What follows belongs to an exercise in optimizing a design on an open flow for small area; a production flow would make more cautious choices. At most, simulation tests tie the RTL to the original design; equivalence was not proved. The series may have gaps, and a smaller design here may also do less where the tests do not look. Function not checked in runs 10, 11 and 14 to 18: the RTL went through the layout flow alone.

run_1/clock_wires.png
(1.5 px per µm)
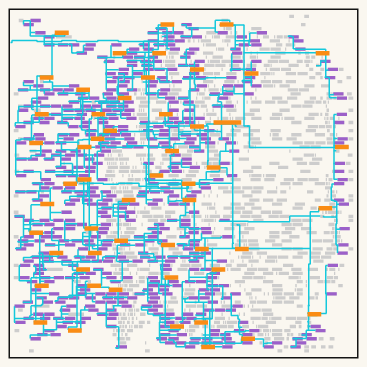
run_1/class_map.png
(3 px per µm) Fill, decap, tap and diode cells in gray.
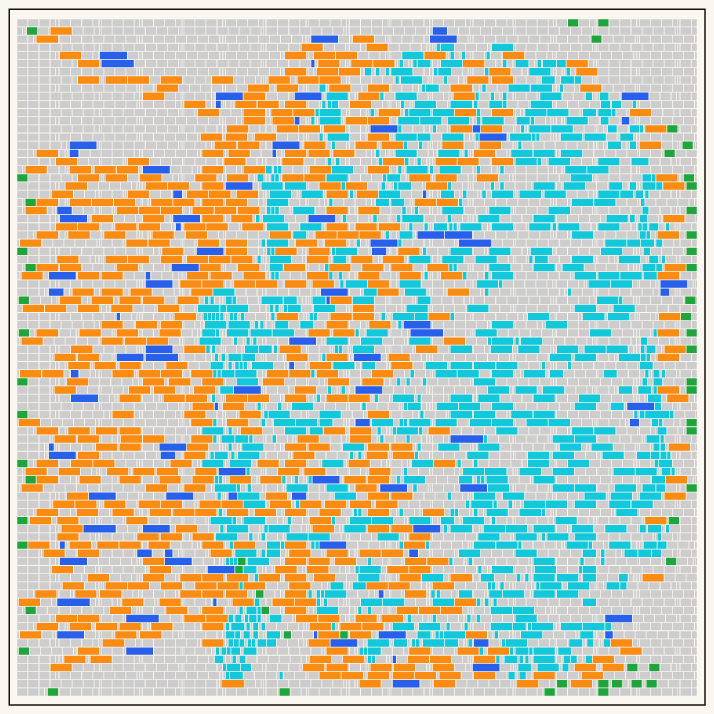
run_1/ff_map.png
(3 px per µm)
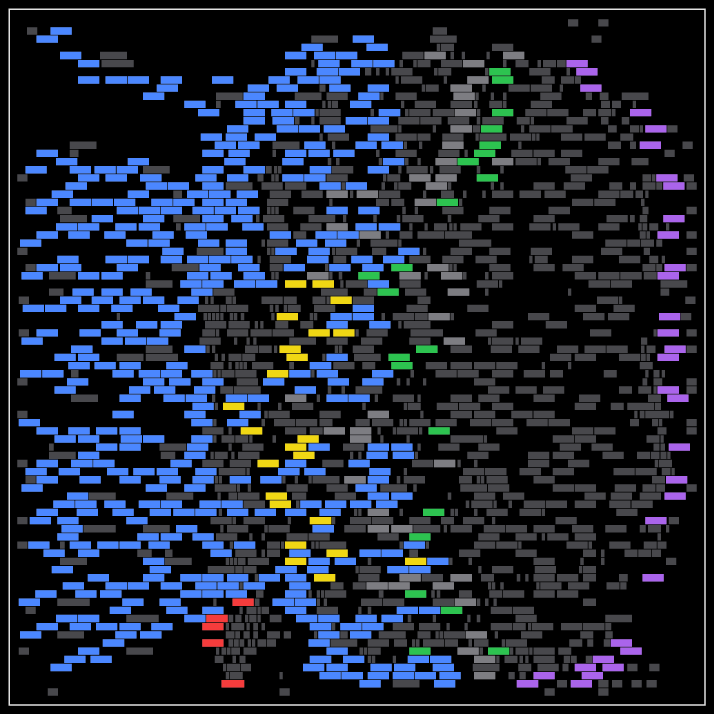
==> flow/design.v <==
`timescale 1ns / 1ps
module fir_fa (input a, input b, input c, output s, output co);
  assign s  = a ^ b ^ c;
  assign co = (a & b) | (a & c) | (b & c);
endmodule
module fir_ha (input a, input b, output s, output co);
  assign s  = a ^ b;
  assign co = a & b;
endmodule
`timescale 1ns / 1ps
module fir #(parameter DWIDTH = 16)
(
  input clk,
  input rstn,
  input signed [DWIDTH-1:0] i_data,
  output signed [(2*DWIDTH)-1:0] o_data
);
reg [15:0] d [0:26];
reg [4:0] cnt;       
reg [31:0] acc;
integer m;
always @(posedge clk) begin
  d[0] <= i_data;
  for (m = 1; m < 27; m = m + 1) d[m] <= d[m-1];
end
always @(posedge clk) begin
  if (!rstn)          cnt <= 5'd0;
  else if (cnt != 28) cnt <= cnt + 5'd1;
end
wire [15:0] u0 = ~(d[12] & {16{cnt >= 5'd13}});
wire [15:0] u2 = ~(d[14] & {16{cnt >= 5'd15}});
wire [15:0] u4 = ~(d[16] & {16{cnt >= 5'd17}});
wire [15:0] u6 = ~(d[18] & {16{cnt >= 5'd19}});
wire [15:0] u8 = ~(d[20] & {16{cnt >= 5'd21}});
wire [15:0] u10 = ~(d[22] & {16{cnt >= 5'd23}});
wire [15:0] u12 = ~(d[24] & {16{cnt >= 5'd25}});
wire [15:0] u14 = ~(d[26] & {16{cnt >= 5'd27}});
wire a_n1 = ~u0[15];
wire a_n2 = ~u14[15];
wire a_s3, a_c4;
fir_ha u_a_s3 (.a(u0[0]), .b(u14[0]), .s(a_s3), .co(a_c4));
wire a_s5, a_c6;
fir_fa u_a_s5 (.a(u0[1]), .b(u14[1]), .c(a_c4), .s(a_s5), .co(a_c6));
wire a_s7, a_c8;
fir_fa u_a_s7 (.a(u0[2]), .b(u14[2]), .c(a_c6), .s(a_s7), .co(a_c8));
wire a_s9, a_c10;
fir_fa u_a_s9 (.a(u0[3]), .b(u14[3]), .c(a_c8), .s(a_s9), .co(a_c10));
wire a_s11, a_c12;
fir_fa u_a_s11 (.a(u0[4]), .b(u14[4]), .c(a_c10), .s(a_s11), .co(a_c12));
wire a_s13, a_c14;
fir_fa u_a_s13 (.a(u0[5]), .b(u14[5]), .c(a_c12), .s(a_s13), .co(a_c14));
wire a_s15, a_c16;
fir_fa u_a_s15 (.a(u0[6]), .b(u14[6]), .c(a_c14), .s(a_s15), .co(a_c16));
wire a_s17, a_c18;
fir_fa u_a_s17 (.a(u0[7]), .b(u14[7]), .c(a_c16), .s(a_s17), .co(a_c18));
wire a_s19, a_c20;
fir_ha u_a_s19 (.a(u0[8]), .b(u14[8]), .s(a_s19), .co(a_c20));
wire a_s21, a_c22;
fir_fa u_a_s21 (.a(u0[9]), .b(u14[9]), .c(a_c20), .s(a_s21), .co(a_c22));
wire a_s23, a_c24;
fir_fa u_a_s23 (.a(u0[10]), .b(u14[10]), .c(a_c22), .s(a_s23), .co(a_c24));
wire a_s25, a_c26;
fir_fa u_a_s25 (.a(u0[11]), .b(u14[11]), .c(a_c24), .s(a_s25), .co(a_c26));
wire a_s27, a_c28;
fir_fa u_a_s27 (.a(u0[12]), .b(u14[12]), .c(a_c26), .s(a_s27), .co(a_c28));
wire a_s29, a_c30;
fir_fa u_a_s29 (.a(u0[13]), .b(u14[13]), .c(a_c28), .s(a_s29), .co(a_c30));
wire a_s31, a_c32;
fir_fa u_a_s31 (.a(u0[14]), .b(u14[14]), .c(a_c30), .s(a_s31), .co(a_c32));
wire a_s33, a_c34;
fir_fa u_a_s33 (.a(a_n1), .b(a_n2), .c(a_c32), .s(a_s33), .co(a_c34));
wire a_n35 = ~a_c34;
wire a_n36 = ~a_n35;
wire a_n37 = ~a_s3;
wire a_n38 = ~a_s5;
wire a_n39 = ~a_s7;
wire a_n40 = ~a_s9;
wire a_n41 = ~a_s11;
wire a_n42 = ~a_s13;
wire a_n43 = ~a_s15;
wire a_n44 = ~a_s17;
wire a_n45 = ~a_s19;
wire a_n46 = ~a_s21;
wire a_n47 = ~a_s23;
wire a_n48 = ~a_s25;
wire a_n49 = ~a_s27;
wire a_n50 = ~a_s29;
wire a_n51 = ~a_s31;
wire a_n52 = ~a_s33;
wire a_n53 = ~a_n36;
wire a_n54 = ~a_c18;
wire a_n55 = ~a_n37;
wire a_s56, a_c57;
fir_ha u_a_s56 (.a(a_n37), .b(a_n38), .s(a_s56), .co(a_c57));
wire a_s58, a_c59;
fir_ha u_a_s58 (.a(a_c57), .b(a_n39), .s(a_s58), .co(a_c59));
wire a_s60, a_c61;
fir_fa u_a_s60 (.a(a_s3), .b(a_c59), .c(a_n40), .s(a_s60), .co(a_c61));
wire a_s62, a_c63;
fir_fa u_a_s62 (.a(a_s5), .b(a_n41), .c(a_c61), .s(a_s62), .co(a_c63));
wire a_s64, a_c65;
fir_fa u_a_s64 (.a(a_s7), .b(a_n42), .c(a_c63), .s(a_s64), .co(a_c65));
wire a_s66, a_c67;
fir_fa u_a_s66 (.a(a_s9), .b(a_n43), .c(a_c65), .s(a_s66), .co(a_c67));
wire a_s68, a_c69;
fir_fa u_a_s68 (.a(a_s11), .b(a_c67), .c(a_n44), .s(a_s68), .co(a_c69));
wire a_s70 = ~(a_n45 ^ a_s13);
wire a_c71 = a_n45 | a_s13;
wire a_s72, a_c73;
fir_fa u_a_s72 (.a(a_s70), .b(a_n54), .c(a_c69), .s(a_s72), .co(a_c73));
wire a_s74 = ~(a_n46 ^ a_c71);
wire a_c75 = a_n46 | a_c71;
wire a_s76, a_c77;
fir_fa u_a_s76 (.a(a_s15), .b(a_s74), .c(a_c73), .s(a_s76), .co(a_c77));
wire a_s78 = ~(a_n47 ^ a_c75);
wire a_c79 = a_n47 | a_c75;
wire a_s80, a_c81;
fir_fa u_a_s80 (.a(a_s78), .b(a_s17), .c(a_c77), .s(a_s80), .co(a_c81));
wire a_s82 = ~(a_s19 ^ a_n48);
wire a_c83 = a_s19 | a_n48;
wire a_s84, a_c85;
fir_ha u_a_s84 (.a(a_s82), .b(a_c18), .s(a_s84), .co(a_c85));
wire a_s86 = ~(a_s21 ^ a_c83);
wire a_c87 = a_s21 | a_c83;
wire a_s88, a_c89;
fir_fa u_a_s88 (.a(a_n49), .b(a_s86), .c(a_c85), .s(a_s88), .co(a_c89));
wire a_s90 = ~(a_s23 ^ a_c87);
wire a_c91 = a_s23 | a_c87;
wire a_s92, a_c93;
fir_fa u_a_s92 (.a(a_s90), .b(a_n50), .c(a_c89), .s(a_s92), .co(a_c93));
wire a_s94 = ~(a_s25 ^ a_c91);
wire a_c95 = a_s25 | a_c91;
wire a_s96, a_c97;
fir_fa u_a_s96 (.a(a_s94), .b(a_n51), .c(a_c93), .s(a_s96), .co(a_c97));
wire a_s98 = ~(a_s27 ^ a_c95);
wire a_c99 = a_s27 | a_c95;
wire a_s100, a_c101;
fir_fa u_a_s100 (.a(a_s98), .b(a_n52), .c(a_c97), .s(a_s100), .co(a_c101));
wire a_s102 = ~(a_s29 ^ a_c99);
wire a_c103 = a_s29 | a_c99;
wire a_s104, a_c105;
fir_fa u_a_s104 (.a(a_s102), .b(a_n36), .c(a_c101), .s(a_s104), .co(a_c105));
wire a_s106, a_c107;
fir_fa u_a_s106 (.a(a_s31), .b(a_c103), .c(a_n53), .s(a_s106), .co(a_c107));
wire a_s108, a_c109;
fir_ha u_a_s108 (.a(a_s106), .b(a_c105), .s(a_s108), .co(a_c109));
wire a_s110 = ~(a_s33 ^ a_c107);
wire a_c111 = a_s33 | a_c107;
wire a_s112, a_c113;
fir_ha u_a_s112 (.a(a_s110), .b(a_c109), .s(a_s112), .co(a_c113));
wire a_s114 = ~(a_n35 ^ a_c111);
wire a_c115 = a_n35 | a_c111;
wire a_s116, a_c117;
fir_ha u_a_s116 (.a(a_s114), .b(a_c113), .s(a_s116), .co(a_c117));
wire a_s118, a_c119;
fir_fa u_a_s118 (.a(a_n36), .b(a_c115), .c(a_c117), .s(a_s118), .co(a_c119));
wire a_n120 = ~u2[15];
wire a_n121 = ~u12[15];
wire a_s122, a_c123;
fir_ha u_a_s122 (.a(u2[0]), .b(u12[0]), .s(a_s122), .co(a_c123));
wire a_s124, a_c125;
fir_fa u_a_s124 (.a(u2[1]), .b(u12[1]), .c(a_c123), .s(a_s124), .co(a_c125));
wire a_s126, a_c127;
fir_fa u_a_s126 (.a(u2[2]), .b(u12[2]), .c(a_c125), .s(a_s126), .co(a_c127));
wire a_s128, a_c129;
fir_fa u_a_s128 (.a(u2[3]), .b(u12[3]), .c(a_c127), .s(a_s128), .co(a_c129));
wire a_s130, a_c131;
fir_fa u_a_s130 (.a(u2[4]), .b(u12[4]), .c(a_c129), .s(a_s130), .co(a_c131));
wire a_s132, a_c133;
fir_fa u_a_s132 (.a(u2[5]), .b(u12[5]), .c(a_c131), .s(a_s132), .co(a_c133));
wire a_s134, a_c135;
fir_fa u_a_s134 (.a(u2[6]), .b(u12[6]), .c(a_c133), .s(a_s134), .co(a_c135));
wire a_s136, a_c137;
fir_fa u_a_s136 (.a(u2[7]), .b(u12[7]), .c(a_c135), .s(a_s136), .co(a_c137));
wire a_s138, a_c139;
fir_ha u_a_s138 (.a(u2[8]), .b(u12[8]), .s(a_s138), .co(a_c139));
wire a_s140, a_c141;
fir_fa u_a_s140 (.a(u2[9]), .b(u12[9]), .c(a_c139), .s(a_s140), .co(a_c141));
wire a_s142, a_c143;
fir_fa u_a_s142 (.a(u2[10]), .b(u12[10]), .c(a_c141), .s(a_s142), .co(a_c143));
wire a_s144, a_c145;
fir_fa u_a_s144 (.a(u2[11]), .b(u12[11]), .c(a_c143), .s(a_s144), .co(a_c145));
wire a_s146, a_c147;
fir_fa u_a_s146 (.a(u2[12]), .b(u12[12]), .c(a_c145), .s(a_s146), .co(a_c147));
wire a_s148, a_c149;
fir_fa u_a_s148 (.a(u2[13]), .b(u12[13]), .c(a_c147), .s(a_s148), .co(a_c149));
wire a_s150, a_c151;
fir_fa u_a_s150 (.a(u2[14]), .b(u12[14]), .c(a_c149), .s(a_s150), .co(a_c151));
wire a_s152, a_c153;
fir_fa u_a_s152 (.a(a_n120), .b(a_n121), .c(a_c151), .s(a_s152), .co(a_c153));
wire a_n154 = ~a_c153;
wire a_n155 = ~a_n154;
wire a_s156, a_c157;
fir_ha u_a_s156 (.a(a_s122), .b(a_s126), .s(a_s156), .co(a_c157));
wire a_s158, a_c159;
fir_fa u_a_s158 (.a(a_s124), .b(a_c157), .c(a_s128), .s(a_s158), .co(a_c159));
wire a_s160, a_c161;
fir_fa u_a_s160 (.a(a_s126), .b(a_s130), .c(a_c159), .s(a_s160), .co(a_c161));
wire a_s162, a_c163;
fir_fa u_a_s162 (.a(a_s128), .b(a_s132), .c(a_c161), .s(a_s162), .co(a_c163));
wire a_s164, a_c165;
fir_fa u_a_s164 (.a(a_s130), .b(a_s134), .c(a_c163), .s(a_s164), .co(a_c165));
wire a_s166, a_c167;
fir_fa u_a_s166 (.a(a_s132), .b(a_s136), .c(a_c165), .s(a_s166), .co(a_c167));
wire a_s168, a_c169;
fir_fa u_a_s168 (.a(a_s138), .b(a_s134), .c(a_c137), .s(a_s168), .co(a_c169));
wire a_s170, a_c171;
fir_ha u_a_s170 (.a(a_c167), .b(a_s168), .s(a_s170), .co(a_c171));
wire a_s172, a_c173;
fir_fa u_a_s172 (.a(a_s140), .b(a_s136), .c(a_c169), .s(a_s172), .co(a_c173));
wire a_s174, a_c175;
fir_ha u_a_s174 (.a(a_c171), .b(a_s172), .s(a_s174), .co(a_c175));
wire a_s176, a_c177;
fir_fa u_a_s176 (.a(a_s138), .b(a_s142), .c(a_c137), .s(a_s176), .co(a_c177));
wire a_s178, a_c179;
fir_fa u_a_s178 (.a(a_s176), .b(a_c173), .c(a_c175), .s(a_s178), .co(a_c179));
wire a_s180, a_c181;
fir_ha u_a_s180 (.a(a_s140), .b(a_s144), .s(a_s180), .co(a_c181));
wire a_s182, a_c183;
fir_fa u_a_s182 (.a(a_s142), .b(a_c181), .c(a_s146), .s(a_s182), .co(a_c183));
wire a_s184, a_c185;
fir_fa u_a_s184 (.a(a_s144), .b(a_s148), .c(a_c183), .s(a_s184), .co(a_c185));
wire a_s186, a_c187;
fir_fa u_a_s186 (.a(a_s146), .b(a_s150), .c(a_c185), .s(a_s186), .co(a_c187));
wire a_s188, a_c189;
fir_fa u_a_s188 (.a(a_s148), .b(a_s152), .c(a_c187), .s(a_s188), .co(a_c189));
wire a_s190, a_c191;
fir_fa u_a_s190 (.a(a_s150), .b(a_n154), .c(a_c189), .s(a_s190), .co(a_c191));
wire a_s192 = ~(a_s152 ^ a_n155);
wire a_c193 = a_s152 | a_n155;
wire a_s194, a_c195;
fir_ha u_a_s194 (.a(a_s192), .b(a_c191), .s(a_s194), .co(a_c195));
wire a_s196 = ~(a_n154 ^ a_c193);
wire a_c197 = a_n154 | a_c193;
wire a_s198, a_c199;
fir_ha u_a_s198 (.a(a_s196), .b(a_c195), .s(a_s198), .co(a_c199));
wire a_s200, a_c201;
fir_fa u_a_s200 (.a(a_n155), .b(a_c197), .c(a_c199), .s(a_s200), .co(a_c201));
wire a_n202 = ~a_c201;
wire a_n203 = ~u4[15];
wire a_n204 = ~u10[15];
wire a_s205, a_c206;
fir_ha u_a_s205 (.a(u4[0]), .b(u10[0]), .s(a_s205), .co(a_c206));
wire a_s207, a_c208;
fir_fa u_a_s207 (.a(u4[1]), .b(u10[1]), .c(a_c206), .s(a_s207), .co(a_c208));
wire a_s209, a_c210;
fir_fa u_a_s209 (.a(u4[2]), .b(u10[2]), .c(a_c208), .s(a_s209), .co(a_c210));
wire a_s211, a_c212;
fir_fa u_a_s211 (.a(u4[3]), .b(u10[3]), .c(a_c210), .s(a_s211), .co(a_c212));
wire a_s213, a_c214;
fir_fa u_a_s213 (.a(u4[4]), .b(u10[4]), .c(a_c212), .s(a_s213), .co(a_c214));
wire a_s215, a_c216;
fir_fa u_a_s215 (.a(u4[5]), .b(u10[5]), .c(a_c214), .s(a_s215), .co(a_c216));
wire a_s217, a_c218;
fir_fa u_a_s217 (.a(u4[6]), .b(u10[6]), .c(a_c216), .s(a_s217), .co(a_c218));
wire a_s219, a_c220;
fir_fa u_a_s219 (.a(u4[7]), .b(u10[7]), .c(a_c218), .s(a_s219), .co(a_c220));
wire a_s221, a_c222;
fir_ha u_a_s221 (.a(u4[8]), .b(u10[8]), .s(a_s221), .co(a_c222));
wire a_s223, a_c224;
fir_fa u_a_s223 (.a(u4[9]), .b(u10[9]), .c(a_c222), .s(a_s223), .co(a_c224));
wire a_s225, a_c226;
fir_fa u_a_s225 (.a(u4[10]), .b(u10[10]), .c(a_c224), .s(a_s225), .co(a_c226));
wire a_s227, a_c228;
fir_fa u_a_s227 (.a(u4[11]), .b(u10[11]), .c(a_c226), .s(a_s227), .co(a_c228));
wire a_s229, a_c230;
fir_fa u_a_s229 (.a(u4[12]), .b(u10[12]), .c(a_c228), .s(a_s229), .co(a_c230));
wire a_s231, a_c232;
fir_fa u_a_s231 (.a(u4[13]), .b(u10[13]), .c(a_c230), .s(a_s231), .co(a_c232));
wire a_s233, a_c234;
fir_fa u_a_s233 (.a(u4[14]), .b(u10[14]), .c(a_c232), .s(a_s233), .co(a_c234));
wire a_s235, a_c236;
fir_fa u_a_s235 (.a(a_n203), .b(a_n204), .c(a_c234), .s(a_s235), .co(a_c236));
wire a_n237 = ~a_c236;
wire a_n238 = ~a_n237;
wire a_s239, a_c240;
fir_ha u_a_s239 (.a(a_s205), .b(a_s207), .s(a_s239), .co(a_c240));
wire a_s241, a_c242;
fir_fa u_a_s241 (.a(a_s207), .b(a_c240), .c(a_s209), .s(a_s241), .co(a_c242));
wire a_s243, a_c244;
fir_fa u_a_s243 (.a(a_s209), .b(a_s211), .c(a_c242), .s(a_s243), .co(a_c244));
wire a_s245, a_c246;
fir_fa u_a_s245 (.a(a_s211), .b(a_s213), .c(a_c244), .s(a_s245), .co(a_c246));
wire a_s247, a_c248;
fir_fa u_a_s247 (.a(a_s213), .b(a_s215), .c(a_c246), .s(a_s247), .co(a_c248));
wire a_s249, a_c250;
fir_fa u_a_s249 (.a(a_s215), .b(a_s217), .c(a_c248), .s(a_s249), .co(a_c250));
wire a_s251, a_c252;
fir_fa u_a_s251 (.a(a_s217), .b(a_s219), .c(a_c250), .s(a_s251), .co(a_c252));
wire a_s253, a_c254;
fir_fa u_a_s253 (.a(a_s221), .b(a_c220), .c(a_s219), .s(a_s253), .co(a_c254));
wire a_s255, a_c256;
fir_ha u_a_s255 (.a(a_c252), .b(a_s253), .s(a_s255), .co(a_c256));
wire a_s257, a_c258;
fir_fa u_a_s257 (.a(a_s221), .b(a_s223), .c(a_c220), .s(a_s257), .co(a_c258));
wire a_s259, a_c260;
fir_fa u_a_s259 (.a(a_c254), .b(a_s257), .c(a_c256), .s(a_s259), .co(a_c260));
wire a_s261, a_c262;
fir_fa u_a_s261 (.a(a_s223), .b(a_s225), .c(a_c258), .s(a_s261), .co(a_c262));
wire a_s263, a_c264;
fir_ha u_a_s263 (.a(a_s261), .b(a_c260), .s(a_s263), .co(a_c264));
wire a_s265, a_c266;
fir_ha u_a_s265 (.a(a_s225), .b(a_s227), .s(a_s265), .co(a_c266));
wire a_s267, a_c268;
fir_fa u_a_s267 (.a(a_s227), .b(a_c266), .c(a_s229), .s(a_s267), .co(a_c268));
wire a_s269, a_c270;
fir_fa u_a_s269 (.a(a_s229), .b(a_s231), .c(a_c268), .s(a_s269), .co(a_c270));
wire a_s271, a_c272;
fir_fa u_a_s271 (.a(a_s231), .b(a_s233), .c(a_c270), .s(a_s271), .co(a_c272));
wire a_s273, a_c274;
fir_fa u_a_s273 (.a(a_s233), .b(a_s235), .c(a_c272), .s(a_s273), .co(a_c274));
wire a_s275, a_c276;
fir_fa u_a_s275 (.a(a_n237), .b(a_s235), .c(a_c274), .s(a_s275), .co(a_c276));
wire a_s277 = ~(a_n237 ^ a_n238);
wire a_c278 = a_n237 | a_n238;
wire a_s279, a_c280;
fir_ha u_a_s279 (.a(a_s277), .b(a_c276), .s(a_s279), .co(a_c280));
wire a_s281, a_c282;
fir_fa u_a_s281 (.a(a_n238), .b(a_c278), .c(a_c280), .s(a_s281), .co(a_c282));
wire a_n283 = ~a_c282;
wire a_n284 = ~u6[15];
wire a_n285 = ~u8[15];
wire a_s286, a_c287;
fir_ha u_a_s286 (.a(u6[0]), .b(u8[0]), .s(a_s286), .co(a_c287));
wire a_s288, a_c289;
fir_fa u_a_s288 (.a(u6[1]), .b(u8[1]), .c(a_c287), .s(a_s288), .co(a_c289));
wire a_s290, a_c291;
fir_fa u_a_s290 (.a(u6[2]), .b(u8[2]), .c(a_c289), .s(a_s290), .co(a_c291));
wire a_s292, a_c293;
fir_fa u_a_s292 (.a(u6[3]), .b(u8[3]), .c(a_c291), .s(a_s292), .co(a_c293));
wire a_s294, a_c295;
fir_fa u_a_s294 (.a(u6[4]), .b(u8[4]), .c(a_c293), .s(a_s294), .co(a_c295));
wire a_s296, a_c297;
fir_fa u_a_s296 (.a(u6[5]), .b(u8[5]), .c(a_c295), .s(a_s296), .co(a_c297));
wire a_s298, a_c299;
fir_fa u_a_s298 (.a(u6[6]), .b(u8[6]), .c(a_c297), .s(a_s298), .co(a_c299));
wire a_s300, a_c301;
fir_fa u_a_s300 (.a(u6[7]), .b(u8[7]), .c(a_c299), .s(a_s300), .co(a_c301));
wire a_s302, a_c303;
fir_ha u_a_s302 (.a(u6[8]), .b(u8[8]), .s(a_s302), .co(a_c303));
wire a_s304, a_c305;
fir_fa u_a_s304 (.a(u6[9]), .b(u8[9]), .c(a_c303), .s(a_s304), .co(a_c305));
wire a_s306, a_c307;
fir_fa u_a_s306 (.a(u6[10]), .b(u8[10]), .c(a_c305), .s(a_s306), .co(a_c307));
wire a_s308, a_c309;
fir_fa u_a_s308 (.a(u6[11]), .b(u8[11]), .c(a_c307), .s(a_s308), .co(a_c309));
wire a_s310, a_c311;
fir_fa u_a_s310 (.a(u6[12]), .b(u8[12]), .c(a_c309), .s(a_s310), .co(a_c311));
wire a_s312, a_c313;
fir_fa u_a_s312 (.a(u6[13]), .b(u8[13]), .c(a_c311), .s(a_s312), .co(a_c313));
wire a_s314, a_c315;
fir_fa u_a_s314 (.a(u6[14]), .b(u8[14]), .c(a_c313), .s(a_s314), .co(a_c315));
wire a_s316, a_c317;
fir_fa u_a_s316 (.a(a_n284), .b(a_n285), .c(a_c315), .s(a_s316), .co(a_c317));
wire a_n318 = ~a_c317;
wire a_n319 = ~a_n318;
wire a_s320, a_c321;
fir_ha u_a_s320 (.a(a_s286), .b(a_s290), .s(a_s320), .co(a_c321));
wire a_s322, a_c323;
fir_fa u_a_s322 (.a(a_s288), .b(a_c321), .c(a_s292), .s(a_s322), .co(a_c323));
wire a_s324, a_c325;
fir_fa u_a_s324 (.a(a_s290), .b(a_s294), .c(a_c323), .s(a_s324), .co(a_c325));
wire a_s326, a_c327;
fir_fa u_a_s326 (.a(a_s292), .b(a_s296), .c(a_c325), .s(a_s326), .co(a_c327));
wire a_s328, a_c329;
fir_fa u_a_s328 (.a(a_s294), .b(a_s298), .c(a_c327), .s(a_s328), .co(a_c329));
wire a_s330, a_c331;
fir_fa u_a_s330 (.a(a_s296), .b(a_s300), .c(a_c329), .s(a_s330), .co(a_c331));
wire a_s332, a_c333;
fir_fa u_a_s332 (.a(a_s302), .b(a_s298), .c(a_c301), .s(a_s332), .co(a_c333));
wire a_s334, a_c335;
fir_ha u_a_s334 (.a(a_c331), .b(a_s332), .s(a_s334), .co(a_c335));
wire a_s336, a_c337;
fir_fa u_a_s336 (.a(a_s304), .b(a_s300), .c(a_c333), .s(a_s336), .co(a_c337));
wire a_s338, a_c339;
fir_ha u_a_s338 (.a(a_c335), .b(a_s336), .s(a_s338), .co(a_c339));
wire a_s340, a_c341;
fir_fa u_a_s340 (.a(a_s302), .b(a_s306), .c(a_c301), .s(a_s340), .co(a_c341));
wire a_s342, a_c343;
fir_fa u_a_s342 (.a(a_s340), .b(a_c337), .c(a_c339), .s(a_s342), .co(a_c343));
wire a_s344, a_c345;
fir_ha u_a_s344 (.a(a_s304), .b(a_s308), .s(a_s344), .co(a_c345));
wire a_s346, a_c347;
fir_fa u_a_s346 (.a(a_s306), .b(a_c345), .c(a_s310), .s(a_s346), .co(a_c347));
wire a_s348, a_c349;
fir_fa u_a_s348 (.a(a_s308), .b(a_s312), .c(a_c347), .s(a_s348), .co(a_c349));
wire a_s350, a_c351;
fir_fa u_a_s350 (.a(a_s310), .b(a_s314), .c(a_c349), .s(a_s350), .co(a_c351));
wire a_s352, a_c353;
fir_fa u_a_s352 (.a(a_s312), .b(a_s316), .c(a_c351), .s(a_s352), .co(a_c353));
wire a_s354, a_c355;
fir_fa u_a_s354 (.a(a_s314), .b(a_n318), .c(a_c353), .s(a_s354), .co(a_c355));
wire a_s356 = ~(a_s316 ^ a_n319);
wire a_c357 = a_s316 | a_n319;
wire a_s358, a_c359;
fir_ha u_a_s358 (.a(a_s356), .b(a_c355), .s(a_s358), .co(a_c359));
wire a_s360 = ~(a_n318 ^ a_c357);
wire a_c361 = a_n318 | a_c357;
wire a_s362, a_c363;
fir_ha u_a_s362 (.a(a_s360), .b(a_c359), .s(a_s362), .co(a_c363));
wire a_s364, a_c365;
fir_fa u_a_s364 (.a(a_n319), .b(a_c361), .c(a_c363), .s(a_s364), .co(a_c365));
wire a_n366 = ~a_c365;
reg [22:0] x0;
reg [22:0] x2;
reg [21:0] x4;
reg [22:0] x6;
always @(posedge clk) begin
  x0 <= {a_c81, a_c79, a_s118, a_s116, a_s112, a_s108, a_s104, a_s100, a_s96, a_s92, a_s88, a_s84, a_s80, a_s76, a_s72, a_s68, a_s66, a_s64, a_s62, a_s60, a_s58, a_s56, a_n55};
  x2 <= {a_c179, a_c177, a_n202, a_s200, a_s198, a_s194, a_s190, a_s188, a_s186, a_s184, a_s182, a_s180, a_s178, a_s174, a_s170, a_s166, a_s164, a_s162, a_s160, a_s158, a_s156, a_s124, a_s122};
  x4 <= {a_c264, a_c262, a_n283, a_s281, a_s279, a_s275, a_s273, a_s271, a_s269, a_s267, a_s265, a_s263, a_s259, a_s255, a_s251, a_s249, a_s247, a_s245, a_s243, a_s241, a_s239, a_s205};
  x6 <= {a_c343, a_c341, a_n366, a_s364, a_s362, a_s358, a_s354, a_s352, a_s350, a_s348, a_s346, a_s344, a_s342, a_s338, a_s334, a_s330, a_s328, a_s326, a_s324, a_s322, a_s320, a_s288, a_s286};
end
wire [15:0] t7 = d[20] & {16{cnt >= 5'd21}};
wire b_n1 = ~x0[20];
wire b_n2 = ~x0[0];
wire b_n3 = ~x0[1];
wire b_n4 = ~x0[2];
wire b_n5 = ~x0[3];
wire b_n6 = ~x0[4];
wire b_n7 = ~x0[5];
wire b_n8 = ~x0[6];
wire b_n9 = ~x0[7];
wire b_n10 = ~x0[8];
wire b_n11 = ~x0[9];
wire b_n12 = ~x0[10];
wire b_n13 = ~x0[11];
wire b_n14 = ~x0[12];
wire b_n15 = ~x0[13];
wire b_n16 = ~x0[14];
wire b_n17 = ~x0[15];
wire b_n18 = ~x0[16];
wire b_n19 = ~x0[17];
wire b_n20 = ~x0[18];
wire b_n21 = ~x0[19];
wire b_n22 = ~b_n1;
wire b_n23 = ~x0[21];
wire b_n24 = ~x0[22];
wire b_n25 = ~x2[20];
wire b_n26 = ~x2[0];
wire b_n27 = ~x2[1];
wire b_n28 = ~x2[2];
wire b_n29 = ~x2[3];
wire b_n30 = ~x2[4];
wire b_n31 = ~x2[5];
wire b_n32 = ~x2[6];
wire b_n33 = ~x2[7];
wire b_n34 = ~x2[8];
wire b_n35 = ~x2[9];
wire b_n36 = ~x2[10];
wire b_n37 = ~x2[11];
wire b_n38 = ~x2[12];
wire b_n39 = ~x2[13];
wire b_n40 = ~x2[14];
wire b_n41 = ~x2[15];
wire b_n42 = ~x2[16];
wire b_n43 = ~x2[17];
wire b_n44 = ~x2[18];
wire b_n45 = ~x2[19];
wire b_n46 = ~b_n25;
wire b_n47 = ~x2[21];
wire b_n48 = ~x2[22];
wire b_n49 = ~x4[19];
wire b_n50 = ~x4[0];
wire b_n51 = ~x4[1];
wire b_n52 = ~x4[2];
wire b_n53 = ~x4[3];
wire b_n54 = ~x4[4];
wire b_n55 = ~x4[5];
wire b_n56 = ~x4[6];
wire b_n57 = ~x4[7];
wire b_n58 = ~x4[8];
wire b_n59 = ~x4[9];
wire b_n60 = ~x4[10];
wire b_n61 = ~x4[11];
wire b_n62 = ~x4[12];
wire b_n63 = ~x4[13];
wire b_n64 = ~x4[14];
wire b_n65 = ~x4[15];
wire b_n66 = ~x4[16];
wire b_n67 = ~x4[17];
wire b_n68 = ~x4[18];
wire b_n69 = ~b_n49;
wire b_n70 = ~x4[20];
wire b_n71 = ~x4[21];
wire b_n72 = ~x6[20];
wire b_n73 = ~x6[0];
wire b_n74 = ~x6[1];
wire b_n75 = ~x6[2];
wire b_n76 = ~x6[3];
wire b_n77 = ~x6[4];
wire b_n78 = ~x6[5];
wire b_n79 = ~x6[6];
wire b_n80 = ~x6[7];
wire b_n81 = ~x6[8];
wire b_n82 = ~x6[9];
wire b_n83 = ~x6[10];
wire b_n84 = ~x6[11];
wire b_n85 = ~x6[12];
wire b_n86 = ~x6[13];
wire b_n87 = ~x6[14];
wire b_n88 = ~x6[15];
wire b_n89 = ~x6[16];
wire b_n90 = ~x6[17];
wire b_n91 = ~x6[18];
wire b_n92 = ~x6[19];
wire b_n93 = ~b_n72;
wire b_n94 = ~x6[21];
wire b_n95 = ~x6[22];
wire b_n96 = ~t7[15];
wire b_s97 = ~(b_n27 ^ b_n74);
wire b_c98 = b_n27 | b_n74;
wire b_s99 = ~(b_n2 ^ b_n28);
wire b_c100 = b_n2 | b_n28;
wire b_s101, b_c102;
fir_fa u_b_s101 (.a(b_n50), .b(b_n75), .c(b_c98), .s(b_s101), .co(b_c102));
wire b_s103 = ~(b_n3 ^ b_n29);
wire b_c104 = b_n3 | b_n29;
wire b_s105, b_c106;
fir_fa u_b_s105 (.a(b_n51), .b(b_n73), .c(b_n76), .s(b_s105), .co(b_c106));
wire b_s107, b_c108;
fir_fa u_b_s107 (.a(b_c100), .b(b_s103), .c(b_s105), .s(b_s107), .co(b_c108));
wire b_s109 = ~(b_n4 ^ b_n30);
wire b_c110 = b_n4 | b_n30;
wire b_s111, b_c112;
fir_fa u_b_s111 (.a(b_n52), .b(b_n74), .c(b_n77), .s(b_s111), .co(b_c112));
wire b_s113, b_c114;
fir_fa u_b_s113 (.a(b_c104), .b(b_s109), .c(b_c106), .s(b_s113), .co(b_c114));
wire b_s115, b_c116;
fir_fa u_b_s115 (.a(b_s111), .b(b_c108), .c(b_s113), .s(b_s115), .co(b_c116));
wire b_s117 = ~(b_n5 ^ b_n26);
wire b_c118 = b_n5 | b_n26;
wire b_s119, b_c120;
fir_fa u_b_s119 (.a(b_n31), .b(b_n53), .c(b_n75), .s(b_s119), .co(b_c120));
wire b_s121, b_c122;
fir_fa u_b_s121 (.a(b_n78), .b(b_c110), .c(b_s117), .s(b_s121), .co(b_c122));
wire b_s123, b_c124;
fir_fa u_b_s123 (.a(b_c112), .b(b_s119), .c(b_s121), .s(b_s123), .co(b_c124));
wire b_s125, b_c126;
fir_fa u_b_s125 (.a(b_c114), .b(b_s123), .c(b_c116), .s(b_s125), .co(b_c126));
wire b_s127, b_c128;
fir_fa u_b_s127 (.a(b_n6), .b(b_n27), .c(b_n32), .s(b_s127), .co(b_c128));
wire b_s129, b_c130;
fir_fa u_b_s129 (.a(b_n54), .b(b_n76), .c(b_n79), .s(b_s129), .co(b_c130));
wire b_s131, b_c132;
fir_fa u_b_s131 (.a(b_c118), .b(b_c120), .c(b_s127), .s(b_s131), .co(b_c132));
wire b_s133, b_c134;
fir_fa u_b_s133 (.a(b_s129), .b(b_c122), .c(b_s131), .s(b_s133), .co(b_c134));
wire b_s135, b_c136;
fir_fa u_b_s135 (.a(b_c124), .b(b_s133), .c(b_c126), .s(b_s135), .co(b_c136));
wire b_s137, b_c138;
fir_fa u_b_s137 (.a(x0[0]), .b(b_n7), .c(b_n28), .s(b_s137), .co(b_c138));
wire b_s139, b_c140;
fir_fa u_b_s139 (.a(b_n33), .b(b_n55), .c(b_n77), .s(b_s139), .co(b_c140));
wire b_s141, b_c142;
fir_fa u_b_s141 (.a(b_n80), .b(b_c128), .c(b_c130), .s(b_s141), .co(b_c142));
wire b_s143, b_c144;
fir_fa u_b_s143 (.a(b_s137), .b(b_s139), .c(b_c132), .s(b_s143), .co(b_c144));
wire b_s145, b_c146;
fir_fa u_b_s145 (.a(b_s141), .b(b_c134), .c(b_s143), .s(b_s145), .co(b_c146));
wire b_s147, b_c148;
fir_fa u_b_s147 (.a(x0[1]), .b(b_n8), .c(b_n26), .s(b_s147), .co(b_c148));
wire b_s149, b_c150;
fir_fa u_b_s149 (.a(b_n29), .b(b_n34), .c(b_n56), .s(b_s149), .co(b_c150));
wire b_s151, b_c152;
fir_fa u_b_s151 (.a(b_n78), .b(b_n81), .c(b_c138), .s(b_s151), .co(b_c152));
wire b_s153, b_c154;
fir_fa u_b_s153 (.a(b_c140), .b(b_s147), .c(b_s149), .s(b_s153), .co(b_c154));
wire b_s155, b_c156;
fir_fa u_b_s155 (.a(b_c142), .b(b_s151), .c(b_s153), .s(b_s155), .co(b_c156));
wire b_s157, b_c158;
fir_fa u_b_s157 (.a(b_c144), .b(b_s155), .c(b_c146), .s(b_s157), .co(b_c158));
wire b_s159, b_c160;
fir_fa u_b_s159 (.a(x0[2]), .b(b_n9), .c(b_n27), .s(b_s159), .co(b_c160));
wire b_s161, b_c162;
fir_fa u_b_s161 (.a(b_n30), .b(b_n35), .c(b_n57), .s(b_s161), .co(b_c162));
wire b_s163, b_c164;
fir_fa u_b_s163 (.a(b_n79), .b(b_n82), .c(b_c148), .s(b_s163), .co(b_c164));
wire b_s165, b_c166;
fir_fa u_b_s165 (.a(b_c150), .b(b_s159), .c(b_s161), .s(b_s165), .co(b_c166));
wire b_s167, b_c168;
fir_fa u_b_s167 (.a(b_c152), .b(b_c154), .c(b_s163), .s(b_s167), .co(b_c168));
wire b_s169, b_c170;
fir_fa u_b_s169 (.a(b_s165), .b(b_c156), .c(b_s167), .s(b_s169), .co(b_c170));
wire b_s171 = ~(x0[3] ^ x4[0]);
wire b_c172 = x0[3] | x4[0];
wire b_s173, b_c174;
fir_fa u_b_s173 (.a(b_n10), .b(b_n28), .c(b_n31), .s(b_s173), .co(b_c174));
wire b_s175, b_c176;
fir_fa u_b_s175 (.a(b_n36), .b(b_n58), .c(b_n80), .s(b_s175), .co(b_c176));
wire b_s177, b_c178;
fir_fa u_b_s177 (.a(b_n83), .b(b_s171), .c(b_c160), .s(b_s177), .co(b_c178));
wire b_s179, b_c180;
fir_fa u_b_s179 (.a(b_c162), .b(b_s173), .c(b_s175), .s(b_s179), .co(b_c180));
wire b_s181, b_c182;
fir_fa u_b_s181 (.a(b_c164), .b(b_c166), .c(b_s177), .s(b_s181), .co(b_c182));
wire b_s183, b_c184;
fir_fa u_b_s183 (.a(b_s179), .b(b_c168), .c(b_s181), .s(b_s183), .co(b_c184));
wire b_s185 = ~(x0[4] ^ x4[1]);
wire b_c186 = x0[4] | x4[1];
wire b_s187, b_c188;
fir_fa u_b_s187 (.a(b_n11), .b(b_n29), .c(b_n32), .s(b_s187), .co(b_c188));
wire b_s189, b_c190;
fir_fa u_b_s189 (.a(b_n37), .b(b_n47), .c(b_n48), .s(b_s189), .co(b_c190));
wire b_s191, b_c192;
fir_fa u_b_s191 (.a(b_n59), .b(b_n73), .c(b_n81), .s(b_s191), .co(b_c192));
wire b_s193, b_c194;
fir_fa u_b_s193 (.a(b_n84), .b(b_n94), .c(b_n95), .s(b_s193), .co(b_c194));
wire b_s195, b_c196;
fir_fa u_b_s195 (.a(b_c172), .b(b_s185), .c(b_c174), .s(b_s195), .co(b_c196));
wire b_s197, b_c198;
fir_fa u_b_s197 (.a(b_c176), .b(b_s187), .c(b_s189), .s(b_s197), .co(b_c198));
wire b_s199, b_c200;
fir_fa u_b_s199 (.a(b_s191), .b(b_s193), .c(b_c178), .s(b_s199), .co(b_c200));
wire b_s201, b_c202;
fir_fa u_b_s201 (.a(b_c180), .b(b_s195), .c(b_s197), .s(b_s201), .co(b_c202));
wire b_s203, b_c204;
fir_fa u_b_s203 (.a(b_c182), .b(b_s199), .c(b_s201), .s(b_s203), .co(b_c204));
wire b_s205, b_c206;
fir_fa u_b_s205 (.a(x0[5]), .b(x4[2]), .c(b_n12), .s(b_s205), .co(b_c206));
wire b_s207, b_c208;
fir_fa u_b_s207 (.a(b_n30), .b(b_n33), .c(b_n38), .s(b_s207), .co(b_c208));
wire b_s209, b_c210;
fir_fa u_b_s209 (.a(b_n60), .b(b_n74), .c(b_n82), .s(b_s209), .co(b_c210));
wire b_s211, b_c212;
fir_fa u_b_s211 (.a(b_n85), .b(b_c186), .c(b_c188), .s(b_s211), .co(b_c212));
wire b_s213, b_c214;
fir_fa u_b_s213 (.a(b_c190), .b(b_c192), .c(b_c194), .s(b_s213), .co(b_c214));
wire b_s215, b_c216;
fir_fa u_b_s215 (.a(b_s205), .b(b_s207), .c(b_s209), .s(b_s215), .co(b_c216));
wire b_s217, b_c218;
fir_fa u_b_s217 (.a(b_c196), .b(b_c198), .c(b_s211), .s(b_s217), .co(b_c218));
wire b_s219, b_c220;
fir_fa u_b_s219 (.a(b_s213), .b(b_s215), .c(b_c200), .s(b_s219), .co(b_c220));
wire b_s221, b_c222;
fir_fa u_b_s221 (.a(b_c202), .b(b_s217), .c(b_s219), .s(b_s221), .co(b_c222));
wire b_s223 = ~(x0[6] ^ x4[3]);
wire b_c224 = x0[6] | x4[3];
wire b_s225, b_c226;
fir_fa u_b_s225 (.a(b_n13), .b(b_n23), .c(b_n24), .s(b_s225), .co(b_c226));
wire b_s227, b_c228;
fir_fa u_b_s227 (.a(b_n31), .b(b_n34), .c(b_n39), .s(b_s227), .co(b_c228));
wire b_s229, b_c230;
fir_fa u_b_s229 (.a(b_n61), .b(b_n70), .c(b_n71), .s(b_s229), .co(b_c230));
wire b_s231, b_c232;
fir_fa u_b_s231 (.a(b_n75), .b(b_n83), .c(b_n86), .s(b_s231), .co(b_c232));
wire b_s233, b_c234;
fir_fa u_b_s233 (.a(b_s223), .b(b_c206), .c(b_c208), .s(b_s233), .co(b_c234));
wire b_s235, b_c236;
fir_fa u_b_s235 (.a(b_c210), .b(b_s225), .c(b_s227), .s(b_s235), .co(b_c236));
wire b_s237, b_c238;
fir_fa u_b_s237 (.a(b_s229), .b(b_s231), .c(b_c212), .s(b_s237), .co(b_c238));
wire b_s239, b_c240;
fir_fa u_b_s239 (.a(b_c214), .b(b_c216), .c(b_s233), .s(b_s239), .co(b_c240));
wire b_s241, b_c242;
fir_fa u_b_s241 (.a(b_s235), .b(b_c218), .c(b_s237), .s(b_s241), .co(b_c242));
wire b_s243, b_c244;
fir_fa u_b_s243 (.a(b_s239), .b(b_c220), .c(b_s241), .s(b_s243), .co(b_c244));
wire b_s245, b_c246;
fir_fa u_b_s245 (.a(x0[7]), .b(x4[4]), .c(b_n14), .s(b_s245), .co(b_c246));
wire b_s247, b_c248;
fir_fa u_b_s247 (.a(b_n32), .b(b_n35), .c(b_n40), .s(b_s247), .co(b_c248));
wire b_s249, b_c250;
fir_fa u_b_s249 (.a(b_n62), .b(b_n76), .c(b_n84), .s(b_s249), .co(b_c250));
wire b_s251, b_c252;
fir_fa u_b_s251 (.a(b_n94), .b(b_n95), .c(b_n87), .s(b_s251), .co(b_c252));
wire b_s253, b_c254;
fir_fa u_b_s253 (.a(t7[0]), .b(b_c224), .c(b_c226), .s(b_s253), .co(b_c254));
wire b_s255, b_c256;
fir_fa u_b_s255 (.a(b_c228), .b(b_c230), .c(b_c232), .s(b_s255), .co(b_c256));
wire b_s257, b_c258;
fir_fa u_b_s257 (.a(b_s245), .b(b_s247), .c(b_s249), .s(b_s257), .co(b_c258));
wire b_s259, b_c260;
fir_fa u_b_s259 (.a(b_s251), .b(b_c234), .c(b_c236), .s(b_s259), .co(b_c260));
wire b_s261, b_c262;
fir_fa u_b_s261 (.a(b_s253), .b(b_s255), .c(b_s257), .s(b_s261), .co(b_c262));
wire b_s263, b_c264;
fir_fa u_b_s263 (.a(b_c238), .b(b_c240), .c(b_s259), .s(b_s263), .co(b_c264));
wire b_s265, b_c266;
fir_fa u_b_s265 (.a(b_s261), .b(b_c242), .c(b_s263), .s(b_s265), .co(b_c266));
wire b_s267 = ~(x0[8] ^ x4[5]);
wire b_c268 = x0[8] | x4[5];
wire b_s269, b_c270;
fir_fa u_b_s269 (.a(b_n15), .b(b_n33), .c(b_n36), .s(b_s269), .co(b_c270));
wire b_s271, b_c272;
fir_fa u_b_s271 (.a(b_n41), .b(b_n63), .c(b_n77), .s(b_s271), .co(b_c272));
wire b_s273, b_c274;
fir_fa u_b_s273 (.a(b_n85), .b(b_n88), .c(t7[1]), .s(b_s273), .co(b_c274));
wire b_s275, b_c276;
fir_fa u_b_s275 (.a(b_s267), .b(b_c246), .c(b_c248), .s(b_s275), .co(b_c276));
wire b_s277, b_c278;
fir_fa u_b_s277 (.a(b_c250), .b(b_c252), .c(b_s269), .s(b_s277), .co(b_c278));
wire b_s279, b_c280;
fir_fa u_b_s279 (.a(b_s271), .b(b_s273), .c(b_c254), .s(b_s279), .co(b_c280));
wire b_s281, b_c282;
fir_fa u_b_s281 (.a(b_c256), .b(b_c258), .c(b_s275), .s(b_s281), .co(b_c282));
wire b_s283, b_c284;
fir_fa u_b_s283 (.a(b_s277), .b(b_c260), .c(b_s279), .s(b_s283), .co(b_c284));
wire b_s285, b_c286;
fir_fa u_b_s285 (.a(b_c262), .b(b_s281), .c(b_c264), .s(b_s285), .co(b_c286));
wire b_s287, b_c288;
fir_fa u_b_s287 (.a(b_s283), .b(b_c266), .c(b_s285), .s(b_s287), .co(b_c288));
wire b_s289, b_c290;
fir_fa u_b_s289 (.a(x0[9]), .b(x4[6]), .c(b_n16), .s(b_s289), .co(b_c290));
wire b_s291, b_c292;
fir_fa u_b_s291 (.a(b_n34), .b(b_n37), .c(b_n47), .s(b_s291), .co(b_c292));
wire b_s293, b_c294;
fir_fa u_b_s293 (.a(b_n48), .b(b_n42), .c(b_n64), .s(b_s293), .co(b_c294));
wire b_s295, b_c296;
fir_fa u_b_s295 (.a(b_n78), .b(b_n86), .c(b_n89), .s(b_s295), .co(b_c296));
wire b_s297, b_c298;
fir_fa u_b_s297 (.a(t7[2]), .b(b_c268), .c(b_c270), .s(b_s297), .co(b_c298));
wire b_s299, b_c300;
fir_fa u_b_s299 (.a(b_c272), .b(b_s289), .c(b_s291), .s(b_s299), .co(b_c300));
wire b_s301, b_c302;
fir_fa u_b_s301 (.a(b_s293), .b(b_s295), .c(b_c274), .s(b_s301), .co(b_c302));
wire b_s303, b_c304;
fir_fa u_b_s303 (.a(b_c276), .b(b_c278), .c(b_s297), .s(b_s303), .co(b_c304));
wire b_s305, b_c306;
fir_fa u_b_s305 (.a(b_s299), .b(b_s301), .c(b_c280), .s(b_s305), .co(b_c306));
wire b_s307, b_c308;
fir_fa u_b_s307 (.a(b_c282), .b(b_s303), .c(b_c284), .s(b_s307), .co(b_c308));
wire b_s309, b_c310;
fir_fa u_b_s309 (.a(b_s305), .b(b_s307), .c(b_c286), .s(b_s309), .co(b_c310));
wire b_s311, b_c312;
fir_fa u_b_s311 (.a(x0[10]), .b(x4[7]), .c(b_n17), .s(b_s311), .co(b_c312));
wire b_s313, b_c314;
fir_fa u_b_s313 (.a(b_n35), .b(b_n38), .c(b_n43), .s(b_s313), .co(b_c314));
wire b_s315, b_c316;
fir_fa u_b_s315 (.a(b_n65), .b(b_n79), .c(b_n87), .s(b_s315), .co(b_c316));
wire b_s317, b_c318;
fir_fa u_b_s317 (.a(b_n90), .b(t7[3]), .c(b_c290), .s(b_s317), .co(b_c318));
wire b_s319, b_c320;
fir_fa u_b_s319 (.a(b_c292), .b(b_c294), .c(b_c296), .s(b_s319), .co(b_c320));
wire b_s321, b_c322;
fir_fa u_b_s321 (.a(b_s311), .b(b_s313), .c(b_s315), .s(b_s321), .co(b_c322));
wire b_s323, b_c324;
fir_fa u_b_s323 (.a(b_c298), .b(b_c300), .c(b_s317), .s(b_s323), .co(b_c324));
wire b_s325, b_c326;
fir_fa u_b_s325 (.a(b_s319), .b(b_c302), .c(b_s321), .s(b_s325), .co(b_c326));
wire b_s327, b_c328;
fir_fa u_b_s327 (.a(b_c304), .b(b_s323), .c(b_s325), .s(b_s327), .co(b_c328));
wire b_s329, b_c330;
fir_fa u_b_s329 (.a(b_c306), .b(b_s327), .c(b_c308), .s(b_s329), .co(b_c330));
wire b_s331 = ~(x0[11] ^ x0[21]);
wire b_c332 = x0[11] | x0[21];
wire b_s333, b_c334;
fir_fa u_b_s333 (.a(x0[22]), .b(x4[8]), .c(b_n18), .s(b_s333), .co(b_c334));
wire b_s335, b_c336;
fir_fa u_b_s335 (.a(b_n36), .b(b_n39), .c(b_n44), .s(b_s335), .co(b_c336));
wire b_s337, b_c338;
fir_fa u_b_s337 (.a(b_n66), .b(b_n80), .c(b_n88), .s(b_s337), .co(b_c338));
wire b_s339, b_c340;
fir_fa u_b_s339 (.a(b_n91), .b(t7[4]), .c(b_s331), .s(b_s339), .co(b_c340));
wire b_s341, b_c342;
fir_fa u_b_s341 (.a(b_c312), .b(b_c314), .c(b_c316), .s(b_s341), .co(b_c342));
wire b_s343, b_c344;
fir_fa u_b_s343 (.a(b_s333), .b(b_s335), .c(b_s337), .s(b_s343), .co(b_c344));
wire b_s345, b_c346;
fir_fa u_b_s345 (.a(b_s339), .b(b_c318), .c(b_c320), .s(b_s345), .co(b_c346));
wire b_s347, b_c348;
fir_fa u_b_s347 (.a(b_c322), .b(b_s341), .c(b_s343), .s(b_s347), .co(b_c348));
wire b_s349, b_c350;
fir_fa u_b_s349 (.a(b_c324), .b(b_s345), .c(b_c326), .s(b_s349), .co(b_c350));
wire b_s351, b_c352;
fir_fa u_b_s351 (.a(b_s347), .b(b_c328), .c(b_s349), .s(b_s351), .co(b_c352));
wire b_s353 = ~(x0[12] ^ x4[9]);
wire b_c354 = x0[12] | x4[9];
wire b_s355, b_c356;
fir_fa u_b_s355 (.a(b_n19), .b(b_n37), .c(b_n47), .s(b_s355), .co(b_c356));
wire b_s357, b_c358;
fir_fa u_b_s357 (.a(b_n48), .b(b_n40), .c(b_n45), .s(b_s357), .co(b_c358));
wire b_s359, b_c360;
fir_fa u_b_s359 (.a(b_n67), .b(b_n81), .c(b_n89), .s(b_s359), .co(b_c360));
wire b_s361, b_c362;
fir_fa u_b_s361 (.a(b_n92), .b(t7[5]), .c(b_c332), .s(b_s361), .co(b_c362));
wire b_s363, b_c364;
fir_fa u_b_s363 (.a(b_s353), .b(b_c334), .c(b_c336), .s(b_s363), .co(b_c364));
wire b_s365, b_c366;
fir_fa u_b_s365 (.a(b_c338), .b(b_s355), .c(b_s357), .s(b_s365), .co(b_c366));
wire b_s367, b_c368;
fir_fa u_b_s367 (.a(b_s359), .b(b_c340), .c(b_s361), .s(b_s367), .co(b_c368));
wire b_s369, b_c370;
fir_fa u_b_s369 (.a(b_c342), .b(b_c344), .c(b_s363), .s(b_s369), .co(b_c370));
wire b_s371, b_c372;
fir_fa u_b_s371 (.a(b_s365), .b(b_s367), .c(b_c346), .s(b_s371), .co(b_c372));
wire b_s373, b_c374;
fir_fa u_b_s373 (.a(b_c348), .b(b_s369), .c(b_s371), .s(b_s373), .co(b_c374));
wire b_s375, b_c376;
fir_fa u_b_s375 (.a(b_c350), .b(b_s373), .c(b_c352), .s(b_s375), .co(b_c376));
wire b_s377, b_c378;
fir_fa u_b_s377 (.a(x0[13]), .b(x4[10]), .c(b_n20), .s(b_s377), .co(b_c378));
wire b_s379, b_c380;
fir_fa u_b_s379 (.a(b_n38), .b(b_n41), .c(b_n68), .s(b_s379), .co(b_c380));
wire b_s381, b_c382;
fir_fa u_b_s381 (.a(b_n82), .b(b_n90), .c(b_n46), .s(b_s381), .co(b_c382));
wire b_s383, b_c384;
fir_fa u_b_s383 (.a(b_n93), .b(t7[6]), .c(b_c354), .s(b_s383), .co(b_c384));
wire b_s385, b_c386;
fir_fa u_b_s385 (.a(b_c356), .b(b_c358), .c(b_c360), .s(b_s385), .co(b_c386));
wire b_s387, b_c388;
fir_fa u_b_s387 (.a(b_s377), .b(b_s379), .c(b_c362), .s(b_s387), .co(b_c388));
wire b_s389, b_c390;
fir_fa u_b_s389 (.a(b_s381), .b(b_s383), .c(b_c364), .s(b_s389), .co(b_c390));
wire b_s391, b_c392;
fir_fa u_b_s391 (.a(b_c366), .b(b_s385), .c(b_c368), .s(b_s391), .co(b_c392));
wire b_s393, b_c394;
fir_fa u_b_s393 (.a(b_s387), .b(b_c370), .c(b_s389), .s(b_s393), .co(b_c394));
wire b_s395, b_c396;
fir_fa u_b_s395 (.a(b_s391), .b(b_c372), .c(b_s393), .s(b_s395), .co(b_c396));
wire b_s397, b_c398;
fir_fa u_b_s397 (.a(b_c374), .b(b_s395), .c(b_c376), .s(b_s397), .co(b_c398));
wire b_s399 = ~(x0[14] ^ x4[11]);
wire b_c400 = x0[14] | x4[11];
wire b_s401, b_c402;
fir_fa u_b_s401 (.a(x4[20]), .b(x4[21]), .c(b_n21), .s(b_s401), .co(b_c402));
wire b_s403, b_c404;
fir_fa u_b_s403 (.a(b_n39), .b(b_n42), .c(b_n83), .s(b_s403), .co(b_c404));
wire b_s405, b_c406;
fir_fa u_b_s405 (.a(b_n91), .b(b_n69), .c(t7[7]), .s(b_s405), .co(b_c406));
wire b_s407, b_c408;
fir_fa u_b_s407 (.a(b_s399), .b(b_c378), .c(b_c380), .s(b_s407), .co(b_c408));
wire b_s409, b_c410;
fir_fa u_b_s409 (.a(b_c382), .b(b_s401), .c(b_s403), .s(b_s409), .co(b_c410));
wire b_s411, b_c412;
fir_fa u_b_s411 (.a(b_c384), .b(b_s405), .c(b_c386), .s(b_s411), .co(b_c412));
wire b_s413, b_c414;
fir_fa u_b_s413 (.a(b_s407), .b(b_c388), .c(b_s409), .s(b_s413), .co(b_c414));
wire b_s415, b_c416;
fir_fa u_b_s415 (.a(b_c390), .b(b_s411), .c(b_c392), .s(b_s415), .co(b_c416));
wire b_s417, b_c418;
fir_fa u_b_s417 (.a(b_s413), .b(b_c394), .c(b_s415), .s(b_s417), .co(b_c418));
wire b_s419, b_c420;
fir_fa u_b_s419 (.a(b_c396), .b(b_s417), .c(b_c398), .s(b_s419), .co(b_c420));
wire b_s421 = ~(x0[15] ^ x4[12]);
wire b_c422 = x0[15] | x4[12];
wire b_s423, b_c424;
fir_fa u_b_s423 (.a(b_n40), .b(b_n43), .c(b_n84), .s(b_s423), .co(b_c424));
wire b_s425, b_c426;
fir_fa u_b_s425 (.a(b_n94), .b(b_n95), .c(b_n92), .s(b_s425), .co(b_c426));
wire b_s427, b_c428;
fir_fa u_b_s427 (.a(b_n22), .b(t7[8]), .c(b_c400), .s(b_s427), .co(b_c428));
wire b_s429, b_c430;
fir_fa u_b_s429 (.a(b_s421), .b(b_c402), .c(b_c404), .s(b_s429), .co(b_c430));
wire b_s431, b_c432;
fir_fa u_b_s431 (.a(b_s423), .b(b_s425), .c(b_c406), .s(b_s431), .co(b_c432));
wire b_s433, b_c434;
fir_fa u_b_s433 (.a(b_s427), .b(b_c408), .c(b_c410), .s(b_s433), .co(b_c434));
wire b_s435, b_c436;
fir_fa u_b_s435 (.a(b_s429), .b(b_s431), .c(b_c412), .s(b_s435), .co(b_c436));
wire b_s437, b_c438;
fir_fa u_b_s437 (.a(b_c414), .b(b_s433), .c(b_s435), .s(b_s437), .co(b_c438));
wire b_s439, b_c440;
fir_fa u_b_s439 (.a(b_c416), .b(b_s437), .c(b_c418), .s(b_s439), .co(b_c440));
wire b_s441, b_c442;
fir_fa u_b_s441 (.a(x0[16]), .b(x4[13]), .c(b_n41), .s(b_s441), .co(b_c442));
wire b_s443, b_c444;
fir_fa u_b_s443 (.a(b_n44), .b(b_n85), .c(b_n93), .s(b_s443), .co(b_c444));
wire b_s445, b_c446;
fir_fa u_b_s445 (.a(t7[9]), .b(b_c422), .c(b_c424), .s(b_s445), .co(b_c446));
wire b_s447, b_c448;
fir_fa u_b_s447 (.a(b_c426), .b(b_s441), .c(b_c428), .s(b_s447), .co(b_c448));
wire b_s449, b_c450;
fir_fa u_b_s449 (.a(b_s443), .b(b_c430), .c(b_s445), .s(b_s449), .co(b_c450));
wire b_s451, b_c452;
fir_fa u_b_s451 (.a(b_c432), .b(b_s447), .c(b_c434), .s(b_s451), .co(b_c452));
wire b_s453, b_c454;
fir_fa u_b_s453 (.a(b_s449), .b(b_c436), .c(b_s451), .s(b_s453), .co(b_c454));
wire b_s455, b_c456;
fir_fa u_b_s455 (.a(b_c438), .b(b_s453), .c(b_c440), .s(b_s455), .co(b_c456));
wire b_s457, b_c458;
fir_fa u_b_s457 (.a(x0[17]), .b(x4[14]), .c(b_n42), .s(b_s457), .co(b_c458));
wire b_s459, b_c460;
fir_fa u_b_s459 (.a(b_n45), .b(b_n86), .c(t7[10]), .s(b_s459), .co(b_c460));
wire b_s461, b_c462;
fir_fa u_b_s461 (.a(b_c442), .b(b_c444), .c(b_s457), .s(b_s461), .co(b_c462));
wire b_s463, b_c464;
fir_fa u_b_s463 (.a(b_s459), .b(b_c446), .c(b_c448), .s(b_s463), .co(b_c464));
wire b_s465, b_c466;
fir_fa u_b_s465 (.a(b_s461), .b(b_c450), .c(b_s463), .s(b_s465), .co(b_c466));
wire b_s467, b_c468;
fir_fa u_b_s467 (.a(b_c452), .b(b_s465), .c(b_c454), .s(b_s467), .co(b_c468));
wire b_s469, b_c470;
fir_fa u_b_s469 (.a(x0[18]), .b(x4[15]), .c(b_n43), .s(b_s469), .co(b_c470));
wire b_s471, b_c472;
fir_fa u_b_s471 (.a(b_n87), .b(b_n46), .c(t7[11]), .s(b_s471), .co(b_c472));
wire b_s473, b_c474;
fir_fa u_b_s473 (.a(b_c458), .b(b_s469), .c(b_c460), .s(b_s473), .co(b_c474));
wire b_s475, b_c476;
fir_fa u_b_s475 (.a(b_s471), .b(b_c462), .c(b_s473), .s(b_s475), .co(b_c476));
wire b_s477, b_c478;
fir_fa u_b_s477 (.a(b_c464), .b(b_s475), .c(b_c466), .s(b_s477), .co(b_c478));
wire b_s479 = ~(x0[19] ^ x4[16]);
wire b_c480 = x0[19] | x4[16];
wire b_s481, b_c482;
fir_fa u_b_s481 (.a(b_n44), .b(b_n88), .c(t7[12]), .s(b_s481), .co(b_c482));
wire b_s483, b_c484;
fir_fa u_b_s483 (.a(b_s479), .b(b_c470), .c(b_c472), .s(b_s483), .co(b_c484));
wire b_s485, b_c486;
fir_fa u_b_s485 (.a(b_s481), .b(b_c474), .c(b_s483), .s(b_s485), .co(b_c486));
wire b_s487, b_c488;
fir_fa u_b_s487 (.a(b_c476), .b(b_s485), .c(b_c478), .s(b_s487), .co(b_c488));
wire b_s489, b_c490;
fir_fa u_b_s489 (.a(x4[17]), .b(b_n1), .c(b_n45), .s(b_s489), .co(b_c490));
wire b_s491, b_c492;
fir_fa u_b_s491 (.a(b_n89), .b(t7[13]), .c(b_c480), .s(b_s491), .co(b_c492));
wire b_s493, b_c494;
fir_fa u_b_s493 (.a(b_s489), .b(b_c482), .c(b_s491), .s(b_s493), .co(b_c494));
wire b_s495, b_c496;
fir_fa u_b_s495 (.a(b_c484), .b(b_s493), .c(b_c486), .s(b_s495), .co(b_c496));
wire b_s497, b_c498;
fir_fa u_b_s497 (.a(x4[18]), .b(b_n90), .c(b_n46), .s(b_s497), .co(b_c498));
wire b_s499, b_c500;
fir_fa u_b_s499 (.a(t7[14]), .b(b_c490), .c(b_c492), .s(b_s499), .co(b_c500));
wire b_s501, b_c502;
fir_fa u_b_s501 (.a(b_s497), .b(b_c494), .c(b_s499), .s(b_s501), .co(b_c502));
wire b_s503 = ~(b_n49 ^ b_n91);
wire b_c504 = b_n49 | b_n91;
wire b_s505, b_c506;
fir_fa u_b_s505 (.a(b_n96), .b(b_s503), .c(b_c498), .s(b_s505), .co(b_c506));
wire b_s507, b_c508;
fir_fa u_b_s507 (.a(b_c500), .b(b_s505), .c(b_c502), .s(b_s507), .co(b_c508));
wire b_s509, b_c510;
fir_fa u_b_s509 (.a(b_n92), .b(b_c504), .c(b_c506), .s(b_s509), .co(b_c510));
wire b_s511, b_c512;
fir_ha u_b_s511 (.a(b_n26), .b(b_n73), .s(b_s511), .co(b_c512));
wire b_s513, b_c514;
fir_ha u_b_s513 (.a(b_c512), .b(b_s97), .s(b_s513), .co(b_c514));
wire b_s515, b_c516;
fir_fa u_b_s515 (.a(b_s99), .b(b_c514), .c(b_s101), .s(b_s515), .co(b_c516));
wire b_s517, b_c518;
fir_fa u_b_s517 (.a(b_c102), .b(b_s107), .c(b_c516), .s(b_s517), .co(b_c518));
wire b_s519, b_c520;
fir_ha u_b_s519 (.a(b_s115), .b(b_c518), .s(b_s519), .co(b_c520));
wire b_s521, b_c522;
fir_ha u_b_s521 (.a(b_c520), .b(b_s125), .s(b_s521), .co(b_c522));
wire b_s523, b_c524;
fir_ha u_b_s523 (.a(b_c522), .b(b_s135), .s(b_s523), .co(b_c524));
wire b_s525, b_c526;
fir_fa u_b_s525 (.a(b_s145), .b(b_c136), .c(b_c524), .s(b_s525), .co(b_c526));
wire b_s527, b_c528;
fir_ha u_b_s527 (.a(b_c158), .b(b_s169), .s(b_s527), .co(b_c528));
wire b_s529, b_c530;
fir_ha u_b_s529 (.a(b_c170), .b(b_s183), .s(b_s529), .co(b_c530));
wire b_s531, b_c532;
fir_ha u_b_s531 (.a(b_c184), .b(b_s203), .s(b_s531), .co(b_c532));
wire b_s533, b_c534;
fir_ha u_b_s533 (.a(b_c204), .b(b_s221), .s(b_s533), .co(b_c534));
wire b_s535, b_c536;
fir_ha u_b_s535 (.a(b_c222), .b(b_s243), .s(b_s535), .co(b_c536));
wire b_s537, b_c538;
fir_ha u_b_s537 (.a(b_c244), .b(b_s265), .s(b_s537), .co(b_c538));
wire b_s539, b_c540;
fir_ha u_b_s539 (.a(b_c288), .b(b_s309), .s(b_s539), .co(b_c540));
wire b_s541, b_c542;
fir_ha u_b_s541 (.a(b_c310), .b(b_s329), .s(b_s541), .co(b_c542));
wire b_s543, b_c544;
fir_ha u_b_s543 (.a(b_c330), .b(b_s351), .s(b_s543), .co(b_c544));
wire b_s545, b_c546;
fir_ha u_b_s545 (.a(b_c420), .b(b_s439), .s(b_s545), .co(b_c546));
wire b_s547, b_c548;
fir_ha u_b_s547 (.a(b_c456), .b(b_s467), .s(b_s547), .co(b_c548));
wire b_s549, b_c550;
fir_ha u_b_s549 (.a(b_c468), .b(b_s477), .s(b_s549), .co(b_c550));
wire b_s551, b_c552;
fir_ha u_b_s551 (.a(b_c488), .b(b_s495), .s(b_s551), .co(b_c552));
wire b_s553, b_c554;
fir_ha u_b_s553 (.a(b_c496), .b(b_s501), .s(b_s553), .co(b_c554));
wire b_s555, b_c556;
fir_ha u_b_s555 (.a(b_c508), .b(b_s509), .s(b_s555), .co(b_c556));
wire b_s557, b_c558;
fir_ha u_b_s557 (.a(b_n93), .b(b_c510), .s(b_s557), .co(b_c558));
wire b_g559 = 1'b0 | (b_s157 & b_c526);
wire b_g560 = b_c528 | (b_s527 & b_g559);
wire b_p561 = b_s527 & b_s157;
wire b_g562 = b_c532 | (b_s531 & b_c530);
wire b_p563 = b_s531 & b_s529;
wire b_g564 = b_c536 | (b_s535 & b_c534);
wire b_p565 = b_s535 & b_s533;
wire b_g566 = 1'b0 | (b_s287 & b_c538);
wire b_p567 = b_s287 & b_s537;
wire b_g568 = b_c542 | (b_s541 & b_c540);
wire b_p569 = b_s541 & b_s539;
wire b_g570 = 1'b0 | (b_s375 & b_c544);
wire b_p571 = b_s375 & b_s543;
wire b_g572 = 1'b0 | (b_s419 & 1'b0);
wire b_p573 = b_s419 & b_s397;
wire b_g574 = 1'b0 | (b_s455 & b_c546);
wire b_p575 = b_s455 & b_s545;
wire b_g576 = b_c550 | (b_s549 & b_c548);
wire b_p577 = b_s549 & b_s547;
wire b_g578 = b_c552 | (b_s551 & 1'b0);
wire b_p579 = b_s551 & b_s487;
wire b_g580 = 1'b0 | (b_s507 & b_c554);
wire b_p581 = b_s507 & b_s553;
wire b_g582 = b_c558 | (b_s557 & b_c556);
wire b_p583 = b_s557 & b_s555;
wire b_g584 = b_g562 | (b_p563 & b_g560);
wire b_p585 = b_p563 & b_p561;
wire b_g586 = b_g566 | (b_p567 & b_g564);
wire b_p587 = b_p567 & b_p565;
wire b_g588 = b_g570 | (b_p571 & b_g568);
wire b_p589 = b_p571 & b_p569;
wire b_g590 = b_g574 | (b_p575 & b_g572);
wire b_p591 = b_p575 & b_p573;
wire b_g592 = b_g578 | (b_p579 & b_g576);
wire b_p593 = b_p579 & b_p577;
wire b_g594 = b_g582 | (b_p583 & b_g580);
wire b_p595 = b_p583 & b_p581;
wire b_g596 = b_g586 | (b_p587 & b_g584);
wire b_p597 = b_p587 & b_p585;
wire b_g598 = b_g590 | (b_p591 & b_g588);
wire b_p599 = b_p591 & b_p589;
wire b_g600 = b_g594 | (b_p595 & b_g592);
wire b_p601 = b_p595 & b_p593;
wire b_g602 = b_g598 | (b_p599 & b_g596);
wire b_p603 = b_p599 & b_p597;
wire b_g604 = b_g600 | (b_p601 & b_g602);
wire b_p605 = b_p601 & b_p603;
wire b_g606 = b_g588 | (b_p589 & b_g596);
wire b_p607 = b_p589 & b_p597;
wire b_g608 = b_g592 | (b_p593 & b_g602);
wire b_p609 = b_p593 & b_p603;
wire b_g610 = b_g564 | (b_p565 & b_g584);
wire b_p611 = b_p565 & b_p585;
wire b_g612 = b_g568 | (b_p569 & b_g596);
wire b_p613 = b_p569 & b_p597;
wire b_g614 = b_g572 | (b_p573 & b_g606);
wire b_p615 = b_p573 & b_p607;
wire b_g616 = b_g576 | (b_p577 & b_g602);
wire b_p617 = b_p577 & b_p603;
wire b_g618 = b_g580 | (b_p581 & b_g608);
wire b_p619 = b_p581 & b_p609;
wire b_g620 = b_c530 | (b_s529 & b_g560);
wire b_p621 = b_s529 & b_p561;
wire b_g622 = b_c534 | (b_s533 & b_g584);
wire b_p623 = b_s533 & b_p585;
wire b_g624 = b_c538 | (b_s537 & b_g610);
wire b_p625 = b_s537 & b_p611;
wire b_g626 = b_c540 | (b_s539 & b_g596);
wire b_p627 = b_s539 & b_p597;
wire b_g628 = b_c544 | (b_s543 & b_g612);
wire b_p629 = b_s543 & b_p613;
wire b_g630 = 1'b0 | (b_s397 & b_g606);
wire b_p631 = b_s397 & b_p607;
wire b_g632 = b_c546 | (b_s545 & b_g614);
wire b_p633 = b_s545 & b_p615;
wire b_g634 = b_c548 | (b_s547 & b_g602);
wire b_p635 = b_s547 & b_p603;
wire b_g636 = 1'b0 | (b_s487 & b_g616);
wire b_p637 = b_s487 & b_p617;
wire b_g638 = b_c554 | (b_s553 & b_g608);
wire b_p639 = b_s553 & b_p609;
wire b_g640 = b_c556 | (b_s555 & b_g618);
wire b_p641 = b_s555 & b_p619;
wire b_z642 = b_s157 ^ b_c526;
wire b_z643 = b_s527 ^ b_g559;
wire b_z644 = b_s529 ^ b_g560;
wire b_z645 = b_s531 ^ b_g620;
wire b_z646 = b_s533 ^ b_g584;
wire b_z647 = b_s535 ^ b_g622;
wire b_z648 = b_s537 ^ b_g610;
wire b_z649 = b_s287 ^ b_g624;
wire b_z650 = b_s539 ^ b_g596;
wire b_z651 = b_s541 ^ b_g626;
wire b_z652 = b_s543 ^ b_g612;
wire b_z653 = b_s375 ^ b_g628;
wire b_z654 = b_s397 ^ b_g606;
wire b_z655 = b_s419 ^ b_g630;
wire b_z656 = b_s545 ^ b_g614;
wire b_z657 = b_s455 ^ b_g632;
wire b_z658 = b_s547 ^ b_g602;
wire b_z659 = b_s549 ^ b_g634;
wire b_z660 = b_s487 ^ b_g616;
wire b_z661 = b_s551 ^ b_g636;
wire b_z662 = b_s553 ^ b_g608;
wire b_z663 = b_s507 ^ b_g638;
wire b_z664 = b_s555 ^ b_g618;
wire b_z665 = b_s557 ^ b_g640;
wire [31:0] sum = {b_z665, b_z664, b_z663, b_z662, b_z661, b_z660, b_z659, b_z658, b_z657, b_z656, b_z655, b_z654, b_z653, b_z652, b_z651, b_z650, b_z649, b_z648, b_z647, b_z646, b_z645, b_z644, b_z643, b_z642, b_s525, b_s523, b_s521, b_s519, b_s517, b_s515, b_s513, b_s511};
always @(posedge clk) acc <= sum & {32{rstn && cnt != 5'd0}};
assign o_data = acc;
endmodule
==> flow/run.sh <==
#!/bin/bash
# synth_recipe.tcl (not shown) runs the flow's synth.tcl, then flattens the netlist and writes it again
# the make line also repeats each setting of config.mk as NAME=value (left out here)
make -C /OpenROAD-flow-scripts/flow DESIGN_CONFIG=/design/flow/config.mk WORK_HOME=/design/flow/orfs CLKGATE_MAP_FILE= SYNTH_SCRIPT=/design/flow/synth_recipe.tcl finish
==> flow/config.mk <==
export PLATFORM = sky130hd
export DESIGN_NAME = fir
export DESIGN_NICKNAME = fir
export VERILOG_FILES = /design/flow/design.v
export SDC_FILE = /design/flow/constraint.sdc
export NUM_CORES = 4
export LEC_CHECK = 0
export CAP_MARGIN = 20
export CORE_MARGIN = 2
export CORE_UTILIZATION = 40
export SLEW_MARGIN = 20
export SYNTH_HIERARCHICAL = 1
export SYNTH_MINIMUM_KEEP_SIZE = 0
==> flow/constraint.sdc <==
create_clock -name core_clock -period 8.0 [get_ports {clk}]
set_input_delay 1.6000 -clock core_clock [delete_from_list [all_inputs] [get_ports {clk}]]
set_output_delay 1.6000 -clock core_clock [all_outputs]
set_load 0.01 [all_outputs]
==> qor.yml, run 1 <==
outcome:
  outcome: "no timing/DRC/antenna violations"
setup_path:
  endpoint_kind: "register"
  critical_path.endpoint: "x0[20]"
  regToRegSetupSlack_ps: 490
  critPathMaxFanout: 15
  worst_r2r_path_depth: 22
  critPathLaunchType: "register"
  arrival_ps: 7980
  reg2reg_to: "x0[20]"
  worst_r2r_startpoint: "cnt[1]"
  crit_required_ps: 8470
  crit_type: "reg -> reg"
route:
  route.final.wire_length_um: 38400
  drt_first_iter_violations: 307
  firstDrtPassIters: 4
  drc: 0
  route.detailed.wl_per_inst_um: 17.2
  vias: 9471
  antenna_left: 0
logic_synthesis:
  mappedNetlistNets: 1842
  synth.most_common_cell: "dfxtp_1"
  synth.yosys.seq_area_share: 0.542
  yosysUniqueCellTypes: 39
  post_synth_instance_area_um2: 20700
  synth_flop_cell: "dfxtp_1"
  netlist_instances: 1413
  synth_top_area_share: 0.542
  yosys.area.top_type: "dfxtp_1"
  ys.warnings.count: 8
  postSynth.asyncResetShare: 0
  synthTopCellsByCount: "dfxtp_1 (560), fa_1 (312), inv_1 (181), nand2_1 (131), ha_1 (99)"
  post_synth_main_area_contributors: "dfxtp_1 (54%), fa_1 (30%), ha_1 (6.0%)"
  avgSynthCellArea_um2: 14.6
  synth_enable_flop_cells: 0
  synth-seq-cells: 560
placement:
  port_buffers: 49
  place_hpwl_um: 31400
  dp_slack_ps: 449
  gp_congestion: 0.863
  dpl-instance-area_um2: 22000
global_route:
  first_global_vias: 10500
  global_route.usage.total: 0.152
  number_of_antenna_violations_at_the_first_check_in_global_routing: 0
  grt_max_degree: 22
  grt_pass1_wl_um: 60400
  grt-ovfl-total: 0
sta:
  finalHoldViolCount: 0
  period_minus_slack_ps: 7510
  timing.setup.tns_ps: 0
  hold-worst-slack_ps: 312
  worstMarginPinSlew_ps: 843
  postLayoutSetupSlackWorst_ps: 495
  finalCritPeriodShare: 0.938
  fmax_mhz: 133
  max-slew-margin-rel: 0.438
  setup_viol_count_final: 0
  final-max-slew-violation-count: 0
  grt_setup_unrepaired: "no"
finish:
  areaGrowthSynthToFinish_pct: 15.5
  net_count_reported_at_finish: 1940
  num_antenna_cells: 0
  drive_gt1_frac: 0.0727
floorplan:
  floorplan.initialDensity: 0.404
  ios: 50
  dieHeight_um: 231
  design.die.area_um2: 53500
  die_w_um: 231
cts:
  cts.path.max_buffers: 3
  clk_root_buffer_cell: "clkbuf_16"
  hold_bufs_inserted_after_cts: 0
  clock_sink_count: 560
  clk_pin_slew_ps: 60
  numCtsBuffers: 54
  tritoncts: "done"
  cts_setup_buffers: 0
  ctsHtreeMaxLevel: 2
hold_path:
  min-delay-path-class: "reg -> reg"
run:
  timing.max_cap.violations: 0
## Picture notes: clock_wires.png
- orange: clock-net drivers (count 54)
- cyan: clock wires (length 6380 µm)
- purple: flip-flops (count 560)
- routed clock nets: 55
clock insertion delay at the later pin of the skew report: 610 ps
final worst clock skew: 26.3 ps

## Picture notes: class_map.png
- orange: registers (cells 560)
- green: remaining buffers and delay cells (cells 55)
- blue: clock drivers and dummy loads (cells 99)
- cyan: remaining logic cells (cells 840)
area of all placed cells without fillers: 23900 µm²
share of the final layout cell area in sequential cells: 0.469
Site Rows: 83
Floorplan Core Area: 51200 µm²
post-route core utilization: 0.467

## Picture notes: ff_map.png
- red: cnt (flops 5)
- yellow: x0 (flops 23)
- green: x4 (flops 22)
- blue: d (flops 432)
- purple: acc (flops 32; where a column on the right)
- not colored: 46

## run 1: per-module statistics from Yosys, one instance, submodules excluded
module,cell area [µm²],flops+latches,times used
fir,13800,560,1
fir_fa,20.0,0,312
fir_ha,12.5,0,52
## run 1: registers in the layout, indices dropped and copies added (netlist names)
| register | count |
|---|---|
| d | 432 |
| cnt | 5 |
| x0 | 23 |
| acc | 32 |
| x4 | 22 |
| x2 | 23 |
| x6 | 23 |
## run 1: metal layers
layer | wire, µm | track usage | up-vias
li1 | - | - | 4473
met1 | 17600 | 0.198 | 4765
met2 | 18300 | 0.255 | 155
met3 | 1350 | 0.0281 | 78
met4 | 1150 | 0.0560 | 0
met5 | 0 | 0 | -
## run 1: layout make-up
cell class / instances / area, µm²
fillers: 4510 / 27300
inverters: 181 / 679
flip-flops and latches: 560 / 11200
repair buffers: 55 / 536
well taps: 680 / 851
multi-input cells: 659 / 8740
clock inverters: 27 / 370
clock buffers: 72 / 1510
## run 1: cell families after synthesis
group | count (synthesis) | share of synthesized area
other | 2 | 0.000363
buffers and inverters | 194 | 0.0358
XOR/XNOR | 13 | 0.00550
flip-flops | 560 | 0.542
AO/OA/AOI/OAI | 34 | 0.0129
AND/OR/NAND/NOR | 199 | 0.0416
adder cells (fa/ha/maj) | 411 | 0.362
## run 1: worst max-delay path, stage by stage, from the launching register on
cell,delay [ps]
dfxtp_1,440
ha_1,250
a21oi_1,90
a21oi_1,240
buf_4,250
nand2_1,100
fa_1,410
fa_1,390
fa_1,400
fa_1,400
fa_1,410
fa_1,400
fa_1,410
ha_1,210
fa_1,390
fa_1,390
fa_1,410
fa_1,400
fa_1,390
ha_1,190
ha_1,180
ha_1,190
fa_1,410
## run 1: how the worst min path moves through the flow
stage                      to       from  slack, ps  depth (start not counted)
finish               d[22][0]   d[21][0]        310                          0
global route         d[24][8]   d[23][8]        330                          0
CTS                  d[22][0]   d[21][0]        320                          0
detailed placement  d[22][14]  d[21][14]        310                          0
global placement     d[11][2]   d[10][2]        310                          0
floorplan            d[10][0]    d[9][0]        310                          0
## run 1: metrics by stage
step / std cells
2_1_floorplan: 1413
3_3_place_gp: 2135
3_5_place_dp: 2135
4_1_cts: 2234
5_1_grt: 2234
6_report: 2234
## run 1: cells in the final DEF (no fill, tap or decap), types with 2 or more instances in the layout
| cell type | n |
|---|---|
| clkbuf_16 | 54 |
| conb_1 | 2 |
| a21o_2 | 2 |
| buf_4 | 6 |
| clkinv_16 | 2 |
| o21ai_1 | 2 |
| and2_1 | 28 |
| inv_1 | 181 |
| clkinv_4 | 3 |
| ha_1 | 99 |
| inv_6 | 3 |
| dfxtp_1 | 559 |
| clkbuf_1 | 9 |
| a21oi_1 | 10 |
| a21o_1 | 2 |
| nand2_1 | 131 |
| nor2_1 | 27 |
| xor2_1 | 8 |
| fa_1 | 312 |
| xnor2_1 | 5 |
| clkdlybuf4s50_1 | 49 |
| bufinv_16 | 6 |
| a31o_2 | 3 |
| clkbuf_8 | 9 |
| clkinvlp_4 | 5 |
| nand4_1 | 4 |
| a31oi_2 | 2 |
| clkinv_2 | 8 |
| and3_1 | 2 |
## run 1: what timing repair did
| item | CTS | global route |
|---|---|---|
| resized for setup | 0 | 1 |
| endpoints found under the hold margin | 0 | 0 |
| endpoints found under the setup margin | 0 | 1 |
run_1/top_view.png
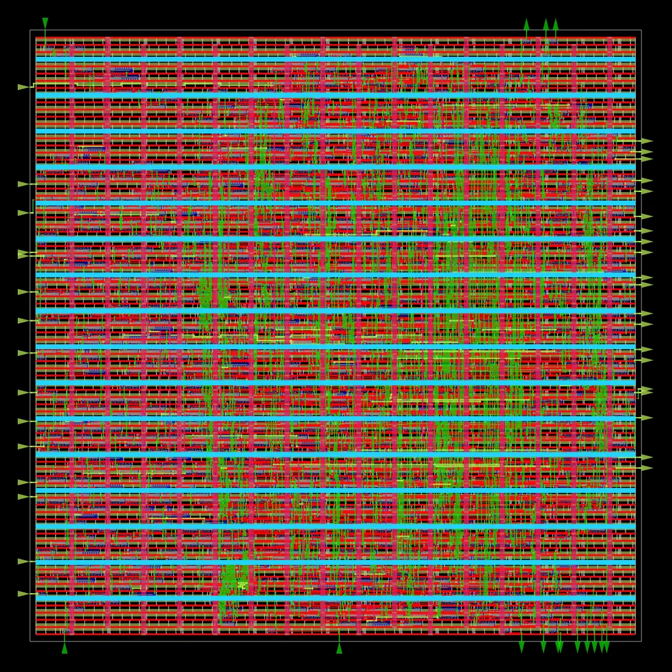

==> run 1 -> run 2 <==
--- a/flow/config.mk
+++ b/flow/config.mk
@@ -9,4 +9,5 @@
 export CORE_MARGIN = 2
 export CORE_UTILIZATION = 40
+export CTS_BUF_LIST = sky130_fd_sc_hd__clkbuf_4
 export SLEW_MARGIN = 20
 export SYNTH_HIERARCHICAL = 1
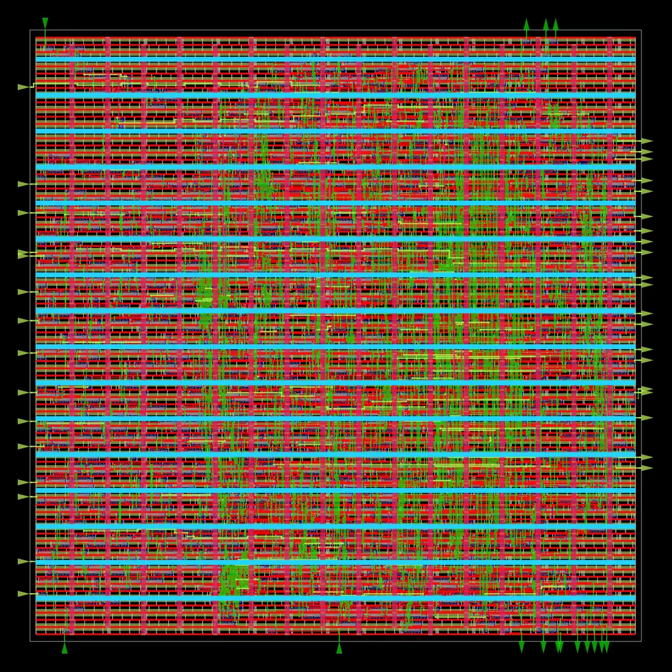
run_2/top_view.png
Die W: 231 µm
area of all placed cells without fillers: 23800 µm²

==> run 2 against run 1 <==
Design area down 0.63%. Non-clock buffer count unchanged. Cell count rose by 6.4%. Critical path type unchanged. Via count is 5.2% higher. First-iteration DRC count shrank 8.5%. Fmax barely moved. Register-to-register slack is essentially flat. Synthesized cell count unchanged. Largest cell class unchanged. Clock-buffer cell count is 133 higher. Critical endpoint unchanged. Still clean on timing, DRC and antenna.
==> qor.yml, run 2 <==
outcome:
  outcome: "no timing/DRC/antenna violations"
floorplan:
  core_region_area_um2: 51200
  floorplan.initialDensity: 0.404
  ios: 50
  design.die.area_um2: 53500
  rows: 83
global_route:
  number_of_antenna_violations_at_the_first_check_in_global_routing: 1
  grt-ovfl-total: 0
  first_global_vias: 11400
  grt_max_degree: 22
  grt_pass1_wl_um: 61900
  global_route.usage.total: 0.159
placement:
  gp_congestion: 0.863
  port_buffers: 49
  place_hpwl_um: 31400
setup_path:
  critPathMostFrequentCell: "fa_1"
  crit_type: "reg -> reg"
  arrival_ps: 8280
  critPathLaunchType: "register"
  worst_r2r_startpoint: "cnt[1]"
  endpoint_kind: "register"
finish:
  net_count_reported_at_finish: 2030
  fillCellCount: 4601
  drive_gt1_frac: 0.144
  largestRegisters: "d (432), acc (32)"
  multiInputGateArea_um2: 8740
  most_common_cell_after_layout_fill_and_taps_aside: "dfxtp_1"
  utilization: 0.464
  most-common-layout-cells: "dfxtp_1 (559), fa_1 (312), clkbuf_4 (205)"
  areaGrowthSynthToFinish_pct: 14.8
  largest_reg_flops: 432
sta:
  setup_viol_count_final: 0
  grt_setup_unrepaired: "no"
  period_minus_slack_ps: 7510
  finalCritPeriodShare: 0.938
  finalHoldViolCount: 0
  final-max-slew-violation-count: 0
  worstMarginPinSlew_ps: 867
  timing.setup.tns_ps: 0
cts:
  cts_setup_buffers: 0
  numCtsBuffers: 144
  hold_bufs_inserted_after_cts: 0
  ctsHtreeMaxLevel: 4
  clk_root_buffer_cell: "clkbuf_4"
  clk_pin_slew_ps: 70
  cts-resized-gates: 0
  worstSkewPairLatency_ps: 920
  tritoncts: "done"
  clock_sink_count: 560
logic_synthesis:
  synth.yosys.seq_area_share: 0.542
  post_synth_instance_area_um2: 20700
  mappedNetlistNets: 1842
  yosys.area.top_type: "dfxtp_1"
  synth_flop_cell: "dfxtp_1"
  synth-seq-cells: 560
  synth_enable_flop_cells: 0
  post_synth_main_area_contributors: "dfxtp_1 (54%), fa_1 (30%), ha_1 (6.0%)"
  synth.most_common_cell: "dfxtp_1"
  yosysUniqueCellTypes: 39
  synthTopCellsByCount: "dfxtp_1 (560), fa_1 (312), inv_1 (181), nand2_1 (131), ha_1 (99)"
  netlist_instances: 1413
  postSynth.asyncResetShare: 0
  avgSynthCellArea_um2: 14.6
route:
  drc: 0
  antenna_left: 0
  route.detailed.wl_per_inst_um: 16.5
  route.final.wire_length_um: 39100
  firstDrtPassIters: 4
  vias: 9960
run:
  timing.max_cap.violations: 0
hold_path:
  min-delay-path-class: "reg -> reg"
  worst_hold_startpoint: "d[20][5]"
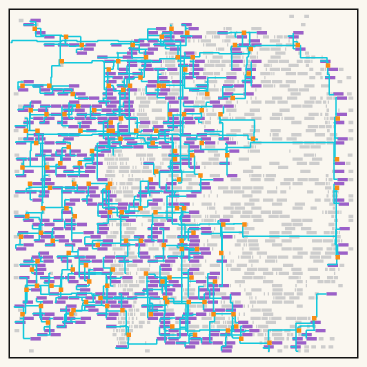
run_2/clock_wires.png
(1.5 px per µm)
- cyan: clock wires (length 7020 µm)
- orange: clock-net drivers (count 144)
- purple: flip-flops (count 560)
- routed clock nets: 145

[run 2: cell counts after synthesis]
Identical to the previous run, type by type.
[run 2: metrics by stage]
step / std cells / setup slack, ps / hold WS [ps] / area [µm²]
finish: 2377 / 492 / 301 / 23800
global route: 2377 / 90.2 / 298 / 23800
CTS: 2376 / 379 / 302 / 23700
detailed placement: 2135 / 449 / 312 / 22000
global placement: 2135 / 564 / 310 / 22000
floorplan: 1413 / 843 / 310 / 20700
[run 2: layout make-up]
cell class / count / area share
multi-input combinational: 659 / 0.368
tap: 680 / 0.0358
inverter: 181 / 0.0286
antenna: 1 / 0.000105
clock buffer: 205 / 0.0648
sequential: 560 / 0.472
timing repair buffer: 55 / 0.0225
clock inverter: 36 / 0.00790
[run 2: path summary, 6_finish.rpt]
kind,end,slack [ps]
worst max register to register,x0[20],490
worst max-delay path,x0[20],490
worst min-delay path,d[21][5],300
worst min register to register,d[21][5],300
[run 2: per-module statistics from Yosys, one instance, submodules excluded]
module  area, µm²  flops+latches  copies in the design  cells
fir         13800            560                     1   1049
fir_fa       20.0              0                   312      1
fir_ha       12.5              0                    52      1
[run 2: logic make-up (layout without fill, tap and decap cells)]
group                      after synthesis  after routing  share of synthesized area
other                                    2              3                   0.000363
buffers and inverters                  194            477                     0.0358
xor gates and xnor gates                13             13                    0.00550
and+or+nand+nor                        199            199                     0.0416
adders and majority gates              411            411                      0.362
AOI/OAI and AO/OA                       34             34                     0.0129
DFF                                    560            560                      0.542
[run 2: metal layers]
layer,GRT usage,vias up,wire length (µm)
met5,0,-,0
met4,0.0579,0,742
met3,0.0591,59,2020
met2,0.260,211,18900
met1,0.193,4950,17500
li1,-,4740,-
[run 2: worst max-delay path: cells and delay by family (launching register included)]
kind,cells,cell delay (ps)
fa+ha+maj,18,6270
buf+inv,1,250
flops,1,440
compound gates,2,340
simple gates,1,100
run_2/ff_map.png
(3 px per µm)
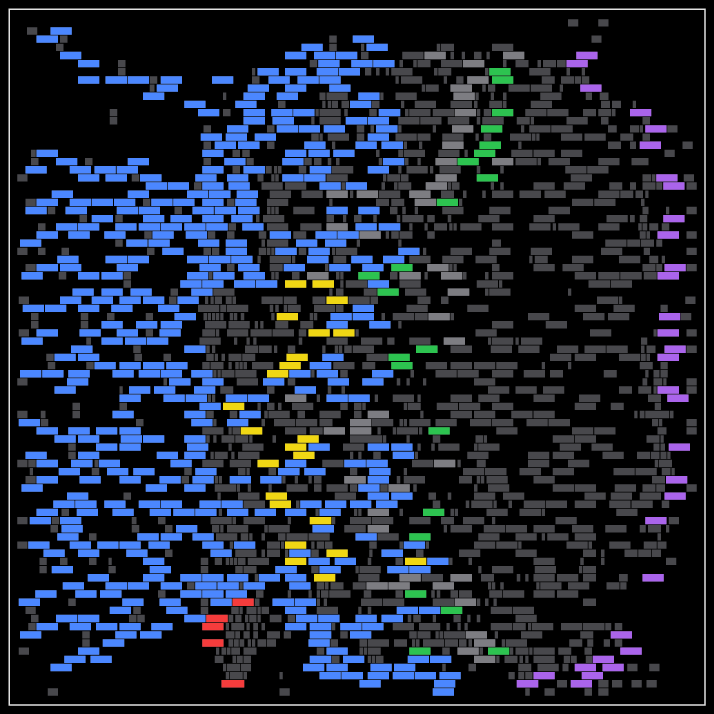

==> run 2 -> run 3 <==
--- a/flow/config.mk
+++ b/flow/config.mk
@@ -8,6 +8,5 @@
 export CAP_MARGIN = 20
 export CORE_MARGIN = 2
-export CORE_UTILIZATION = 40
-export CTS_BUF_LIST = sky130_fd_sc_hd__clkbuf_4
+export CORE_UTILIZATION = 70
 export SLEW_MARGIN = 20
 export SYNTH_HIERARCHICAL = 1
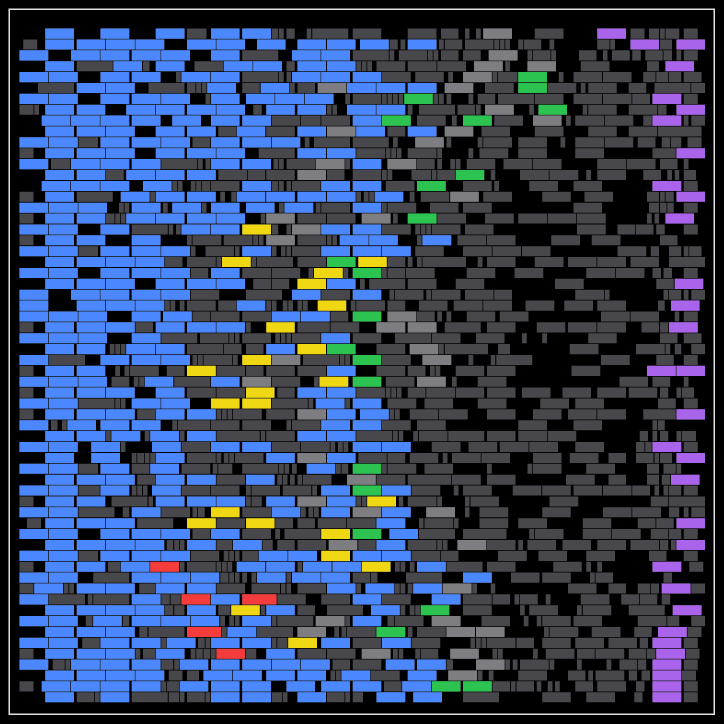
run_3/ff_map.png
(4 px per µm)
- purple: acc (flops 32; where a column on the right)
- yellow: x0 (flops 23)
- green: x4 (flops 22)
- blue: d (flops 432)
- red: cnt (flops 5; where south-west)
- not colored: 46
sequential cell area: 11200 µm²
post-route core utilization: 0.809
share of the final layout cell area in sequential cells: 0.479

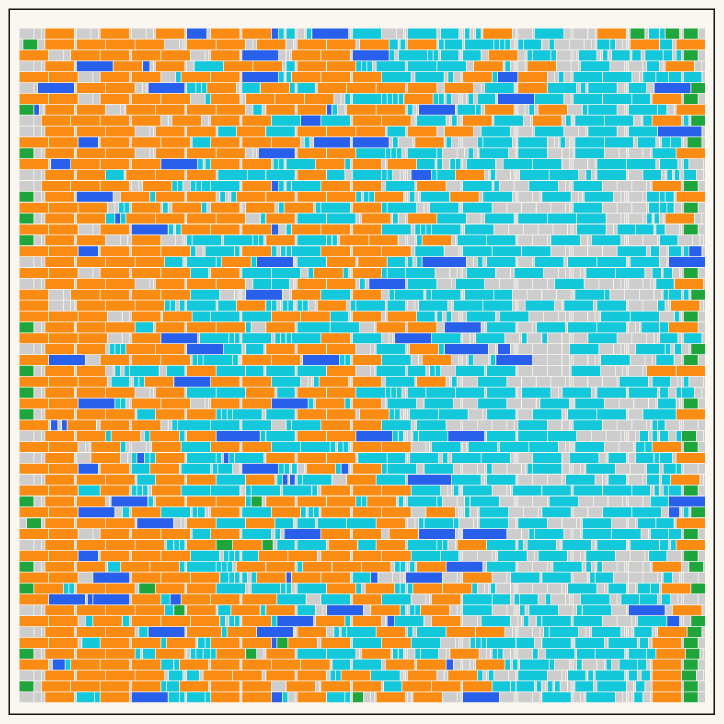
run_3/class_map.png
(4 px per µm) Fill, decap, tap and diode cells in gray.
- cyan: remaining logic cells (cells 840)
- green: remaining buffers and delay cells (cells 57)
- blue: clock drivers and dummy loads (cells 93)
- orange: registers (cells 560)
Floorplan Core Area: 28900 µm²
Site Rows: 62
area of all placed cells without fillers: 23400 µm²

==> run 3 against run 2 <==
The layout now fails its checks (negative setup slack). Highest routed layer unchanged. Utilization grew 35 points. Critical path type unchanged. Sequential share of layout area is 0.71 points higher. First-iteration DRC count rose to 4.2 times the previous value. Wire length up 39%.
==> qor.yml, run 3 <==
outcome:
  outcome: "complete, but fails checks"
  layout.failed_checks: "negative setup slack"
finish:
  largest-register: "d"
  largestRegisters: "d (432), acc (32)"
  drive_gt1_frac: 0.0723
  areaGrowthSynthToFinish_pct: 13.2
  net_count_reported_at_finish: 1939
  multiInputGateArea_um2: 8750
  fillCellCount: 1340
  most-common-layout-cells: "dfxtp_1 (558), fa_1 (310), inv_1 (181)"
placement:
  place_inst: 1841
  place_hpwl_um: 32500
  port_buffers: 49
  gp_congestion: 0.898
  dp_slack_ps: 330
  dpl-instance-area_um2: 21700
sta:
  skew_ps: 50.7
  setup_viol_count_final: 1
  final-max-slew-violation-count: 0
  max-slew-margin-rel: 0.604
  finalCritPeriodShare: 1.01
  worstMarginPinSlew_ps: 591
  hold-worst-slack_ps: 320
  postLayoutSetupSlackWorst_ps: -118
  finalHoldViolCount: 0
  fmax_mhz: 123
  period_minus_slack_ps: 8120
cts:
  cts.path.max_buffers: 3
  clk_root_buffer_cell: "clkbuf_16"
  ctsHtreeMaxLevel: 2
  tritoncts: "done"
  worstSkewPairLatency_ps: 600
logic_synthesis:
  synth_flop_cell: "dfxtp_1"
  post_synth_main_area_contributors: "dfxtp_1 (54%), fa_1 (30%), ha_1 (6.0%)"
  yosysUniqueCellTypes: 39
  post_synth_instance_area_um2: 20700
  synthTopCellsByCount: "dfxtp_1 (560), fa_1 (312), inv_1 (181), nand2_1 (131), ha_1 (99)"
  ys.warnings.count: 8
  avgSynthCellArea_um2: 14.6
  synth-seq-cells: 560
  synth.yosys.seq_area_share: 0.542
  mappedNetlistNets: 1842
  synth.most_common_cell: "dfxtp_1"
  netlist_instances: 1413
  postSynth.asyncResetShare: 0
run:
  timing.max_cap.violations: 0
route:
  route.detailed.wl_per_inst_um: 28.2
  vias: 11100
  route.final.wire_length_um: 54500
  drt_first_iter_violations: 1170
floorplan:
  design.die.area_um2: 30900
  die_w_um: 176
  floorplan.initialDensity: 0.715
  dieHeight_um: 176
  ios: 50
global_route:
  global_route.usage.total: 0.361
  grt-ovfl-total: 0
  grt_max_degree: 22
  grt_pass1_wl_um: 79700
  number_of_antenna_violations_at_the_first_check_in_global_routing: 1
  first_global_vias: 12600
setup_path:
  critPathMaxFanout: 8
  slowest_stage_cell_crit_path: "fa_1"
  critPathLaunchType: "register"
  critPathMostFrequentCell: "fa_1"
  crit_type: "reg -> reg"
  crit_required_ps: 8430
  arrival_ps: 8550
  cpPeakStageDelay_ps: 500
hold_path:
  min-delay-path-class: "reg -> reg"
[run 3: cell counts after synthesis]
Identical to the previous run, type by type.
[run 3: worst paths after layout]
check | from | end | slack (ps) | depth (start not counted)
setup reg to reg | cnt[0] | x0[20] | -120 | 22
hold reg to reg | d[8][0] | d[9][0] | 320 | 0
hold / removal | d[8][0] | d[9][0] | 320 | 0
setup / recovery | cnt[0] | x0[20] | -120 | 22
[run 3: Yosys stat by module, one instance, submodules excluded]
module / times used / flops+latches
fir_ha: 52 / 0
fir_fa: 312 / 0
fir: 1 / 560
[run 3: repair_timing]
action                                  4_1_cts  5_1_grt
pin swaps                                     0        1
resized for setup                             2        9
gates cloned                                  0        0
hold buffers                                  0        0
endpoints found under the setup margin        1        2
[run 3: logic make-up after synthesis]
| group | share of synthesized area |
|---|---|
| adder cells (fa/ha/maj) | 0.362 |
| flip-flops | 0.542 |
| AND/OR/NAND/NOR | 0.0416 |
| buffers and inverters | 0.0358 |
| other | 0.000363 |
| XOR/XNOR | 0.00550 |
| AO/OA/AOI/OAI | 0.0129 |
[run 3: area by class of cell]
| class | instances | share of cell area |
|---|---|---|
| repair buffers | 57 | 0.0238 |
| flip-flops and latches | 560 | 0.479 |
| clock buffers | 70 | 0.0614 |
| clock inverters | 23 | 0.0123 |
| multi-input cells | 659 | 0.374 |
| well taps | 384 | 0.0205 |
| inverters | 181 | 0.0290 |
[run 3: metrics by stage]
step / utilization / TNS, ps
after global routing: 0.809 / -51.2
after floorplan: - / 0
final: 0.809 / -118
after global placement: 0.748 / 0
after CTS: 0.808 / 0
after detailed placement: 0.748 / 0
[run 3: worst max-delay path: cells and delay by family, from the launching register on]
family,cells,cell delay (ps)
flops,1,430
compound gates,2,380
fa+ha+maj,19,6970
simple gates,1,170
[run 3: routing by layer]
metal	wire, µm	track usage	vias to the layer above
li1	-	-	4453
met1	20200	0.438	5587
met2	27000	0.633	795
met3	3900	0.0582	237
met4	3400	0.177	0
met5	0	0	-
run_3/clock_wires.png
(2 px per µm)
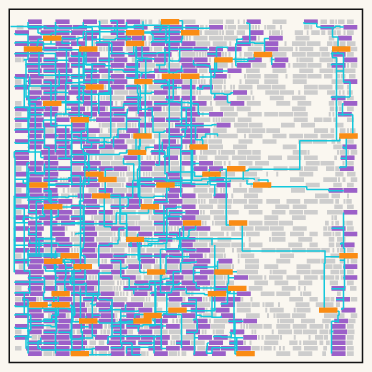

==> run 3 -> run 4 <==
--- a/flow/config.mk
+++ b/flow/config.mk
@@ -9,4 +9,5 @@
 export CORE_MARGIN = 2
 export CORE_UTILIZATION = 70
+export CTS_BUF_LIST = sky130_fd_sc_hd__clkbuf_8
 export SLEW_MARGIN = 20
 export SYNTH_HIERARCHICAL = 1
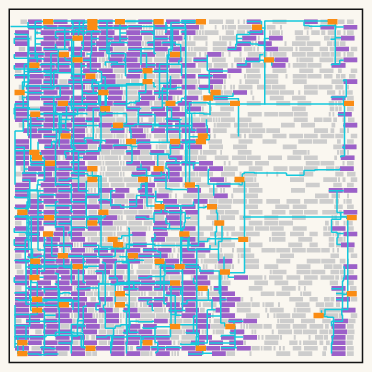
run_4/clock_wires.png
(2 px per µm)
clock insertion delay at the later pin of the skew report: 650 ps
final worst clock skew: 46.7 ps

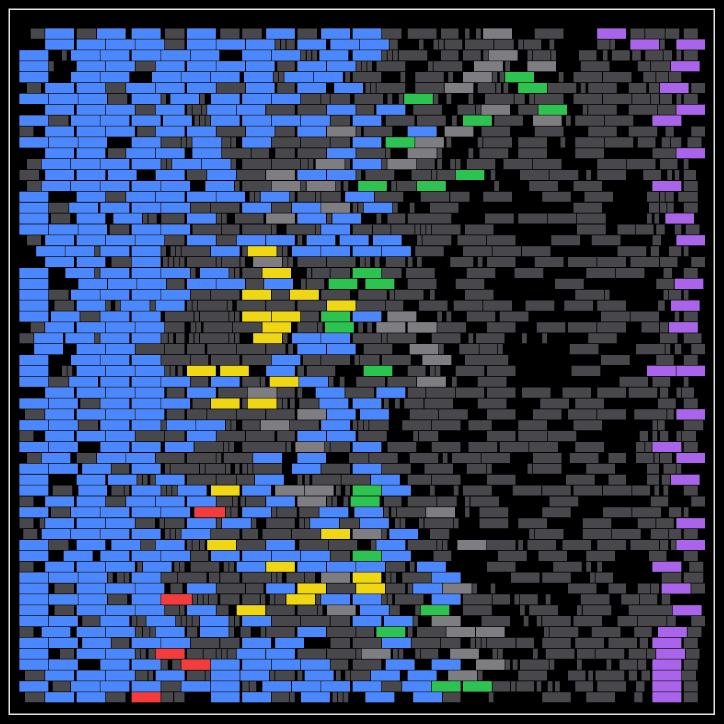
run_4/ff_map.png
(4 px per µm)
post-route core utilization: 0.811
sequential cell area: 11200 µm²
share of the final layout cell area in sequential cells: 0.478

==> run 4 against run 3 <==
Still fails the layout checks on negative setup slack. Register-to-register slack gained 97 ps. Via count shrank 5.4%. Synthesized cell count is the same.
==> qor.yml, run 4 <==
finish:
  drive_gt1_frac: 0.0938
  multiInputGateArea_um2: 8740
  most_common_cell_after_layout_fill_and_taps_aside: "dfxtp_1"
  most-common-layout-cells: "dfxtp_1 (558), fa_1 (312), inv_1 (199)"
sta:
  postLayoutSetupSlackWorst_ps: -20.8
  final-max-slew-violation-count: 0
  setup_viol_count_final: 1
  period_minus_slack_ps: 8020
  finalCritPeriodShare: 1.00
  timing.setup.tns_ps: -20.8
logic_synthesis:
  synth.most_common_cell: "dfxtp_1"
  ys.warnings.count: 8
  synth.yosys.seq_area_share: 0.542
  yosysUniqueCellTypes: 39
  synth_enable_flop_cells: 0
  postSynth.asyncResetShare: 0
  mappedNetlistNets: 1842
  netlist_instances: 1413
setup_path:
  regToRegSetupSlack_ps: -20
  crit_required_ps: 8500
  endpoint_kind: "register"
  critical-path-top-delay-family: "adder cells"
  reg2reg_to: "x0[20]"
  slowest_stage_cell_crit_path: "fa_1"
  critPathMaxFanout: 15
  critPathBufInv: 2
route:
  drc: 0
  firstDrtPassIters: 5
  drt_first_iter_violations: 787
  antenna_left: 0
outcome:
  outcome: "complete, but fails checks"
  layout.failed_checks: "negative setup slack"
hold_path:
  worst_hold_startpoint: "d[9][12]"
  whs_path_depth: 0
  min_delay_worst_endpoint: "d[10][12]"
global_route:
  number_of_antenna_violations_at_the_first_check_in_global_routing: 0
  grt-ovfl-total: 0
  global_route.usage.total: 0.320
floorplan:
  ios: 50
placement:
  port_buffers: 49
  place_hpwl_um: 32500
cts:
  ctsHtreeMaxLevel: 3
  tritoncts: "done"
run:
  timing.max_cap.violations: 0
run 4: worst max-delay path by stage:
stage               startpoint  endpoint  slack, ps  cells after the start
detailed placement      cnt[0]    x0[20]        330                     22
finish                  cnt[1]    x0[20]        -20                     23
floorplan               cnt[0]    x0[20]        840                     22
global placement        cnt[0]    x0[20]        630                     22
global route            cnt[1]    x0[20]       -180                     23
CTS                     cnt[0]    x0[20]          4                     22
run 4: what timing repair did:
action / 4_1_cts / 5_1_grt
gates resized for setup: 0 / 6
buffers inserted: 0 / 0
endpoints found under the setup margin: 0 / 1
run 4: cells by family after synthesis:
logic type,synth area share
adder cells (fa/ha/maj),0.362
AND/OR/NAND/NOR,0.0416
XOR/XNOR,0.00550
other,0.000363
AO/OA/AOI/OAI,0.0129
buffers and inverters,0.0358
flip-flops,0.542
run 4: worst reg2reg max path: cells and delay by family (launching register included):
| family | cells | cell delay [ps] |
|---|---|---|
| adder cells (fa/ha/maj) | 18 | 6660 |
| buffers and inverters | 2 | 370 |
| AND/OR/NAND/NOR | 2 | 220 |
| AO/OA/AOI/OAI | 1 | 290 |
| flip-flops | 1 | 370 |
run 4: per-module statistics from Yosys (local to each module, per instance):
| module | flops+latches | copies in the design | area (µm²) |
|---|---|---|---|
| fir_fa | 0 | 312 | 20.0 |
| fir | 560 | 1 | 13800 |
| fir_ha | 0 | 52 | 12.5 |
run 4: layout make-up:
cell class | count | share of cell area
sequential | 560 | 0.478
multi-input combinational | 659 | 0.373
clock buffer | 106 | 0.0622
inverter | 181 | 0.0290
timing repair buffer | 57 | 0.0238
tap | 384 | 0.0205
clock inverter | 36 | 0.0138
run 4: per-stage QoR:
step,hold WS [ps],cells
after detailed placement,312,1841
after CTS,295,1983
after global routing,305,1983
final,303,1983
after floorplan,310,1413
after global placement,310,1841
run 4: metal layers:
| metal | GRT usage | vias up | wire length (µm) |
|---|---|---|---|
| met1 | 0.405 | 5333 | 18800 |
| met4 | 0.116 | 0 | 1670 |
| met2 | 0.554 | 476 | 23200 |
| met5 | 0 | - | 0 |
| met3 | 0.0619 | 138 | 2770 |
| li1 | - | 4526 | - |
run_4/top_view.png
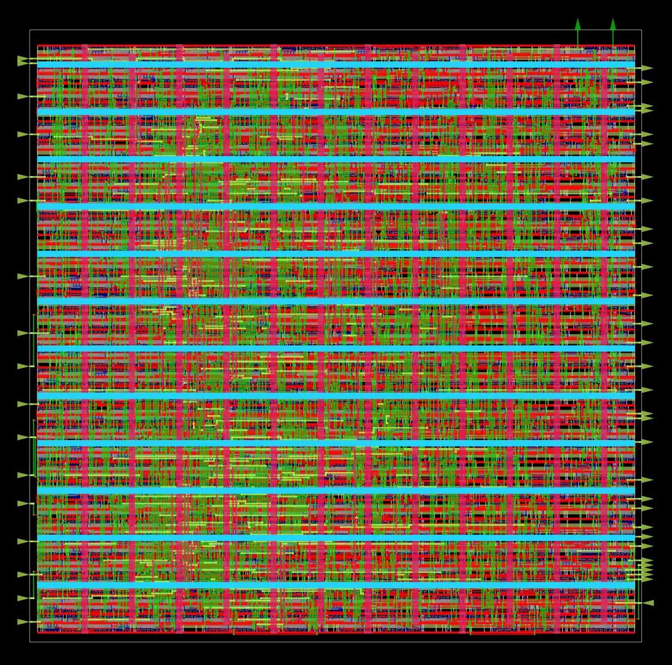

==> run 4 -> run 5 <==
--- a/flow/config.mk
+++ b/flow/config.mk
@@ -8,6 +8,7 @@
 export CAP_MARGIN = 20
 export CORE_MARGIN = 2
-export CORE_UTILIZATION = 70
-export CTS_BUF_LIST = sky130_fd_sc_hd__clkbuf_8
+export CORE_UTILIZATION = 40
+export CTS_BUF_LIST = sky130_fd_sc_hd__clkbuf_2 sky130_fd_sc_hd__clkbuf_4 sky130_fd_sc_hd__clkbuf_8
+export CTS_CLUSTER_SIZE = 20
 export SLEW_MARGIN = 20
 export SYNTH_HIERARCHICAL = 1
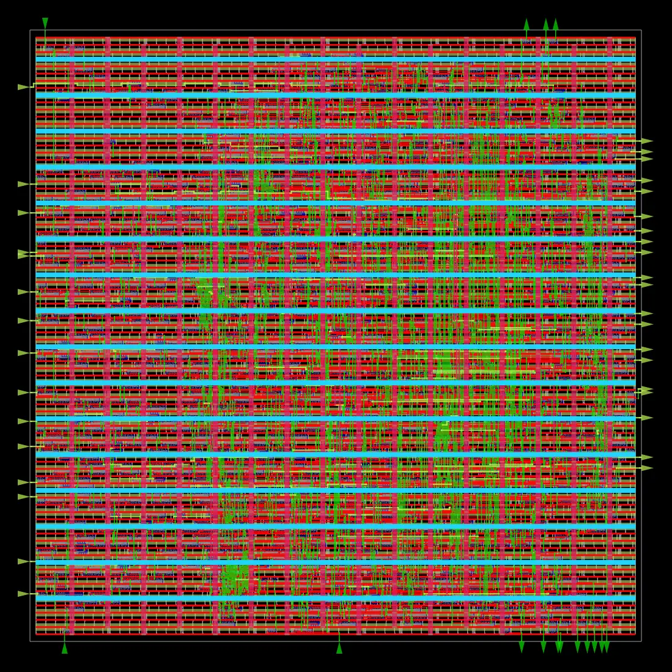
run_5/top_view.png
Die Y-Extent: 231 µm
number of ports placed on the die boundary: 50
Cell Count, Final, Fillers Out: 2289
Site Rows: 83

==> run 5 against run 4 <==
The run now finishes clean. Setup slack better by 480 ps. Critical endpoint unchanged.
==> qor.yml, run 5 <==
cts:
  clock_sink_count: 560
  cts_setup_buffers: 0
  clk_pin_slew_ps: 70
  tritoncts: "done"
  cts.path.max_buffers: 3
logic_synthesis:
  ys.warnings.count: 8
  synth.yosys.seq_area_share: 0.542
  avgSynthCellArea_um2: 14.6
  mappedNetlistNets: 1842
  synth.most_common_cell: "dfxtp_1"
  yosys.area.top_type: "dfxtp_1"
  post_synth_instance_area_um2: 20700
  post_synth_main_area_contributors: "dfxtp_1 (54%), fa_1 (30%), ha_1 (6.0%)"
  synth_top_area_share: 0.542
setup_path:
  endpoint_kind: "register"
  critical_path.endpoint: "x0[20]"
  worst_r2r_startpoint: "cnt[1]"
  slowest_stage_cell_crit_path: "dfxtp_1"
  cpPeakStageDelay_ps: 440
  crit_type: "reg -> reg"
  startpoint: "cnt[1]"
  worst_r2r_path_depth: 22
  arrival_ps: 8060
  critPathLaunchType: "register"
global_route:
  grt-ovfl-total: 0
  number_of_antenna_violations_at_the_first_check_in_global_routing: 0
  grt_pass1_wl_um: 61100
  grt_max_degree: 22
finish:
  largest_reg_flops: 432
  net_count_reported_at_finish: 1975
  most_common_cell_after_layout_fill_and_taps_aside: "dfxtp_1"
floorplan:
  design.die.area_um2: 53500
sta:
  grt_setup_unrepaired: "no"
  max-slew-margin-rel: 0.427
  fmax_mhz: 133
  skew_ps: 19.5
  timing.setup.tns_ps: 0
  final-max-slew-violation-count: 0
placement:
  dpl-instance-area_um2: 22000
  place_hpwl_um: 31400
  gp_congestion: 0.863
route:
  firstDrtPassIters: 4
  route.final.wire_length_um: 38900
outcome:
  outcome: "no timing/DRC/antenna violations"
hold_path:
  whs_path_depth: 0
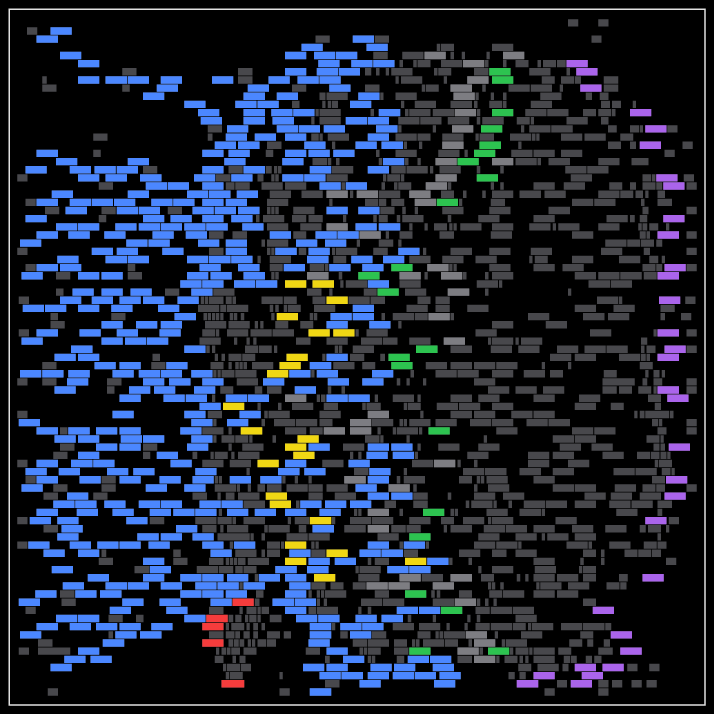
run_5/ff_map.png
(3 px per µm)
sequential cell area: 11200 µm²
share of the final layout cell area in sequential cells: 0.468
post-route core utilization: 0.468

## run 5: kinds of logic after synthesis
logic type | Yosys count | share of synthesized area
simple gates | 199 | 0.0416
xor+xnor | 13 | 0.00550
flops | 560 | 0.542
fa+ha+maj | 411 | 0.362
compound gates | 34 | 0.0129
buf+inv | 194 | 0.0358
other cells | 2 | 0.000363
## run 5: area by class of cell
| cell class | count | area (µm²) |
|---|---|---|
| Sequential cell | 560 | 11200 |
| Multi-Input combinational cell | 659 | 8740 |
| Fill cell | 4508 | 27300 |
| Tap cell | 680 | 851 |
| Clock buffer | 134 | 1700 |
| Inverter | 181 | 679 |
| Clock inverter | 20 | 225 |
| Timing Repair Buffer | 55 | 536 |
## run 5: metal layers
layer	vias to the layer above	global-route usage	wire [µm]
met5	-	0	0
met3	77	0.0407	1960
li1	4557	-	-
met4	0	0.0494	994
met2	203	0.257	18500
met1	4805	0.197	17400
## run 5: worst min path at each step
stage / endpoint / slack, ps
finish: d[20][4] / 320
CTS: d[20][8] / 310
global placement: d[11][2] / 310
global route: d[24][8] / 320
detailed placement: d[22][14] / 310
floorplan: d[10][0] / 310
## run 5: through the flow
stage	worst slack, ps	std cells	hold WS, ps	util
2_1_floorplan	843	1413	310	-
3_3_place_gp	564	2135	310	0.430
3_5_place_dp	449	2135	312	0.430
4_1_cts	322	2289	310	0.468
5_1_grt	83.2	2289	323	0.468
6_report	459	2289	316	0.468
## run 5: Yosys stat by module (local to each module, per instance)
module	times used	area, µm²
fir_ha	52	12.5
fir_fa	312	20.0
fir	1	13800
## run 5: worst max-delay path, delay by kind of cell, from the launching register on
family                   cells  cell delay, ps
AO/OA/AOI/OAI                2             330
buffers and inverters        1             250
adder cells (fa/ha/maj)     18            6300
AND/OR/NAND/NOR              1             100
flip-flops                   1             440
## run 5: timing repair
| item | CTS | global route |
|---|---|---|
| setup endpoints to repair | 0 | 1 |
| gates resized for setup | 0 | 1 |
| hold buffers | 0 | 0 |
run_5/pinout.png
(2 px per µm) Pins as bars across the die edge, other pins in gray.
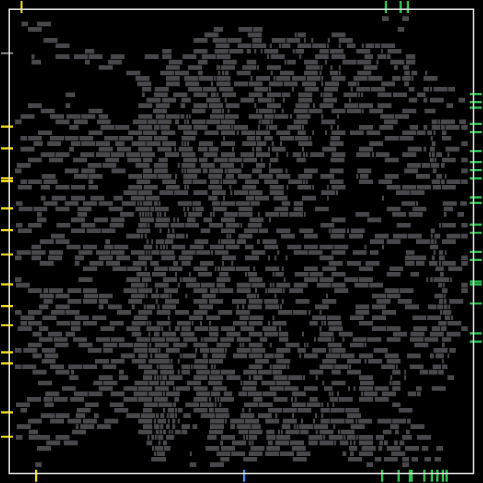

==> run 5 -> run 6 <==
==> flow/flow/run.sh (new file) <==
#!/bin/bash
set -euo pipefail
cd "$(dirname "$0")/.."
export CTS_ARGS="-sink_clustering_enable -repair_clock_nets -dont_use_dummy_load -buf_list {sky130_fd_sc_hd__clkbuf_4 sky130_fd_sc_hd__clkbuf_8}"
export BUFFER_PORTS_ARGS="-buffer_cell sky130_fd_sc_hd__buf_1"
bash standard.sh > flow_make.log 2>&1
==> flow/standard.sh (new file) <==
#!/bin/bash
# synth_recipe.tcl (not shown) runs the flow's synth.tcl, then flattens the netlist and writes it again
# the make line also repeats each setting of config.mk as NAME=value (left out here)
make -C /OpenROAD-flow-scripts/flow DESIGN_CONFIG=/design/flow/config.mk WORK_HOME=/design/flow/orfs CLKGATE_MAP_FILE= SYNTH_SCRIPT=/design/flow/synth_recipe.tcl "${@:-finish}"
--- a/flow/config.mk
+++ b/flow/config.mk
@@ -9,6 +9,4 @@
 export CORE_MARGIN = 2
 export CORE_UTILIZATION = 40
-export CTS_BUF_LIST = sky130_fd_sc_hd__clkbuf_2 sky130_fd_sc_hd__clkbuf_4 sky130_fd_sc_hd__clkbuf_8
-export CTS_CLUSTER_SIZE = 20
 export SLEW_MARGIN = 20
 export SYNTH_HIERARCHICAL = 1
removed: flow/run.sh
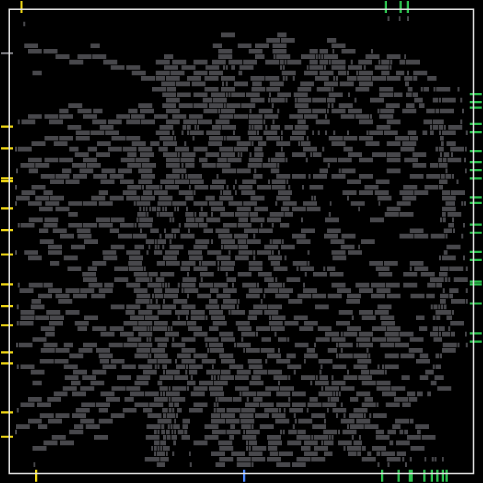
run_6/pinout.png
(2 px per µm) Pins as bars across the die edge, other pins in gray.
- blue: rstn (pins 1; direction input; edge south)
- green: o_data (pins 32; direction output; edge 20 east, 9 south, 3 north)
- yellow: i_data (pins 16; direction input; edge 14 west, 1 south, 1 north)
- all pins by edge: 20 east, 15 west, 11 south, 4 north
count of input and output buffers: 49

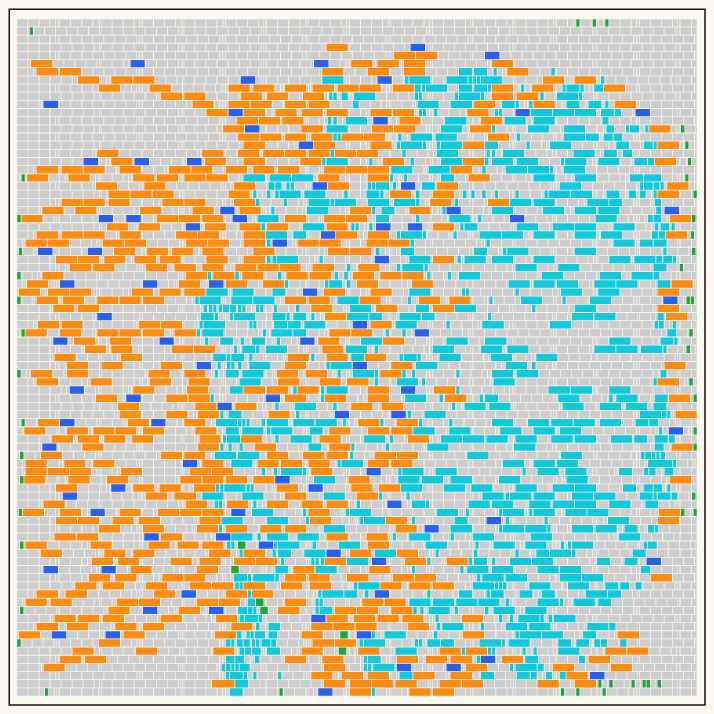
run_6/class_map.png
(3 px per µm) Fill, decap, tap and diode cells in gray.
share of the final layout cell area in sequential cells: 0.489
area of all placed cells without fillers: 22900 µm²
Floorplan Core Area: 51200 µm²
post-route core utilization: 0.448

==> run 6 against run 5 <==
Still clean on timing, DRC and antenna. Worst hold slack lost 7.6 ps. Die area is the same. Non-clock buffer count is the same. Global-route usage is essentially flat. Synthesized area is the same.
==> qor.yml, run 6 <==
sta:
  final-max-slew-violation-count: 0
  finalHoldViolCount: 0
setup_path:
  critPathMostFrequentCell: "fa_1"
  crit_type: "reg -> reg"
  worst_r2r_path_depth: 22
  regToRegSetupSlack_ps: 500
  arrival_ps: 7980
  critPathLaunchType: "register"
  worstPathCellList: "ha_1 > a21oi_1 > a21oi_2 > buf_4 > nand2_1 > fa_1 > fa_1 > fa_1 > fa_1 > fa_1 > fa_1 > fa_1 > ha_1 > fa_1 > fa_1 > fa_1 > fa_1 > fa_1 > ha_1 > ha_1 > ha_1 > fa_1"
  worst_r2r_startpoint: "cnt[1]"
  startpoint: "cnt[1]"
  worst-path-stages: 22
  critPathBufInv: 1
  critPathMaxFanout: 15
  endpoint_kind: "register"
  cpPeakStageDelay_ps: 420
  critical-path-top-delay-family: "adder cells"
hold_path:
  whs_path_depth: 0
  worst_hold_startpoint: "d[2][8]"
  min_delay_worst_endpoint: "d[3][8]"
cts:
  clk_root_buffer_cell: "clkbuf_8"
  clock_sink_count: 560
  hold_bufs_inserted_after_cts: 0
  clk_pin_slew_ps: 60
run:
  timing.max_cap.violations: 0
placement:
  gp_congestion: 0.843
finish:
  largest-register: "d"
  net_count_reported_at_finish: 1975
  largest_reg_flops: 432
  areaGrowthSynthToFinish_pct: 10.9
  most-common-layout-cells: "dfxtp_1 (559), fa_1 (312), inv_1 (181)"
  most_common_cell_after_layout_fill_and_taps_aside: "dfxtp_1"
logic_synthesis:
  ys.warnings.count: 8
  mappedNetlistNets: 1842
  postSynth.asyncResetShare: 0
  synth.yosys.seq_area_share: 0.542
  yosys.area.top_type: "dfxtp_1"
  avgSynthCellArea_um2: 14.6
  synth_flop_cell: "dfxtp_1"
  netlist_instances: 1413
  synth_enable_flop_cells: 0
  synth.most_common_cell: "dfxtp_1"
  yosysUniqueCellTypes: 39
  synth_top_area_share: 0.542
  post_synth_main_area_contributors: "dfxtp_1 (54%), fa_1 (30%), ha_1 (6.0%)"
global_route:
  global_route.peak_usage_layer: "met2"
  number_of_antenna_violations_at_the_first_check_in_global_routing: 0
  grt_pass1_wl_um: 61400
  groute.layer.met2.usage: 0.262
  global_route.usage.total: 0.155
  grt_max_degree: 22
floorplan:
  die_w_um: 231
  floorplan.initialDensity: 0.404
  rows: 83
  ios: 50
outcome:
  outcome: "no timing/DRC/antenna violations"
route:
  route.final.wire_length_um: 38800
  firstDrtPassIters: 4
  drt_first_iter_violations: 273
run 6: cell counts after synthesis:
Identical to the previous run, type by type.
run 6: area by class of cell:
class / count / share of cell area
inverter: 181 / 0.0296
timing repair buffer: 55 / 0.00998
sequential: 560 / 0.489
tap: 680 / 0.0371
clock buffer: 89 / 0.0534
multi-input combinational: 659 / 0.381
run 6: through the flow:
step                      cells  utilization  setup WS [ps]  area, µm²  hold slack [ps]
after floorplan            1413            -            843      20700              310
after global placement     2135        0.424            562      21700              310
after detailed placement   2135        0.424            387      21700              312
after CTS                  2224        0.448            341      22900              313
after global routing       2224        0.448           91.1      22900              317
final                      2224        0.448            499      22900              309
run 6: timing repair:
action | CTS | global route
setup buffers | 0 | 0
gates resized for setup | 0 | 2
endpoints found under the setup margin | 0 | 1
run 6: worst max-delay path by stage:
stage | endpoint | slack, ps
2_1_floorplan | x0[20] | 840
3_3_place_gp | x0[20] | 560
3_5_place_dp | x0[20] | 390
4_1_cts | x0[20] | 340
5_1_grt | x0[20] | 90
6_report | x0[20] | 500
run 6: worst register-to-register path: stages, from the launching register on:
cell and delay (ps):
dfxtp_1 420, ha_1 280, a21oi_1 120, a21oi_2 230, buf_4 240, nand2_1 100
fa_1 420, fa_1 390, fa_1 390, fa_1 400, fa_1 400, fa_1 400
fa_1 410, ha_1 210, fa_1 390, fa_1 390, fa_1 410, fa_1 400
fa_1 380, ha_1 190, ha_1 180, ha_1 190, fa_1 420
run 6: cells by family (layout without fill, tap and decap cells):
family          count (synthesis)  in the layout  share of synthesized area
flops                         560            560                      0.542
fa+ha+maj                     411            411                      0.362
simple gates                  199            199                     0.0416
buf+inv                       194            325                     0.0358
compound gates                 34             34                     0.0129
xor+xnor                       13             13                    0.00550
other cells                     2              2                   0.000363
run 6: Yosys stat by module, one instance, submodules excluded:
module  cells  cell area, µm²  times used  flip-flops and latches
fir      1049           13800           1                     560
fir_fa      1            20.0         312                       0
fir_ha      1            12.5          52                       0
run 6: metal layers:
| layer | wire length (µm) | vias to the layer above |
|---|---|---|
| met4 | 979 | 0 |
| met5 | 0 | - |
| met1 | 17400 | 4767 |
| met2 | 18800 | 182 |
| met3 | 1550 | 79 |
| li1 | - | 4490 |
run_6/top_view.png
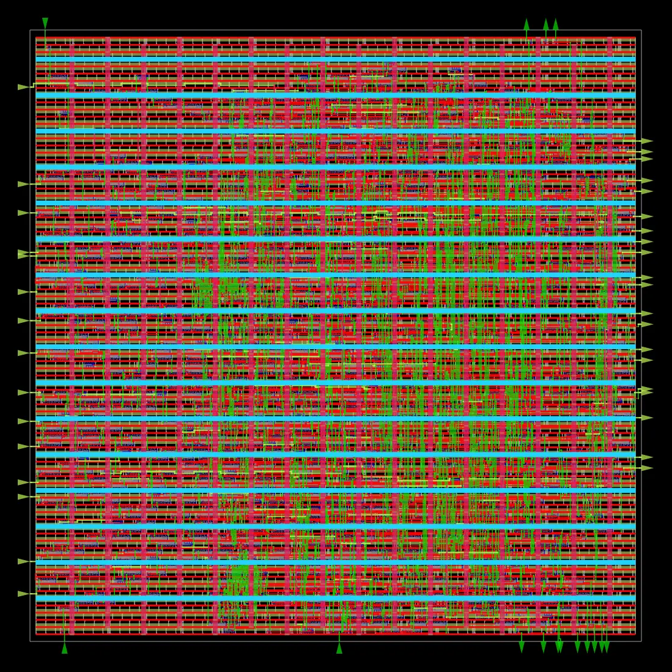

==> run 6 -> run 7 <==
==> flow/flow/run.sh (replaced) <==
#!/bin/bash
set -euo pipefail
cd "$(dirname "$0")/.."
export CTS_ARGS="-sink_clustering_enable -repair_clock_nets -dont_use_dummy_load -sink_clustering_size 25 -sink_clustering_max_diameter 100 -buf_list {sky130_fd_sc_hd__clkbuf_16}"
export BUFFER_PORTS_ARGS="-buffer_cell sky130_fd_sc_hd__buf_1"
bash standard.sh > flow_make.log 2>&1
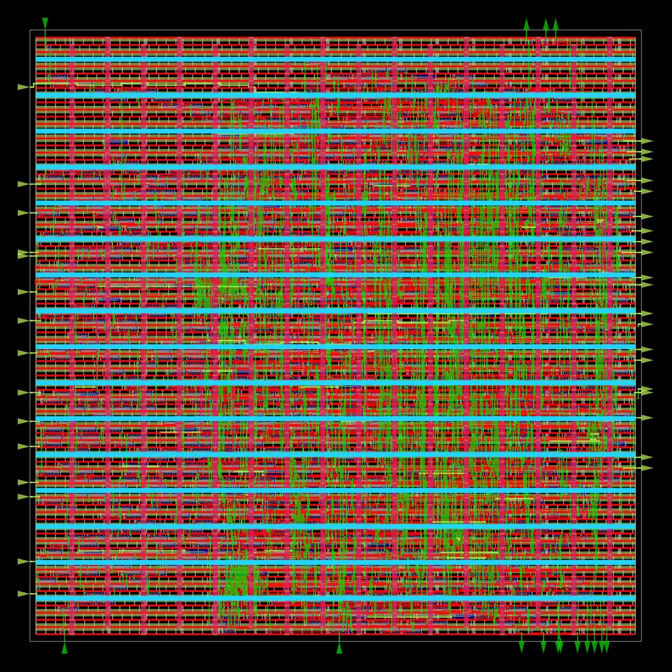
run_7/top_view.png
overall die area: 53500 µm²
drt total wl: 38100 µm
Cell Count, Final, Fillers Out: 2163
area of all placed cells without fillers: 22400 µm²
post-route core utilization: 0.438

==> run 7 against run 6 <==
Flip-flop and latch count stayed put. Clock skew is 39 ps higher. Setup slack worse by 57 ps. Register-to-register slack got worse by 60 ps. Die area stayed put. Via count is 3.8% lower. Global-route usage down 0.51 points. First-iteration DRC count rose by 30%. Non-clock buffer count is the same. Critical path type unchanged.
==> qor.yml, run 7 <==
logic_synthesis:
  synth.most_common_cell: "dfxtp_1"
  yosys-mux-area-fraction: 0
  synth_compound_area_frac: 0.0129
  synth_top_area_share: 0.542
  postSynth.asyncResetShare: 0
  yosys.area.top_type: "dfxtp_1"
  synth_enable_flop_cells: 0
  synthTopCellsByCount: "dfxtp_1 (560), fa_1 (312), inv_1 (181), nand2_1 (131), ha_1 (99)"
  synth-seq-cells: 560
  netlist_instances: 1413
  main_combinational_cell_family_by_area_after_synthesis: "adder cells"
  mappedNetlistNets: 1842
  yosysUniqueCellTypes: 39
  post_synth_main_area_contributors: "dfxtp_1 (54%), fa_1 (30%), ha_1 (6.0%)"
setup_path:
  critical-path-top-delay-family: "adder cells"
  startpoint: "cnt[1]"
  crit_required_ps: 8510
  endpoint_kind: "register"
  crit_type: "reg -> reg"
  worstPathCellList: "ha_1 > a21oi_1 > a21oi_1 > buf_4 > nand2_1 > fa_1 > fa_1 > fa_1 > fa_1 > fa_1 > fa_1 > fa_1 > ha_1 > fa_1 > fa_1 > fa_1 > fa_1 > fa_1 > ha_1 > ha_1 > ha_1 > fa_1"
  slowest_stage_cell_crit_path: "dfxtp_1"
  critPathLaunchType: "register"
sta:
  finalHoldViolCount: 0
  skew_ps: 98.4
  finalCritPeriodShare: 0.945
  max-slew-margin-rel: 0.423
  fmax_mhz: 132
  timing.setup.tns_ps: 0
  setup_viol_count_final: 0
outcome:
  outcome: "no timing/DRC/antenna violations"
route:
  drc: 0
  antenna_left: 0
placement:
  place_inst: 2135
  dp_slack_ps: 387
  place_hpwl_um: 31900
  gp_congestion: 0.843
  dpl-instance-area_um2: 21700
floorplan:
  rows: 83
  dieHeight_um: 231
  die_w_um: 231
cts:
  worstSkewPairLatency_ps: 620
  ctsHtreeMaxLevel: 1
  cts_setup_buffers: 0
  cts.path.max_buffers: 3
global_route:
  first_global_vias: 10400
  grt_max_degree: 26
  global_route.usage.total: 0.150
  grt-ovfl-total: 0
  grt_pass1_wl_um: 59900
finish:
  drive_gt1_frac: 0.0344
  num_antenna_cells: 0
  most-common-layout-cells: "dfxtp_1 (559), fa_1 (312), inv_1 (181)"
  most_common_cell_after_layout_fill_and_taps_aside: "dfxtp_1"
hold_path:
  worst_hold_startpoint: "d[20][7]"
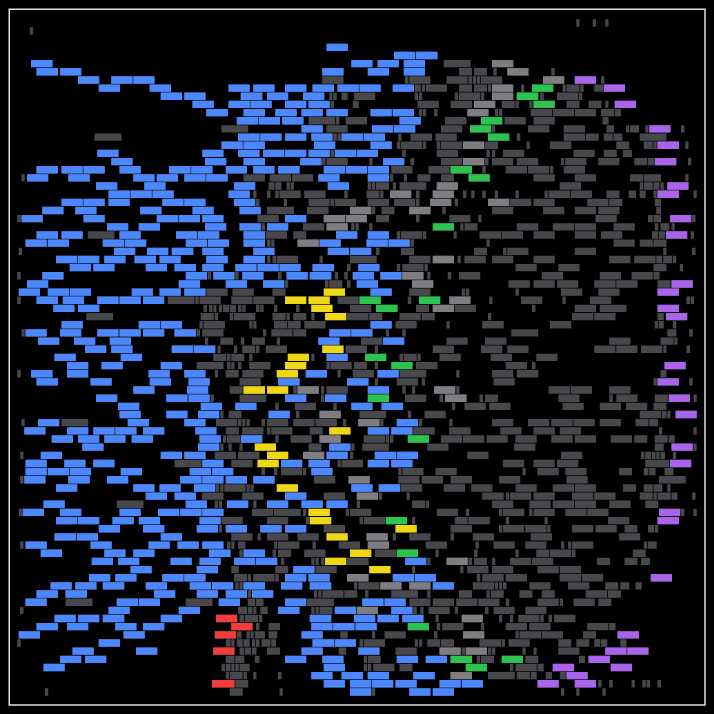
run_7/ff_map.png
(3 px per µm)
- green: x4 (flops 22)
- red: cnt (flops 5)
- yellow: x0 (flops 23)
- purple: acc (flops 32; where a column on the right)
- blue: d (flops 432)
- not colored: 46

==> run 7: cell counts after synthesis <==
Identical to the previous run, type by type.
==> run 7: worst paths after layout <==
check / endpoint / slack (ps) / cells past startpoint
worst max-delay path: x0[20] / 440 / 22
worst min-delay path: d[21][7] / 270 / 0
worst max register to register: x0[20] / 440 / 22
worst min register to register: d[21][7] / 270 / 0
==> run 7: layer usage <==
| layer | wire, µm | vias to the layer above | global-route usage |
|---|---|---|---|
| met4 | 919 | 0 | 0.0377 |
| met1 | 17900 | 4638 | 0.200 |
| met5 | 0 | - | 0 |
| met2 | 18400 | 101 | 0.259 |
| met3 | 842 | 50 | 0.0186 |
| li1 | - | 4368 | - |
==> run 7: final cells by class <==
| class | instances | area (µm²) | area share |
|---|---|---|---|
| Sequential cell | 560 | 11200 | 0.500 |
| Timing Repair Buffer | 55 | 229 | 0.0102 |
| Tap cell | 680 | 851 | 0.0380 |
| Clock buffer | 28 | 701 | 0.0313 |
| Multi-Input combinational cell | 659 | 8740 | 0.390 |
| Inverter | 181 | 679 | 0.0303 |
==> run 7: repair_timing <==
action,in CTS,in global routing
setup endpoints to repair,0,1
resized for setup,0,1
hold buffers,0,0
==> run 7: cell families (layout without fill, tap and decap cells) <==
kind of cell | Yosys count | in the layout
flip-flops | 560 | 560
adder cells (fa/ha/maj) | 411 | 411
AND/OR/NAND/NOR | 199 | 199
buffers and inverters | 194 | 264
AO/OA/AOI/OAI | 34 | 34
XOR/XNOR | 13 | 13
other | 2 | 2
==> run 7: Yosys stat by module, one instance, submodules excluded <==
module  flip-flops and latches  cells inside  area [µm²]  copies in the design
fir                        560          1049       13800                     1
fir_fa                       0             1        20.0                   312
fir_ha                       0             1        12.5                    52
==> run 7: worst register-to-register path, delay by kind of cell (launching register included) <==
| family | cells | cell delay (ps) |
|---|---|---|
| AO/OA/AOI/OAI | 2 | 400 |
| adder cells (fa/ha/maj) | 18 | 6250 |
| AND/OR/NAND/NOR | 1 | 100 |
| buffers and inverters | 1 | 260 |
| flip-flops | 1 | 440 |
run_7/pinout.png
(2 px per µm) Pins as bars across the die edge, other pins in gray.
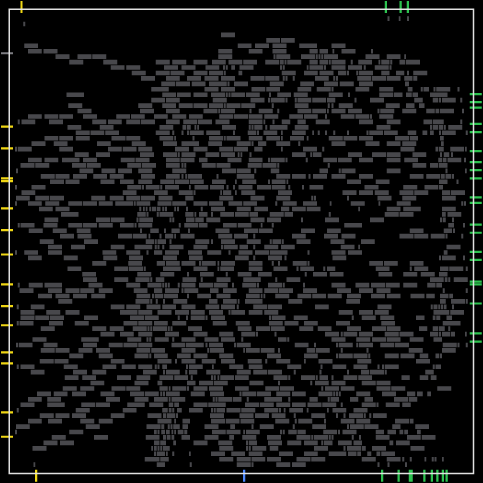

==> run 7 -> run 8 <==
==> flow/flow/run.sh (replaced) <==
#!/bin/bash
set -euo pipefail
cd "$(dirname "$0")/.."
export CTS_ARGS="-sink_clustering_enable -repair_clock_nets -dont_use_dummy_load -sink_clustering_size 18 -sink_clustering_max_diameter 70 -buf_list {sky130_fd_sc_hd__clkbuf_8}"
export BUFFER_PORTS_ARGS="-buffer_cell sky130_fd_sc_hd__buf_1"
bash standard.sh > flow_make.log 2>&1
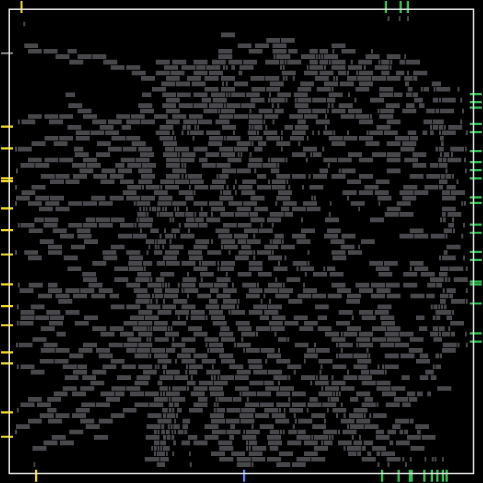
run_8/pinout.png
(2 px per µm) Pins as bars across the die edge, other pins in gray.
- yellow: i_data (pins 16; direction input; edge 14 west, 1 south, 1 north)
- blue: rstn (pins 1; direction input; edge south)
- green: o_data (pins 32; direction output; edge 20 east, 9 south, 3 north)
- all pins by edge: 20 east, 15 west, 11 south, 4 north

==> run 8 against run 7 <==
Still clean on timing, DRC and antenna. Non-clock buffer count did not move. Synthesized cell count did not move. Via count rose by 0.59%. Utilization fell by 0.29 points. Global-route usage rose by 0.16 points. Worst hold slack improved by 26 ps. Highest routed layer unchanged.
==> qor.yml, run 8 <==
global_route:
  first_global_vias: 10600
  grt_max_degree: 22
  grt-ovfl-total: 0
  global_route.usage.total: 0.152
  grt_pass1_wl_um: 60000
  number_of_antenna_violations_at_the_first_check_in_global_routing: 0
placement:
  port_buffers: 49
  place_hpwl_um: 31900
  gp_congestion: 0.843
logic_synthesis:
  post_synth_main_area_contributors: "dfxtp_1 (54%), fa_1 (30%), ha_1 (6.0%)"
  area_fraction_in_and_or_nand_and_nor_cells_after_synthesis: 0.0416
  xor_and_xnor_fraction_of_the_mapped_netlist_area: 0.00550
  yosys.area.top_type: "dfxtp_1"
  synth_enable_flop_cells: 0
  synth_flop_cell: "dfxtp_1"
  synth_compound_area_frac: 0.0129
  post_synth_instance_area_um2: 20700
  synth-seq-cells: 560
  yosysUniqueCellTypes: 39
  synth.most_common_cell: "dfxtp_1"
  synth_top_area_share: 0.542
  avgSynthCellArea_um2: 14.6
  synthTopCellsByCount: "dfxtp_1 (560), fa_1 (312), inv_1 (181), nand2_1 (131), ha_1 (99)"
  netlist_instances: 1413
  synth.yosys.seq_area_share: 0.542
  synthAdderAreaFrac: 0.362
  postSynth.asyncResetShare: 0
  yosys-mux-area-fraction: 0
  main_combinational_cell_family_by_area_after_synthesis: "adder cells"
  ys.warnings.count: 8
  mappedNetlistNets: 1842
cts:
  clk_root_buffer_cell: "clkbuf_8"
  numCtsBuffers: 40
  cts.path.max_buffers: 3
  clk_pin_slew_ps: 100
  clock_sink_count: 560
  cts_setup_buffers: 0
  tritoncts: "done"
  ctsHtreeMaxLevel: 2
  worstSkewPairLatency_ps: 640
setup_path:
  endpoint_kind: "register"
  arrival_ps: 8050
  critPathLaunchType: "register"
  crit_type: "reg -> reg"
  crit_required_ps: 8490
  critPathMaxFanout: 15
floorplan:
  design.die.area_um2: 53500
  floorplan.initialDensity: 0.404
  die_w_um: 231
  rows: 83
  core_region_area_um2: 51200
  ios: 50
  dieHeight_um: 231
route:
  drt_first_iter_violations: 297
  vias: 9211
  firstDrtPassIters: 4
  route.detailed.wl_per_inst_um: 17.6
  antenna_left: 0
  drc: 0
  route.final.wire_length_um: 38300
  vias_per_cell: 4.23
finish:
  largest-register: "d"
  most-common-layout-cells: "dfxtp_1 (559), fa_1 (312), inv_1 (181)"
  largestRegisters: "d (432), acc (32)"
  drive_gt1_frac: 0.0421
  net_count_reported_at_finish: 1926
  areaGrowthSynthToFinish_pct: 7.65
  utilization: 0.435
  largest_reg_flops: 432
  most_common_cell_after_layout_fill_and_taps_aside: "dfxtp_1"
hold_path:
  min-delay-path-class: "reg -> reg"
sta:
  skew_ps: 86.1
  final-max-slew-violation-count: 0
  worstMarginPinSlew_ps: 861
  max-slew-margin-rel: 0.426
  finalHoldViolCount: 0
  period_minus_slack_ps: 7550
  finalCritPeriodShare: 0.944
  fmax_mhz: 132
  setup_viol_count_final: 0
  timing.setup.tns_ps: 0
  grt_setup_unrepaired: "no"
outcome:
  outcome: "no timing/DRC/antenna violations"
run:
  timing.max_cap.violations: 0
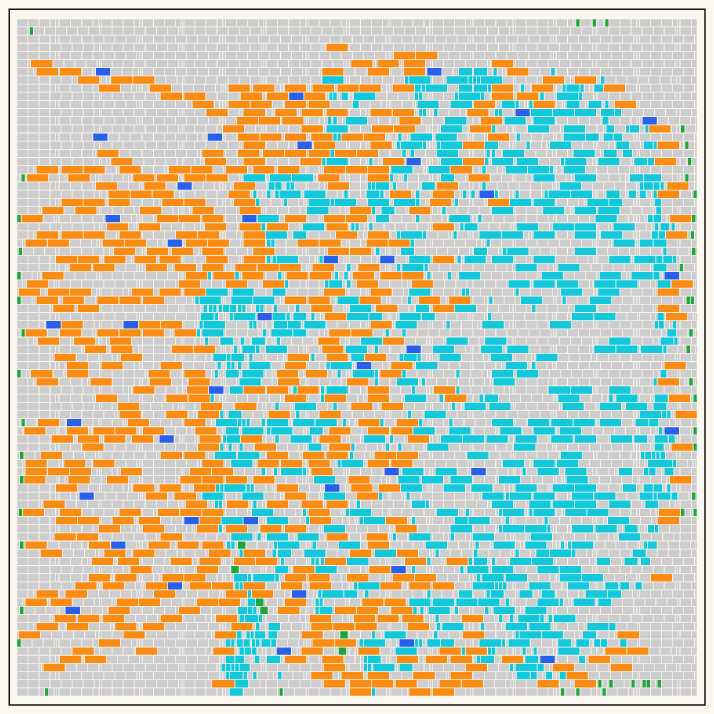
run_8/class_map.png
(3 px per µm) Fill, decap, tap and diode cells in gray.
- orange: registers (cells 560)
- blue: clock-net drivers (cells 40)
- cyan: remaining logic cells (cells 840)
- green: remaining buffers and delay cells (cells 55)

==> run 8: cell count changes in the layout (fill, tap and decap cells not counted), sizes merged <==
cell,previous run,this run
clkbuf,28,40
diode,0,1
==> run 8: worst max-delay path: stages, from the launching register on <==
cell and delay [ps]:
dfxtp_1 440, ha_1 280, a21oi_1 110, a21oi_1 290, buf_4 260, nand2_1 100
fa_1 420, fa_1 390, fa_1 390, fa_1 400, fa_1 400, fa_1 400
fa_1 410, ha_1 210, fa_1 380, fa_1 390, fa_1 410, fa_1 400
fa_1 380, ha_1 190, ha_1 180, ha_1 190, fa_1 420
==> run 8: timing repair <==
| action | in CTS | in global routing |
|---|---|---|
| gates resized for setup | 0 | 1 |
| endpoints found under the setup margin | 0 | 1 |
| hold buffers | 0 | 0 |
==> run 8: through the flow <==
| step | cell area (µm²) | setup slack (ps) | hold WS, ps | instances |
|---|---|---|---|---|
| after floorplan | 20700 | 843 | 310 | 1413 |
| after global placement | 21700 | 562 | 310 | 2135 |
| after detailed placement | 21700 | 387 | 312 | 2135 |
| after CTS | 22300 | 347 | 285 | 2175 |
| after global routing | 22300 | 14.9 | 293 | 2175 |
| final | 22300 | 445 | 297 | 2176 |
==> run 8: path summary, 6_finish.rpt <==
| kind | from | endpoint | slack (ps) | depth (start not counted) |
|---|---|---|---|---|
| worst max-delay path | cnt[1] | x0[20] | 450 | 22 |
| worst min-delay path | d[8][13] | d[9][13] | 300 | 0 |
| worst max register to register | cnt[1] | x0[20] | 450 | 22 |
| worst min register to register | d[8][13] | d[9][13] | 300 | 0 |
==> run 8: modules after synthesis, one instance, submodules excluded <==
| module | cells | times used |
|---|---|---|
| fir | 1049 | 1 |
| fir_ha | 1 | 52 |
| fir_fa | 1 | 312 |
==> run 8: metal layers <==
metal,vias to the layer above,track usage,routed length [µm],part of all wire
met5,-,0,0,0
met4,0,0.0502,981,0.026
met3,64,0.0204,1330,0.035
met2,140,0.259,18400,0.48
met1,4617,0.199,17600,0.46
li1,4390,-,-,-
==> run 8: cell type report <==
type | instances | area [µm²]
Fill cell | 4644 | 28900
Sequential cell | 560 | 11200
Multi-Input combinational cell | 659 | 8740
Tap cell | 680 | 851
Inverter | 181 | 679
Clock buffer | 40 | 551
Timing Repair Buffer | 55 | 229
Antenna cell | 1 | 2.50
==> run 8: logic make-up (layout without fill, tap and decap cells) <==
family / count (synthesis) / count (layout)
AO/OA/AOI/OAI: 34 / 34
other: 2 / 3
adder cells (fa/ha/maj): 411 / 411
flip-flops: 560 / 560
XOR/XNOR: 13 / 13
buffers and inverters: 194 / 276
AND/OR/NAND/NOR: 199 / 199
run_8/cts.png
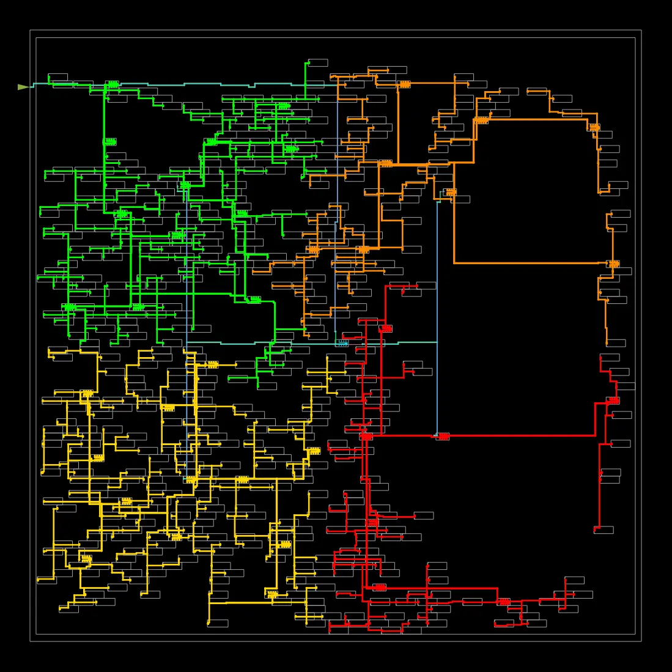

==> run 8 -> run 9 <==
==> flow/flow/run.sh (replaced) <==
#!/bin/bash
set -euo pipefail
cd "$(dirname "$0")/.."
export CTS_ARGS="-sink_clustering_enable -repair_clock_nets -dont_use_dummy_load -sink_clustering_size 10 -sink_clustering_max_diameter 50 -buf_list {sky130_fd_sc_hd__clkbuf_4}"
export BUFFER_PORTS_ARGS="-buffer_cell sky130_fd_sc_hd__buf_1"
bash standard.sh > flow_make.log 2>&1
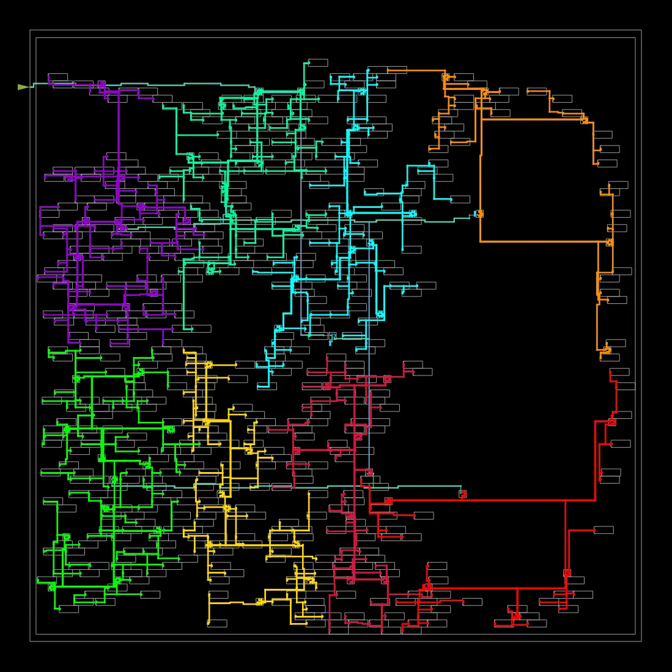
run_9/cts.png
Clock Sink Count: 560
H-tree level count: 3

==> run 9 against run 8 <==
Flip-flop and latch count did not move. Global-route usage up 0.24 points. Critical endpoint unchanged. First-iteration DRC count increased by 3.0%. Synthesized cell count stayed put. Fmax is 0.61% lower. Worst hold slack lost 33 ps.
==> qor.yml, run 9 <==
logic_synthesis:
  synthTopCellsByCount: "dfxtp_1 (560), fa_1 (312), inv_1 (181), nand2_1 (131), ha_1 (99)"
  synth_flop_cell: "dfxtp_1"
  ys.warnings.count: 8
  yosys.area.top_type: "dfxtp_1"
  netlist_instances: 1413
  synth_top_area_share: 0.542
  post_synth_main_area_contributors: "dfxtp_1 (54%), fa_1 (30%), ha_1 (6.0%)"
  synth_enable_flop_cells: 0
  avgSynthCellArea_um2: 14.6
  postSynth.asyncResetShare: 0
  synth.yosys.seq_area_share: 0.542
  yosysUniqueCellTypes: 39
  post_synth_instance_area_um2: 20700
  mappedNetlistNets: 1842
  synth.most_common_cell: "dfxtp_1"
  synth-seq-cells: 560
route:
  route.detailed.wl_per_inst_um: 17.4
  drt_first_iter_violations: 306
  route.final.wire_length_um: 38500
  drc: 0
  vias: 9366
  antenna_left: 0
  vias_per_cell: 4.24
  firstDrtPassIters: 4
placement:
  port_buffers: 49
  gp_congestion: 0.843
  place_hpwl_um: 31900
finish:
  drive_gt1_frac: 0.0616
  most-common-layout-cells: "dfxtp_1 (560), fa_1 (312), inv_1 (181)"
  net_count_reported_at_finish: 1958
  most_common_cell_after_layout_fill_and_taps_aside: "dfxtp_1"
  utilization: 0.435
  largestRegisters: "d (432), acc (32)"
  largest-register: "d"
  fillCellCount: 4671
  largest_reg_flops: 432
  areaGrowthSynthToFinish_pct: 7.62
floorplan:
  floorplan.initialDensity: 0.404
  rows: 83
  ios: 50
  design.die.area_um2: 53500
  die_w_um: 231
  dieHeight_um: 231
  core_region_area_um2: 51200
sta:
  period_minus_slack_ps: 7600
  timing.setup.tns_ps: 0
  setup_viol_count_final: 0
  finalCritPeriodShare: 0.950
  grt_setup_unrepaired: "no"
  max-slew-margin-rel: 0.432
  skew_ps: 71.6
  final-max-slew-violation-count: 0
  worstMarginPinSlew_ps: 851
  fmax_mhz: 132
  finalHoldViolCount: 0
global_route:
  number_of_antenna_violations_at_the_first_check_in_global_routing: 3
  grt_pass1_wl_um: 60700
  grt-ovfl-total: 0
  global_route.usage.total: 0.154
  grt_max_degree: 22
  first_global_vias: 10800
setup_path:
  crit_type: "reg -> reg"
  critPathMaxFanout: 15
  endpoint_kind: "register"
  arrival_ps: 8240
  crit_required_ps: 8640
  critPathLaunchType: "register"
cts:
  cts-resized-gates: 0
  worstSkewPairLatency_ps: 760
  hold_bufs_inserted_after_cts: 0
  numCtsBuffers: 72
  clk_root_buffer_cell: "clkbuf_4"
  cts.path.max_buffers: 3
  clk_pin_slew_ps: 100
  tritoncts: "done"
  cts_setup_buffers: 0
hold_path:
  min-delay-path-class: "reg -> reg"
outcome:
  outcome: "no timing/DRC/antenna violations"
run:
  timing.max_cap.violations: 0
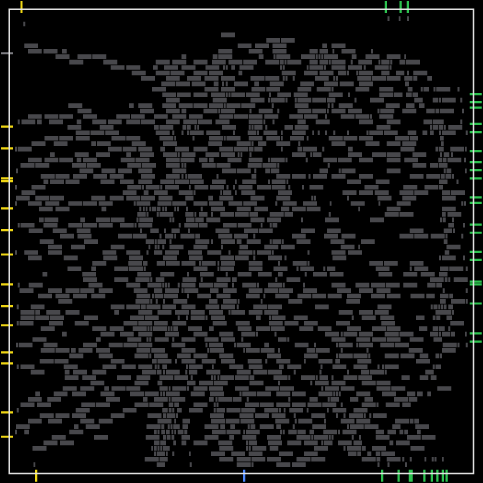
run_9/pinout.png
(2 px per µm) Pins as bars across the die edge, other pins in gray.

run 9: worst paths after layout:
check	end	slack (ps)	cells after the start	start
setup / recovery	x0[20]	400	22	cnt[0]
hold / removal	d[1][1]	260	0	d[0][1]
setup reg to reg	x0[20]	400	22	cnt[0]
hold reg to reg	d[1][1]	260	0	d[0][1]
run 9: layout make-up:
class	instances	area, µm²	area share
sequential	560	11200	0.504
multi-input combinational	659	8740	0.393
tap	680	851	0.0382
inverter	181	679	0.0305
clock buffer	72	541	0.0243
timing repair buffer	55	229	0.0103
antenna	3	7.51	0.000337
run 9: stage by stage:
| stage | hold slack [ps] | cell area, µm² | setup WS (ps) | cells |
|---|---|---|---|---|
| after floorplan | 310 | 20700 | 843 | 1413 |
| after global placement | 310 | 21700 | 562 | 2135 |
| after global routing | 251 | 22300 | 7.75 | 2210 |
| final | 265 | 22300 | 399 | 2210 |
| after detailed placement | 312 | 21700 | 387 | 2135 |
| after CTS | 262 | 22300 | 422 | 2207 |
run 9: metal layers:
layer	global-route usage	up-vias	share of wire
li1	-	4480	-
met5	0	-	0
met4	0.0444	0	0.021
met2	0.261	148	0.48
met1	0.197	4671	0.46
met3	0.0343	67	0.038
run 9: cell families (layout without fill, tap and decap cells):
group	count (synthesis)	after routing	share of synthesized area
flops	560	560	0.542
xor+xnor	13	13	0.00550
fa+ha+maj	411	411	0.362
compound gates	34	34	0.0129
other cells	2	5	0.000363
simple gates	199	199	0.0416
buf+inv	194	308	0.0358
run 9: worst max-delay path, stage by stage (launching register included):
cell and delay (ps):
dfxtp_1 490, ha_1 300, a21oi_1 110, a21oi_1 300, buf_4 260, nand2_1 100, fa_1 420, fa_1 390
fa_1 390, fa_1 400, fa_1 400, fa_1 400, fa_1 410, ha_1 210, fa_1 390, fa_1 390
fa_1 410, fa_1 400, fa_1 380, ha_1 190, ha_1 180, ha_1 190, fa_1 420
run 9: per-module statistics from Yosys (local to each module, per instance):
module  times used  cells inside
fir_ha          52             1
fir              1          1049
fir_fa         312             1
run_9/ff_map.png
(3 px per µm)
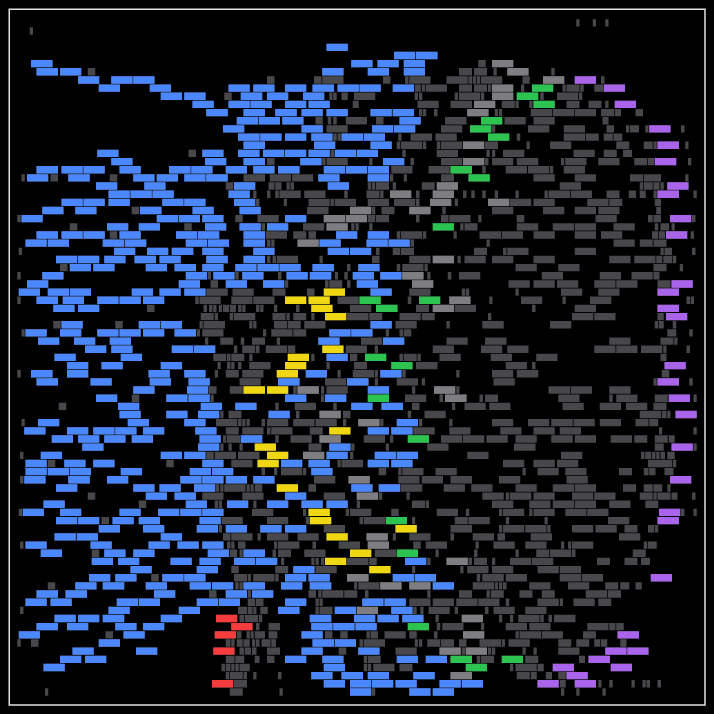

--- run 10 (changed files replaced; the others as in run 9) ---
removed: flow/flow/run.sh
removed: flow/standard.sh
==> flow/design.v <==
`timescale 1ns / 1ps
`timescale 1ns / 1ps
module fir #(parameter DWIDTH = 16)
(
  input clk,
  input rstn,
  input signed [DWIDTH-1:0] i_data,
  output signed [(2*DWIDTH)-1:0] o_data
);
reg signed [DWIDTH-1:0] d [0:27];
reg [4:0] cnt;                   
reg signed [(2*DWIDTH)-1:0] acc;
integer m;
always @(posedge clk) begin
  d[0] <= i_data;
  for (m = 1; m < 28; m = m + 1) d[m] <= d[m-1];
end
always @(posedge clk) begin
  if (!rstn)          cnt <= 5'd0;
  else if (cnt != 28) cnt <= cnt + 5'd1;
end
wire signed [DWIDTH-1:0] t [0:14];
genvar g;
generate
  for (g = 0; g < 15; g = g + 1) begin : taps
    assign t[g] = (rstn && cnt >= 14 + g) ? d[13+g] : {DWIDTH{1'b0}};
  end
endgenerate
wire signed [DWIDTH:0] p0 = t[0]  + t[14];
wire signed [DWIDTH:0] p2 = t[2]  + t[12];
wire signed [DWIDTH:0] p4 = t[4]  + t[10];
wire signed [DWIDTH:0] p6 = t[6]  + t[8];
wire signed [DWIDTH-1:0] c7 = t[7];
wire signed [31:0] q0 = p0, q2 = p2, q4 = p4, q6 = p6, q7 = c7;
wire signed [31:0] sum = -(q0<<10) + (q0<<7) + (q0<<5) - (q0<<2)
                       + (q2<<11) - (q2<<9) - (q2<<7) + (q2<<5) + (q2<<2) + q2
                       - (q4<<12) + (q4<<10) + (q4<<4) - (q4<<2)
                       + (q6<<13) + (q6<<11) + (q6<<6) - (q6<<4) - (q6<<2) + q6
                       + (q7<<14);
always @(posedge clk) acc <= sum;
assign o_data = acc;
endmodule
==> flow/run.sh <==
#!/bin/bash
# synth_recipe.tcl (not shown) runs the flow's synth.tcl, then flattens the netlist and writes it again
# the make line also repeats each setting of config.mk as NAME=value (left out here)
make -C /OpenROAD-flow-scripts/flow DESIGN_CONFIG=/design/flow/config.mk WORK_HOME=/design/flow/orfs CLKGATE_MAP_FILE= SYNTH_SCRIPT=/design/flow/synth_recipe.tcl finish
==> flow/config.mk <==
export PLATFORM = sky130hd
export DESIGN_NAME = fir
export DESIGN_NICKNAME = fir
export VERILOG_FILES = /design/flow/design.v
export SDC_FILE = /design/flow/constraint.sdc
export NUM_CORES = 4
export LEC_CHECK = 0
export CAP_MARGIN = 20
export CORE_MARGIN = 2
export CORE_UTILIZATION = 40
export SLEW_MARGIN = 20
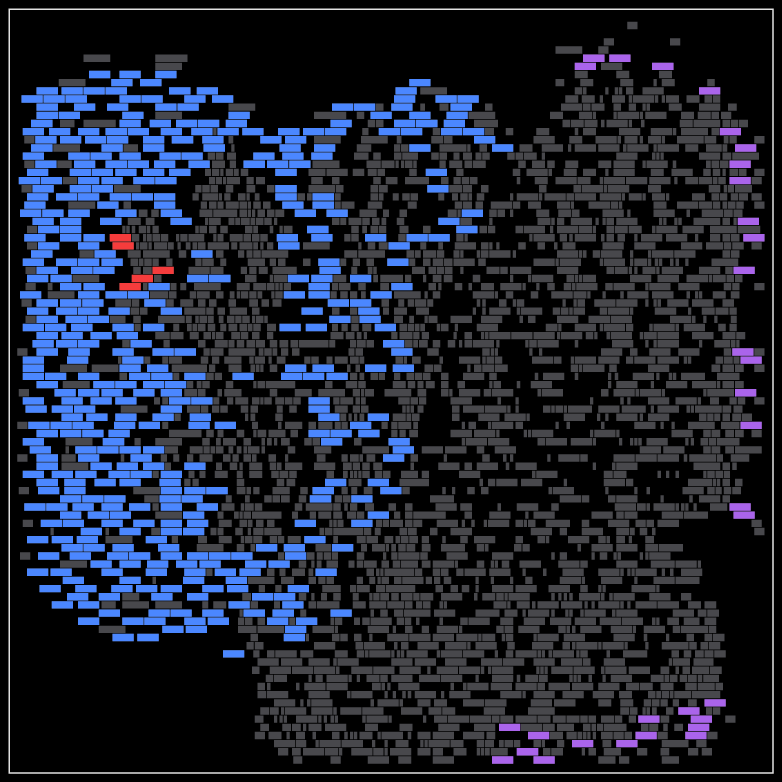
run_10/ff_map.png
(3 px per µm)
- red: cnt (flops 5)
- purple: acc (flops 32)
- blue: d (flops 448)
share of the final layout cell area in sequential cells: 0.292
post-route core utilization: 0.538

==> run 10 against run 9 <==
The layout now fails its checks (negative setup slack). First-iteration DRC count up 130%. Clock skew down 23 ps. Synthesized cell count up 48%. Fmax down 22%. Wire length up 60%. Clock-buffer cell count down 7. Register-to-register slack worse by 1600 ps. Cell count up 60%. Worst hold slack better by 12 ps.
==> qor.yml, run 10 <==
setup_path:
  worst_r2r_startpoint: "cnt[0]"
  endpoint_kind: "register"
  critPathMostFrequentCell: "fa_1"
  critical_path.endpoint: "acc[31]"
  critPathLaunchType: "input pin"
  worst-path-stages: 39
  cpPeakStageDelay_ps: 550
  slowest_stage_cell_crit_path: "fa_1"
  crit_required_ps: 8540
  reg2reg_to: "acc[31]"
  worst_r2r_path_depth: 40
  critical-path-top-delay-family: "adder cells"
  regToRegSetupSlack_ps: -1220
  startpoint: "rstn"
  critPathBufInv: 8
  crit_type: "in -> reg"
  arrival_ps: 10280
  critPathMaxFanout: 3
logic_synthesis:
  mappedNetlistNets: 2674
  yosysUniqueCellTypes: 59
  postSynth.asyncResetShare: 0
  ys.warnings.count: 2
  synth.yosys.seq_area_share: 0.388
  post_synth_instance_area_um2: 25000
  avgSynthCellArea_um2: 11.9
  synth_enable_flop_cells: 0
  yosys.area.top_type: "dfxtp_1"
  synth.most_common_cell: "dfxtp_1"
  synthTopCellsByCount: "dfxtp_1 (485), inv_1 (419), fa_1 (364), ha_1 (195), and2_1 (94)"
  synth_flop_cell: "dfxtp_1"
  post_synth_main_area_contributors: "dfxtp_1 (39%), fa_1 (29%), ha_1 (9.8%)"
  synth_top_area_share: 0.388
  netlist_instances: 2097
  synth-seq-cells: 485
sta:
  finalHoldViolCount: 0
  skew_ps: 48.2
  grt_setup_unrepaired: "yes"
  postLayoutSetupSlackWorst_ps: -1740
  final-max-slew-violation-count: 0
  worstMarginPinSlew_ps: 717
  finalCritPeriodShare: 1.22
  max-slew-margin-rel: 0.518
  period_minus_slack_ps: 9740
  setup_viol_count_final: 21
  timing.setup.tns_ps: -23990
  fmax_mhz: 103
route:
  drc: 0
  firstDrtPassIters: 5
  vias_per_cell: 4.44
  route.final.wire_length_um: 61600
  drt_first_iter_violations: 692
  vias: 15700
  route.detailed.wl_per_inst_um: 17.4
  antenna_left: 0
finish:
  most-common-layout-cells: "dfxtp_1 (485), buf_4 (448), inv_1 (391)"
  largest_reg_flops: 448
  largestRegisters: "d (448), acc (32), cnt (5)"
  largest-register: "d"
  net_count_reported_at_finish: 3240
  drive_gt1_frac: 0.282
  final_design_area_no_fill_um2: 33200
  most_common_cell_after_layout_fill_and_taps_aside: "dfxtp_1"
  num_antenna_cells: 0
  fillCellCount: 5387
  areaGrowthSynthToFinish_pct: 32.8
outcome:
  layout.failed_checks: "negative setup slack"
  outcome: "complete, but fails checks"
global_route:
  first_global_vias: 17200
  grt-ovfl-total: 0
  grt_pass1_wl_um: 94900
  number_of_antenna_violations_at_the_first_check_in_global_routing: 1
  grt_max_degree: 20
  global_route.usage.total: 0.197
cts:
  cts.path.max_buffers: 3
  tritoncts: "done"
  clk_pin_slew_ps: 60
  worstSkewPairLatency_ps: 610
  numCtsBuffers: 49
placement:
  place_hpwl_um: 51800
  gp_congestion: 0.924
  dpl-instance-area_um2: 30000
  port_buffers: 49
  dp_slack_ps: -3310
run:
  timing.max_cap.violations: 0
floorplan:
  core_region_area_um2: 61700
  die_w_um: 254
  floorplan.initialDensity: 0.405
  ios: 50
  design.die.area_um2: 64500
  dieHeight_um: 254
  rows: 91
hold_path:
  min-delay-path-class: "reg -> reg"
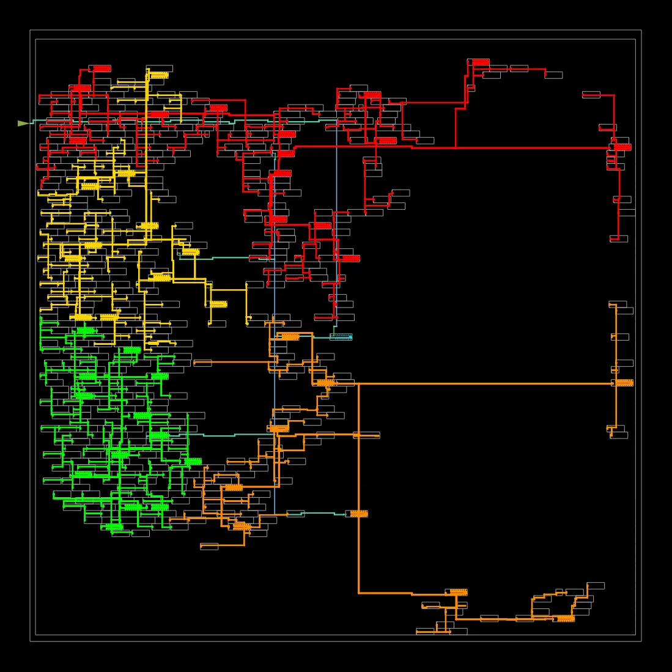
run_10/cts.png
H-tree level count: 2
Clock Sink Count: 485
Clk Tree Root Cell: clkbuf_16

[run 10: layout make-up]
| class | instances | area (µm²) | area share |
|---|---|---|---|
| Clock buffer | 65 | 1390 | 0.0417 |
| Clock inverter | 27 | 338 | 0.0102 |
| Inverter | 421 | 1600 | 0.0481 |
| Multi-Input combinational cell | 1171 | 14700 | 0.444 |
| Sequential cell | 485 | 9710 | 0.292 |
| Tap cell | 837 | 1050 | 0.0315 |
| Timing Repair Buffer | 535 | 4400 | 0.132 |
[run 10: worst register-to-register path, delay by kind of cell, from the launching register on]
kind | cells | cell delay [ps]
AND/OR/NAND/NOR | 7 | 600
XOR/XNOR | 1 | 150
flip-flops | 1 | 320
adder cells (fa/ha/maj) | 11 | 4230
AO/OA/AOI/OAI | 14 | 3160
buffers and inverters | 7 | 700
[run 10: how the worst min path moves through the flow]
| stage | from | endpoint | slack, ps | cells after the start |
|---|---|---|---|---|
| 2_1_floorplan | d[9][0] | d[10][0] | 310 | 0 |
| 3_3_place_gp | d[24][10] | d[25][10] | 310 | 0 |
| 3_5_place_dp | d[22][1] | d[23][1] | 310 | 0 |
| 4_1_cts | d[16][13] | d[17][13] | 280 | 0 |
| 5_1_grt | d[16][13] | d[17][13] | 290 | 0 |
| 6_report | d[16][13] | d[17][13] | 280 | 0 |
[run 10: per-stage QoR]
stage	cells	hold slack, ps
detailed placement	3388	312
global route	3541	288
floorplan	2097	310
global placement	3388	310
CTS	3511	279
finish	3541	277
[run 10: cells by family after synthesis]
family,after synthesis,share of synthesized area
buffers and inverters,441,0.0662
adder cells (fa/ha/maj),559,0.389
AO/OA/AOI/OAI,183,0.0499
AND/OR/NAND/NOR,325,0.0699
multiplexers,1,0.000600
flip-flops,485,0.388
XOR/XNOR,103,0.0364
[run 10: repair_timing]
item / in CTS / in global routing
resized for setup: 103 / 122
setup endpoints to repair: 25 / 24
gates cloned: 1 / 0
hold buffers: 0 / 0
pin swaps: 92 / 128
buffers inserted: 31 / 37
[run 10: per-layer routing]
metal / vias to the layer above / global-route usage / share of wire
met4: 0 / 0.0686 / 0.034
met2: 277 / 0.324 / 0.47
li1: 7601 / - / -
met5: - / 0 / 0
met3: 113 / 0.0321 / 0.037
met1: 7730 / 0.263 / 0.46
run_10/class_map.png
(3 px per µm) Fill, decap, tap and diode cells in gray.
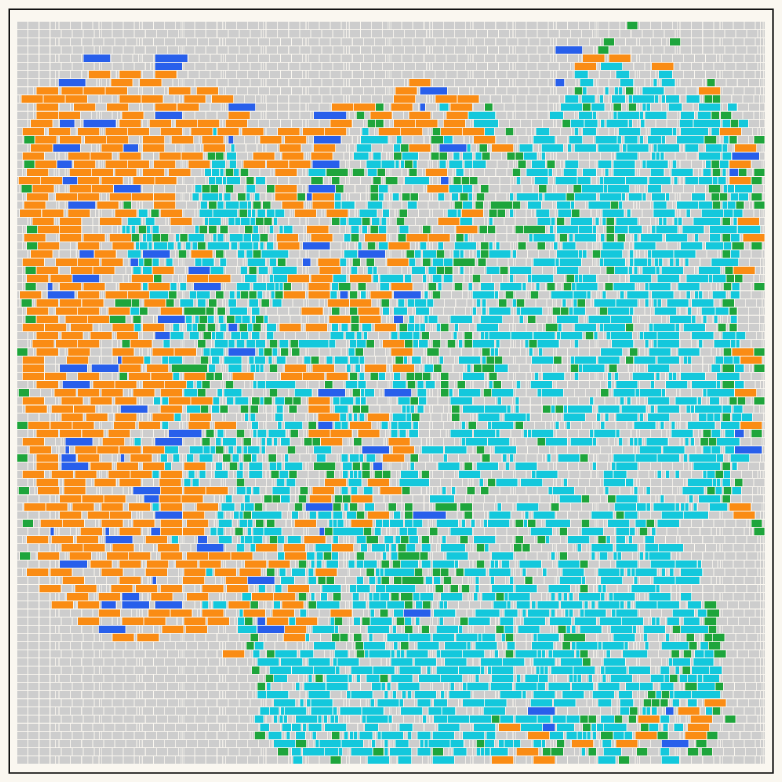

==> run 10 -> run 11 <==
==> flow/design.v (replaced) <==
`timescale 1ns / 1ps
module fir_stage #(parameter DWIDTH = 16)
(
	input clk, 
	input rstn, 
	input signed [DWIDTH-1:0] i_data,
	input signed [DWIDTH-1:0] coeff,
	input signed [(2*DWIDTH)-1:0] i_accdata,
	output signed [DWIDTH-1:0]     o_data,
	output signed [(2*DWIDTH)-1:0] o_accdata
);
reg signed [DWIDTH-1:0]     xin_d;		 
reg signed [DWIDTH-1:0]     xin_dd;		 
reg signed [(2*DWIDTH)-1:0] a_data;    
always @(posedge clk) begin
	if (!rstn) begin
		xin_d  <= {DWIDTH{1'b0}};
		xin_dd <= {DWIDTH{1'b0}};
		a_data <= {2*DWIDTH{1'b0}};
	end else begin
		xin_d  <= i_data;
		xin_dd <= xin_d;
		a_data <= i_accdata + (i_data * coeff);
	end
end
assign o_accdata = a_data;
assign o_data    = xin_dd;
endmodule
`timescale 1ns / 1ps
module fir #(parameter DWIDTH = 16)
(
  input clk,
  input rstn,
	input signed [DWIDTH-1:0] i_data,
	output signed [(2*DWIDTH)-1:0] o_data
 );
localparam NUM_TAPS = 15;
wire signed [DWIDTH-1:0] taps[0:NUM_TAPS-1];
wire signed [DWIDTH-1:0] stage_data[0:NUM_TAPS];
wire signed [(2*DWIDTH)-1:0] stage_accdata[0:NUM_TAPS];
assign stage_data[0]    = i_data;
assign stage_accdata[0] = {2*DWIDTH{1'b0}};
assign taps[0]  = 16'hFC9C;   
assign taps[1]  = 16'h0000;   
assign taps[2]  = 16'h05A5;   
assign taps[3]  = 16'h0000;   
assign taps[4]  = 16'hF40C;   
assign taps[5]  = 16'h0000;   
assign taps[6]  = 16'h282D;   
assign taps[7]  = 16'h4000;   
assign taps[8]  = 16'h282D;   
assign taps[9]  = 16'h0000;   
assign taps[10] = 16'hF40C;   
assign taps[11] = 16'h0000;   
assign taps[12] = 16'h05A5;   
assign taps[13] = 16'h0000;   
assign taps[14] = 16'hFC9C;   
genvar i;
generate 
	for (i = 0; i < NUM_TAPS; i = i+1) begin  : stage
		fir_stage #(.DWIDTH(DWIDTH)) u_fir_stage
		(
			.clk       (clk),
			.rstn      (rstn),
			.i_data    (stage_data[i]),
			.coeff     (taps[i]),
			.i_accdata (stage_accdata[i]),
			.o_data    (stage_data[i+1]),
			.o_accdata (stage_accdata[i+1])
		);
	end
endgenerate
assign o_data = stage_accdata[NUM_TAPS];
endmodule
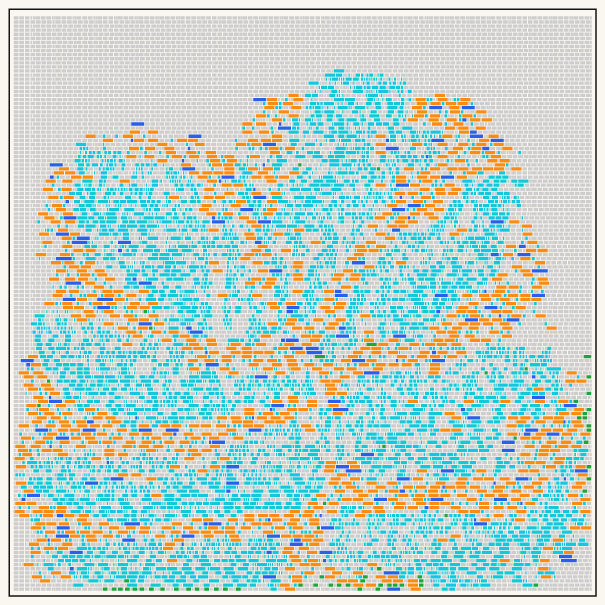
run_11/class_map.png
(1.5 px per µm) Fill, decap, tap and diode cells in gray.
share of the final layout cell area in sequential cells: 0.276
area of all placed cells without fillers: 65600 µm²
Floorplan Core Area: 148000 µm²
post-route core utilization: 0.444
Site Rows: 141

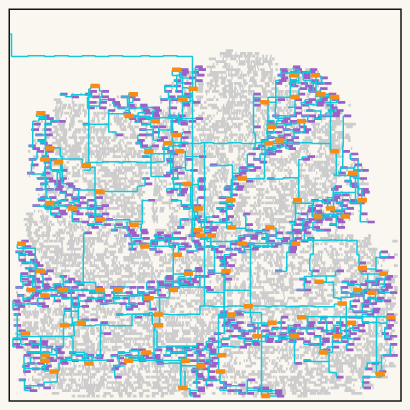
run_11/clock_wires.png
(1 px per µm)
clock insertion delay at the later pin of the skew report: 700 ps

==> run 11 against run 10 <==
The run now finishes clean. Die area up 140%. Synthesized area up 140%. Design area up 98%. Sequential share of layout area down 1.6 points. Cell count up 130%. Synthesized cell count rose to 3.0 times the previous value. Register-to-register slack better by 1900 ps. Fmax up 32%. Critical endpoint is now stage[8].u_fir_stage.a_data[31].
==> qor.yml, run 11 <==
finish:
  drive_gt1_frac: 0.0342
  most_common_cell_after_layout_fill_and_taps_aside: "ha_1"
  most-common-layout-cells: "ha_1 (1015), inv_1 (936), dfxtp_1 (904)"
logic_synthesis:
  synth_top_area_share: 0.303
  netlist_instances: 6192
  post_synth_main_area_contributors: "dfxtp_1 (30%), ha_1 (21%), fa_1 (13%)"
  synth_enable_flop_cells: 0
  synth-seq-cells: 904
  mappedNetlistNets: 7602
  post_synth_instance_area_um2: 59700
  postSynth.asyncResetShare: 0
  synth_flop_cell: "dfxtp_1"
route:
  antenna_left: 0
  drt_first_iter_violations: 1514
  maxUsedRoutingLayer: "met5"
  firstDrtPassIters: 5
  vias: 39800
  m1WireLength_um: 60600
  vias_per_cell: 4.82
  met3_length_um: 3380
sta:
  finalHoldViolCount: 0
  grt_setup_unrepaired: "no"
  hold-worst-slack_ps: 406
  worstMarginPinSlew_ps: 1070
  postLayoutSetupSlackWorst_ps: 635
cts:
  cts-resized-gates: 0
  cts.path.max_buffers: 3
  numCtsBuffers: 96
  clock_sink_count: 904
  clk_pin_slew_ps: 60
setup_path:
  critPathMostFrequentCell: "ha_1"
  crit_type: "reg -> reg"
  worst_r2r_path_depth: 32
  arrival_ps: 7900
  slowest_stage_cell_crit_path: "fa_1"
  endpoint_kind: "register"
  critPathBufInv: 4
  worst_r2r_startpoint: "stage[7].u_fir_stage.xin_dd[14]"
  reg2reg_to: "stage[8].u_fir_stage.a_data[31]"
  startpoint: "stage[7].u_fir_stage.xin_dd[14]"
placement:
  dp_slack_ps: 621
  place_hpwl_um: 100000
  dpl-instance-area_um2: 62300
  port_buffers: 49
global_route:
  grt_pass1_wl_um: 209000
  global_route.usage.total: 0.169
  first_global_vias: 41000
  number_of_antenna_violations_at_the_first_check_in_global_routing: 3
hold_path:
  min_delay_worst_endpoint: "stage[10].u_fir_stage.xin_dd[15]"
  worst_hold_startpoint: "stage[10].u_fir_stage.xin_d[15]"
floorplan:
  design.die.area_um2: 152000
  ios: 50
  floorplan.initialDensity: 0.403
  die_w_um: 390
outcome:
  outcome: "no timing/DRC/antenna violations"
==> run 11: worst max-delay path by stage <==
stage / end / slack [ps]
5_1_grt: stage[14].u_fir_stage.a_data[30] / 90
4_1_cts: stage[14].u_fir_stage.a_data[30] / 620
3_3_place_gp: stage[14].u_fir_stage.a_data[30] / 620
3_5_place_dp: stage[14].u_fir_stage.a_data[30] / 620
2_1_floorplan: stage[8].u_fir_stage.a_data[31] / 1170
6_report: stage[8].u_fir_stage.a_data[31] / 640
==> run 11: cell families after synthesis <==
kind of cell,Yosys count,synth area share
simple gates,1584,0.141
xor+xnor,335,0.0497
fa+ha+maj,1392,0.339
compound gates,927,0.100
buf+inv,1046,0.0658
mux,4,0.000671
flops,904,0.303
==> run 11: area by class of cell <==
class / count / area, µm²
repair buffers: 64 / 633
inverters: 937 / 3520
fillers: 14200 / 82200
diodes: 2 / 5.00
clock inverters: 55 / 684
clock buffers: 121 / 2630
multi-input cells: 4242 / 37600
well taps: 1930 / 2410
flip-flops and latches: 904 / 18100
==> run 11: worst register-to-register path: cells and delay by family (launching register included) <==
family,cells,cell delay [ps]
xor+xnor,2,330
simple gates,5,410
fa+ha+maj,8,3140
flops,1,360
buf+inv,4,190
compound gates,13,2770
==> run 11: through the flow <==
| step | cells |
|---|---|
| after global placement | 8077 |
| after CTS | 8253 |
| after global routing | 8253 |
| after detailed placement | 8077 |
| final | 8255 |
| after floorplan | 6192 |
==> run 11: routing by layer <==
metal / vias up / GRT usage
met5: - / 0
met1: 18800 / 0.227
met4: 2 / 0.0432
met2: 423 / 0.286
met3: 169 / 0.0217
li1: 20400 / -
run_11/pinout.png
(1 px per µm) Pins as bars across the die edge, other pins in gray.
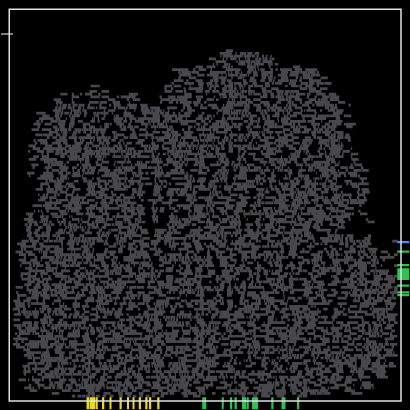

## Run 12: large edit since run 11, in outline
flow/design.v: 74 -> 902 lines; modules unchanged: 0
  fir_fa: new, 4 lines
  fir_ha: new, 4 lines
  fir: edited, 45 -> 892 lines
  removed: fir_stage
==> module fir_ha as of run 12 <==
module fir_ha (input a, input b, output s, output co);
  assign s  = a ^ b;
  assign co = a & b;
endmodule
==> module fir_fa as of run 12 <==
module fir_fa (input a, input b, input c, output s, output co);
  assign s  = a ^ b ^ c;
  assign co = (a & b) | (a & c) | (b & c);
endmodule
==> flow/flow/run.sh (new file) <==
#!/bin/bash
set -euo pipefail
cd "$(dirname "$0")/.."
export CTS_ARGS="-sink_clustering_enable -repair_clock_nets -dont_use_dummy_load -sink_clustering_size 18 -sink_clustering_max_diameter 70 -buf_list {sky130_fd_sc_hd__clkbuf_8}"
export BUFFER_PORTS_ARGS="-buffer_cell sky130_fd_sc_hd__buf_1"
bash standard.sh > flow_make.log 2>&1
==> flow/standard.sh (new file) <==
#!/bin/bash
# synth_recipe.tcl (not shown) runs the flow's synth.tcl, then flattens the netlist and writes it again
# the make line also repeats each setting of config.mk as NAME=value (left out here)
make -C /OpenROAD-flow-scripts/flow DESIGN_CONFIG=/design/flow/config.mk WORK_HOME=/design/flow/orfs CLKGATE_MAP_FILE= SYNTH_SCRIPT=/design/flow/synth_recipe.tcl "${@:-finish}"
--- a/flow/config.mk
+++ b/flow/config.mk
@@ -8,4 +8,6 @@
 export CAP_MARGIN = 20
 export CORE_MARGIN = 2
-export CORE_UTILIZATION = 40
+export CORE_UTILIZATION = 55
 export SLEW_MARGIN = 20
+export SYNTH_HIERARCHICAL = 1
+export SYNTH_MINIMUM_KEEP_SIZE = 0
removed: flow/run.sh
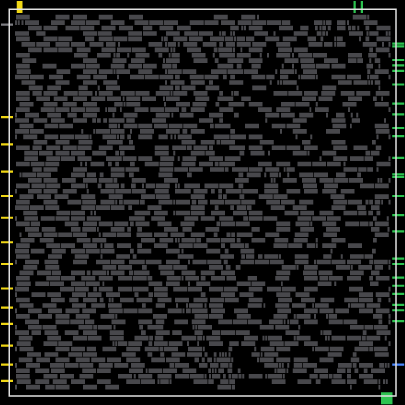
run_12/pinout.png
(2 px per µm) Pins as bars across the die edge, other pins in gray.
Die W: 193 µm
Die Y-Extent: 193 µm

==> run 12 against run 11 <==
Still clean. Synthesized cell count fell by 80%. Fmax down 5.0%. Sequential share of layout area is 25 points higher. Worst hold slack lost 91 ps. Cell count decreased by 78%. Global-route usage rose by 2.7 points. Die area decreased by 76%. Utilization grew 16 points.
==> qor.yml, run 12 <==
outcome:
  outcome: "no timing/DRC/antenna violations"
finish:
  net_count_reported_at_finish: 1761
  most-common-layout-cells: "dfxtp_1 (551), fa_1 (266), inv_1 (119)"
  largest-register: "d"
  num_antenna_cells: 0
  most_common_cell_after_layout_fill_and_taps_aside: "dfxtp_1"
  final_design_area_no_fill_um2: 21200
  largestRegisters: "d (432), acc (32)"
floorplan:
  core_region_area_um2: 35300
  floorplan.initialDensity: 0.554
  design.die.area_um2: 37100
  rows: 69
  ios: 50
setup_path:
  crit_required_ps: 8410
  crit_type: "reg -> reg"
  worst_r2r_startpoint: "d[18][0]"
  critPathLaunchType: "register"
  worst_r2r_path_depth: 21
route:
  drt_first_iter_violations: 288
  antenna_left: 0
  vias: 8402
  route.detailed.wl_per_inst_um: 18.3
logic_synthesis:
  yosysUniqueCellTypes: 28
  post_synth_main_area_contributors: "dfxtp_1 (57%), fa_1 (31%), ha_1 (4.2%)"
  synth_flop_cell: "dfxtp_1"
  post_synth_instance_area_um2: 19600
  yosys.area.top_type: "dfxtp_1"
  main_combinational_cell_family_by_area_after_synthesis: "adder cells"
  synthTopCellsByCount: "dfxtp_1 (553), fa_1 (303), inv_1 (119), ha_1 (65), and2_1 (64)"
  synth.yosys.seq_area_share: 0.566
  postSynth.asyncResetShare: 0
  synth_enable_flop_cells: 0
  avgSynthCellArea_um2: 15.6
  synth_top_area_share: 0.566
  ys.warnings.count: 8
  yosys-mux-area-fraction: 0
  synth_compound_area_frac: 0.00588
  xor_and_xnor_fraction_of_the_mapped_netlist_area: 0.00448
global_route:
  grt_pass1_wl_um: 51900
  first_global_vias: 9267
  global_route.usage.total: 0.196
hold_path:
  min-delay-path-class: "reg -> reg"
  worst_hold_startpoint: "d[17][9]"
  whs_path_depth: 0
sta:
  worstMarginPinSlew_ps: 429
  grt_setup_unrepaired: "no"
  finalHoldViolCount: 0
  setup_viol_count_final: 0
  finalCritPeriodShare: 0.969
  postLayoutSetupSlackWorst_ps: 252
  fmax_mhz: 129
  final-max-slew-violation-count: 0
placement:
  dp_slack_ps: -32.7
  gp_congestion: 0.850
  port_buffers: 49
  place_hpwl_um: 27700
cts:
  tritoncts: "done"
  clk_pin_slew_ps: 100
  hold_bufs_inserted_after_cts: 0
  numCtsBuffers: 39
run:
  timing.max_cap.violations: 0
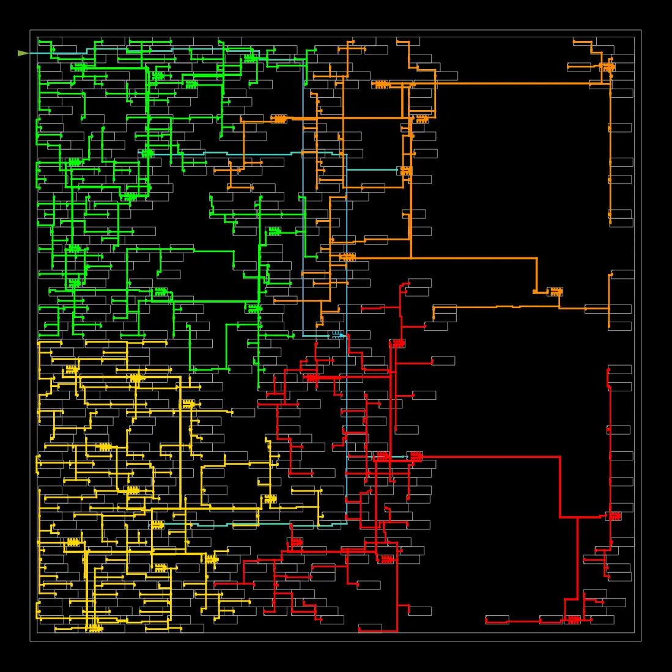
run_12/cts.png
Clock Sink Count: 553
Clk Tree Root Cell: clkbuf_8
sequential cells: 553

## run 12: critical path, cell delays in order, from the launching register on
cell and delay (ps):
dfxtp_1 320, and2_1 160, ha_1 200, fa_1 390, fa_2 350, fa_1 390, fa_1 390, fa_2 360
fa_2 360, fa_2 400, fa_2 350, fa_2 360, fa_2 400, fa_2 350, fa_2 350, fa_2 360
fa_2 390, fa_1 480, fa_1 420, ha_1 200, ha_1 190, fa_1 420
## run 12: area by class of cell
type	count	area (µm²)
Fill cell	2776	14100
Timing Repair Buffer	92	507
Clock buffer	39	537
Sequential cell	553	11100
Inverter	120	450
Tap cell	461	577
Multi-Input combinational cell	569	8080
## run 12: kinds of logic (layout without fill, tap and decap cells)
kind of cell	after synthesis	after routing
simple gates	172	172
xor+xnor	10	10
compound gates	19	19
fa+ha+maj	368	368
buf+inv	134	251
flops	553	553
## run 12: modules after synthesis (local to each module, per instance)
module	flip-flops and latches	cell area (µm²)	times used
fir	553	13100	1
fir_fa	0	20.0	303
fir_ha	0	12.5	31
## run 12: how the worst max path moves through the flow
stage | startpoint | end | slack [ps] | depth (start not counted)
after floorplan | v21 | x6[18] | 210 | 21
after CTS | d[18][0] | x6[18] | 10 | 21
after global placement | d[18][0] | x6[18] | 20 | 21
after global routing | v15 | x2[18] | 30 | 21
after detailed placement | v21 | x6[18] | -30 | 21
final | d[18][0] | x6[18] | 250 | 21
## run 12: timing repair
item,CTS,global route
resized for setup,22,17
endpoints found under the hold margin,0,0
endpoints found under the setup margin,3,6
pin swaps,9,4
## run 12: layer usage
| metal | GRT usage | part of all wire | vias to the layer above |
|---|---|---|---|
| met5 | 0 | 0 | - |
| met4 | 0.0599 | 0.026 | 0 |
| met3 | 0.0416 | 0.041 | 51 |
| met2 | 0.310 | 0.45 | 133 |
| met1 | 0.274 | 0.48 | 4199 |
| li1 | - | - | 4019 |
## run 12: through the flow
stage	util	hold WS (ps)	cells
floorplan	-	310	1256
global placement	0.583	310	1795
detailed placement	0.583	312	1795
CTS	0.600	307	1834
global route	0.601	317	1834
finish	0.601	314	1834
run_12/ff_map.png
(3 px per µm)
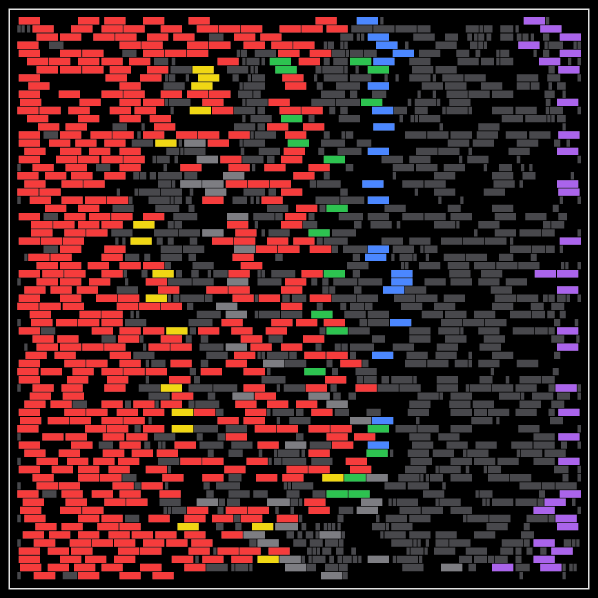

==> run 12 -> run 13 <==
--- a/flow/config.mk
+++ b/flow/config.mk
@@ -8,5 +8,5 @@
 export CAP_MARGIN = 20
 export CORE_MARGIN = 2
-export CORE_UTILIZATION = 55
+export CORE_UTILIZATION = 40
 export SLEW_MARGIN = 20
 export SYNTH_HIERARCHICAL = 1
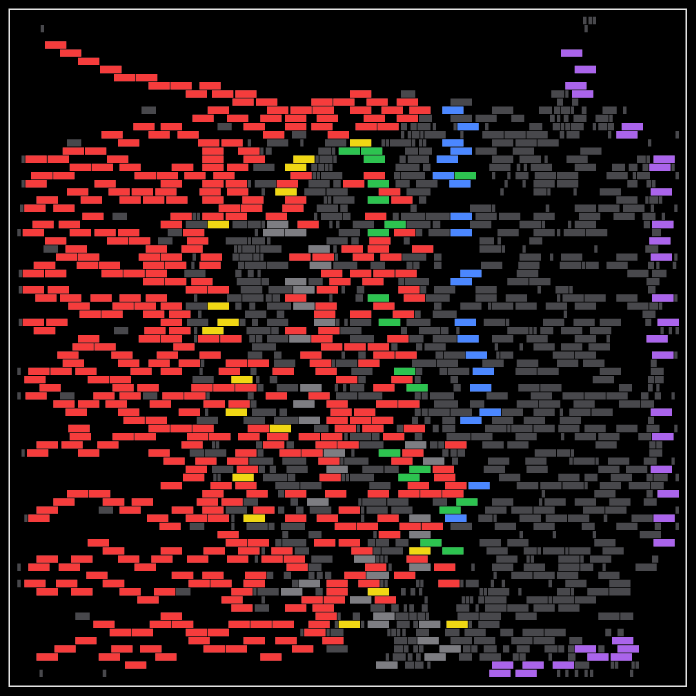
run_13/ff_map.png
(3 px per µm)
share of the final layout cell area in sequential cells: 0.517
sequential cell area: 11100 µm²
post-route core utilization: 0.441

==> run 13 against run 12 <==
Still clean on timing, DRC and antenna. Register-to-register slack barely moved. Synthesized area did not move. Synthesized cell count did not move. Clock skew rose by 16 ps. Die area rose by 37%. Non-clock buffer count fell by 1. Via count rose by 1.8%. Critical path depth did not move. Highest routed layer unchanged.
==> qor.yml, run 13 <==
setup_path:
  startpoint: "d[18][0]"
  crit_type: "reg -> reg"
  critPathLaunchType: "register"
  crit_required_ps: 8450
  worst_r2r_startpoint: "d[18][0]"
  critPathMostFrequentCell: "fa_2"
  endpoint_kind: "register"
  arrival_ps: 8190
  slowest_stage_cell_crit_path: "fa_1"
  worstPathCellList: "and2_1 > ha_1 > fa_2 > fa_1 > fa_2 > fa_2 > fa_1 > fa_2 > fa_1 > fa_2 > fa_2 > fa_2 > fa_2 > fa_2 > fa_2 > fa_2 > fa_1 > fa_1 > ha_1 > ha_1 > fa_1"
  critPathMaxFanout: 2
  worst_r2r_path_depth: 21
  worst-path-stages: 21
  cpPeakStageDelay_ps: 490
  critical-path-top-delay-family: "adder cells"
global_route:
  grt-ovfl-total: 0
  global_route.usage.total: 0.144
  grt_pass1_wl_um: 54000
logic_synthesis:
  synth.yosys.seq_area_share: 0.566
  yosys.area.top_type: "dfxtp_1"
  mappedNetlistNets: 1642
  yosysUniqueCellTypes: 28
  postSynth.asyncResetShare: 0
  synth-seq-cells: 553
  avgSynthCellArea_um2: 15.6
  synth_top_area_share: 0.566
  netlist_instances: 1256
  synth_flop_cell: "dfxtp_1"
floorplan:
  floorplan.initialDensity: 0.402
  rows: 81
  design.die.area_um2: 50700
  die_w_um: 225
  ios: 50
finish:
  final_design_area_no_fill_um2: 21400
  num_antenna_cells: 0
  largest_reg_flops: 432
  finalNonFillerCells: 1995
  areaGrowthSynthToFinish_pct: 9.52
  most_common_cell_after_layout_fill_and_taps_aside: "dfxtp_1"
  largestRegisters: "d (432), acc (32)"
  largest-register: "d"
  drive_gt1_frac: 0.0925
route:
  drt_first_iter_violations: 293
  route.final.wire_length_um: 34000
  met2_wirelength_um: 15900
  met3_length_um: 1020
  drc: 0
  vias: 8554
  route.detailed.wl_per_inst_um: 17.0
  maxUsedRoutingLayer: "met4"
  antenna_left: 0
cts:
  hold_bufs_inserted_after_cts: 0
  ctsHtreeMaxLevel: 2
  numCtsBuffers: 40
  clk_root_buffer_cell: "clkbuf_8"
  cts.path.max_buffers: 3
sta:
  fmax_mhz: 129
  setup_viol_count_final: 0
  postLayoutSetupSlackWorst_ps: 262
  skew_ps: 89.3
  finalCritPeriodShare: 0.967
  timing.setup.tns_ps: 0
  period_minus_slack_ps: 7740
  finalHoldViolCount: 0
  hold-worst-slack_ps: 310
outcome:
  outcome: "no timing/DRC/antenna violations"
hold_path:
  min-delay-path-class: "reg -> reg"
placement:
  port_buffers: 49
  gp_congestion: 0.858
  dp_slack_ps: -73.6
  place_hpwl_um: 27900
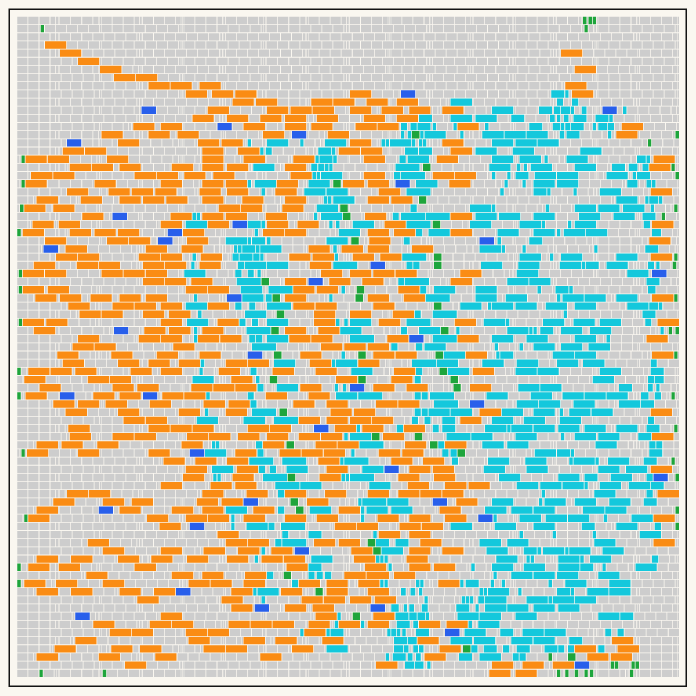
run_13/class_map.png
(3 px per µm) Fill, decap, tap and diode cells in gray.
- cyan: remaining logic cells (cells 689)
- orange: registers (cells 553)
- green: remaining buffers and delay cells (cells 91)
- blue: clock-net drivers (cells 40)

run 13: cells by family after synthesis:
| kind of cell | after synthesis | share of synthesized area |
|---|---|---|
| DFF | 553 | 0.566 |
| adders and majority gates | 368 | 0.352 |
| and+or+nand+nor | 172 | 0.0465 |
| buffers and inverters | 134 | 0.0259 |
| AOI/OAI and AO/OA | 19 | 0.00588 |
| xor gates and xnor gates | 10 | 0.00448 |
run 13: worst paths after layout:
path | slack, ps | end
worst max-delay path | 260 | x6[18]
worst min-delay path | 310 | d[11][13]
worst max register to register | 260 | x6[18]
worst min register to register | 310 | d[11][13]
run 13: area by class of cell:
class / instances / area [µm²]
multi-input combinational: 569 / 8080
clock buffer: 40 / 551
sequential: 553 / 11100
inverter: 120 / 450
timing repair buffer: 91 / 499
fill: 4355 / 27200
tap: 622 / 778
run 13: per-layer routing:
| metal | global-route usage | vias up |
|---|---|---|
| met4 | 0.0468 | 0 |
| met3 | 0.0232 | 54 |
| met1 | 0.195 | 4370 |
| met5 | 0 | - |
| li1 | - | 4018 |
| met2 | 0.237 | 112 |
run 13: repair_timing:
action                                  CTS  global route
pin swaps                                 3             6
hold endpoints to repair                  0             0
endpoints found under the setup margin    3             6
buffers inserted                          0             1
resized for setup                        11            26
run 13: Yosys stat by module, one instance, submodules excluded:
module / cell area, µm² / flip-flops and latches / cells inside / copies in the design
fir: 13100 / 553 / 922 / 1
fir_fa: 20.0 / 0 / 1 / 303
fir_ha: 12.5 / 0 / 1 / 31
run_13/cts.png
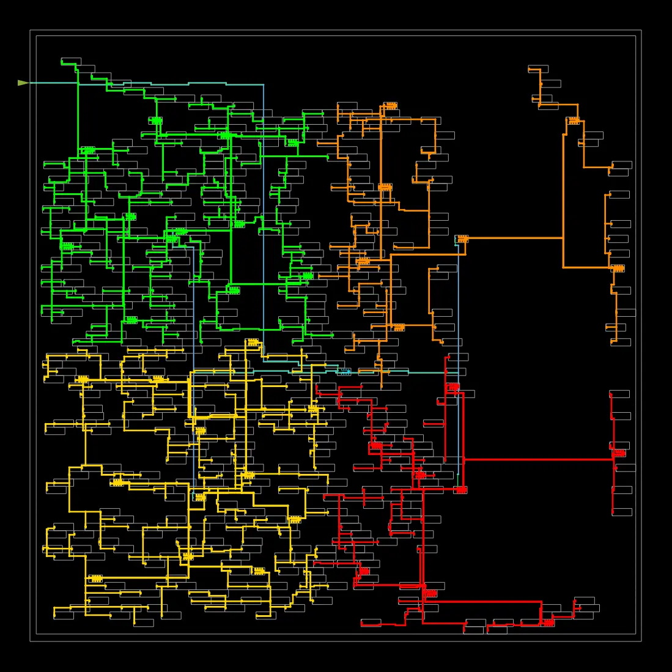

==> run 13 -> run 14 <==
--- a/flow/design.v
+++ b/flow/design.v
@@ -801,7 +801,7 @@
 fir_ha u_b_s486 (.a(b_s202), .b(b_c485), .s(b_s486), .co(b_c487));
 wire b_s488, b_c489;
-fir_ha u_b_s488 (.a(b_c203), .b(b_s224), .s(b_s488), .co(b_c489));
+fir_fa u_b_s488 (.a(b_s224), .b(b_c203), .c(b_c487), .s(b_s488), .co(b_c489));
 wire b_s490, b_c491;
-fir_ha u_b_s490 (.a(b_c225), .b(b_s246), .s(b_s490), .co(b_c491));
+fir_fa u_b_s490 (.a(b_s246), .b(b_c225), .c(b_c489), .s(b_s490), .co(b_c491));
 wire b_s492, b_c493;
 fir_ha u_b_s492 (.a(b_c247), .b(b_s268), .s(b_s492), .co(b_c493));
@@ -820,82 +820,74 @@
 wire b_s506, b_c507;
 fir_ha u_b_s506 (.a(b_n38), .b(b_c459), .s(b_s506), .co(b_c507));
-wire b_g508 = b_c489 | (b_s488 & b_c487);
-wire b_g509 = b_c491 | (b_s490 & b_g508);
-wire b_p510 = b_s490 & b_s488;
-wire b_g511 = b_c495 | (b_s494 & b_c493);
-wire b_p512 = b_s494 & b_s492;
-wire b_g513 = 1'b0 | (b_s338 & 1'b0);
-wire b_p514 = b_s338 & b_s314;
-wire b_g515 = 1'b0 | (b_s380 & 1'b0);
-wire b_p516 = b_s380 & b_s360;
-wire b_g517 = 1'b0 | (b_s414 & 1'b0);
-wire b_p518 = b_s414 & b_s398;
-wire b_g519 = b_c497 | (b_s496 & 1'b0);
-wire b_p520 = b_s496 & b_s428;
-wire b_g521 = b_c501 | (b_s500 & b_c499);
-wire b_p522 = b_s500 & b_s498;
-wire b_g523 = b_c505 | (b_s504 & b_c503);
-wire b_p524 = b_s504 & b_s502;
-wire b_g525 = 1'b0 | (1'b1 & b_c507);
-wire b_p526 = 1'b1 & b_s506;
-wire b_g527 = b_g511 | (b_p512 & b_g509);
-wire b_p528 = b_p512 & b_p510;
-wire b_g529 = b_g515 | (b_p516 & b_g513);
-wire b_p530 = b_p516 & b_p514;
-wire b_g531 = b_g519 | (b_p520 & b_g517);
-wire b_p532 = b_p520 & b_p518;
-wire b_g533 = b_g523 | (b_p524 & b_g521);
-wire b_p534 = b_p524 & b_p522;
-wire b_g535 = b_g529 | (b_p530 & b_g527);
-wire b_p536 = b_p530 & b_p528;
-wire b_g537 = b_g533 | (b_p534 & b_g531);
-wire b_p538 = b_p534 & b_p532;
-wire b_g539 = b_g537 | (b_p538 & b_g535);
-wire b_p540 = b_p538 & b_p536;
-wire b_g541 = b_g531 | (b_p532 & b_g535);
-wire b_p542 = b_p532 & b_p536;
-wire b_g543 = b_g513 | (b_p514 & b_g527);
-wire b_p544 = b_p514 & b_p528;
-wire b_g545 = b_g517 | (b_p518 & b_g535);
-wire b_p546 = b_p518 & b_p536;
-wire b_g547 = b_g521 | (b_p522 & b_g541);
-wire b_p548 = b_p522 & b_p542;
-wire b_g549 = b_g525 | (b_p526 & b_g539);
-wire b_p550 = b_p526 & b_p540;
-wire b_g551 = b_c493 | (b_s492 & b_g509);
-wire b_p552 = b_s492 & b_p510;
-wire b_g553 = 1'b0 | (b_s314 & b_g527);
-wire b_p554 = b_s314 & b_p528;
-wire b_g555 = 1'b0 | (b_s360 & b_g543);
-wire b_p556 = b_s360 & b_p544;
-wire b_g557 = 1'b0 | (b_s398 & b_g535);
-wire b_p558 = b_s398 & b_p536;
-wire b_g559 = 1'b0 | (b_s428 & b_g545);
-wire b_p560 = b_s428 & b_p546;
-wire b_g561 = b_c499 | (b_s498 & b_g541);
-wire b_p562 = b_s498 & b_p542;
-wire b_g563 = b_c503 | (b_s502 & b_g547);
-wire b_p564 = b_s502 & b_p548;
-wire b_g565 = b_c507 | (b_s506 & b_g539);
-wire b_p566 = b_s506 & b_p540;
-wire b_z567 = b_s488 ^ b_c487;
-wire b_z568 = b_s490 ^ b_g508;
-wire b_z569 = b_s492 ^ b_g509;
-wire b_z570 = b_s494 ^ b_g551;
-wire b_z571 = b_s314 ^ b_g527;
-wire b_z572 = b_s338 ^ b_g553;
-wire b_z573 = b_s360 ^ b_g543;
-wire b_z574 = b_s380 ^ b_g555;
-wire b_z575 = b_s398 ^ b_g535;
-wire b_z576 = b_s414 ^ b_g557;
-wire b_z577 = b_s428 ^ b_g545;
-wire b_z578 = b_s496 ^ b_g559;
-wire b_z579 = b_s498 ^ b_g541;
-wire b_z580 = b_s500 ^ b_g561;
-wire b_z581 = b_s502 ^ b_g547;
-wire b_z582 = b_s504 ^ b_g563;
-wire b_z583 = b_s506 ^ b_g539;
-wire b_z584 = 1'b1 ^ b_g565;
-wire [31:0] sum = {b_z584, b_z583, b_z582, b_z581, b_z580, b_z579, b_z578, b_z577, b_z576, b_z575, b_z574, b_z573, b_z572, b_z571, b_z570, b_z569, b_z568, b_z567, b_s486, b_s484, b_s482, b_s480, b_s478, b_s476, b_s474, b_s472, b_s470, b_s468, b_s466, b_s464, b_s462, b_s460};
+wire b_g508 = b_c493 | (b_s492 & b_c491);
+wire b_g509 = b_c495 | (b_s494 & b_g508);
+wire b_p510 = b_s494 & b_s492;
+wire b_g511 = 1'b0 | (b_s338 & 1'b0);
+wire b_p512 = b_s338 & b_s314;
+wire b_g513 = 1'b0 | (b_s380 & 1'b0);
+wire b_p514 = b_s380 & b_s360;
+wire b_g515 = 1'b0 | (b_s414 & 1'b0);
+wire b_p516 = b_s414 & b_s398;
+wire b_g517 = b_c497 | (b_s496 & 1'b0);
+wire b_p518 = b_s496 & b_s428;
+wire b_g519 = b_c501 | (b_s500 & b_c499);
+wire b_p520 = b_s500 & b_s498;
+wire b_g521 = b_c505 | (b_s504 & b_c503);
+wire b_p522 = b_s504 & b_s502;
+wire b_g523 = 1'b0 | (1'b1 & b_c507);
+wire b_p524 = 1'b1 & b_s506;
+wire b_g525 = b_g511 | (b_p512 & b_g509);
+wire b_p526 = b_p512 & b_p510;
+wire b_g527 = b_g515 | (b_p516 & b_g513);
+wire b_p528 = b_p516 & b_p514;
+wire b_g529 = b_g519 | (b_p520 & b_g517);
+wire b_p530 = b_p520 & b_p518;
+wire b_g531 = b_g523 | (b_p524 & b_g521);
+wire b_p532 = b_p524 & b_p522;
+wire b_g533 = b_g527 | (b_p528 & b_g525);
+wire b_p534 = b_p528 & b_p526;
+wire b_g535 = b_g531 | (b_p532 & b_g529);
+wire b_p536 = b_p532 & b_p530;
+wire b_g537 = b_g535 | (b_p536 & b_g533);
+wire b_p538 = b_p536 & b_p534;
+wire b_g539 = b_g529 | (b_p530 & b_g533);
+wire b_p540 = b_p530 & b_p534;
+wire b_g541 = b_g513 | (b_p514 & b_g525);
+wire b_p542 = b_p514 & b_p526;
+wire b_g543 = b_g517 | (b_p518 & b_g533);
+wire b_p544 = b_p518 & b_p534;
+wire b_g545 = b_g521 | (b_p522 & b_g539);
+wire b_p546 = b_p522 & b_p540;
+wire b_g547 = 1'b0 | (b_s314 & b_g509);
+wire b_p548 = b_s314 & b_p510;
+wire b_g549 = 1'b0 | (b_s360 & b_g525);
+wire b_p550 = b_s360 & b_p526;
+wire b_g551 = 1'b0 | (b_s398 & b_g541);
+wire b_p552 = b_s398 & b_p542;
+wire b_g553 = 1'b0 | (b_s428 & b_g533);
+wire b_p554 = b_s428 & b_p534;
+wire b_g555 = b_c499 | (b_s498 & b_g543);
+wire b_p556 = b_s498 & b_p544;
+wire b_g557 = b_c503 | (b_s502 & b_g539);
+wire b_p558 = b_s502 & b_p540;
+wire b_g559 = b_c507 | (b_s506 & b_g545);
+wire b_p560 = b_s506 & b_p546;
+wire b_z561 = b_s492 ^ b_c491;
+wire b_z562 = b_s494 ^ b_g508;
+wire b_z563 = b_s314 ^ b_g509;
+wire b_z564 = b_s338 ^ b_g547;
+wire b_z565 = b_s360 ^ b_g525;
+wire b_z566 = b_s380 ^ b_g549;
+wire b_z567 = b_s398 ^ b_g541;
+wire b_z568 = b_s414 ^ b_g551;
+wire b_z569 = b_s428 ^ b_g533;
+wire b_z570 = b_s496 ^ b_g553;
+wire b_z571 = b_s498 ^ b_g543;
+wire b_z572 = b_s500 ^ b_g555;
+wire b_z573 = b_s502 ^ b_g539;
+wire b_z574 = b_s504 ^ b_g557;
+wire b_z575 = b_s506 ^ b_g545;
+wire b_z576 = 1'b1 ^ b_g559;
+wire [31:0] sum = {b_z576, b_z575, b_z574, b_z573, b_z572, b_z571, b_z570, b_z569, b_z568, b_z567, b_z566, b_z565, b_z564, b_z563, b_z562, b_z561, b_s490, b_s488, b_s486, b_s484, b_s482, b_s480, b_s478, b_s476, b_s474, b_s472, b_s470, b_s468, b_s466, b_s464, b_s462, b_s460};
 always @(posedge clk) acc <= sum & {32{rstn && v14}};
 assign o_data = acc;
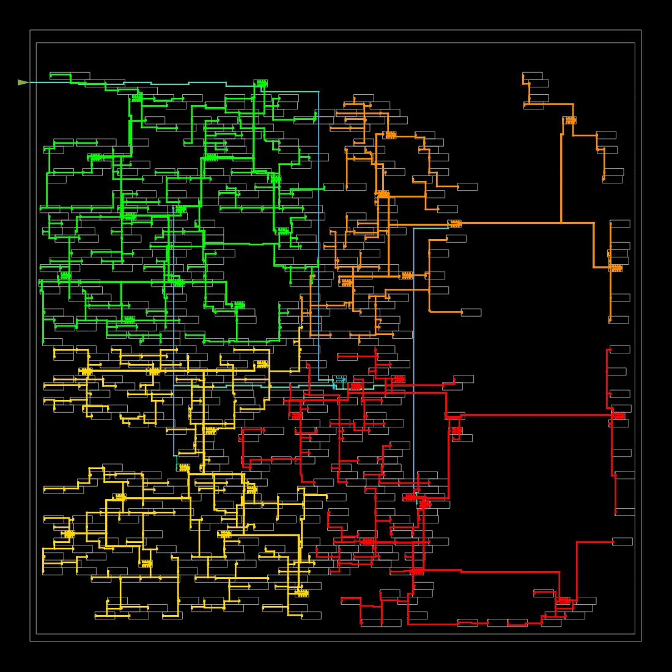
run_14/cts.png
TritonCTS buffer count: 41

==> run 14 against run 13 <==
Still clean. Cell count about the same. Global-route usage grew 0.089 points. Fmax fell by 0.51%. Register-to-register slack lost 40 ps. Worst hold slack lost 18 ps. Clock-buffer cell count is 1 higher. Critical path type unchanged. Largest cell class unchanged. Highest routed layer unchanged.
==> qor.yml, run 14 <==
finish:
  drive_gt1_frac: 0.112
  areaGrowthSynthToFinish_pct: 10.3
  largest-register: "d"
  fillCellCount: 4302
  utilization: 0.449
  final_design_area_no_fill_um2: 21600
  largestRegisters: "d (432), acc (32)"
  largest_reg_flops: 432
  most-common-layout-cells: "dfxtp_1 (550), fa_1 (259), inv_1 (116)"
cts:
  cts.path.max_buffers: 3
  hold_bufs_inserted_after_cts: 0
  clk_pin_slew_ps: 100
  tritoncts: "done"
  clk_root_buffer_cell: "clkbuf_8"
  ctsHtreeMaxLevel: 2
  clock_sink_count: 553
logic_synthesis:
  postSynth.asyncResetShare: 0
  synthTopCellsByCount: "dfxtp_1 (553), fa_1 (305), inv_1 (117), and2_1 (63), ha_1 (62)"
  synth-seq-cells: 553
  synth_enable_flop_cells: 0
  post_synth_main_area_contributors: "dfxtp_1 (57%), fa_1 (31%), ha_1 (4.0%)"
  yosysUniqueCellTypes: 30
  synth_top_area_share: 0.567
  netlist_instances: 1246
  ys.warnings.count: 8
  synth.most_common_cell: "dfxtp_1"
  synth.yosys.seq_area_share: 0.567
  yosys.area.top_type: "dfxtp_1"
  synth_flop_cell: "dfxtp_1"
  mappedNetlistNets: 1631
  post_synth_instance_area_um2: 19500
floorplan:
  floorplan.initialDensity: 0.408
  core_region_area_um2: 47900
  design.die.area_um2: 50600
  die_w_um: 225
  ios: 50
  rows: 80
  dieHeight_um: 225
sta:
  final-max-slew-violation-count: 0
  setup_viol_count_final: 0
  period_minus_slack_ps: 7780
  hold-worst-slack_ps: 292
  finalHoldViolCount: 0
  worstMarginPinSlew_ps: 412
  max-slew-margin-rel: 0.725
route:
  route.final.wire_length_um: 34100
  vias: 8606
  drc: 0
  route.detailed.wl_per_inst_um: 17.1
  vias_per_cell: 4.32
  firstDrtPassIters: 4
  antenna_left: 0
setup_path:
  worst_r2r_startpoint: "d[14][0]"
  critical_path.endpoint: "x2[18]"
  reg2reg_to: "x2[18]"
  startpoint: "d[14][0]"
  worst_r2r_path_depth: 21
  regToRegSetupSlack_ps: 220
  critPathMaxFanout: 2
  critPathLaunchType: "register"
  arrival_ps: 8290
run:
  timing.max_cap.violations: 0
outcome:
  outcome: "no timing/DRC/antenna violations"
global_route:
  number_of_antenna_violations_at_the_first_check_in_global_routing: 2
  grt_max_degree: 30
  grt-ovfl-total: 0
  grt_pass1_wl_um: 54200
  first_global_vias: 9642
placement:
  dpl-instance-area_um2: 20800
hold_path:
  min-delay-path-class: "reg -> reg"
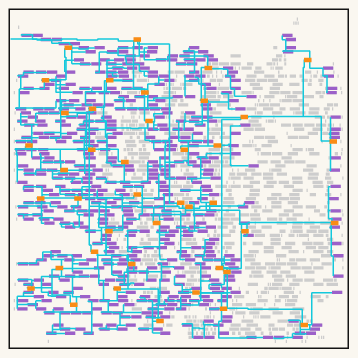
run_14/clock_wires.png
(1.5 px per µm)
clock insertion delay at the later pin of the skew report: 620 ps
final worst clock skew: 96.6 ps

## run 14: changes by cell type after synthesis, sizes merged, moves of 2 or more
| cell | previous run | this run |
|---|---|---|
| a21oi | 11 | 7 |
| fa | 303 | 305 |
| ha | 65 | 62 |
| inv | 120 | 118 |
| nand2 | 54 | 52 |
| o21ai | 2 | 0 |
## run 14: logic make-up (layout without fill, tap and decap cells)
family          Yosys count  after routing  share of synthesized area
buf+inv                 132            264                     0.0255
other cells               0              1                          0
fa+ha+maj               367            367                      0.352
simple gates            169            169                     0.0457
xor+xnor                  9              9                    0.00403
flops                   553            553                      0.567
mux                       1              1                   0.000512
compound gates           15             15                    0.00563
## run 14: cell type report
type	instances	area, µm²	area share
well taps	615	769	0.0357
clock buffers	41	564	0.0262
repair buffers	105	604	0.0280
flip-flops and latches	553	11100	0.514
diodes	1	2.50	0.000116
multi-input cells	561	8090	0.375
inverters	118	443	0.0206
## run 14: per-module statistics from Yosys, one instance, submodules excluded
module / flip-flops and latches / cell area, µm²
fir: 553 / 13100
fir_fa: 0 / 20.0
fir_ha: 0 / 12.5
## run 14: worst max-delay path, stage by stage (launching register included)
cell and delay (ps):
dfxtp_1 320, and2_1 150, ha_1 200, fa_1 390, fa_2 360, fa_1 440
fa_2 360, fa_2 360, fa_2 380, fa_2 370, fa_2 360, fa_2 370
fa_2 350, fa_1 420, fa_1 390, fa_1 390, fa_2 360, fa_1 510
fa_1 400, ha_1 190, ha_1 190, fa_1 420
## run 14: stage by stage
step,cells,worst slack (ps),setup TNS [ps]
finish,1994,222,0
global route,1994,-24.8,-48.0
CTS,1986,1.20,0
detailed placement,1945,-73.3,-163
global placement,1945,21.5,0
floorplan,1246,211,0
## run 14: how the worst min path moves through the flow
stage	slack [ps]	startpoint	to	depth (start not counted)
after floorplan	310	d[9][0]	d[10][0]	0
after detailed placement	310	d[9][1]	d[10][1]	0
after CTS	290	d[2][1]	d[3][1]	0
final	290	d[2][1]	d[3][1]	0
after global routing	290	d[2][1]	d[3][1]	0
after global placement	310	d[11][4]	d[12][4]	0
## run 14: what timing repair did
| item | 4_1_cts | 5_1_grt |
|---|---|---|
| pin swaps | 2 | 12 |
| endpoints found under the setup margin | 9 | 14 |
| gates resized for setup | 12 | 40 |
| setup buffers | 0 | 7 |
## run 14: layer usage
layer  global-route usage  share of wire  vias up
met3               0.0249          0.040       65
li1                     -              -     4021
met2                0.235           0.47      136
met1                0.197           0.47     4384
met5                    0              0        -
met4               0.0526          0.028        0
run_14/pinout.png
(2 px per µm) Pins as bars across the die edge, other pins in gray.
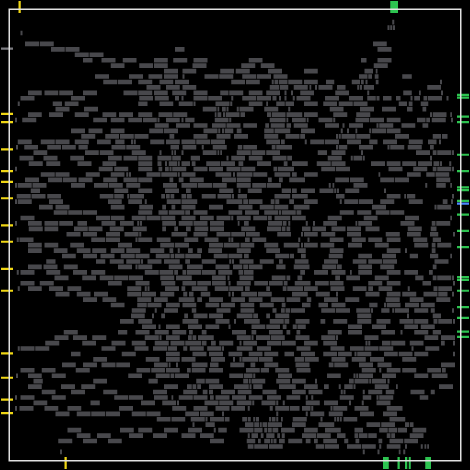

## Run 15: large edit since run 14, in outline
flow/design.v: 894 -> 920 lines; modules unchanged: 2
  fir: edited, 884 -> 910 lines
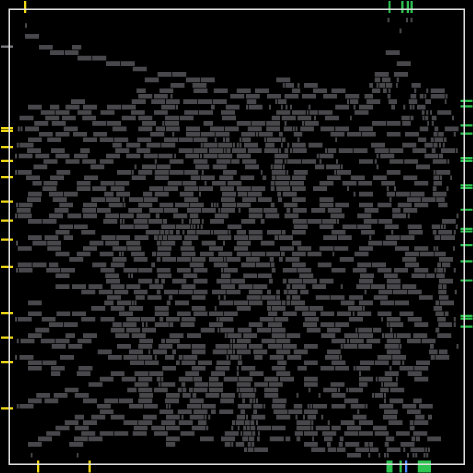
run_15/pinout.png
(2 px per µm) Pins as bars across the die edge, other pins in gray.
- blue: rstn (pins 1; direction input; edge south)
- green: o_data (pins 32; direction output; edge 17 east, 11 south, 4 north)
- yellow: i_data (pins 16; direction input; edge 13 west, 2 south, 1 north)
- all pins by edge: 17 east, 14 west, 14 south, 5 north
Die Y-Extent: 227 µm
Die W: 227 µm

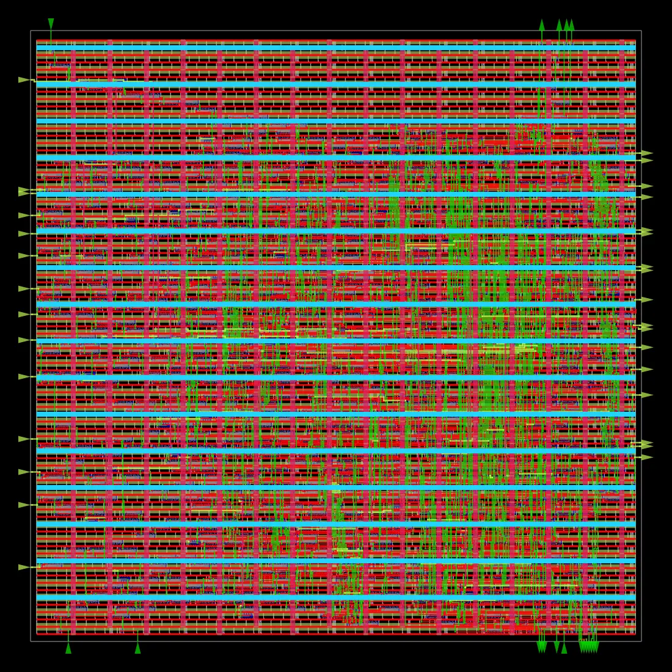
run_15/top_view.png
area of all placed cells without fillers: 21400 µm²
overall die area: 51400 µm²
post-route core utilization: 0.437
Site Rows: 81
drt total wl: 35600 µm

==> run 15 against run 14 <==
Still clean. Synthesized cell count is 2.6% higher. Cell count is 1.5% higher. Fmax is 2.6% higher. Design area is 0.71% lower. Wire length is 4.3% higher. Register-to-register slack better by 200 ps. Critical path type unchanged.
==> qor.yml, run 15 <==
floorplan:
  floorplan.initialDensity: 0.405
finish:
  drive_gt1_frac: 0.0382
  most_common_cell_after_layout_fill_and_taps_aside: "dfxtp_1"
  num_antenna_cells: 0
  fillCellCount: 4402
  multiInputGateArea_um2: 8190
  ff_latch_area_um2: 11100
  areaGrowthSynthToFinish_pct: 7.86
sta:
  period_minus_slack_ps: 7580
  grt_setup_unrepaired: "no"
  finalCritPeriodShare: 0.948
  max-slew-margin-rel: 0.687
  setup_viol_count_final: 0
cts:
  clock_sink_count: 556
  numCtsBuffers: 41
  cts.path.max_buffers: 3
  clk_root_buffer_cell: "clkbuf_8"
  worstSkewPairLatency_ps: 630
  hold_bufs_inserted_after_cts: 0
  tritoncts: "done"
setup_path:
  crit_required_ps: 8480
  crit_type: "reg -> reg"
  critPathLaunchType: "register"
logic_synthesis:
  mappedNetlistNets: 1673
  synthTopCellsByCount: "dfxtp_1 (556), fa_1 (310), inv_1 (122), ha_1 (66), and2_1 (63)"
  postSynth.asyncResetShare: 0
  ys.warnings.count: 8
  synth.yosys.seq_area_share: 0.561
  yosysUniqueCellTypes: 28
  synth_flop_cell: "dfxtp_1"
route:
  antenna_left: 0
  vias: 8591
  drc: 0
  route.detailed.wl_per_inst_um: 17.6
  firstDrtPassIters: 4
run:
  timing.max_cap.violations: 0
outcome:
  outcome: "no timing/DRC/antenna violations"
==> run 15: worst max-delay path: stages, from the launching register on <==
cell	delay (ps)
dfxtp_1	430
and2_1	230
ha_1	190
fa_1	390
fa_1	390
fa_1	390
fa_1	400
fa_1	390
fa_1	390
fa_1	390
fa_1	400
fa_1	400
fa_1	390
fa_1	390
fa_1	390
fa_1	390
fa_1	390
fa_1	540
inv_1	80
ha_1	210
inv_1	60
ha_1	210
==> run 15: metrics by stage <==
step | std cells | instance area, µm² | setup slack (ps) | hold WS, ps
3_3_place_gp | 1983 | 20800 | 526 | 310
2_1_floorplan | 1279 | 19800 | 899 | 310
4_1_cts | 2024 | 21400 | 373 | 288
6_report | 2024 | 21400 | 419 | 291
3_5_place_dp | 1983 | 20800 | 464 | 312
5_1_grt | 2024 | 21400 | 89.4 | 279
==> run 15: worst paths after layout <==
check / cells after the start / endpoint / slack (ps) / start
worst max-delay path: 21 / x6[18] / 420 / v21
worst min-delay path: 0 / d[8][15] / 290 / d[7][15]
worst max register to register: 21 / x6[18] / 420 / v21
worst min register to register: 0 / d[8][15] / 290 / d[7][15]
==> run 15: layout make-up <==
cell class,instances,share of cell area
Clock buffer,41,0.0264
Inverter,122,0.0214
Multi-Input combinational cell,587,0.383
Sequential cell,556,0.520
Tap cell,664,0.0388
Timing Repair Buffer,54,0.0103
==> run 15: modules after synthesis, one instance, submodules excluded <==
module | times used | cells inside
fir | 1 | 939
fir_ha | 30 | 1
fir_fa | 310 | 1
==> run 15: layer usage <==
metal / track usage / share of wire / wire length (µm) / vias up
met1: 0.199 / 0.47 / 16700 / 4373
met5: 0 / 0 / 0 / -
met2: 0.243 / 0.46 / 16400 / 145
li1: - / - / - / 4011
met3: 0.0276 / 0.038 / 1360 / 62
met4: 0.0537 / 0.029 / 1040 / 0
==> run 15: kinds of logic after synthesis <==
group | count (synthesis) | synth area share
compound gates | 21 | 0.00732
simple gates | 179 | 0.0464
flops | 556 | 0.561
fa+ha+maj | 376 | 0.354
buf+inv | 136 | 0.0259
xor+xnor | 11 | 0.00486
run_15/cts.png
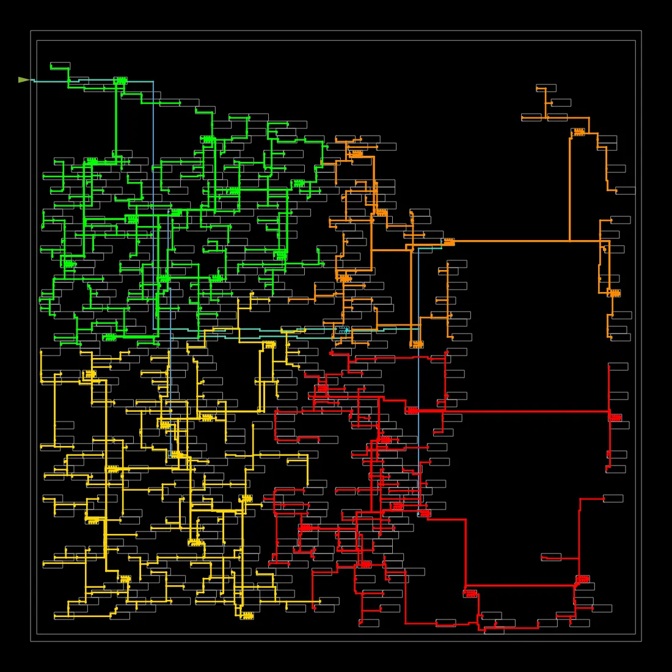

==> run 15 -> run 16 <==
--- a/flow/config.mk
+++ b/flow/config.mk
@@ -9,4 +9,5 @@
 export CORE_MARGIN = 2
 export CORE_UTILIZATION = 40
+export GPL_TIMING_DRIVEN = 0
 export SLEW_MARGIN = 20
 export SYNTH_HIERARCHICAL = 1
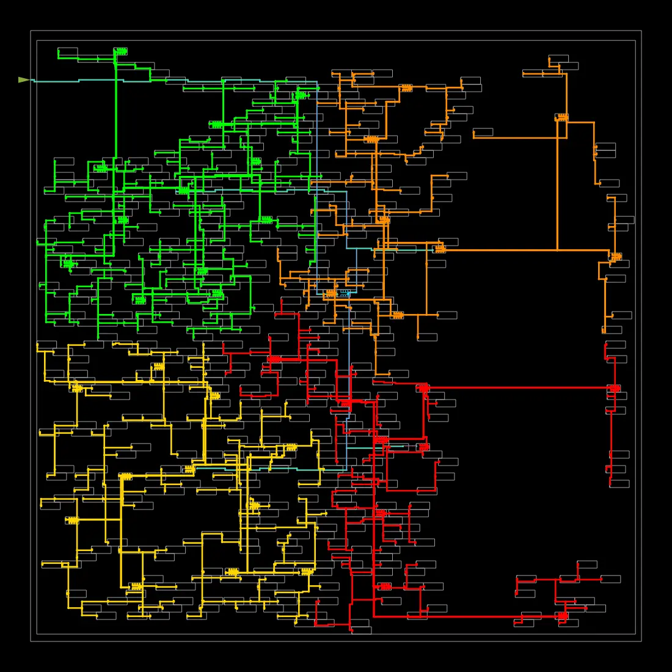
run_16/cts.png
sequential cells: 556
Clock Sink Count: 556

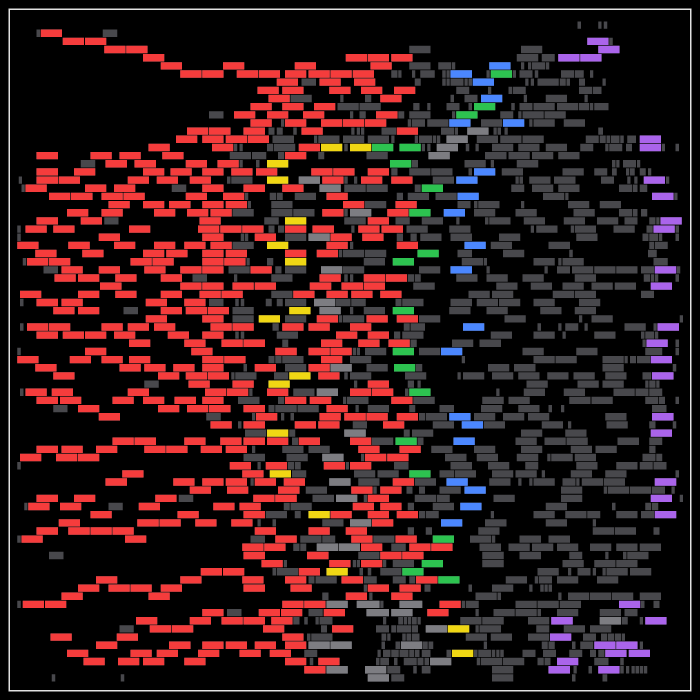
run_16/ff_map.png
(3 px per µm)
- red: d (flops 432)
- blue: x6 (flops 21)
- purple: acc (flops 32; where a column on the right)
- green: x4 (flops 20)
- yellow: x0 (flops 17)

==> run 16 against run 15 <==
Worst hold slack worse by 23 ps. Design area hardly changed. Via count fell by 1.2%.
==> qor.yml, run 16 <==
outcome:
  outcome: "no timing/DRC/antenna violations"
cts:
  tritoncts: "done"
  numCtsBuffers: 41
  cts.path.max_buffers: 3
  worstSkewPairLatency_ps: 630
  clk_pin_slew_ps: 110
  cts_setup_buffers: 0
  ctsHtreeMaxLevel: 2
  clk_root_buffer_cell: "clkbuf_8"
setup_path:
  arrival_ps: 8130
  critical-path-top-delay-family: "adder cells"
  critPathMaxFanout: 7
  cpPeakStageDelay_ps: 600
  worst_r2r_path_depth: 21
  critPathMostFrequentCell: "fa_1"
  crit_required_ps: 8490
  crit_type: "reg -> reg"
  critPathLaunchType: "register"
  reg2reg_to: "x2[18]"
  worst_r2r_startpoint: "v15"
  slowest_stage_cell_crit_path: "fa_1"
  worstPathCellList: "and2_1 > ha_1 > fa_1 > fa_1 > fa_1 > fa_1 > fa_1 > fa_1 > fa_1 > fa_1 > fa_1 > fa_1 > fa_1 > fa_1 > fa_1 > fa_1 > fa_1 > inv_1 > ha_1 > inv_1 > ha_1"
  endpoint_kind: "register"
  regToRegSetupSlack_ps: 360
logic_synthesis:
  postSynth.asyncResetShare: 0
  synth.most_common_cell: "dfxtp_1"
  ys.warnings.count: 8
  synth.yosys.seq_area_share: 0.561
  mappedNetlistNets: 1673
  netlist_instances: 1279
  synth_flop_cell: "dfxtp_1"
  synth_enable_flop_cells: 0
  synth-seq-cells: 556
  synth_top_area_share: 0.561
  post_synth_main_area_contributors: "dfxtp_1 (56%), fa_1 (31%), ha_1 (4.2%)"
  synthTopCellsByCount: "dfxtp_1 (556), fa_1 (310), inv_1 (122), ha_1 (66), and2_1 (63)"
  post_synth_instance_area_um2: 19800
  yosys.area.top_type: "dfxtp_1"
  avgSynthCellArea_um2: 15.5
finish:
  most-common-layout-cells: "dfxtp_1 (553), fa_1 (310), inv_1 (122)"
  drive_gt1_frac: 0.0387
  areaGrowthSynthToFinish_pct: 7.96
  utilization: 0.438
  finalNonFillerCells: 2032
  largestRegisters: "d (432), acc (32)"
  largest-register: "d"
  net_count_reported_at_finish: 1764
route:
  firstDrtPassIters: 4
  drt_first_iter_violations: 308
  antenna_left: 0
  route.final.wire_length_um: 34800
  vias_per_cell: 4.18
  vias: 8489
  drc: 0
floorplan:
  die_w_um: 227
  design.die.area_um2: 51400
  dieHeight_um: 227
  core_region_area_um2: 49000
  floorplan.initialDensity: 0.405
  ios: 50
placement:
  gp_congestion: 0.859
  place_inst: 1991
  place_hpwl_um: 28600
  port_buffers: 48
  dp_slack_ps: 254
sta:
  finalHoldViolCount: 0
  setup_viol_count_final: 0
  timing.setup.tns_ps: 0
  fmax_mhz: 131
  max-slew-margin-rel: 0.574
  period_minus_slack_ps: 7640
  final-max-slew-violation-count: 0
  finalCritPeriodShare: 0.955
  skew_ps: 79.5
  postLayoutSetupSlackWorst_ps: 361
global_route:
  number_of_antenna_violations_at_the_first_check_in_global_routing: 0
  grt_max_degree: 19
  grt-ovfl-total: 0
  grt_pass1_wl_um: 55000
  first_global_vias: 9780
  global_route.usage.total: 0.147
run:
  timing.max_cap.violations: 0
hold_path:
  whs_path_depth: 0
  min-delay-path-class: "reg -> reg"
  min_delay_worst_endpoint: "d[4][2]"
## run 16: how the worst max path moves through the flow
stage	from	end	slack, ps	depth (start not counted)
finish	v15	x2[18]	360	21
global route	v21	x6[18]	40	22
CTS	v23	x4[17]	200	21
detailed placement	v17	x4[17]	250	21
global placement	v17	x4[17]	270	21
floorplan	v21	x6[18]	900	21
## run 16: final cells by class
type | instances | area (µm²)
fillers | 4390 | 27500
flip-flops and latches | 556 | 11100
multi-input cells | 587 | 8190
well taps | 664 | 831
clock buffers | 41 | 564
inverters | 122 | 458
repair buffers | 48 | 180
plain buffers | 14 | 56.3
## run 16: modules after synthesis (local to each module, per instance)
module	cells inside	flip-flops and latches	cell area, µm²	copies in the design
fir_ha	1	0	12.5	30
fir_fa	1	0	20.0	310
fir	939	556	13300	1
## run 16: per-stage QoR
stage | hold slack, ps | area (µm²)
4_1_cts | 265 | 21400
3_5_place_dp | 312 | 20800
3_3_place_gp | 310 | 20800
6_report | 269 | 21400
5_1_grt | 268 | 21400
2_1_floorplan | 310 | 19800
## run 16: cell families after synthesis
logic type,count (synthesis),synth area share
flops,556,0.561
simple gates,179,0.0464
fa+ha+maj,376,0.354
buf+inv,136,0.0259
xor+xnor,11,0.00486
compound gates,21,0.00732
## run 16: per-layer routing
layer / vias up / routed length, µm / part of all wire / track usage
met5: - / 0 / 0 / 0
met4: 0 / 1060 / 0.030 / 0.0480
met3: 62 / 1320 / 0.038 / 0.0320
met2: 120 / 16700 / 0.48 / 0.249
met1: 4275 / 15700 / 0.45 / 0.187
li1: 4032 / - / - / -
## run 16: timing repair
item	CTS	global route
hold buffers	0	0
endpoints found under the setup margin	0	3
resized for setup	0	3
## run 16: worst register-to-register path: cells and delay by family (launching register included)
kind | cells | cell delay (ps)
fa+ha+maj | 18 | 6830
flops | 1 | 390
simple gates | 1 | 170
buf+inv | 2 | 130
run_16/clock_wires.png
(1.5 px per µm)
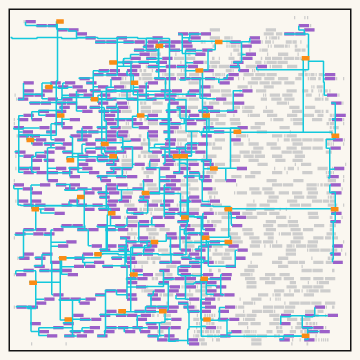

==> run 16 -> run 17 <==
--- a/flow/config.mk
+++ b/flow/config.mk
@@ -9,5 +9,7 @@
 export CORE_MARGIN = 2
 export CORE_UTILIZATION = 40
+export GPL_ROUTABILITY_DRIVEN = 0
 export GPL_TIMING_DRIVEN = 0
+export PLACE_DENSITY = 0.7
 export SLEW_MARGIN = 20
 export SYNTH_HIERARCHICAL = 1
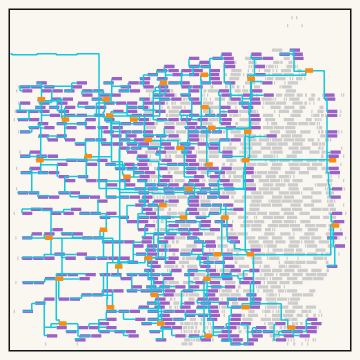
run_17/clock_wires.png
(1.5 px per µm)
- orange: clock-net drivers (count 40)
- cyan: clock wires (length 5650 µm)
- purple: flip-flops (count 556)
- routed clock nets: 41

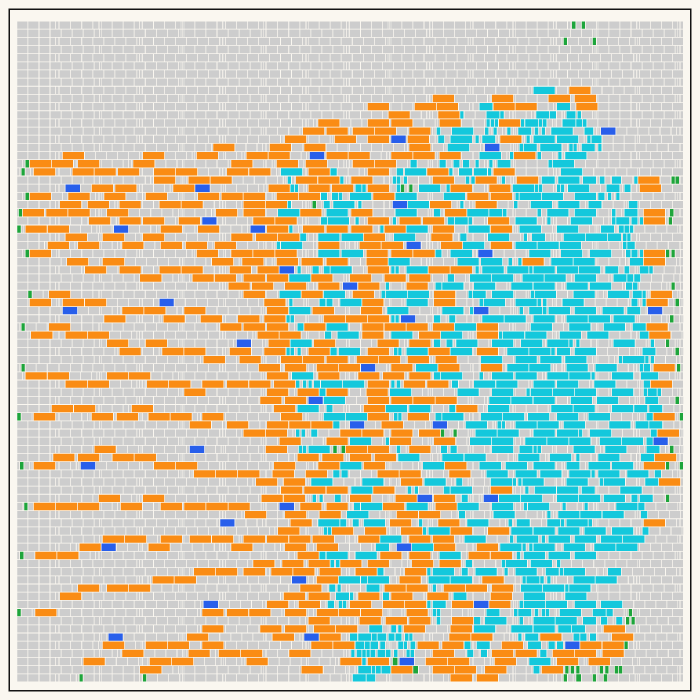
run_17/class_map.png
(3 px per µm) Fill, decap, tap and diode cells in gray.
- cyan: remaining logic cells (cells 709)
- orange: registers (cells 556)
- green: remaining buffers and delay cells (cells 62)
- blue: clock-net drivers (cells 40)
Floorplan Core Area: 49000 µm²
share of the final layout cell area in sequential cells: 0.520
post-route core utilization: 0.437
area of all placed cells without fillers: 21400 µm²

==> run 17 against run 16 <==
Still clean on timing, DRC and antenna. Clock skew fell by 16 ps. Global-route usage shrank 1.2 points. Flip-flop and latch count stayed put. Non-clock buffer count unchanged. Critical path type unchanged. Critical endpoint is now x6[15].
==> qor.yml, run 17 <==
outcome:
  outcome: "no timing/DRC/antenna violations"
setup_path:
  critical-path-top-delay-family: "adder cells"
  arrival_ps: 8130
  slowest_stage_cell_crit_path: "fa_1"
  cpPeakStageDelay_ps: 540
  critPathLaunchType: "register"
logic_synthesis:
  mappedNetlistNets: 1673
  avgSynthCellArea_um2: 15.5
  post_synth_main_area_contributors: "dfxtp_1 (56%), fa_1 (31%), ha_1 (4.2%)"
  synth_top_area_share: 0.561
  yosys.area.top_type: "dfxtp_1"
  synth_enable_flop_cells: 0
  synthTopCellsByCount: "dfxtp_1 (556), fa_1 (310), inv_1 (122), ha_1 (66), and2_1 (63)"
  post_synth_instance_area_um2: 19800
  synth_flop_cell: "dfxtp_1"
  ys.warnings.count: 8
finish:
  areaGrowthSynthToFinish_pct: 7.87
  largestRegisters: "d (432), acc (32)"
cts:
  hold_bufs_inserted_after_cts: 0
  worstSkewPairLatency_ps: 610
  clock_sink_count: 556
  tritoncts: "done"
  numCtsBuffers: 40
  ctsHtreeMaxLevel: 2
  clk_pin_slew_ps: 100
floorplan:
  die_w_um: 227
  dieHeight_um: 227
sta:
  finalHoldViolCount: 0
  worstMarginPinSlew_ps: 627
  period_minus_slack_ps: 7650
  finalCritPeriodShare: 0.956
  grt_setup_unrepaired: "no"
global_route:
  grt_pass1_wl_um: 51600
route:
  drt_first_iter_violations: 363
  route.detailed.wl_per_inst_um: 15.8
  vias: 8573
placement:
  place_inst: 1991
-- run 17: final timing paths --
path	from	end	slack [ps]	cells after the start
worst min-delay path	d[3][2]	d[4][2]	290	0
worst min register to register	d[3][2]	d[4][2]	290	0
worst max-delay path	v21	x6[15]	350	18
worst max register to register	v21	x6[15]	350	18
-- run 17: per-stage QoR --
step | area, µm² | hold WS [ps] | setup WS, ps
after floorplan | 19800 | 310 | 899
after global placement | 20800 | 310 | 318
after detailed placement | 20800 | 312 | 315
after CTS | 21400 | 284 | 306
after global routing | 21400 | 282 | 42.1
final | 21400 | 290 | 349
-- run 17: kinds of logic (layout without fill, tap and decap cells) --
group                    after synthesis  after routing  synth area share
AO/OA/AOI/OAI                         21             21           0.00732
XOR/XNOR                              11             11           0.00486
adder cells (fa/ha/maj)              376            376             0.354
buffers and inverters                136            224            0.0259
flip-flops                           556            556             0.561
AND/OR/NAND/NOR                      179            179            0.0464
-- run 17: layout make-up --
class / count / area, µm²
buffer: 14 / 56.3
clock buffer: 40 / 551
fill: 4359 / 27600
inverter: 122 / 458
multi-input combinational: 587 / 8190
sequential: 556 / 11100
tap: 664 / 831
timing repair buffer: 48 / 180
-- run 17: per-module statistics from Yosys (local to each module, per instance) --
module / flops+latches / cells inside
fir: 556 / 939
fir_fa: 0 / 1
fir_ha: 0 / 1
-- run 17: layer usage --
metal  vias up  wire [µm]  GRT usage
met2       167      15900      0.235
met4         0       1230     0.0605
met3        78       1390     0.0233
met1      4301      13600      0.162
met5         -          0          0
li1       4027          -          -
run_17/cts.png
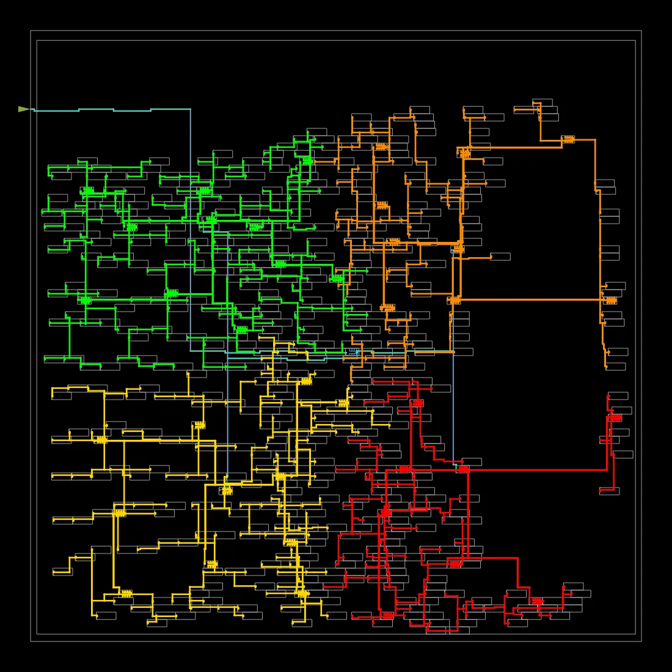

==> run 17 -> run 18 <==
==> flow/flow/run.sh (replaced) <==
#!/bin/bash
set -euo pipefail
cd "$(dirname "$0")/.."
export CTS_ARGS="-sink_clustering_enable -repair_clock_nets -dont_use_dummy_load -sink_clustering_size 16 -sink_clustering_max_diameter 60 -buf_list {sky130_fd_sc_hd__clkbuf_8}"
export BUFFER_PORTS_ARGS="-buffer_cell sky130_fd_sc_hd__buf_1"
bash standard.sh > flow_make.log 2>&1
--- a/flow/config.mk
+++ b/flow/config.mk
@@ -9,7 +9,4 @@
 export CORE_MARGIN = 2
 export CORE_UTILIZATION = 40
-export GPL_ROUTABILITY_DRIVEN = 0
-export GPL_TIMING_DRIVEN = 0
-export PLACE_DENSITY = 0.7
 export SLEW_MARGIN = 20
 export SYNTH_HIERARCHICAL = 1
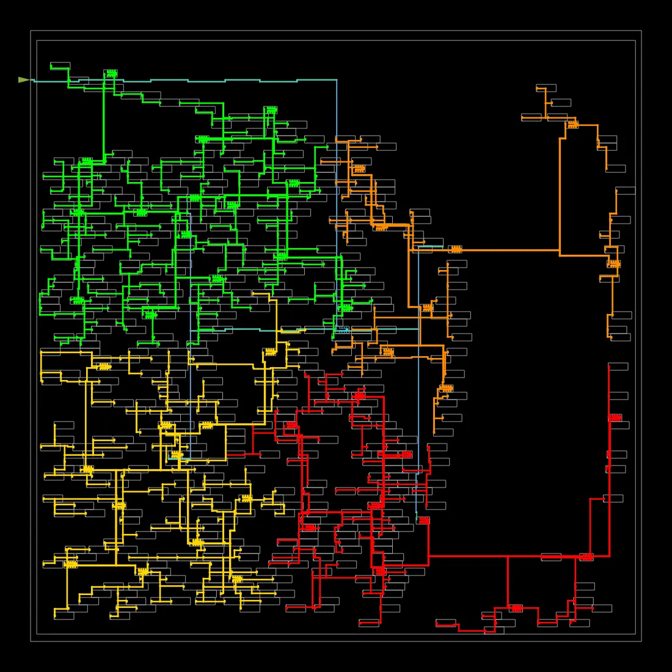
run_18/cts.png
TritonCTS buffer count: 46

==> run 18 against run 17 <==
Register-to-register slack gained 110 ps. Die area is the same. Design area grew 0.32%. Synthesized area is the same. Non-clock buffer count shrank 8. Utilization grew 0.14 points. Worst hold slack lost 3.1 ps. Setup slack gained 110 ps. First-iteration DRC count grew 12%. Critical path type unchanged. Highest routed layer unchanged.
==> qor.yml, run 18 <==
cts:
  worstSkewPairLatency_ps: 650
  clock_sink_count: 556
  tritoncts: "done"
  cts_setup_buffers: 0
  cts.path.max_buffers: 3
  clk_root_buffer_cell: "clkbuf_8"
  cts-resized-gates: 0
  ctsHtreeMaxLevel: 2
  clk_pin_slew_ps: 90
  hold_bufs_inserted_after_cts: 0
logic_synthesis:
  avgSynthCellArea_um2: 15.5
  post_synth_main_area_contributors: "dfxtp_1 (56%), fa_1 (31%), ha_1 (4.2%)"
  synth.most_common_cell: "dfxtp_1"
  xor_and_xnor_fraction_of_the_mapped_netlist_area: 0.00486
  synth_flop_cell: "dfxtp_1"
  yosysUniqueCellTypes: 28
  post_synth_instance_area_um2: 19800
  synth.yosys.seq_area_share: 0.561
  synth_enable_flop_cells: 0
  area_fraction_in_and_or_nand_and_nor_cells_after_synthesis: 0.0464
  netlist_instances: 1279
  synth-seq-cells: 556
  ys.warnings.count: 8
  main_combinational_cell_family_by_area_after_synthesis: "adder cells"
  postSynth.asyncResetShare: 0
  synth_top_area_share: 0.561
  synthAdderAreaFrac: 0.354
  yosys-mux-area-fraction: 0
  mappedNetlistNets: 1673
setup_path:
  crit_type: "reg -> reg"
  endpoint_kind: "register"
  critPathLaunchType: "register"
  arrival_ps: 8030
  crit_required_ps: 8480
  critPathMaxFanout: 16
sta:
  period_minus_slack_ps: 7550
  timing.setup.tns_ps: 0
  finalCritPeriodShare: 0.943
  skew_ps: 109
  worstMarginPinSlew_ps: 473
  finalHoldViolCount: 0
  hold-worst-slack_ps: 287
  max-slew-margin-rel: 0.684
  setup_viol_count_final: 0
  postLayoutSetupSlackWorst_ps: 455
route:
  route.detailed.wl_per_inst_um: 17.5
  vias_per_cell: 4.24
  drt_first_iter_violations: 408
  vias: 8608
  antenna_left: 0
  firstDrtPassIters: 4
  drc: 0
  route.final.wire_length_um: 35600
global_route:
  grt_max_degree: 29
  first_global_vias: 9819
  grt-ovfl-total: 0
  grt_pass1_wl_um: 56000
  global_route.usage.total: 0.150
  number_of_antenna_violations_at_the_first_check_in_global_routing: 0
placement:
  dp_slack_ps: 464
  gp_congestion: 0.869
  place_hpwl_um: 29200
floorplan:
  dieHeight_um: 227
  core_region_area_um2: 49000
finish:
  most_common_cell_after_layout_fill_and_taps_aside: "dfxtp_1"
  largest_reg_flops: 432
  largestRegisters: "d (432), acc (32)"
  drive_gt1_frac: 0.0418
  most-common-layout-cells: "dfxtp_1 (556), fa_1 (310), inv_1 (122)"
  final_design_area_no_fill_um2: 21500
  areaGrowthSynthToFinish_pct: 8.21
  largest-register: "d"
hold_path:
  min-delay-path-class: "reg -> reg"
run:
  timing.max_cap.violations: 0
outcome:
  outcome: "no timing/DRC/antenna violations"
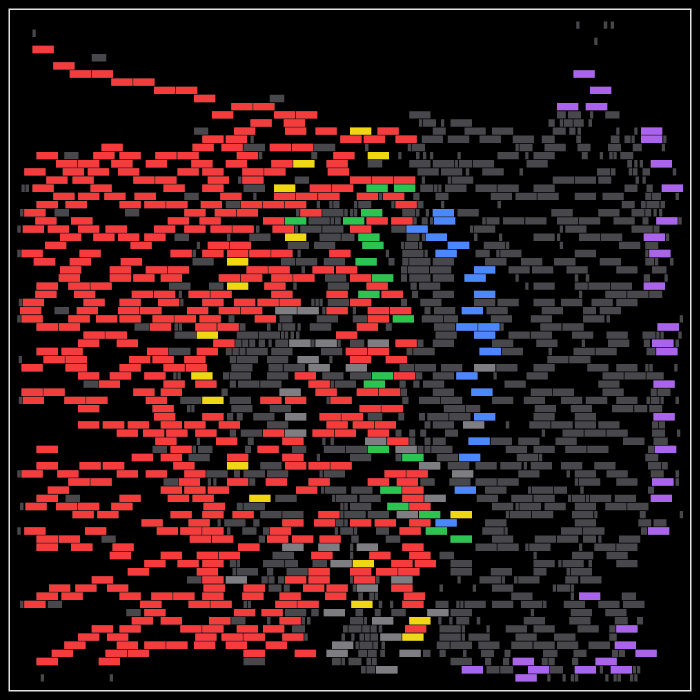
run_18/ff_map.png
(3 px per µm)
- red: d (flops 432)
- yellow: x0 (flops 17)
- purple: acc (flops 32; where a column on the right)
- blue: x6 (flops 21)
- green: x4 (flops 20)

## run 18: cell counts after synthesis
Identical to the previous run, type by type.
## run 18: layout make-up
class | instances | area, µm²
fill | 4397 | 27500
sequential | 556 | 11100
multi-input combinational | 587 | 8190
tap | 664 | 831
clock buffer | 46 | 633
inverter | 122 | 458
timing repair buffer | 54 | 221
## run 18: cells by family (layout without fill, tap and decap cells)
| group | count (synthesis) | count (layout) |
|---|---|---|
| compound gates | 21 | 21 |
| xor+xnor | 11 | 11 |
| fa+ha+maj | 376 | 376 |
| buf+inv | 136 | 222 |
| flops | 556 | 556 |
| simple gates | 179 | 179 |
## run 18: modules after synthesis (local to each module, per instance)
module | cells inside | flip-flops and latches | times used | area, µm²
fir_ha | 1 | 0 | 30 | 12.5
fir_fa | 1 | 0 | 310 | 20.0
fir | 939 | 556 | 1 | 13300
## run 18: routing by layer
metal  part of all wire  wire, µm  global-route usage  up-vias
met2               0.46     16400               0.244      145
met3              0.040      1420              0.0262       69
li1                   -         -                   -     4023
met5                  0         0                   0        -
met1               0.47     16700               0.200     4371
met4              0.030      1060              0.0558        0
## run 18: path summary, 6_finish.rpt
check,startpoint,slack [ps],depth (start not counted),endpoint
setup / recovery,v21,450,21,x6[18]
hold / removal,d[4][2],290,0,d[5][2]
setup reg to reg,v21,450,21,x6[18]
hold reg to reg,d[4][2],290,0,d[5][2]
## run 18: worst max-delay path: stages (launching register included)
cell     delay, ps
dfxtp_1        430
and2_1         230
ha_1           190
fa_1           390
fa_1           390
fa_1           390
fa_1           400
fa_1           390
fa_1           390
fa_1           390
fa_1           400
fa_1           400
fa_1           390
fa_1           390
fa_1           390
fa_1           390
fa_1           390
fa_1           540
inv_1           70
ha_1           190
inv_1           50
ha_1           210
## run 18: stage by stage
stage                     utilization  instances
after global routing            0.439       2029
final                           0.439       2029
after CTS                       0.439       2029
after global placement          0.426       1983
after detailed placement        0.426       1983
after floorplan                     -       1279
run_18/class_map.png
(3 px per µm) Fill, decap, tap and diode cells in gray.
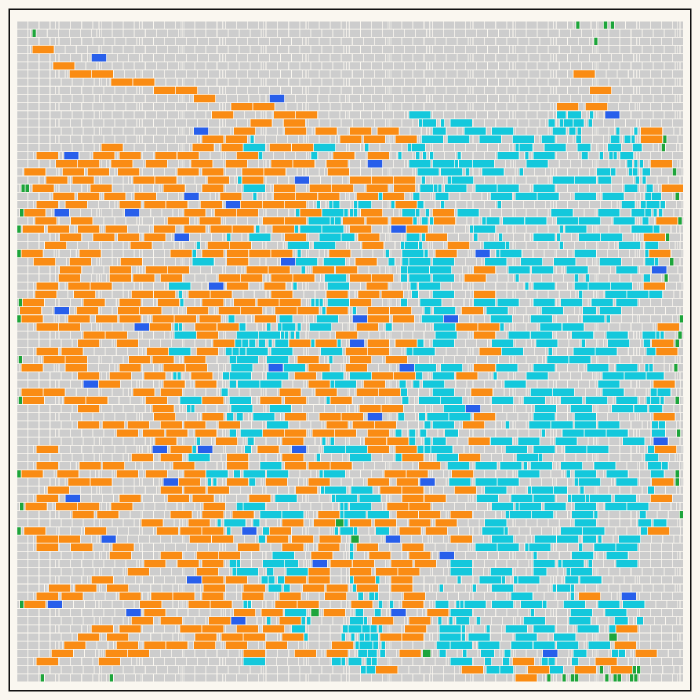

--- run 19: outline of the changes from run 18 ---
flow/design.v: 920 -> 902 lines; modules unchanged: 2
  fir: edited, 910 -> 892 lines
==> flow/flow/run.sh (replaced) <==
#!/bin/bash
set -euo pipefail
cd "$(dirname "$0")/.."
export CTS_ARGS="-sink_clustering_enable -repair_clock_nets -dont_use_dummy_load -sink_clustering_size 10 -sink_clustering_max_diameter 50 -buf_list {sky130_fd_sc_hd__clkbuf_4}"
export BUFFER_PORTS_ARGS="-buffer_cell sky130_fd_sc_hd__buf_1"
bash standard.sh > flow_make.log 2>&1
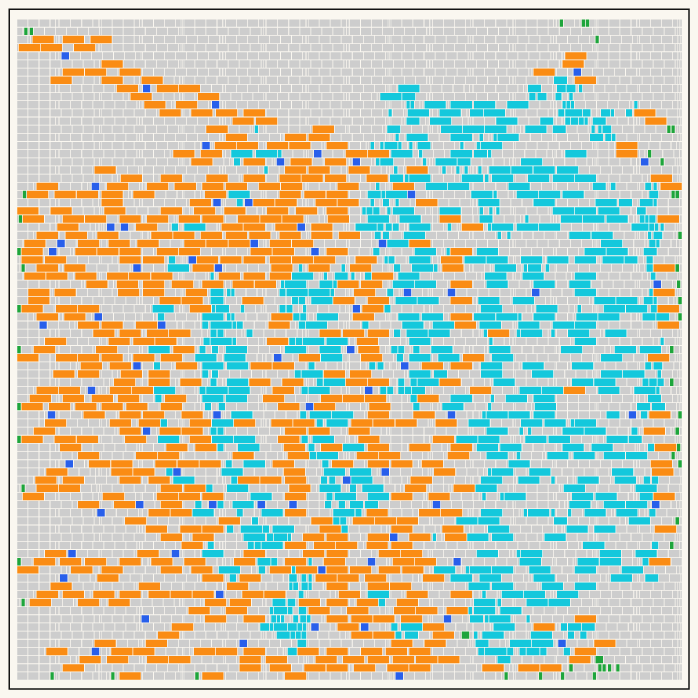
run_19/class_map.png
(3 px per µm) Fill, decap, tap and diode cells in gray.
post-route core utilization: 0.435
share of the final layout cell area in sequential cells: 0.524
Floorplan Core Area: 48800 µm²
area of all placed cells without fillers: 21200 µm²

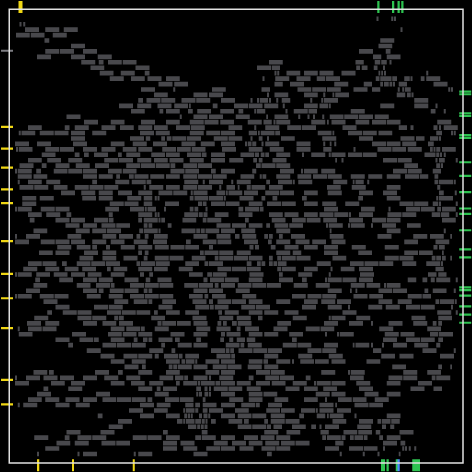
run_19/pinout.png
(2 px per µm) Pins as bars across the die edge, other pins in gray.
- green: o_data (pins 32; direction output; edge 20 east, 8 south, 4 north)
- yellow: i_data (pins 16; direction input; edge 11 west, 3 south, 2 north)
- blue: rstn (pins 1; direction input; edge south)

==> run 19 against run 18 <==
Largest cell class unchanged. Design area down 1.0%. Synthesized area down 0.56%. Wire length up 3.1%. Non-clock buffer count down 3. Critical path depth up 1. Still clean on timing, DRC and antenna. Flip-flop and latch count unchanged. Die area down 0.56%. Utilization down 0.37 points. Sequential share of layout area up 0.55 points. Global-route usage up 0.60 points.
==> qor.yml, run 19 <==
logic_synthesis:
  post_synth_instance_area_um2: 19700
  synth_flop_cell: "dfxtp_1"
  avgSynthCellArea_um2: 15.9
  ys.warnings.count: 8
  synth.yosys.seq_area_share: 0.564
  mappedNetlistNets: 1624
  yosys.area.top_type: "dfxtp_1"
  netlist_instances: 1239
  synthTopCellsByCount: "dfxtp_1 (556), fa_1 (311), and2_1 (105), inv_1 (91), ha_1 (56)"
  synth.most_common_cell: "dfxtp_1"
  yosysUniqueCellTypes: 32
  synth_enable_flop_cells: 0
  synth_top_area_share: 0.564
cts:
  cts_setup_buffers: 0
  cts-resized-gates: 0
  cts.path.max_buffers: 3
  clock_sink_count: 556
  ctsHtreeMaxLevel: 3
  tritoncts: "done"
  worstSkewPairLatency_ps: 780
  hold_bufs_inserted_after_cts: 0
  clk_pin_slew_ps: 100
sta:
  grt_setup_unrepaired: "no"
  max-slew-margin-rel: 0.598
  final-max-slew-violation-count: 0
  finalHoldViolCount: 0
  finalCritPeriodShare: 0.952
  skew_ps: 83.6
  fmax_mhz: 131
setup_path:
  critPathMaxFanout: 16
  critPathLaunchType: "register"
  arrival_ps: 8230
  crit_required_ps: 8610
  endpoint_kind: "register"
  worst_r2r_startpoint: "v21"
  crit_type: "reg -> reg"
  startpoint: "v21"
global_route:
  grt-ovfl-total: 0
  grt_pass1_wl_um: 56900
  number_of_antenna_violations_at_the_first_check_in_global_routing: 4
  global_route.usage.total: 0.155
floorplan:
  die_w_um: 226
  ios: 50
  design.die.area_um2: 51100
  dieHeight_um: 226
  floorplan.initialDensity: 0.404
route:
  m1WireLength_um: 16400
  met3_length_um: 2310
  route.detailed.wl_per_inst_um: 18.2
  vias_per_cell: 4.32
  maxUsedRoutingLayer: "met5"
  met2_wirelength_um: 16600
  vias: 8691
  drc: 0
  firstDrtPassIters: 4
placement:
  place_hpwl_um: 30100
  gp_congestion: 0.872
finish:
  drive_gt1_frac: 0.0572
  most-common-layout-cells: "dfxtp_1 (556), fa_1 (311), and2_1 (105)"
  largestRegisters: "d (432), acc (32)"
  areaGrowthSynthToFinish_pct: 7.68
  net_count_reported_at_finish: 1734
  fillCellCount: 4383
  largest_reg_flops: 432
  most_common_cell_after_layout_fill_and_taps_aside: "dfxtp_1"
  largest-register: "d"
outcome:
  outcome: "no timing/DRC/antenna violations"
hold_path:
  min-delay-path-class: "reg -> reg"
run:
  timing.max_cap.violations: 0
run 19: cell count changes after synthesis, moves of 2 or more:
cell,previous run,this run
a31oi_1,0,2
and2_1,63,105
nand4_1,3,1
nand3_1,2,4
inv_1,122,91
a21oi_1,12,10
ha_1,66,56
nand2_1,58,15
run 19: metrics by stage:
| step | worst slack [ps] | instances | hold WS [ps] | area [µm²] |
|---|---|---|---|---|
| after CTS | 363 | 2011 | 281 | 21200 |
| after floorplan | 899 | 1239 | 310 | 19700 |
| after detailed placement | 423 | 1940 | 312 | 20700 |
| after global placement | 561 | 1940 | 310 | 20700 |
| final | 383 | 2014 | 295 | 21200 |
| after global routing | 79.3 | 2014 | 287 | 21200 |
run 19: logic make-up after synthesis:
| group | after synthesis | share of synthesized area |
|---|---|---|
| flip-flops | 556 | 0.564 |
| adder cells (fa/ha/maj) | 367 | 0.351 |
| AND/OR/NAND/NOR | 176 | 0.0511 |
| buffers and inverters | 105 | 0.0201 |
| AO/OA/AOI/OAI | 24 | 0.00856 |
| XOR/XNOR | 11 | 0.00488 |
run 19: final timing paths:
| kind | to | slack [ps] | depth (start not counted) |
|---|---|---|---|
| min reg2reg | d[12][15] | 290 | 0 |
| max reg2reg | x6[18] | 380 | 22 |
| min | d[12][15] | 290 | 0 |
| max | x6[18] | 380 | 22 |
run 19: routing by layer:
layer / up-vias / global-route usage
met5: - / 0
met2: 189 / 0.246
met4: 2 / 0.0586
li1: 4010 / -
met3: 95 / 0.0471
met1: 4395 / 0.202
run 19: Yosys stat by module (local to each module, per instance):
module | flip-flops and latches | cell area [µm²] | cells
fir_ha | 0 | 12.5 | 1
fir_fa | 0 | 20.0 | 1
fir | 556 | 13200 | 901
run 19: area by class of cell:
class	instances	area (µm²)	area share
tap	664	831	0.0391
sequential	556	11100	0.524
multi-input combinational	578	8200	0.386
inverter	91	342	0.0161
timing repair buffer	51	199	0.00937
clock buffer	71	533	0.0251
antenna	3	7.51	0.000353
run 19: worst max-delay path, stage by stage (launching register included):
cell	delay, ps
dfxtp_1	450
and2_1	240
ha_1	200
fa_1	380
fa_1	400
fa_1	400
fa_1	390
fa_1	390
fa_1	390
fa_1	390
fa_1	390
fa_1	390
fa_1	410
fa_1	390
fa_1	400
fa_1	400
fa_1	390
fa_1	410
inv_1	80
ha_1	140
ha_1	140
inv_1	40
ha_1	260

==> notes/layouts.md <==
Pictures saved along the way, in no particular order.

Pin placement.
picture 1
(3 px per µm) Pins as bars across the die edge, other pins in gray.
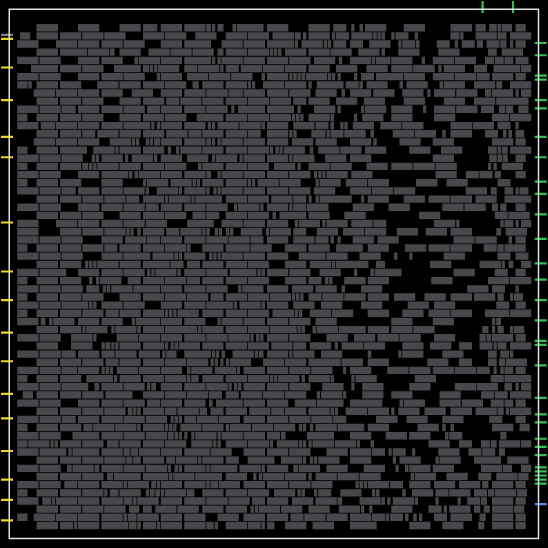
picture 2
(2 px per µm) Pins as bars across the die edge, other pins in gray.
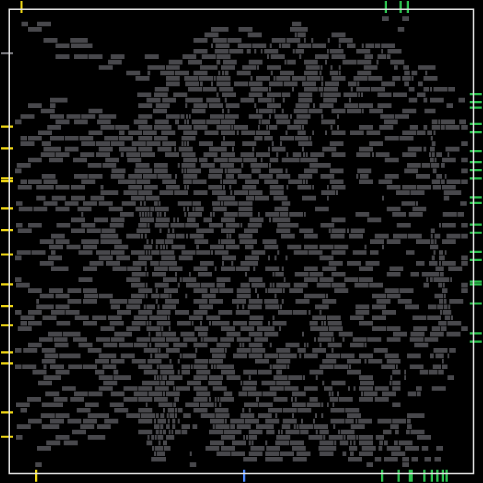
picture 3
(2 px per µm) Pins as bars across the die edge, other pins in gray.
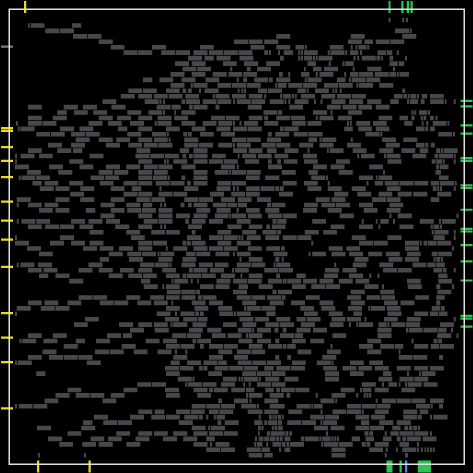
picture 4
(2 px per µm) Pins as bars across the die edge, other pins in gray.
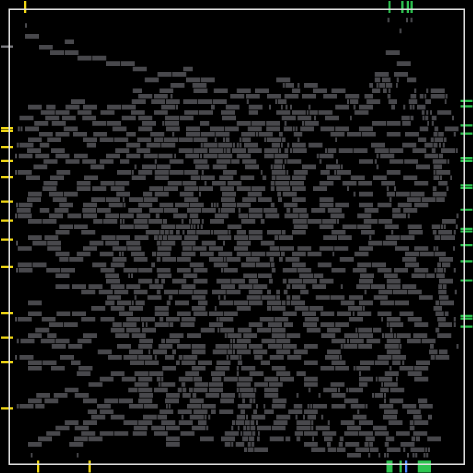
picture 5
(2 px per µm) Pins as bars across the die edge, other pins in gray.
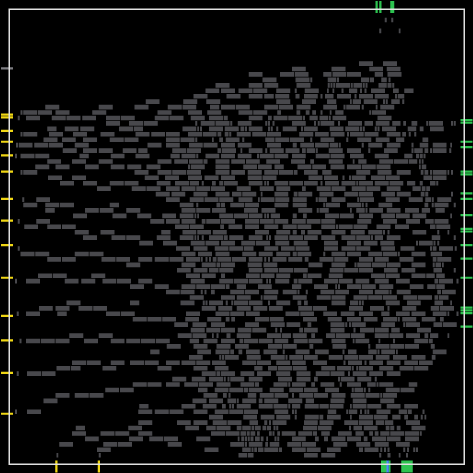
picture 6
(2 px per µm) Pins as bars across the die edge, other pins in gray.
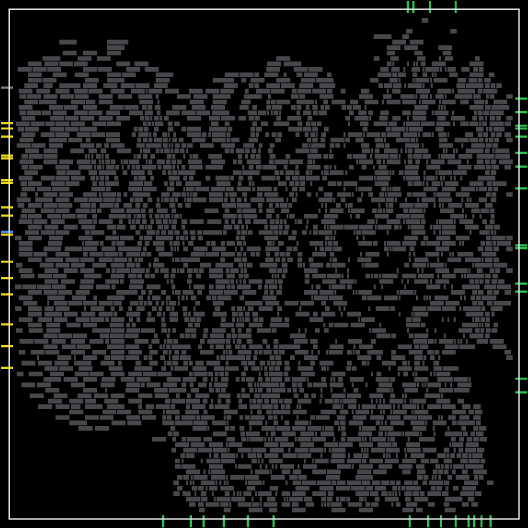
| picture | from |
|---|---|
| picture 4 | run 18 |
| picture 5 | run 17 |
| picture 2 | run 1 |
| picture 6 | run 10 |
| picture 3 | run 16 |
| picture 1 | run 3 |


## Gallery

Clock distribution.
panel A
(1.5 px per µm)
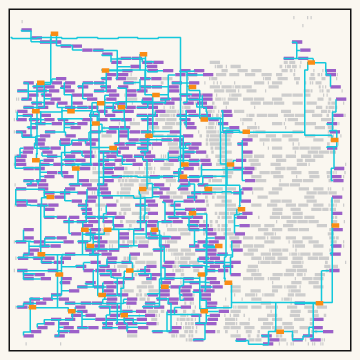
panel B
(1.5 px per µm)
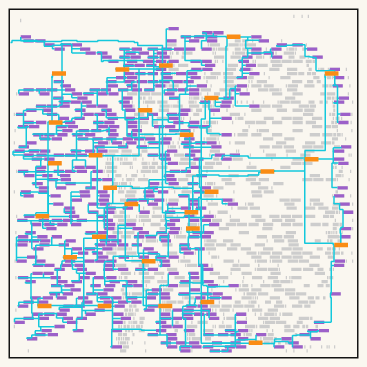
panel C
(2 px per µm)
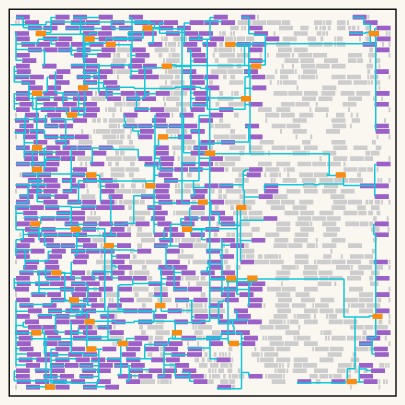
panel D
(1.5 px per µm)
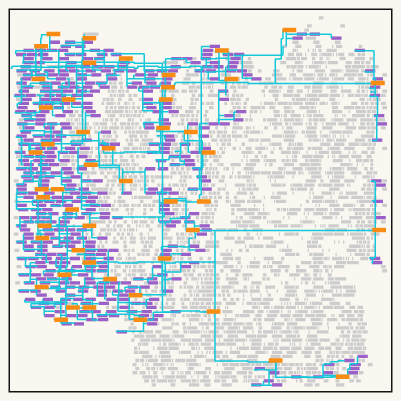
Panel C is run 12.
Panel A is run 18.
Panel D is run 10.
Panel B is run 7.
Of these, smallest die: panel C
Of these, largest die: panel D

[afterwards: timing with drivers on the ports]
No port has a modelled driver above. Below, the same layouts with a new extraction and two added sets of constraints. Step 1, drivers: a clkbuf_16 drives clk and a buf_2 each remaining input, both assumed. Step 2 moves the port delays by t, midway between the first and last clock arrival at a register: inputs arrive t later, outputs are due t later. That takes back most of the time a late clock gives input paths. Three values: ideal ports, drivers, drivers and shift; two values: the first two.
| run | shift t [ns] | setup slack, ns | worst setup path at the end | slew at the worst register clock pin (ns) | worst data-port slew with drivers (ns) |
|---|---|---|---|---|---|
| run 1 | 0.649 | 0.495 / 0.495 / 0.495 | register to register | 0.07 / 0.07 | 0.04 |
| run 2 | 0.948 | 0.492 / 0.492 / 0.492 | register to register | 0.08 / 0.08 | 0.04 |
| run 3 | 0.632 | -0.118 / -0.118 / -0.118 | register to register | 0.08 / 0.08 | 0.04 |
| run 4 | 0.674 | -0.021 / -0.021 / -0.021 | register to register | 0.08 / 0.08 | 0.04 |
| run 5 | 0.697 | 0.459 / 0.459 / 0.459 | register to register | 0.07 / 0.07 | 0.05 |
| run 6 | 0.658 | 0.499 / 0.499 / 0.499 | register to register | 0.06 / 0.06 | 0.04 |
| run 7 | 0.627 | 0.443 / 0.443 / 0.443 | register to register | 0.10 / 0.10 | 0.04 |
| run 8 | 0.646 | 0.445 / 0.445 / 0.445 | register to register | 0.12 / 0.12 | 0.04 |
| run 9 | 0.781 | 0.399 / 0.399 / 0.399 | register to register | 0.11 / 0.11 | 0.04 |
| run 10 | 0.645 | -1.743 / -1.741 / -2.386 | input to register | 0.07 / 0.07 | 0.07 |
| run 11 | 0.760 | 0.635 / 0.635 / 0.635 | register to register | 0.07 / 0.07 | 0.05 |
| run 12 | 0.621 | 0.252 / 0.252 / 0.252 | register to register | 0.11 / 0.11 | 0.03 |
| run 13 | 0.646 | 0.262 / 0.262 / 0.262 | register to register | 0.11 / 0.11 | 0.03 |
| run 14 | 0.629 | 0.222 / 0.222 / 0.222 | register to register | 0.10 / 0.10 | 0.03 |
| run 15 | 0.637 | 0.419 / 0.419 / 0.419 | register to register | 0.11 / 0.11 | 0.03 |
| run 16 | 0.638 | 0.361 / 0.361 / 0.361 | register to register | 0.11 / 0.11 | 0.03 |
| run 17 | 0.629 | 0.349 / 0.349 / 0.349 | register to register | 0.10 / 0.10 | 0.03 |
| run 18 | 0.649 | 0.455 / 0.455 / 0.455 | register to register | 0.10 / 0.10 | 0.03 |
| run 19 | 0.786 | 0.383 / 0.383 / 0.383 | register to register | 0.11 / 0.11 | 0.03 |
The setup slack of run 10, which loses most, moves by +0.002 ns with the drivers and by -0.643 ns with both steps.
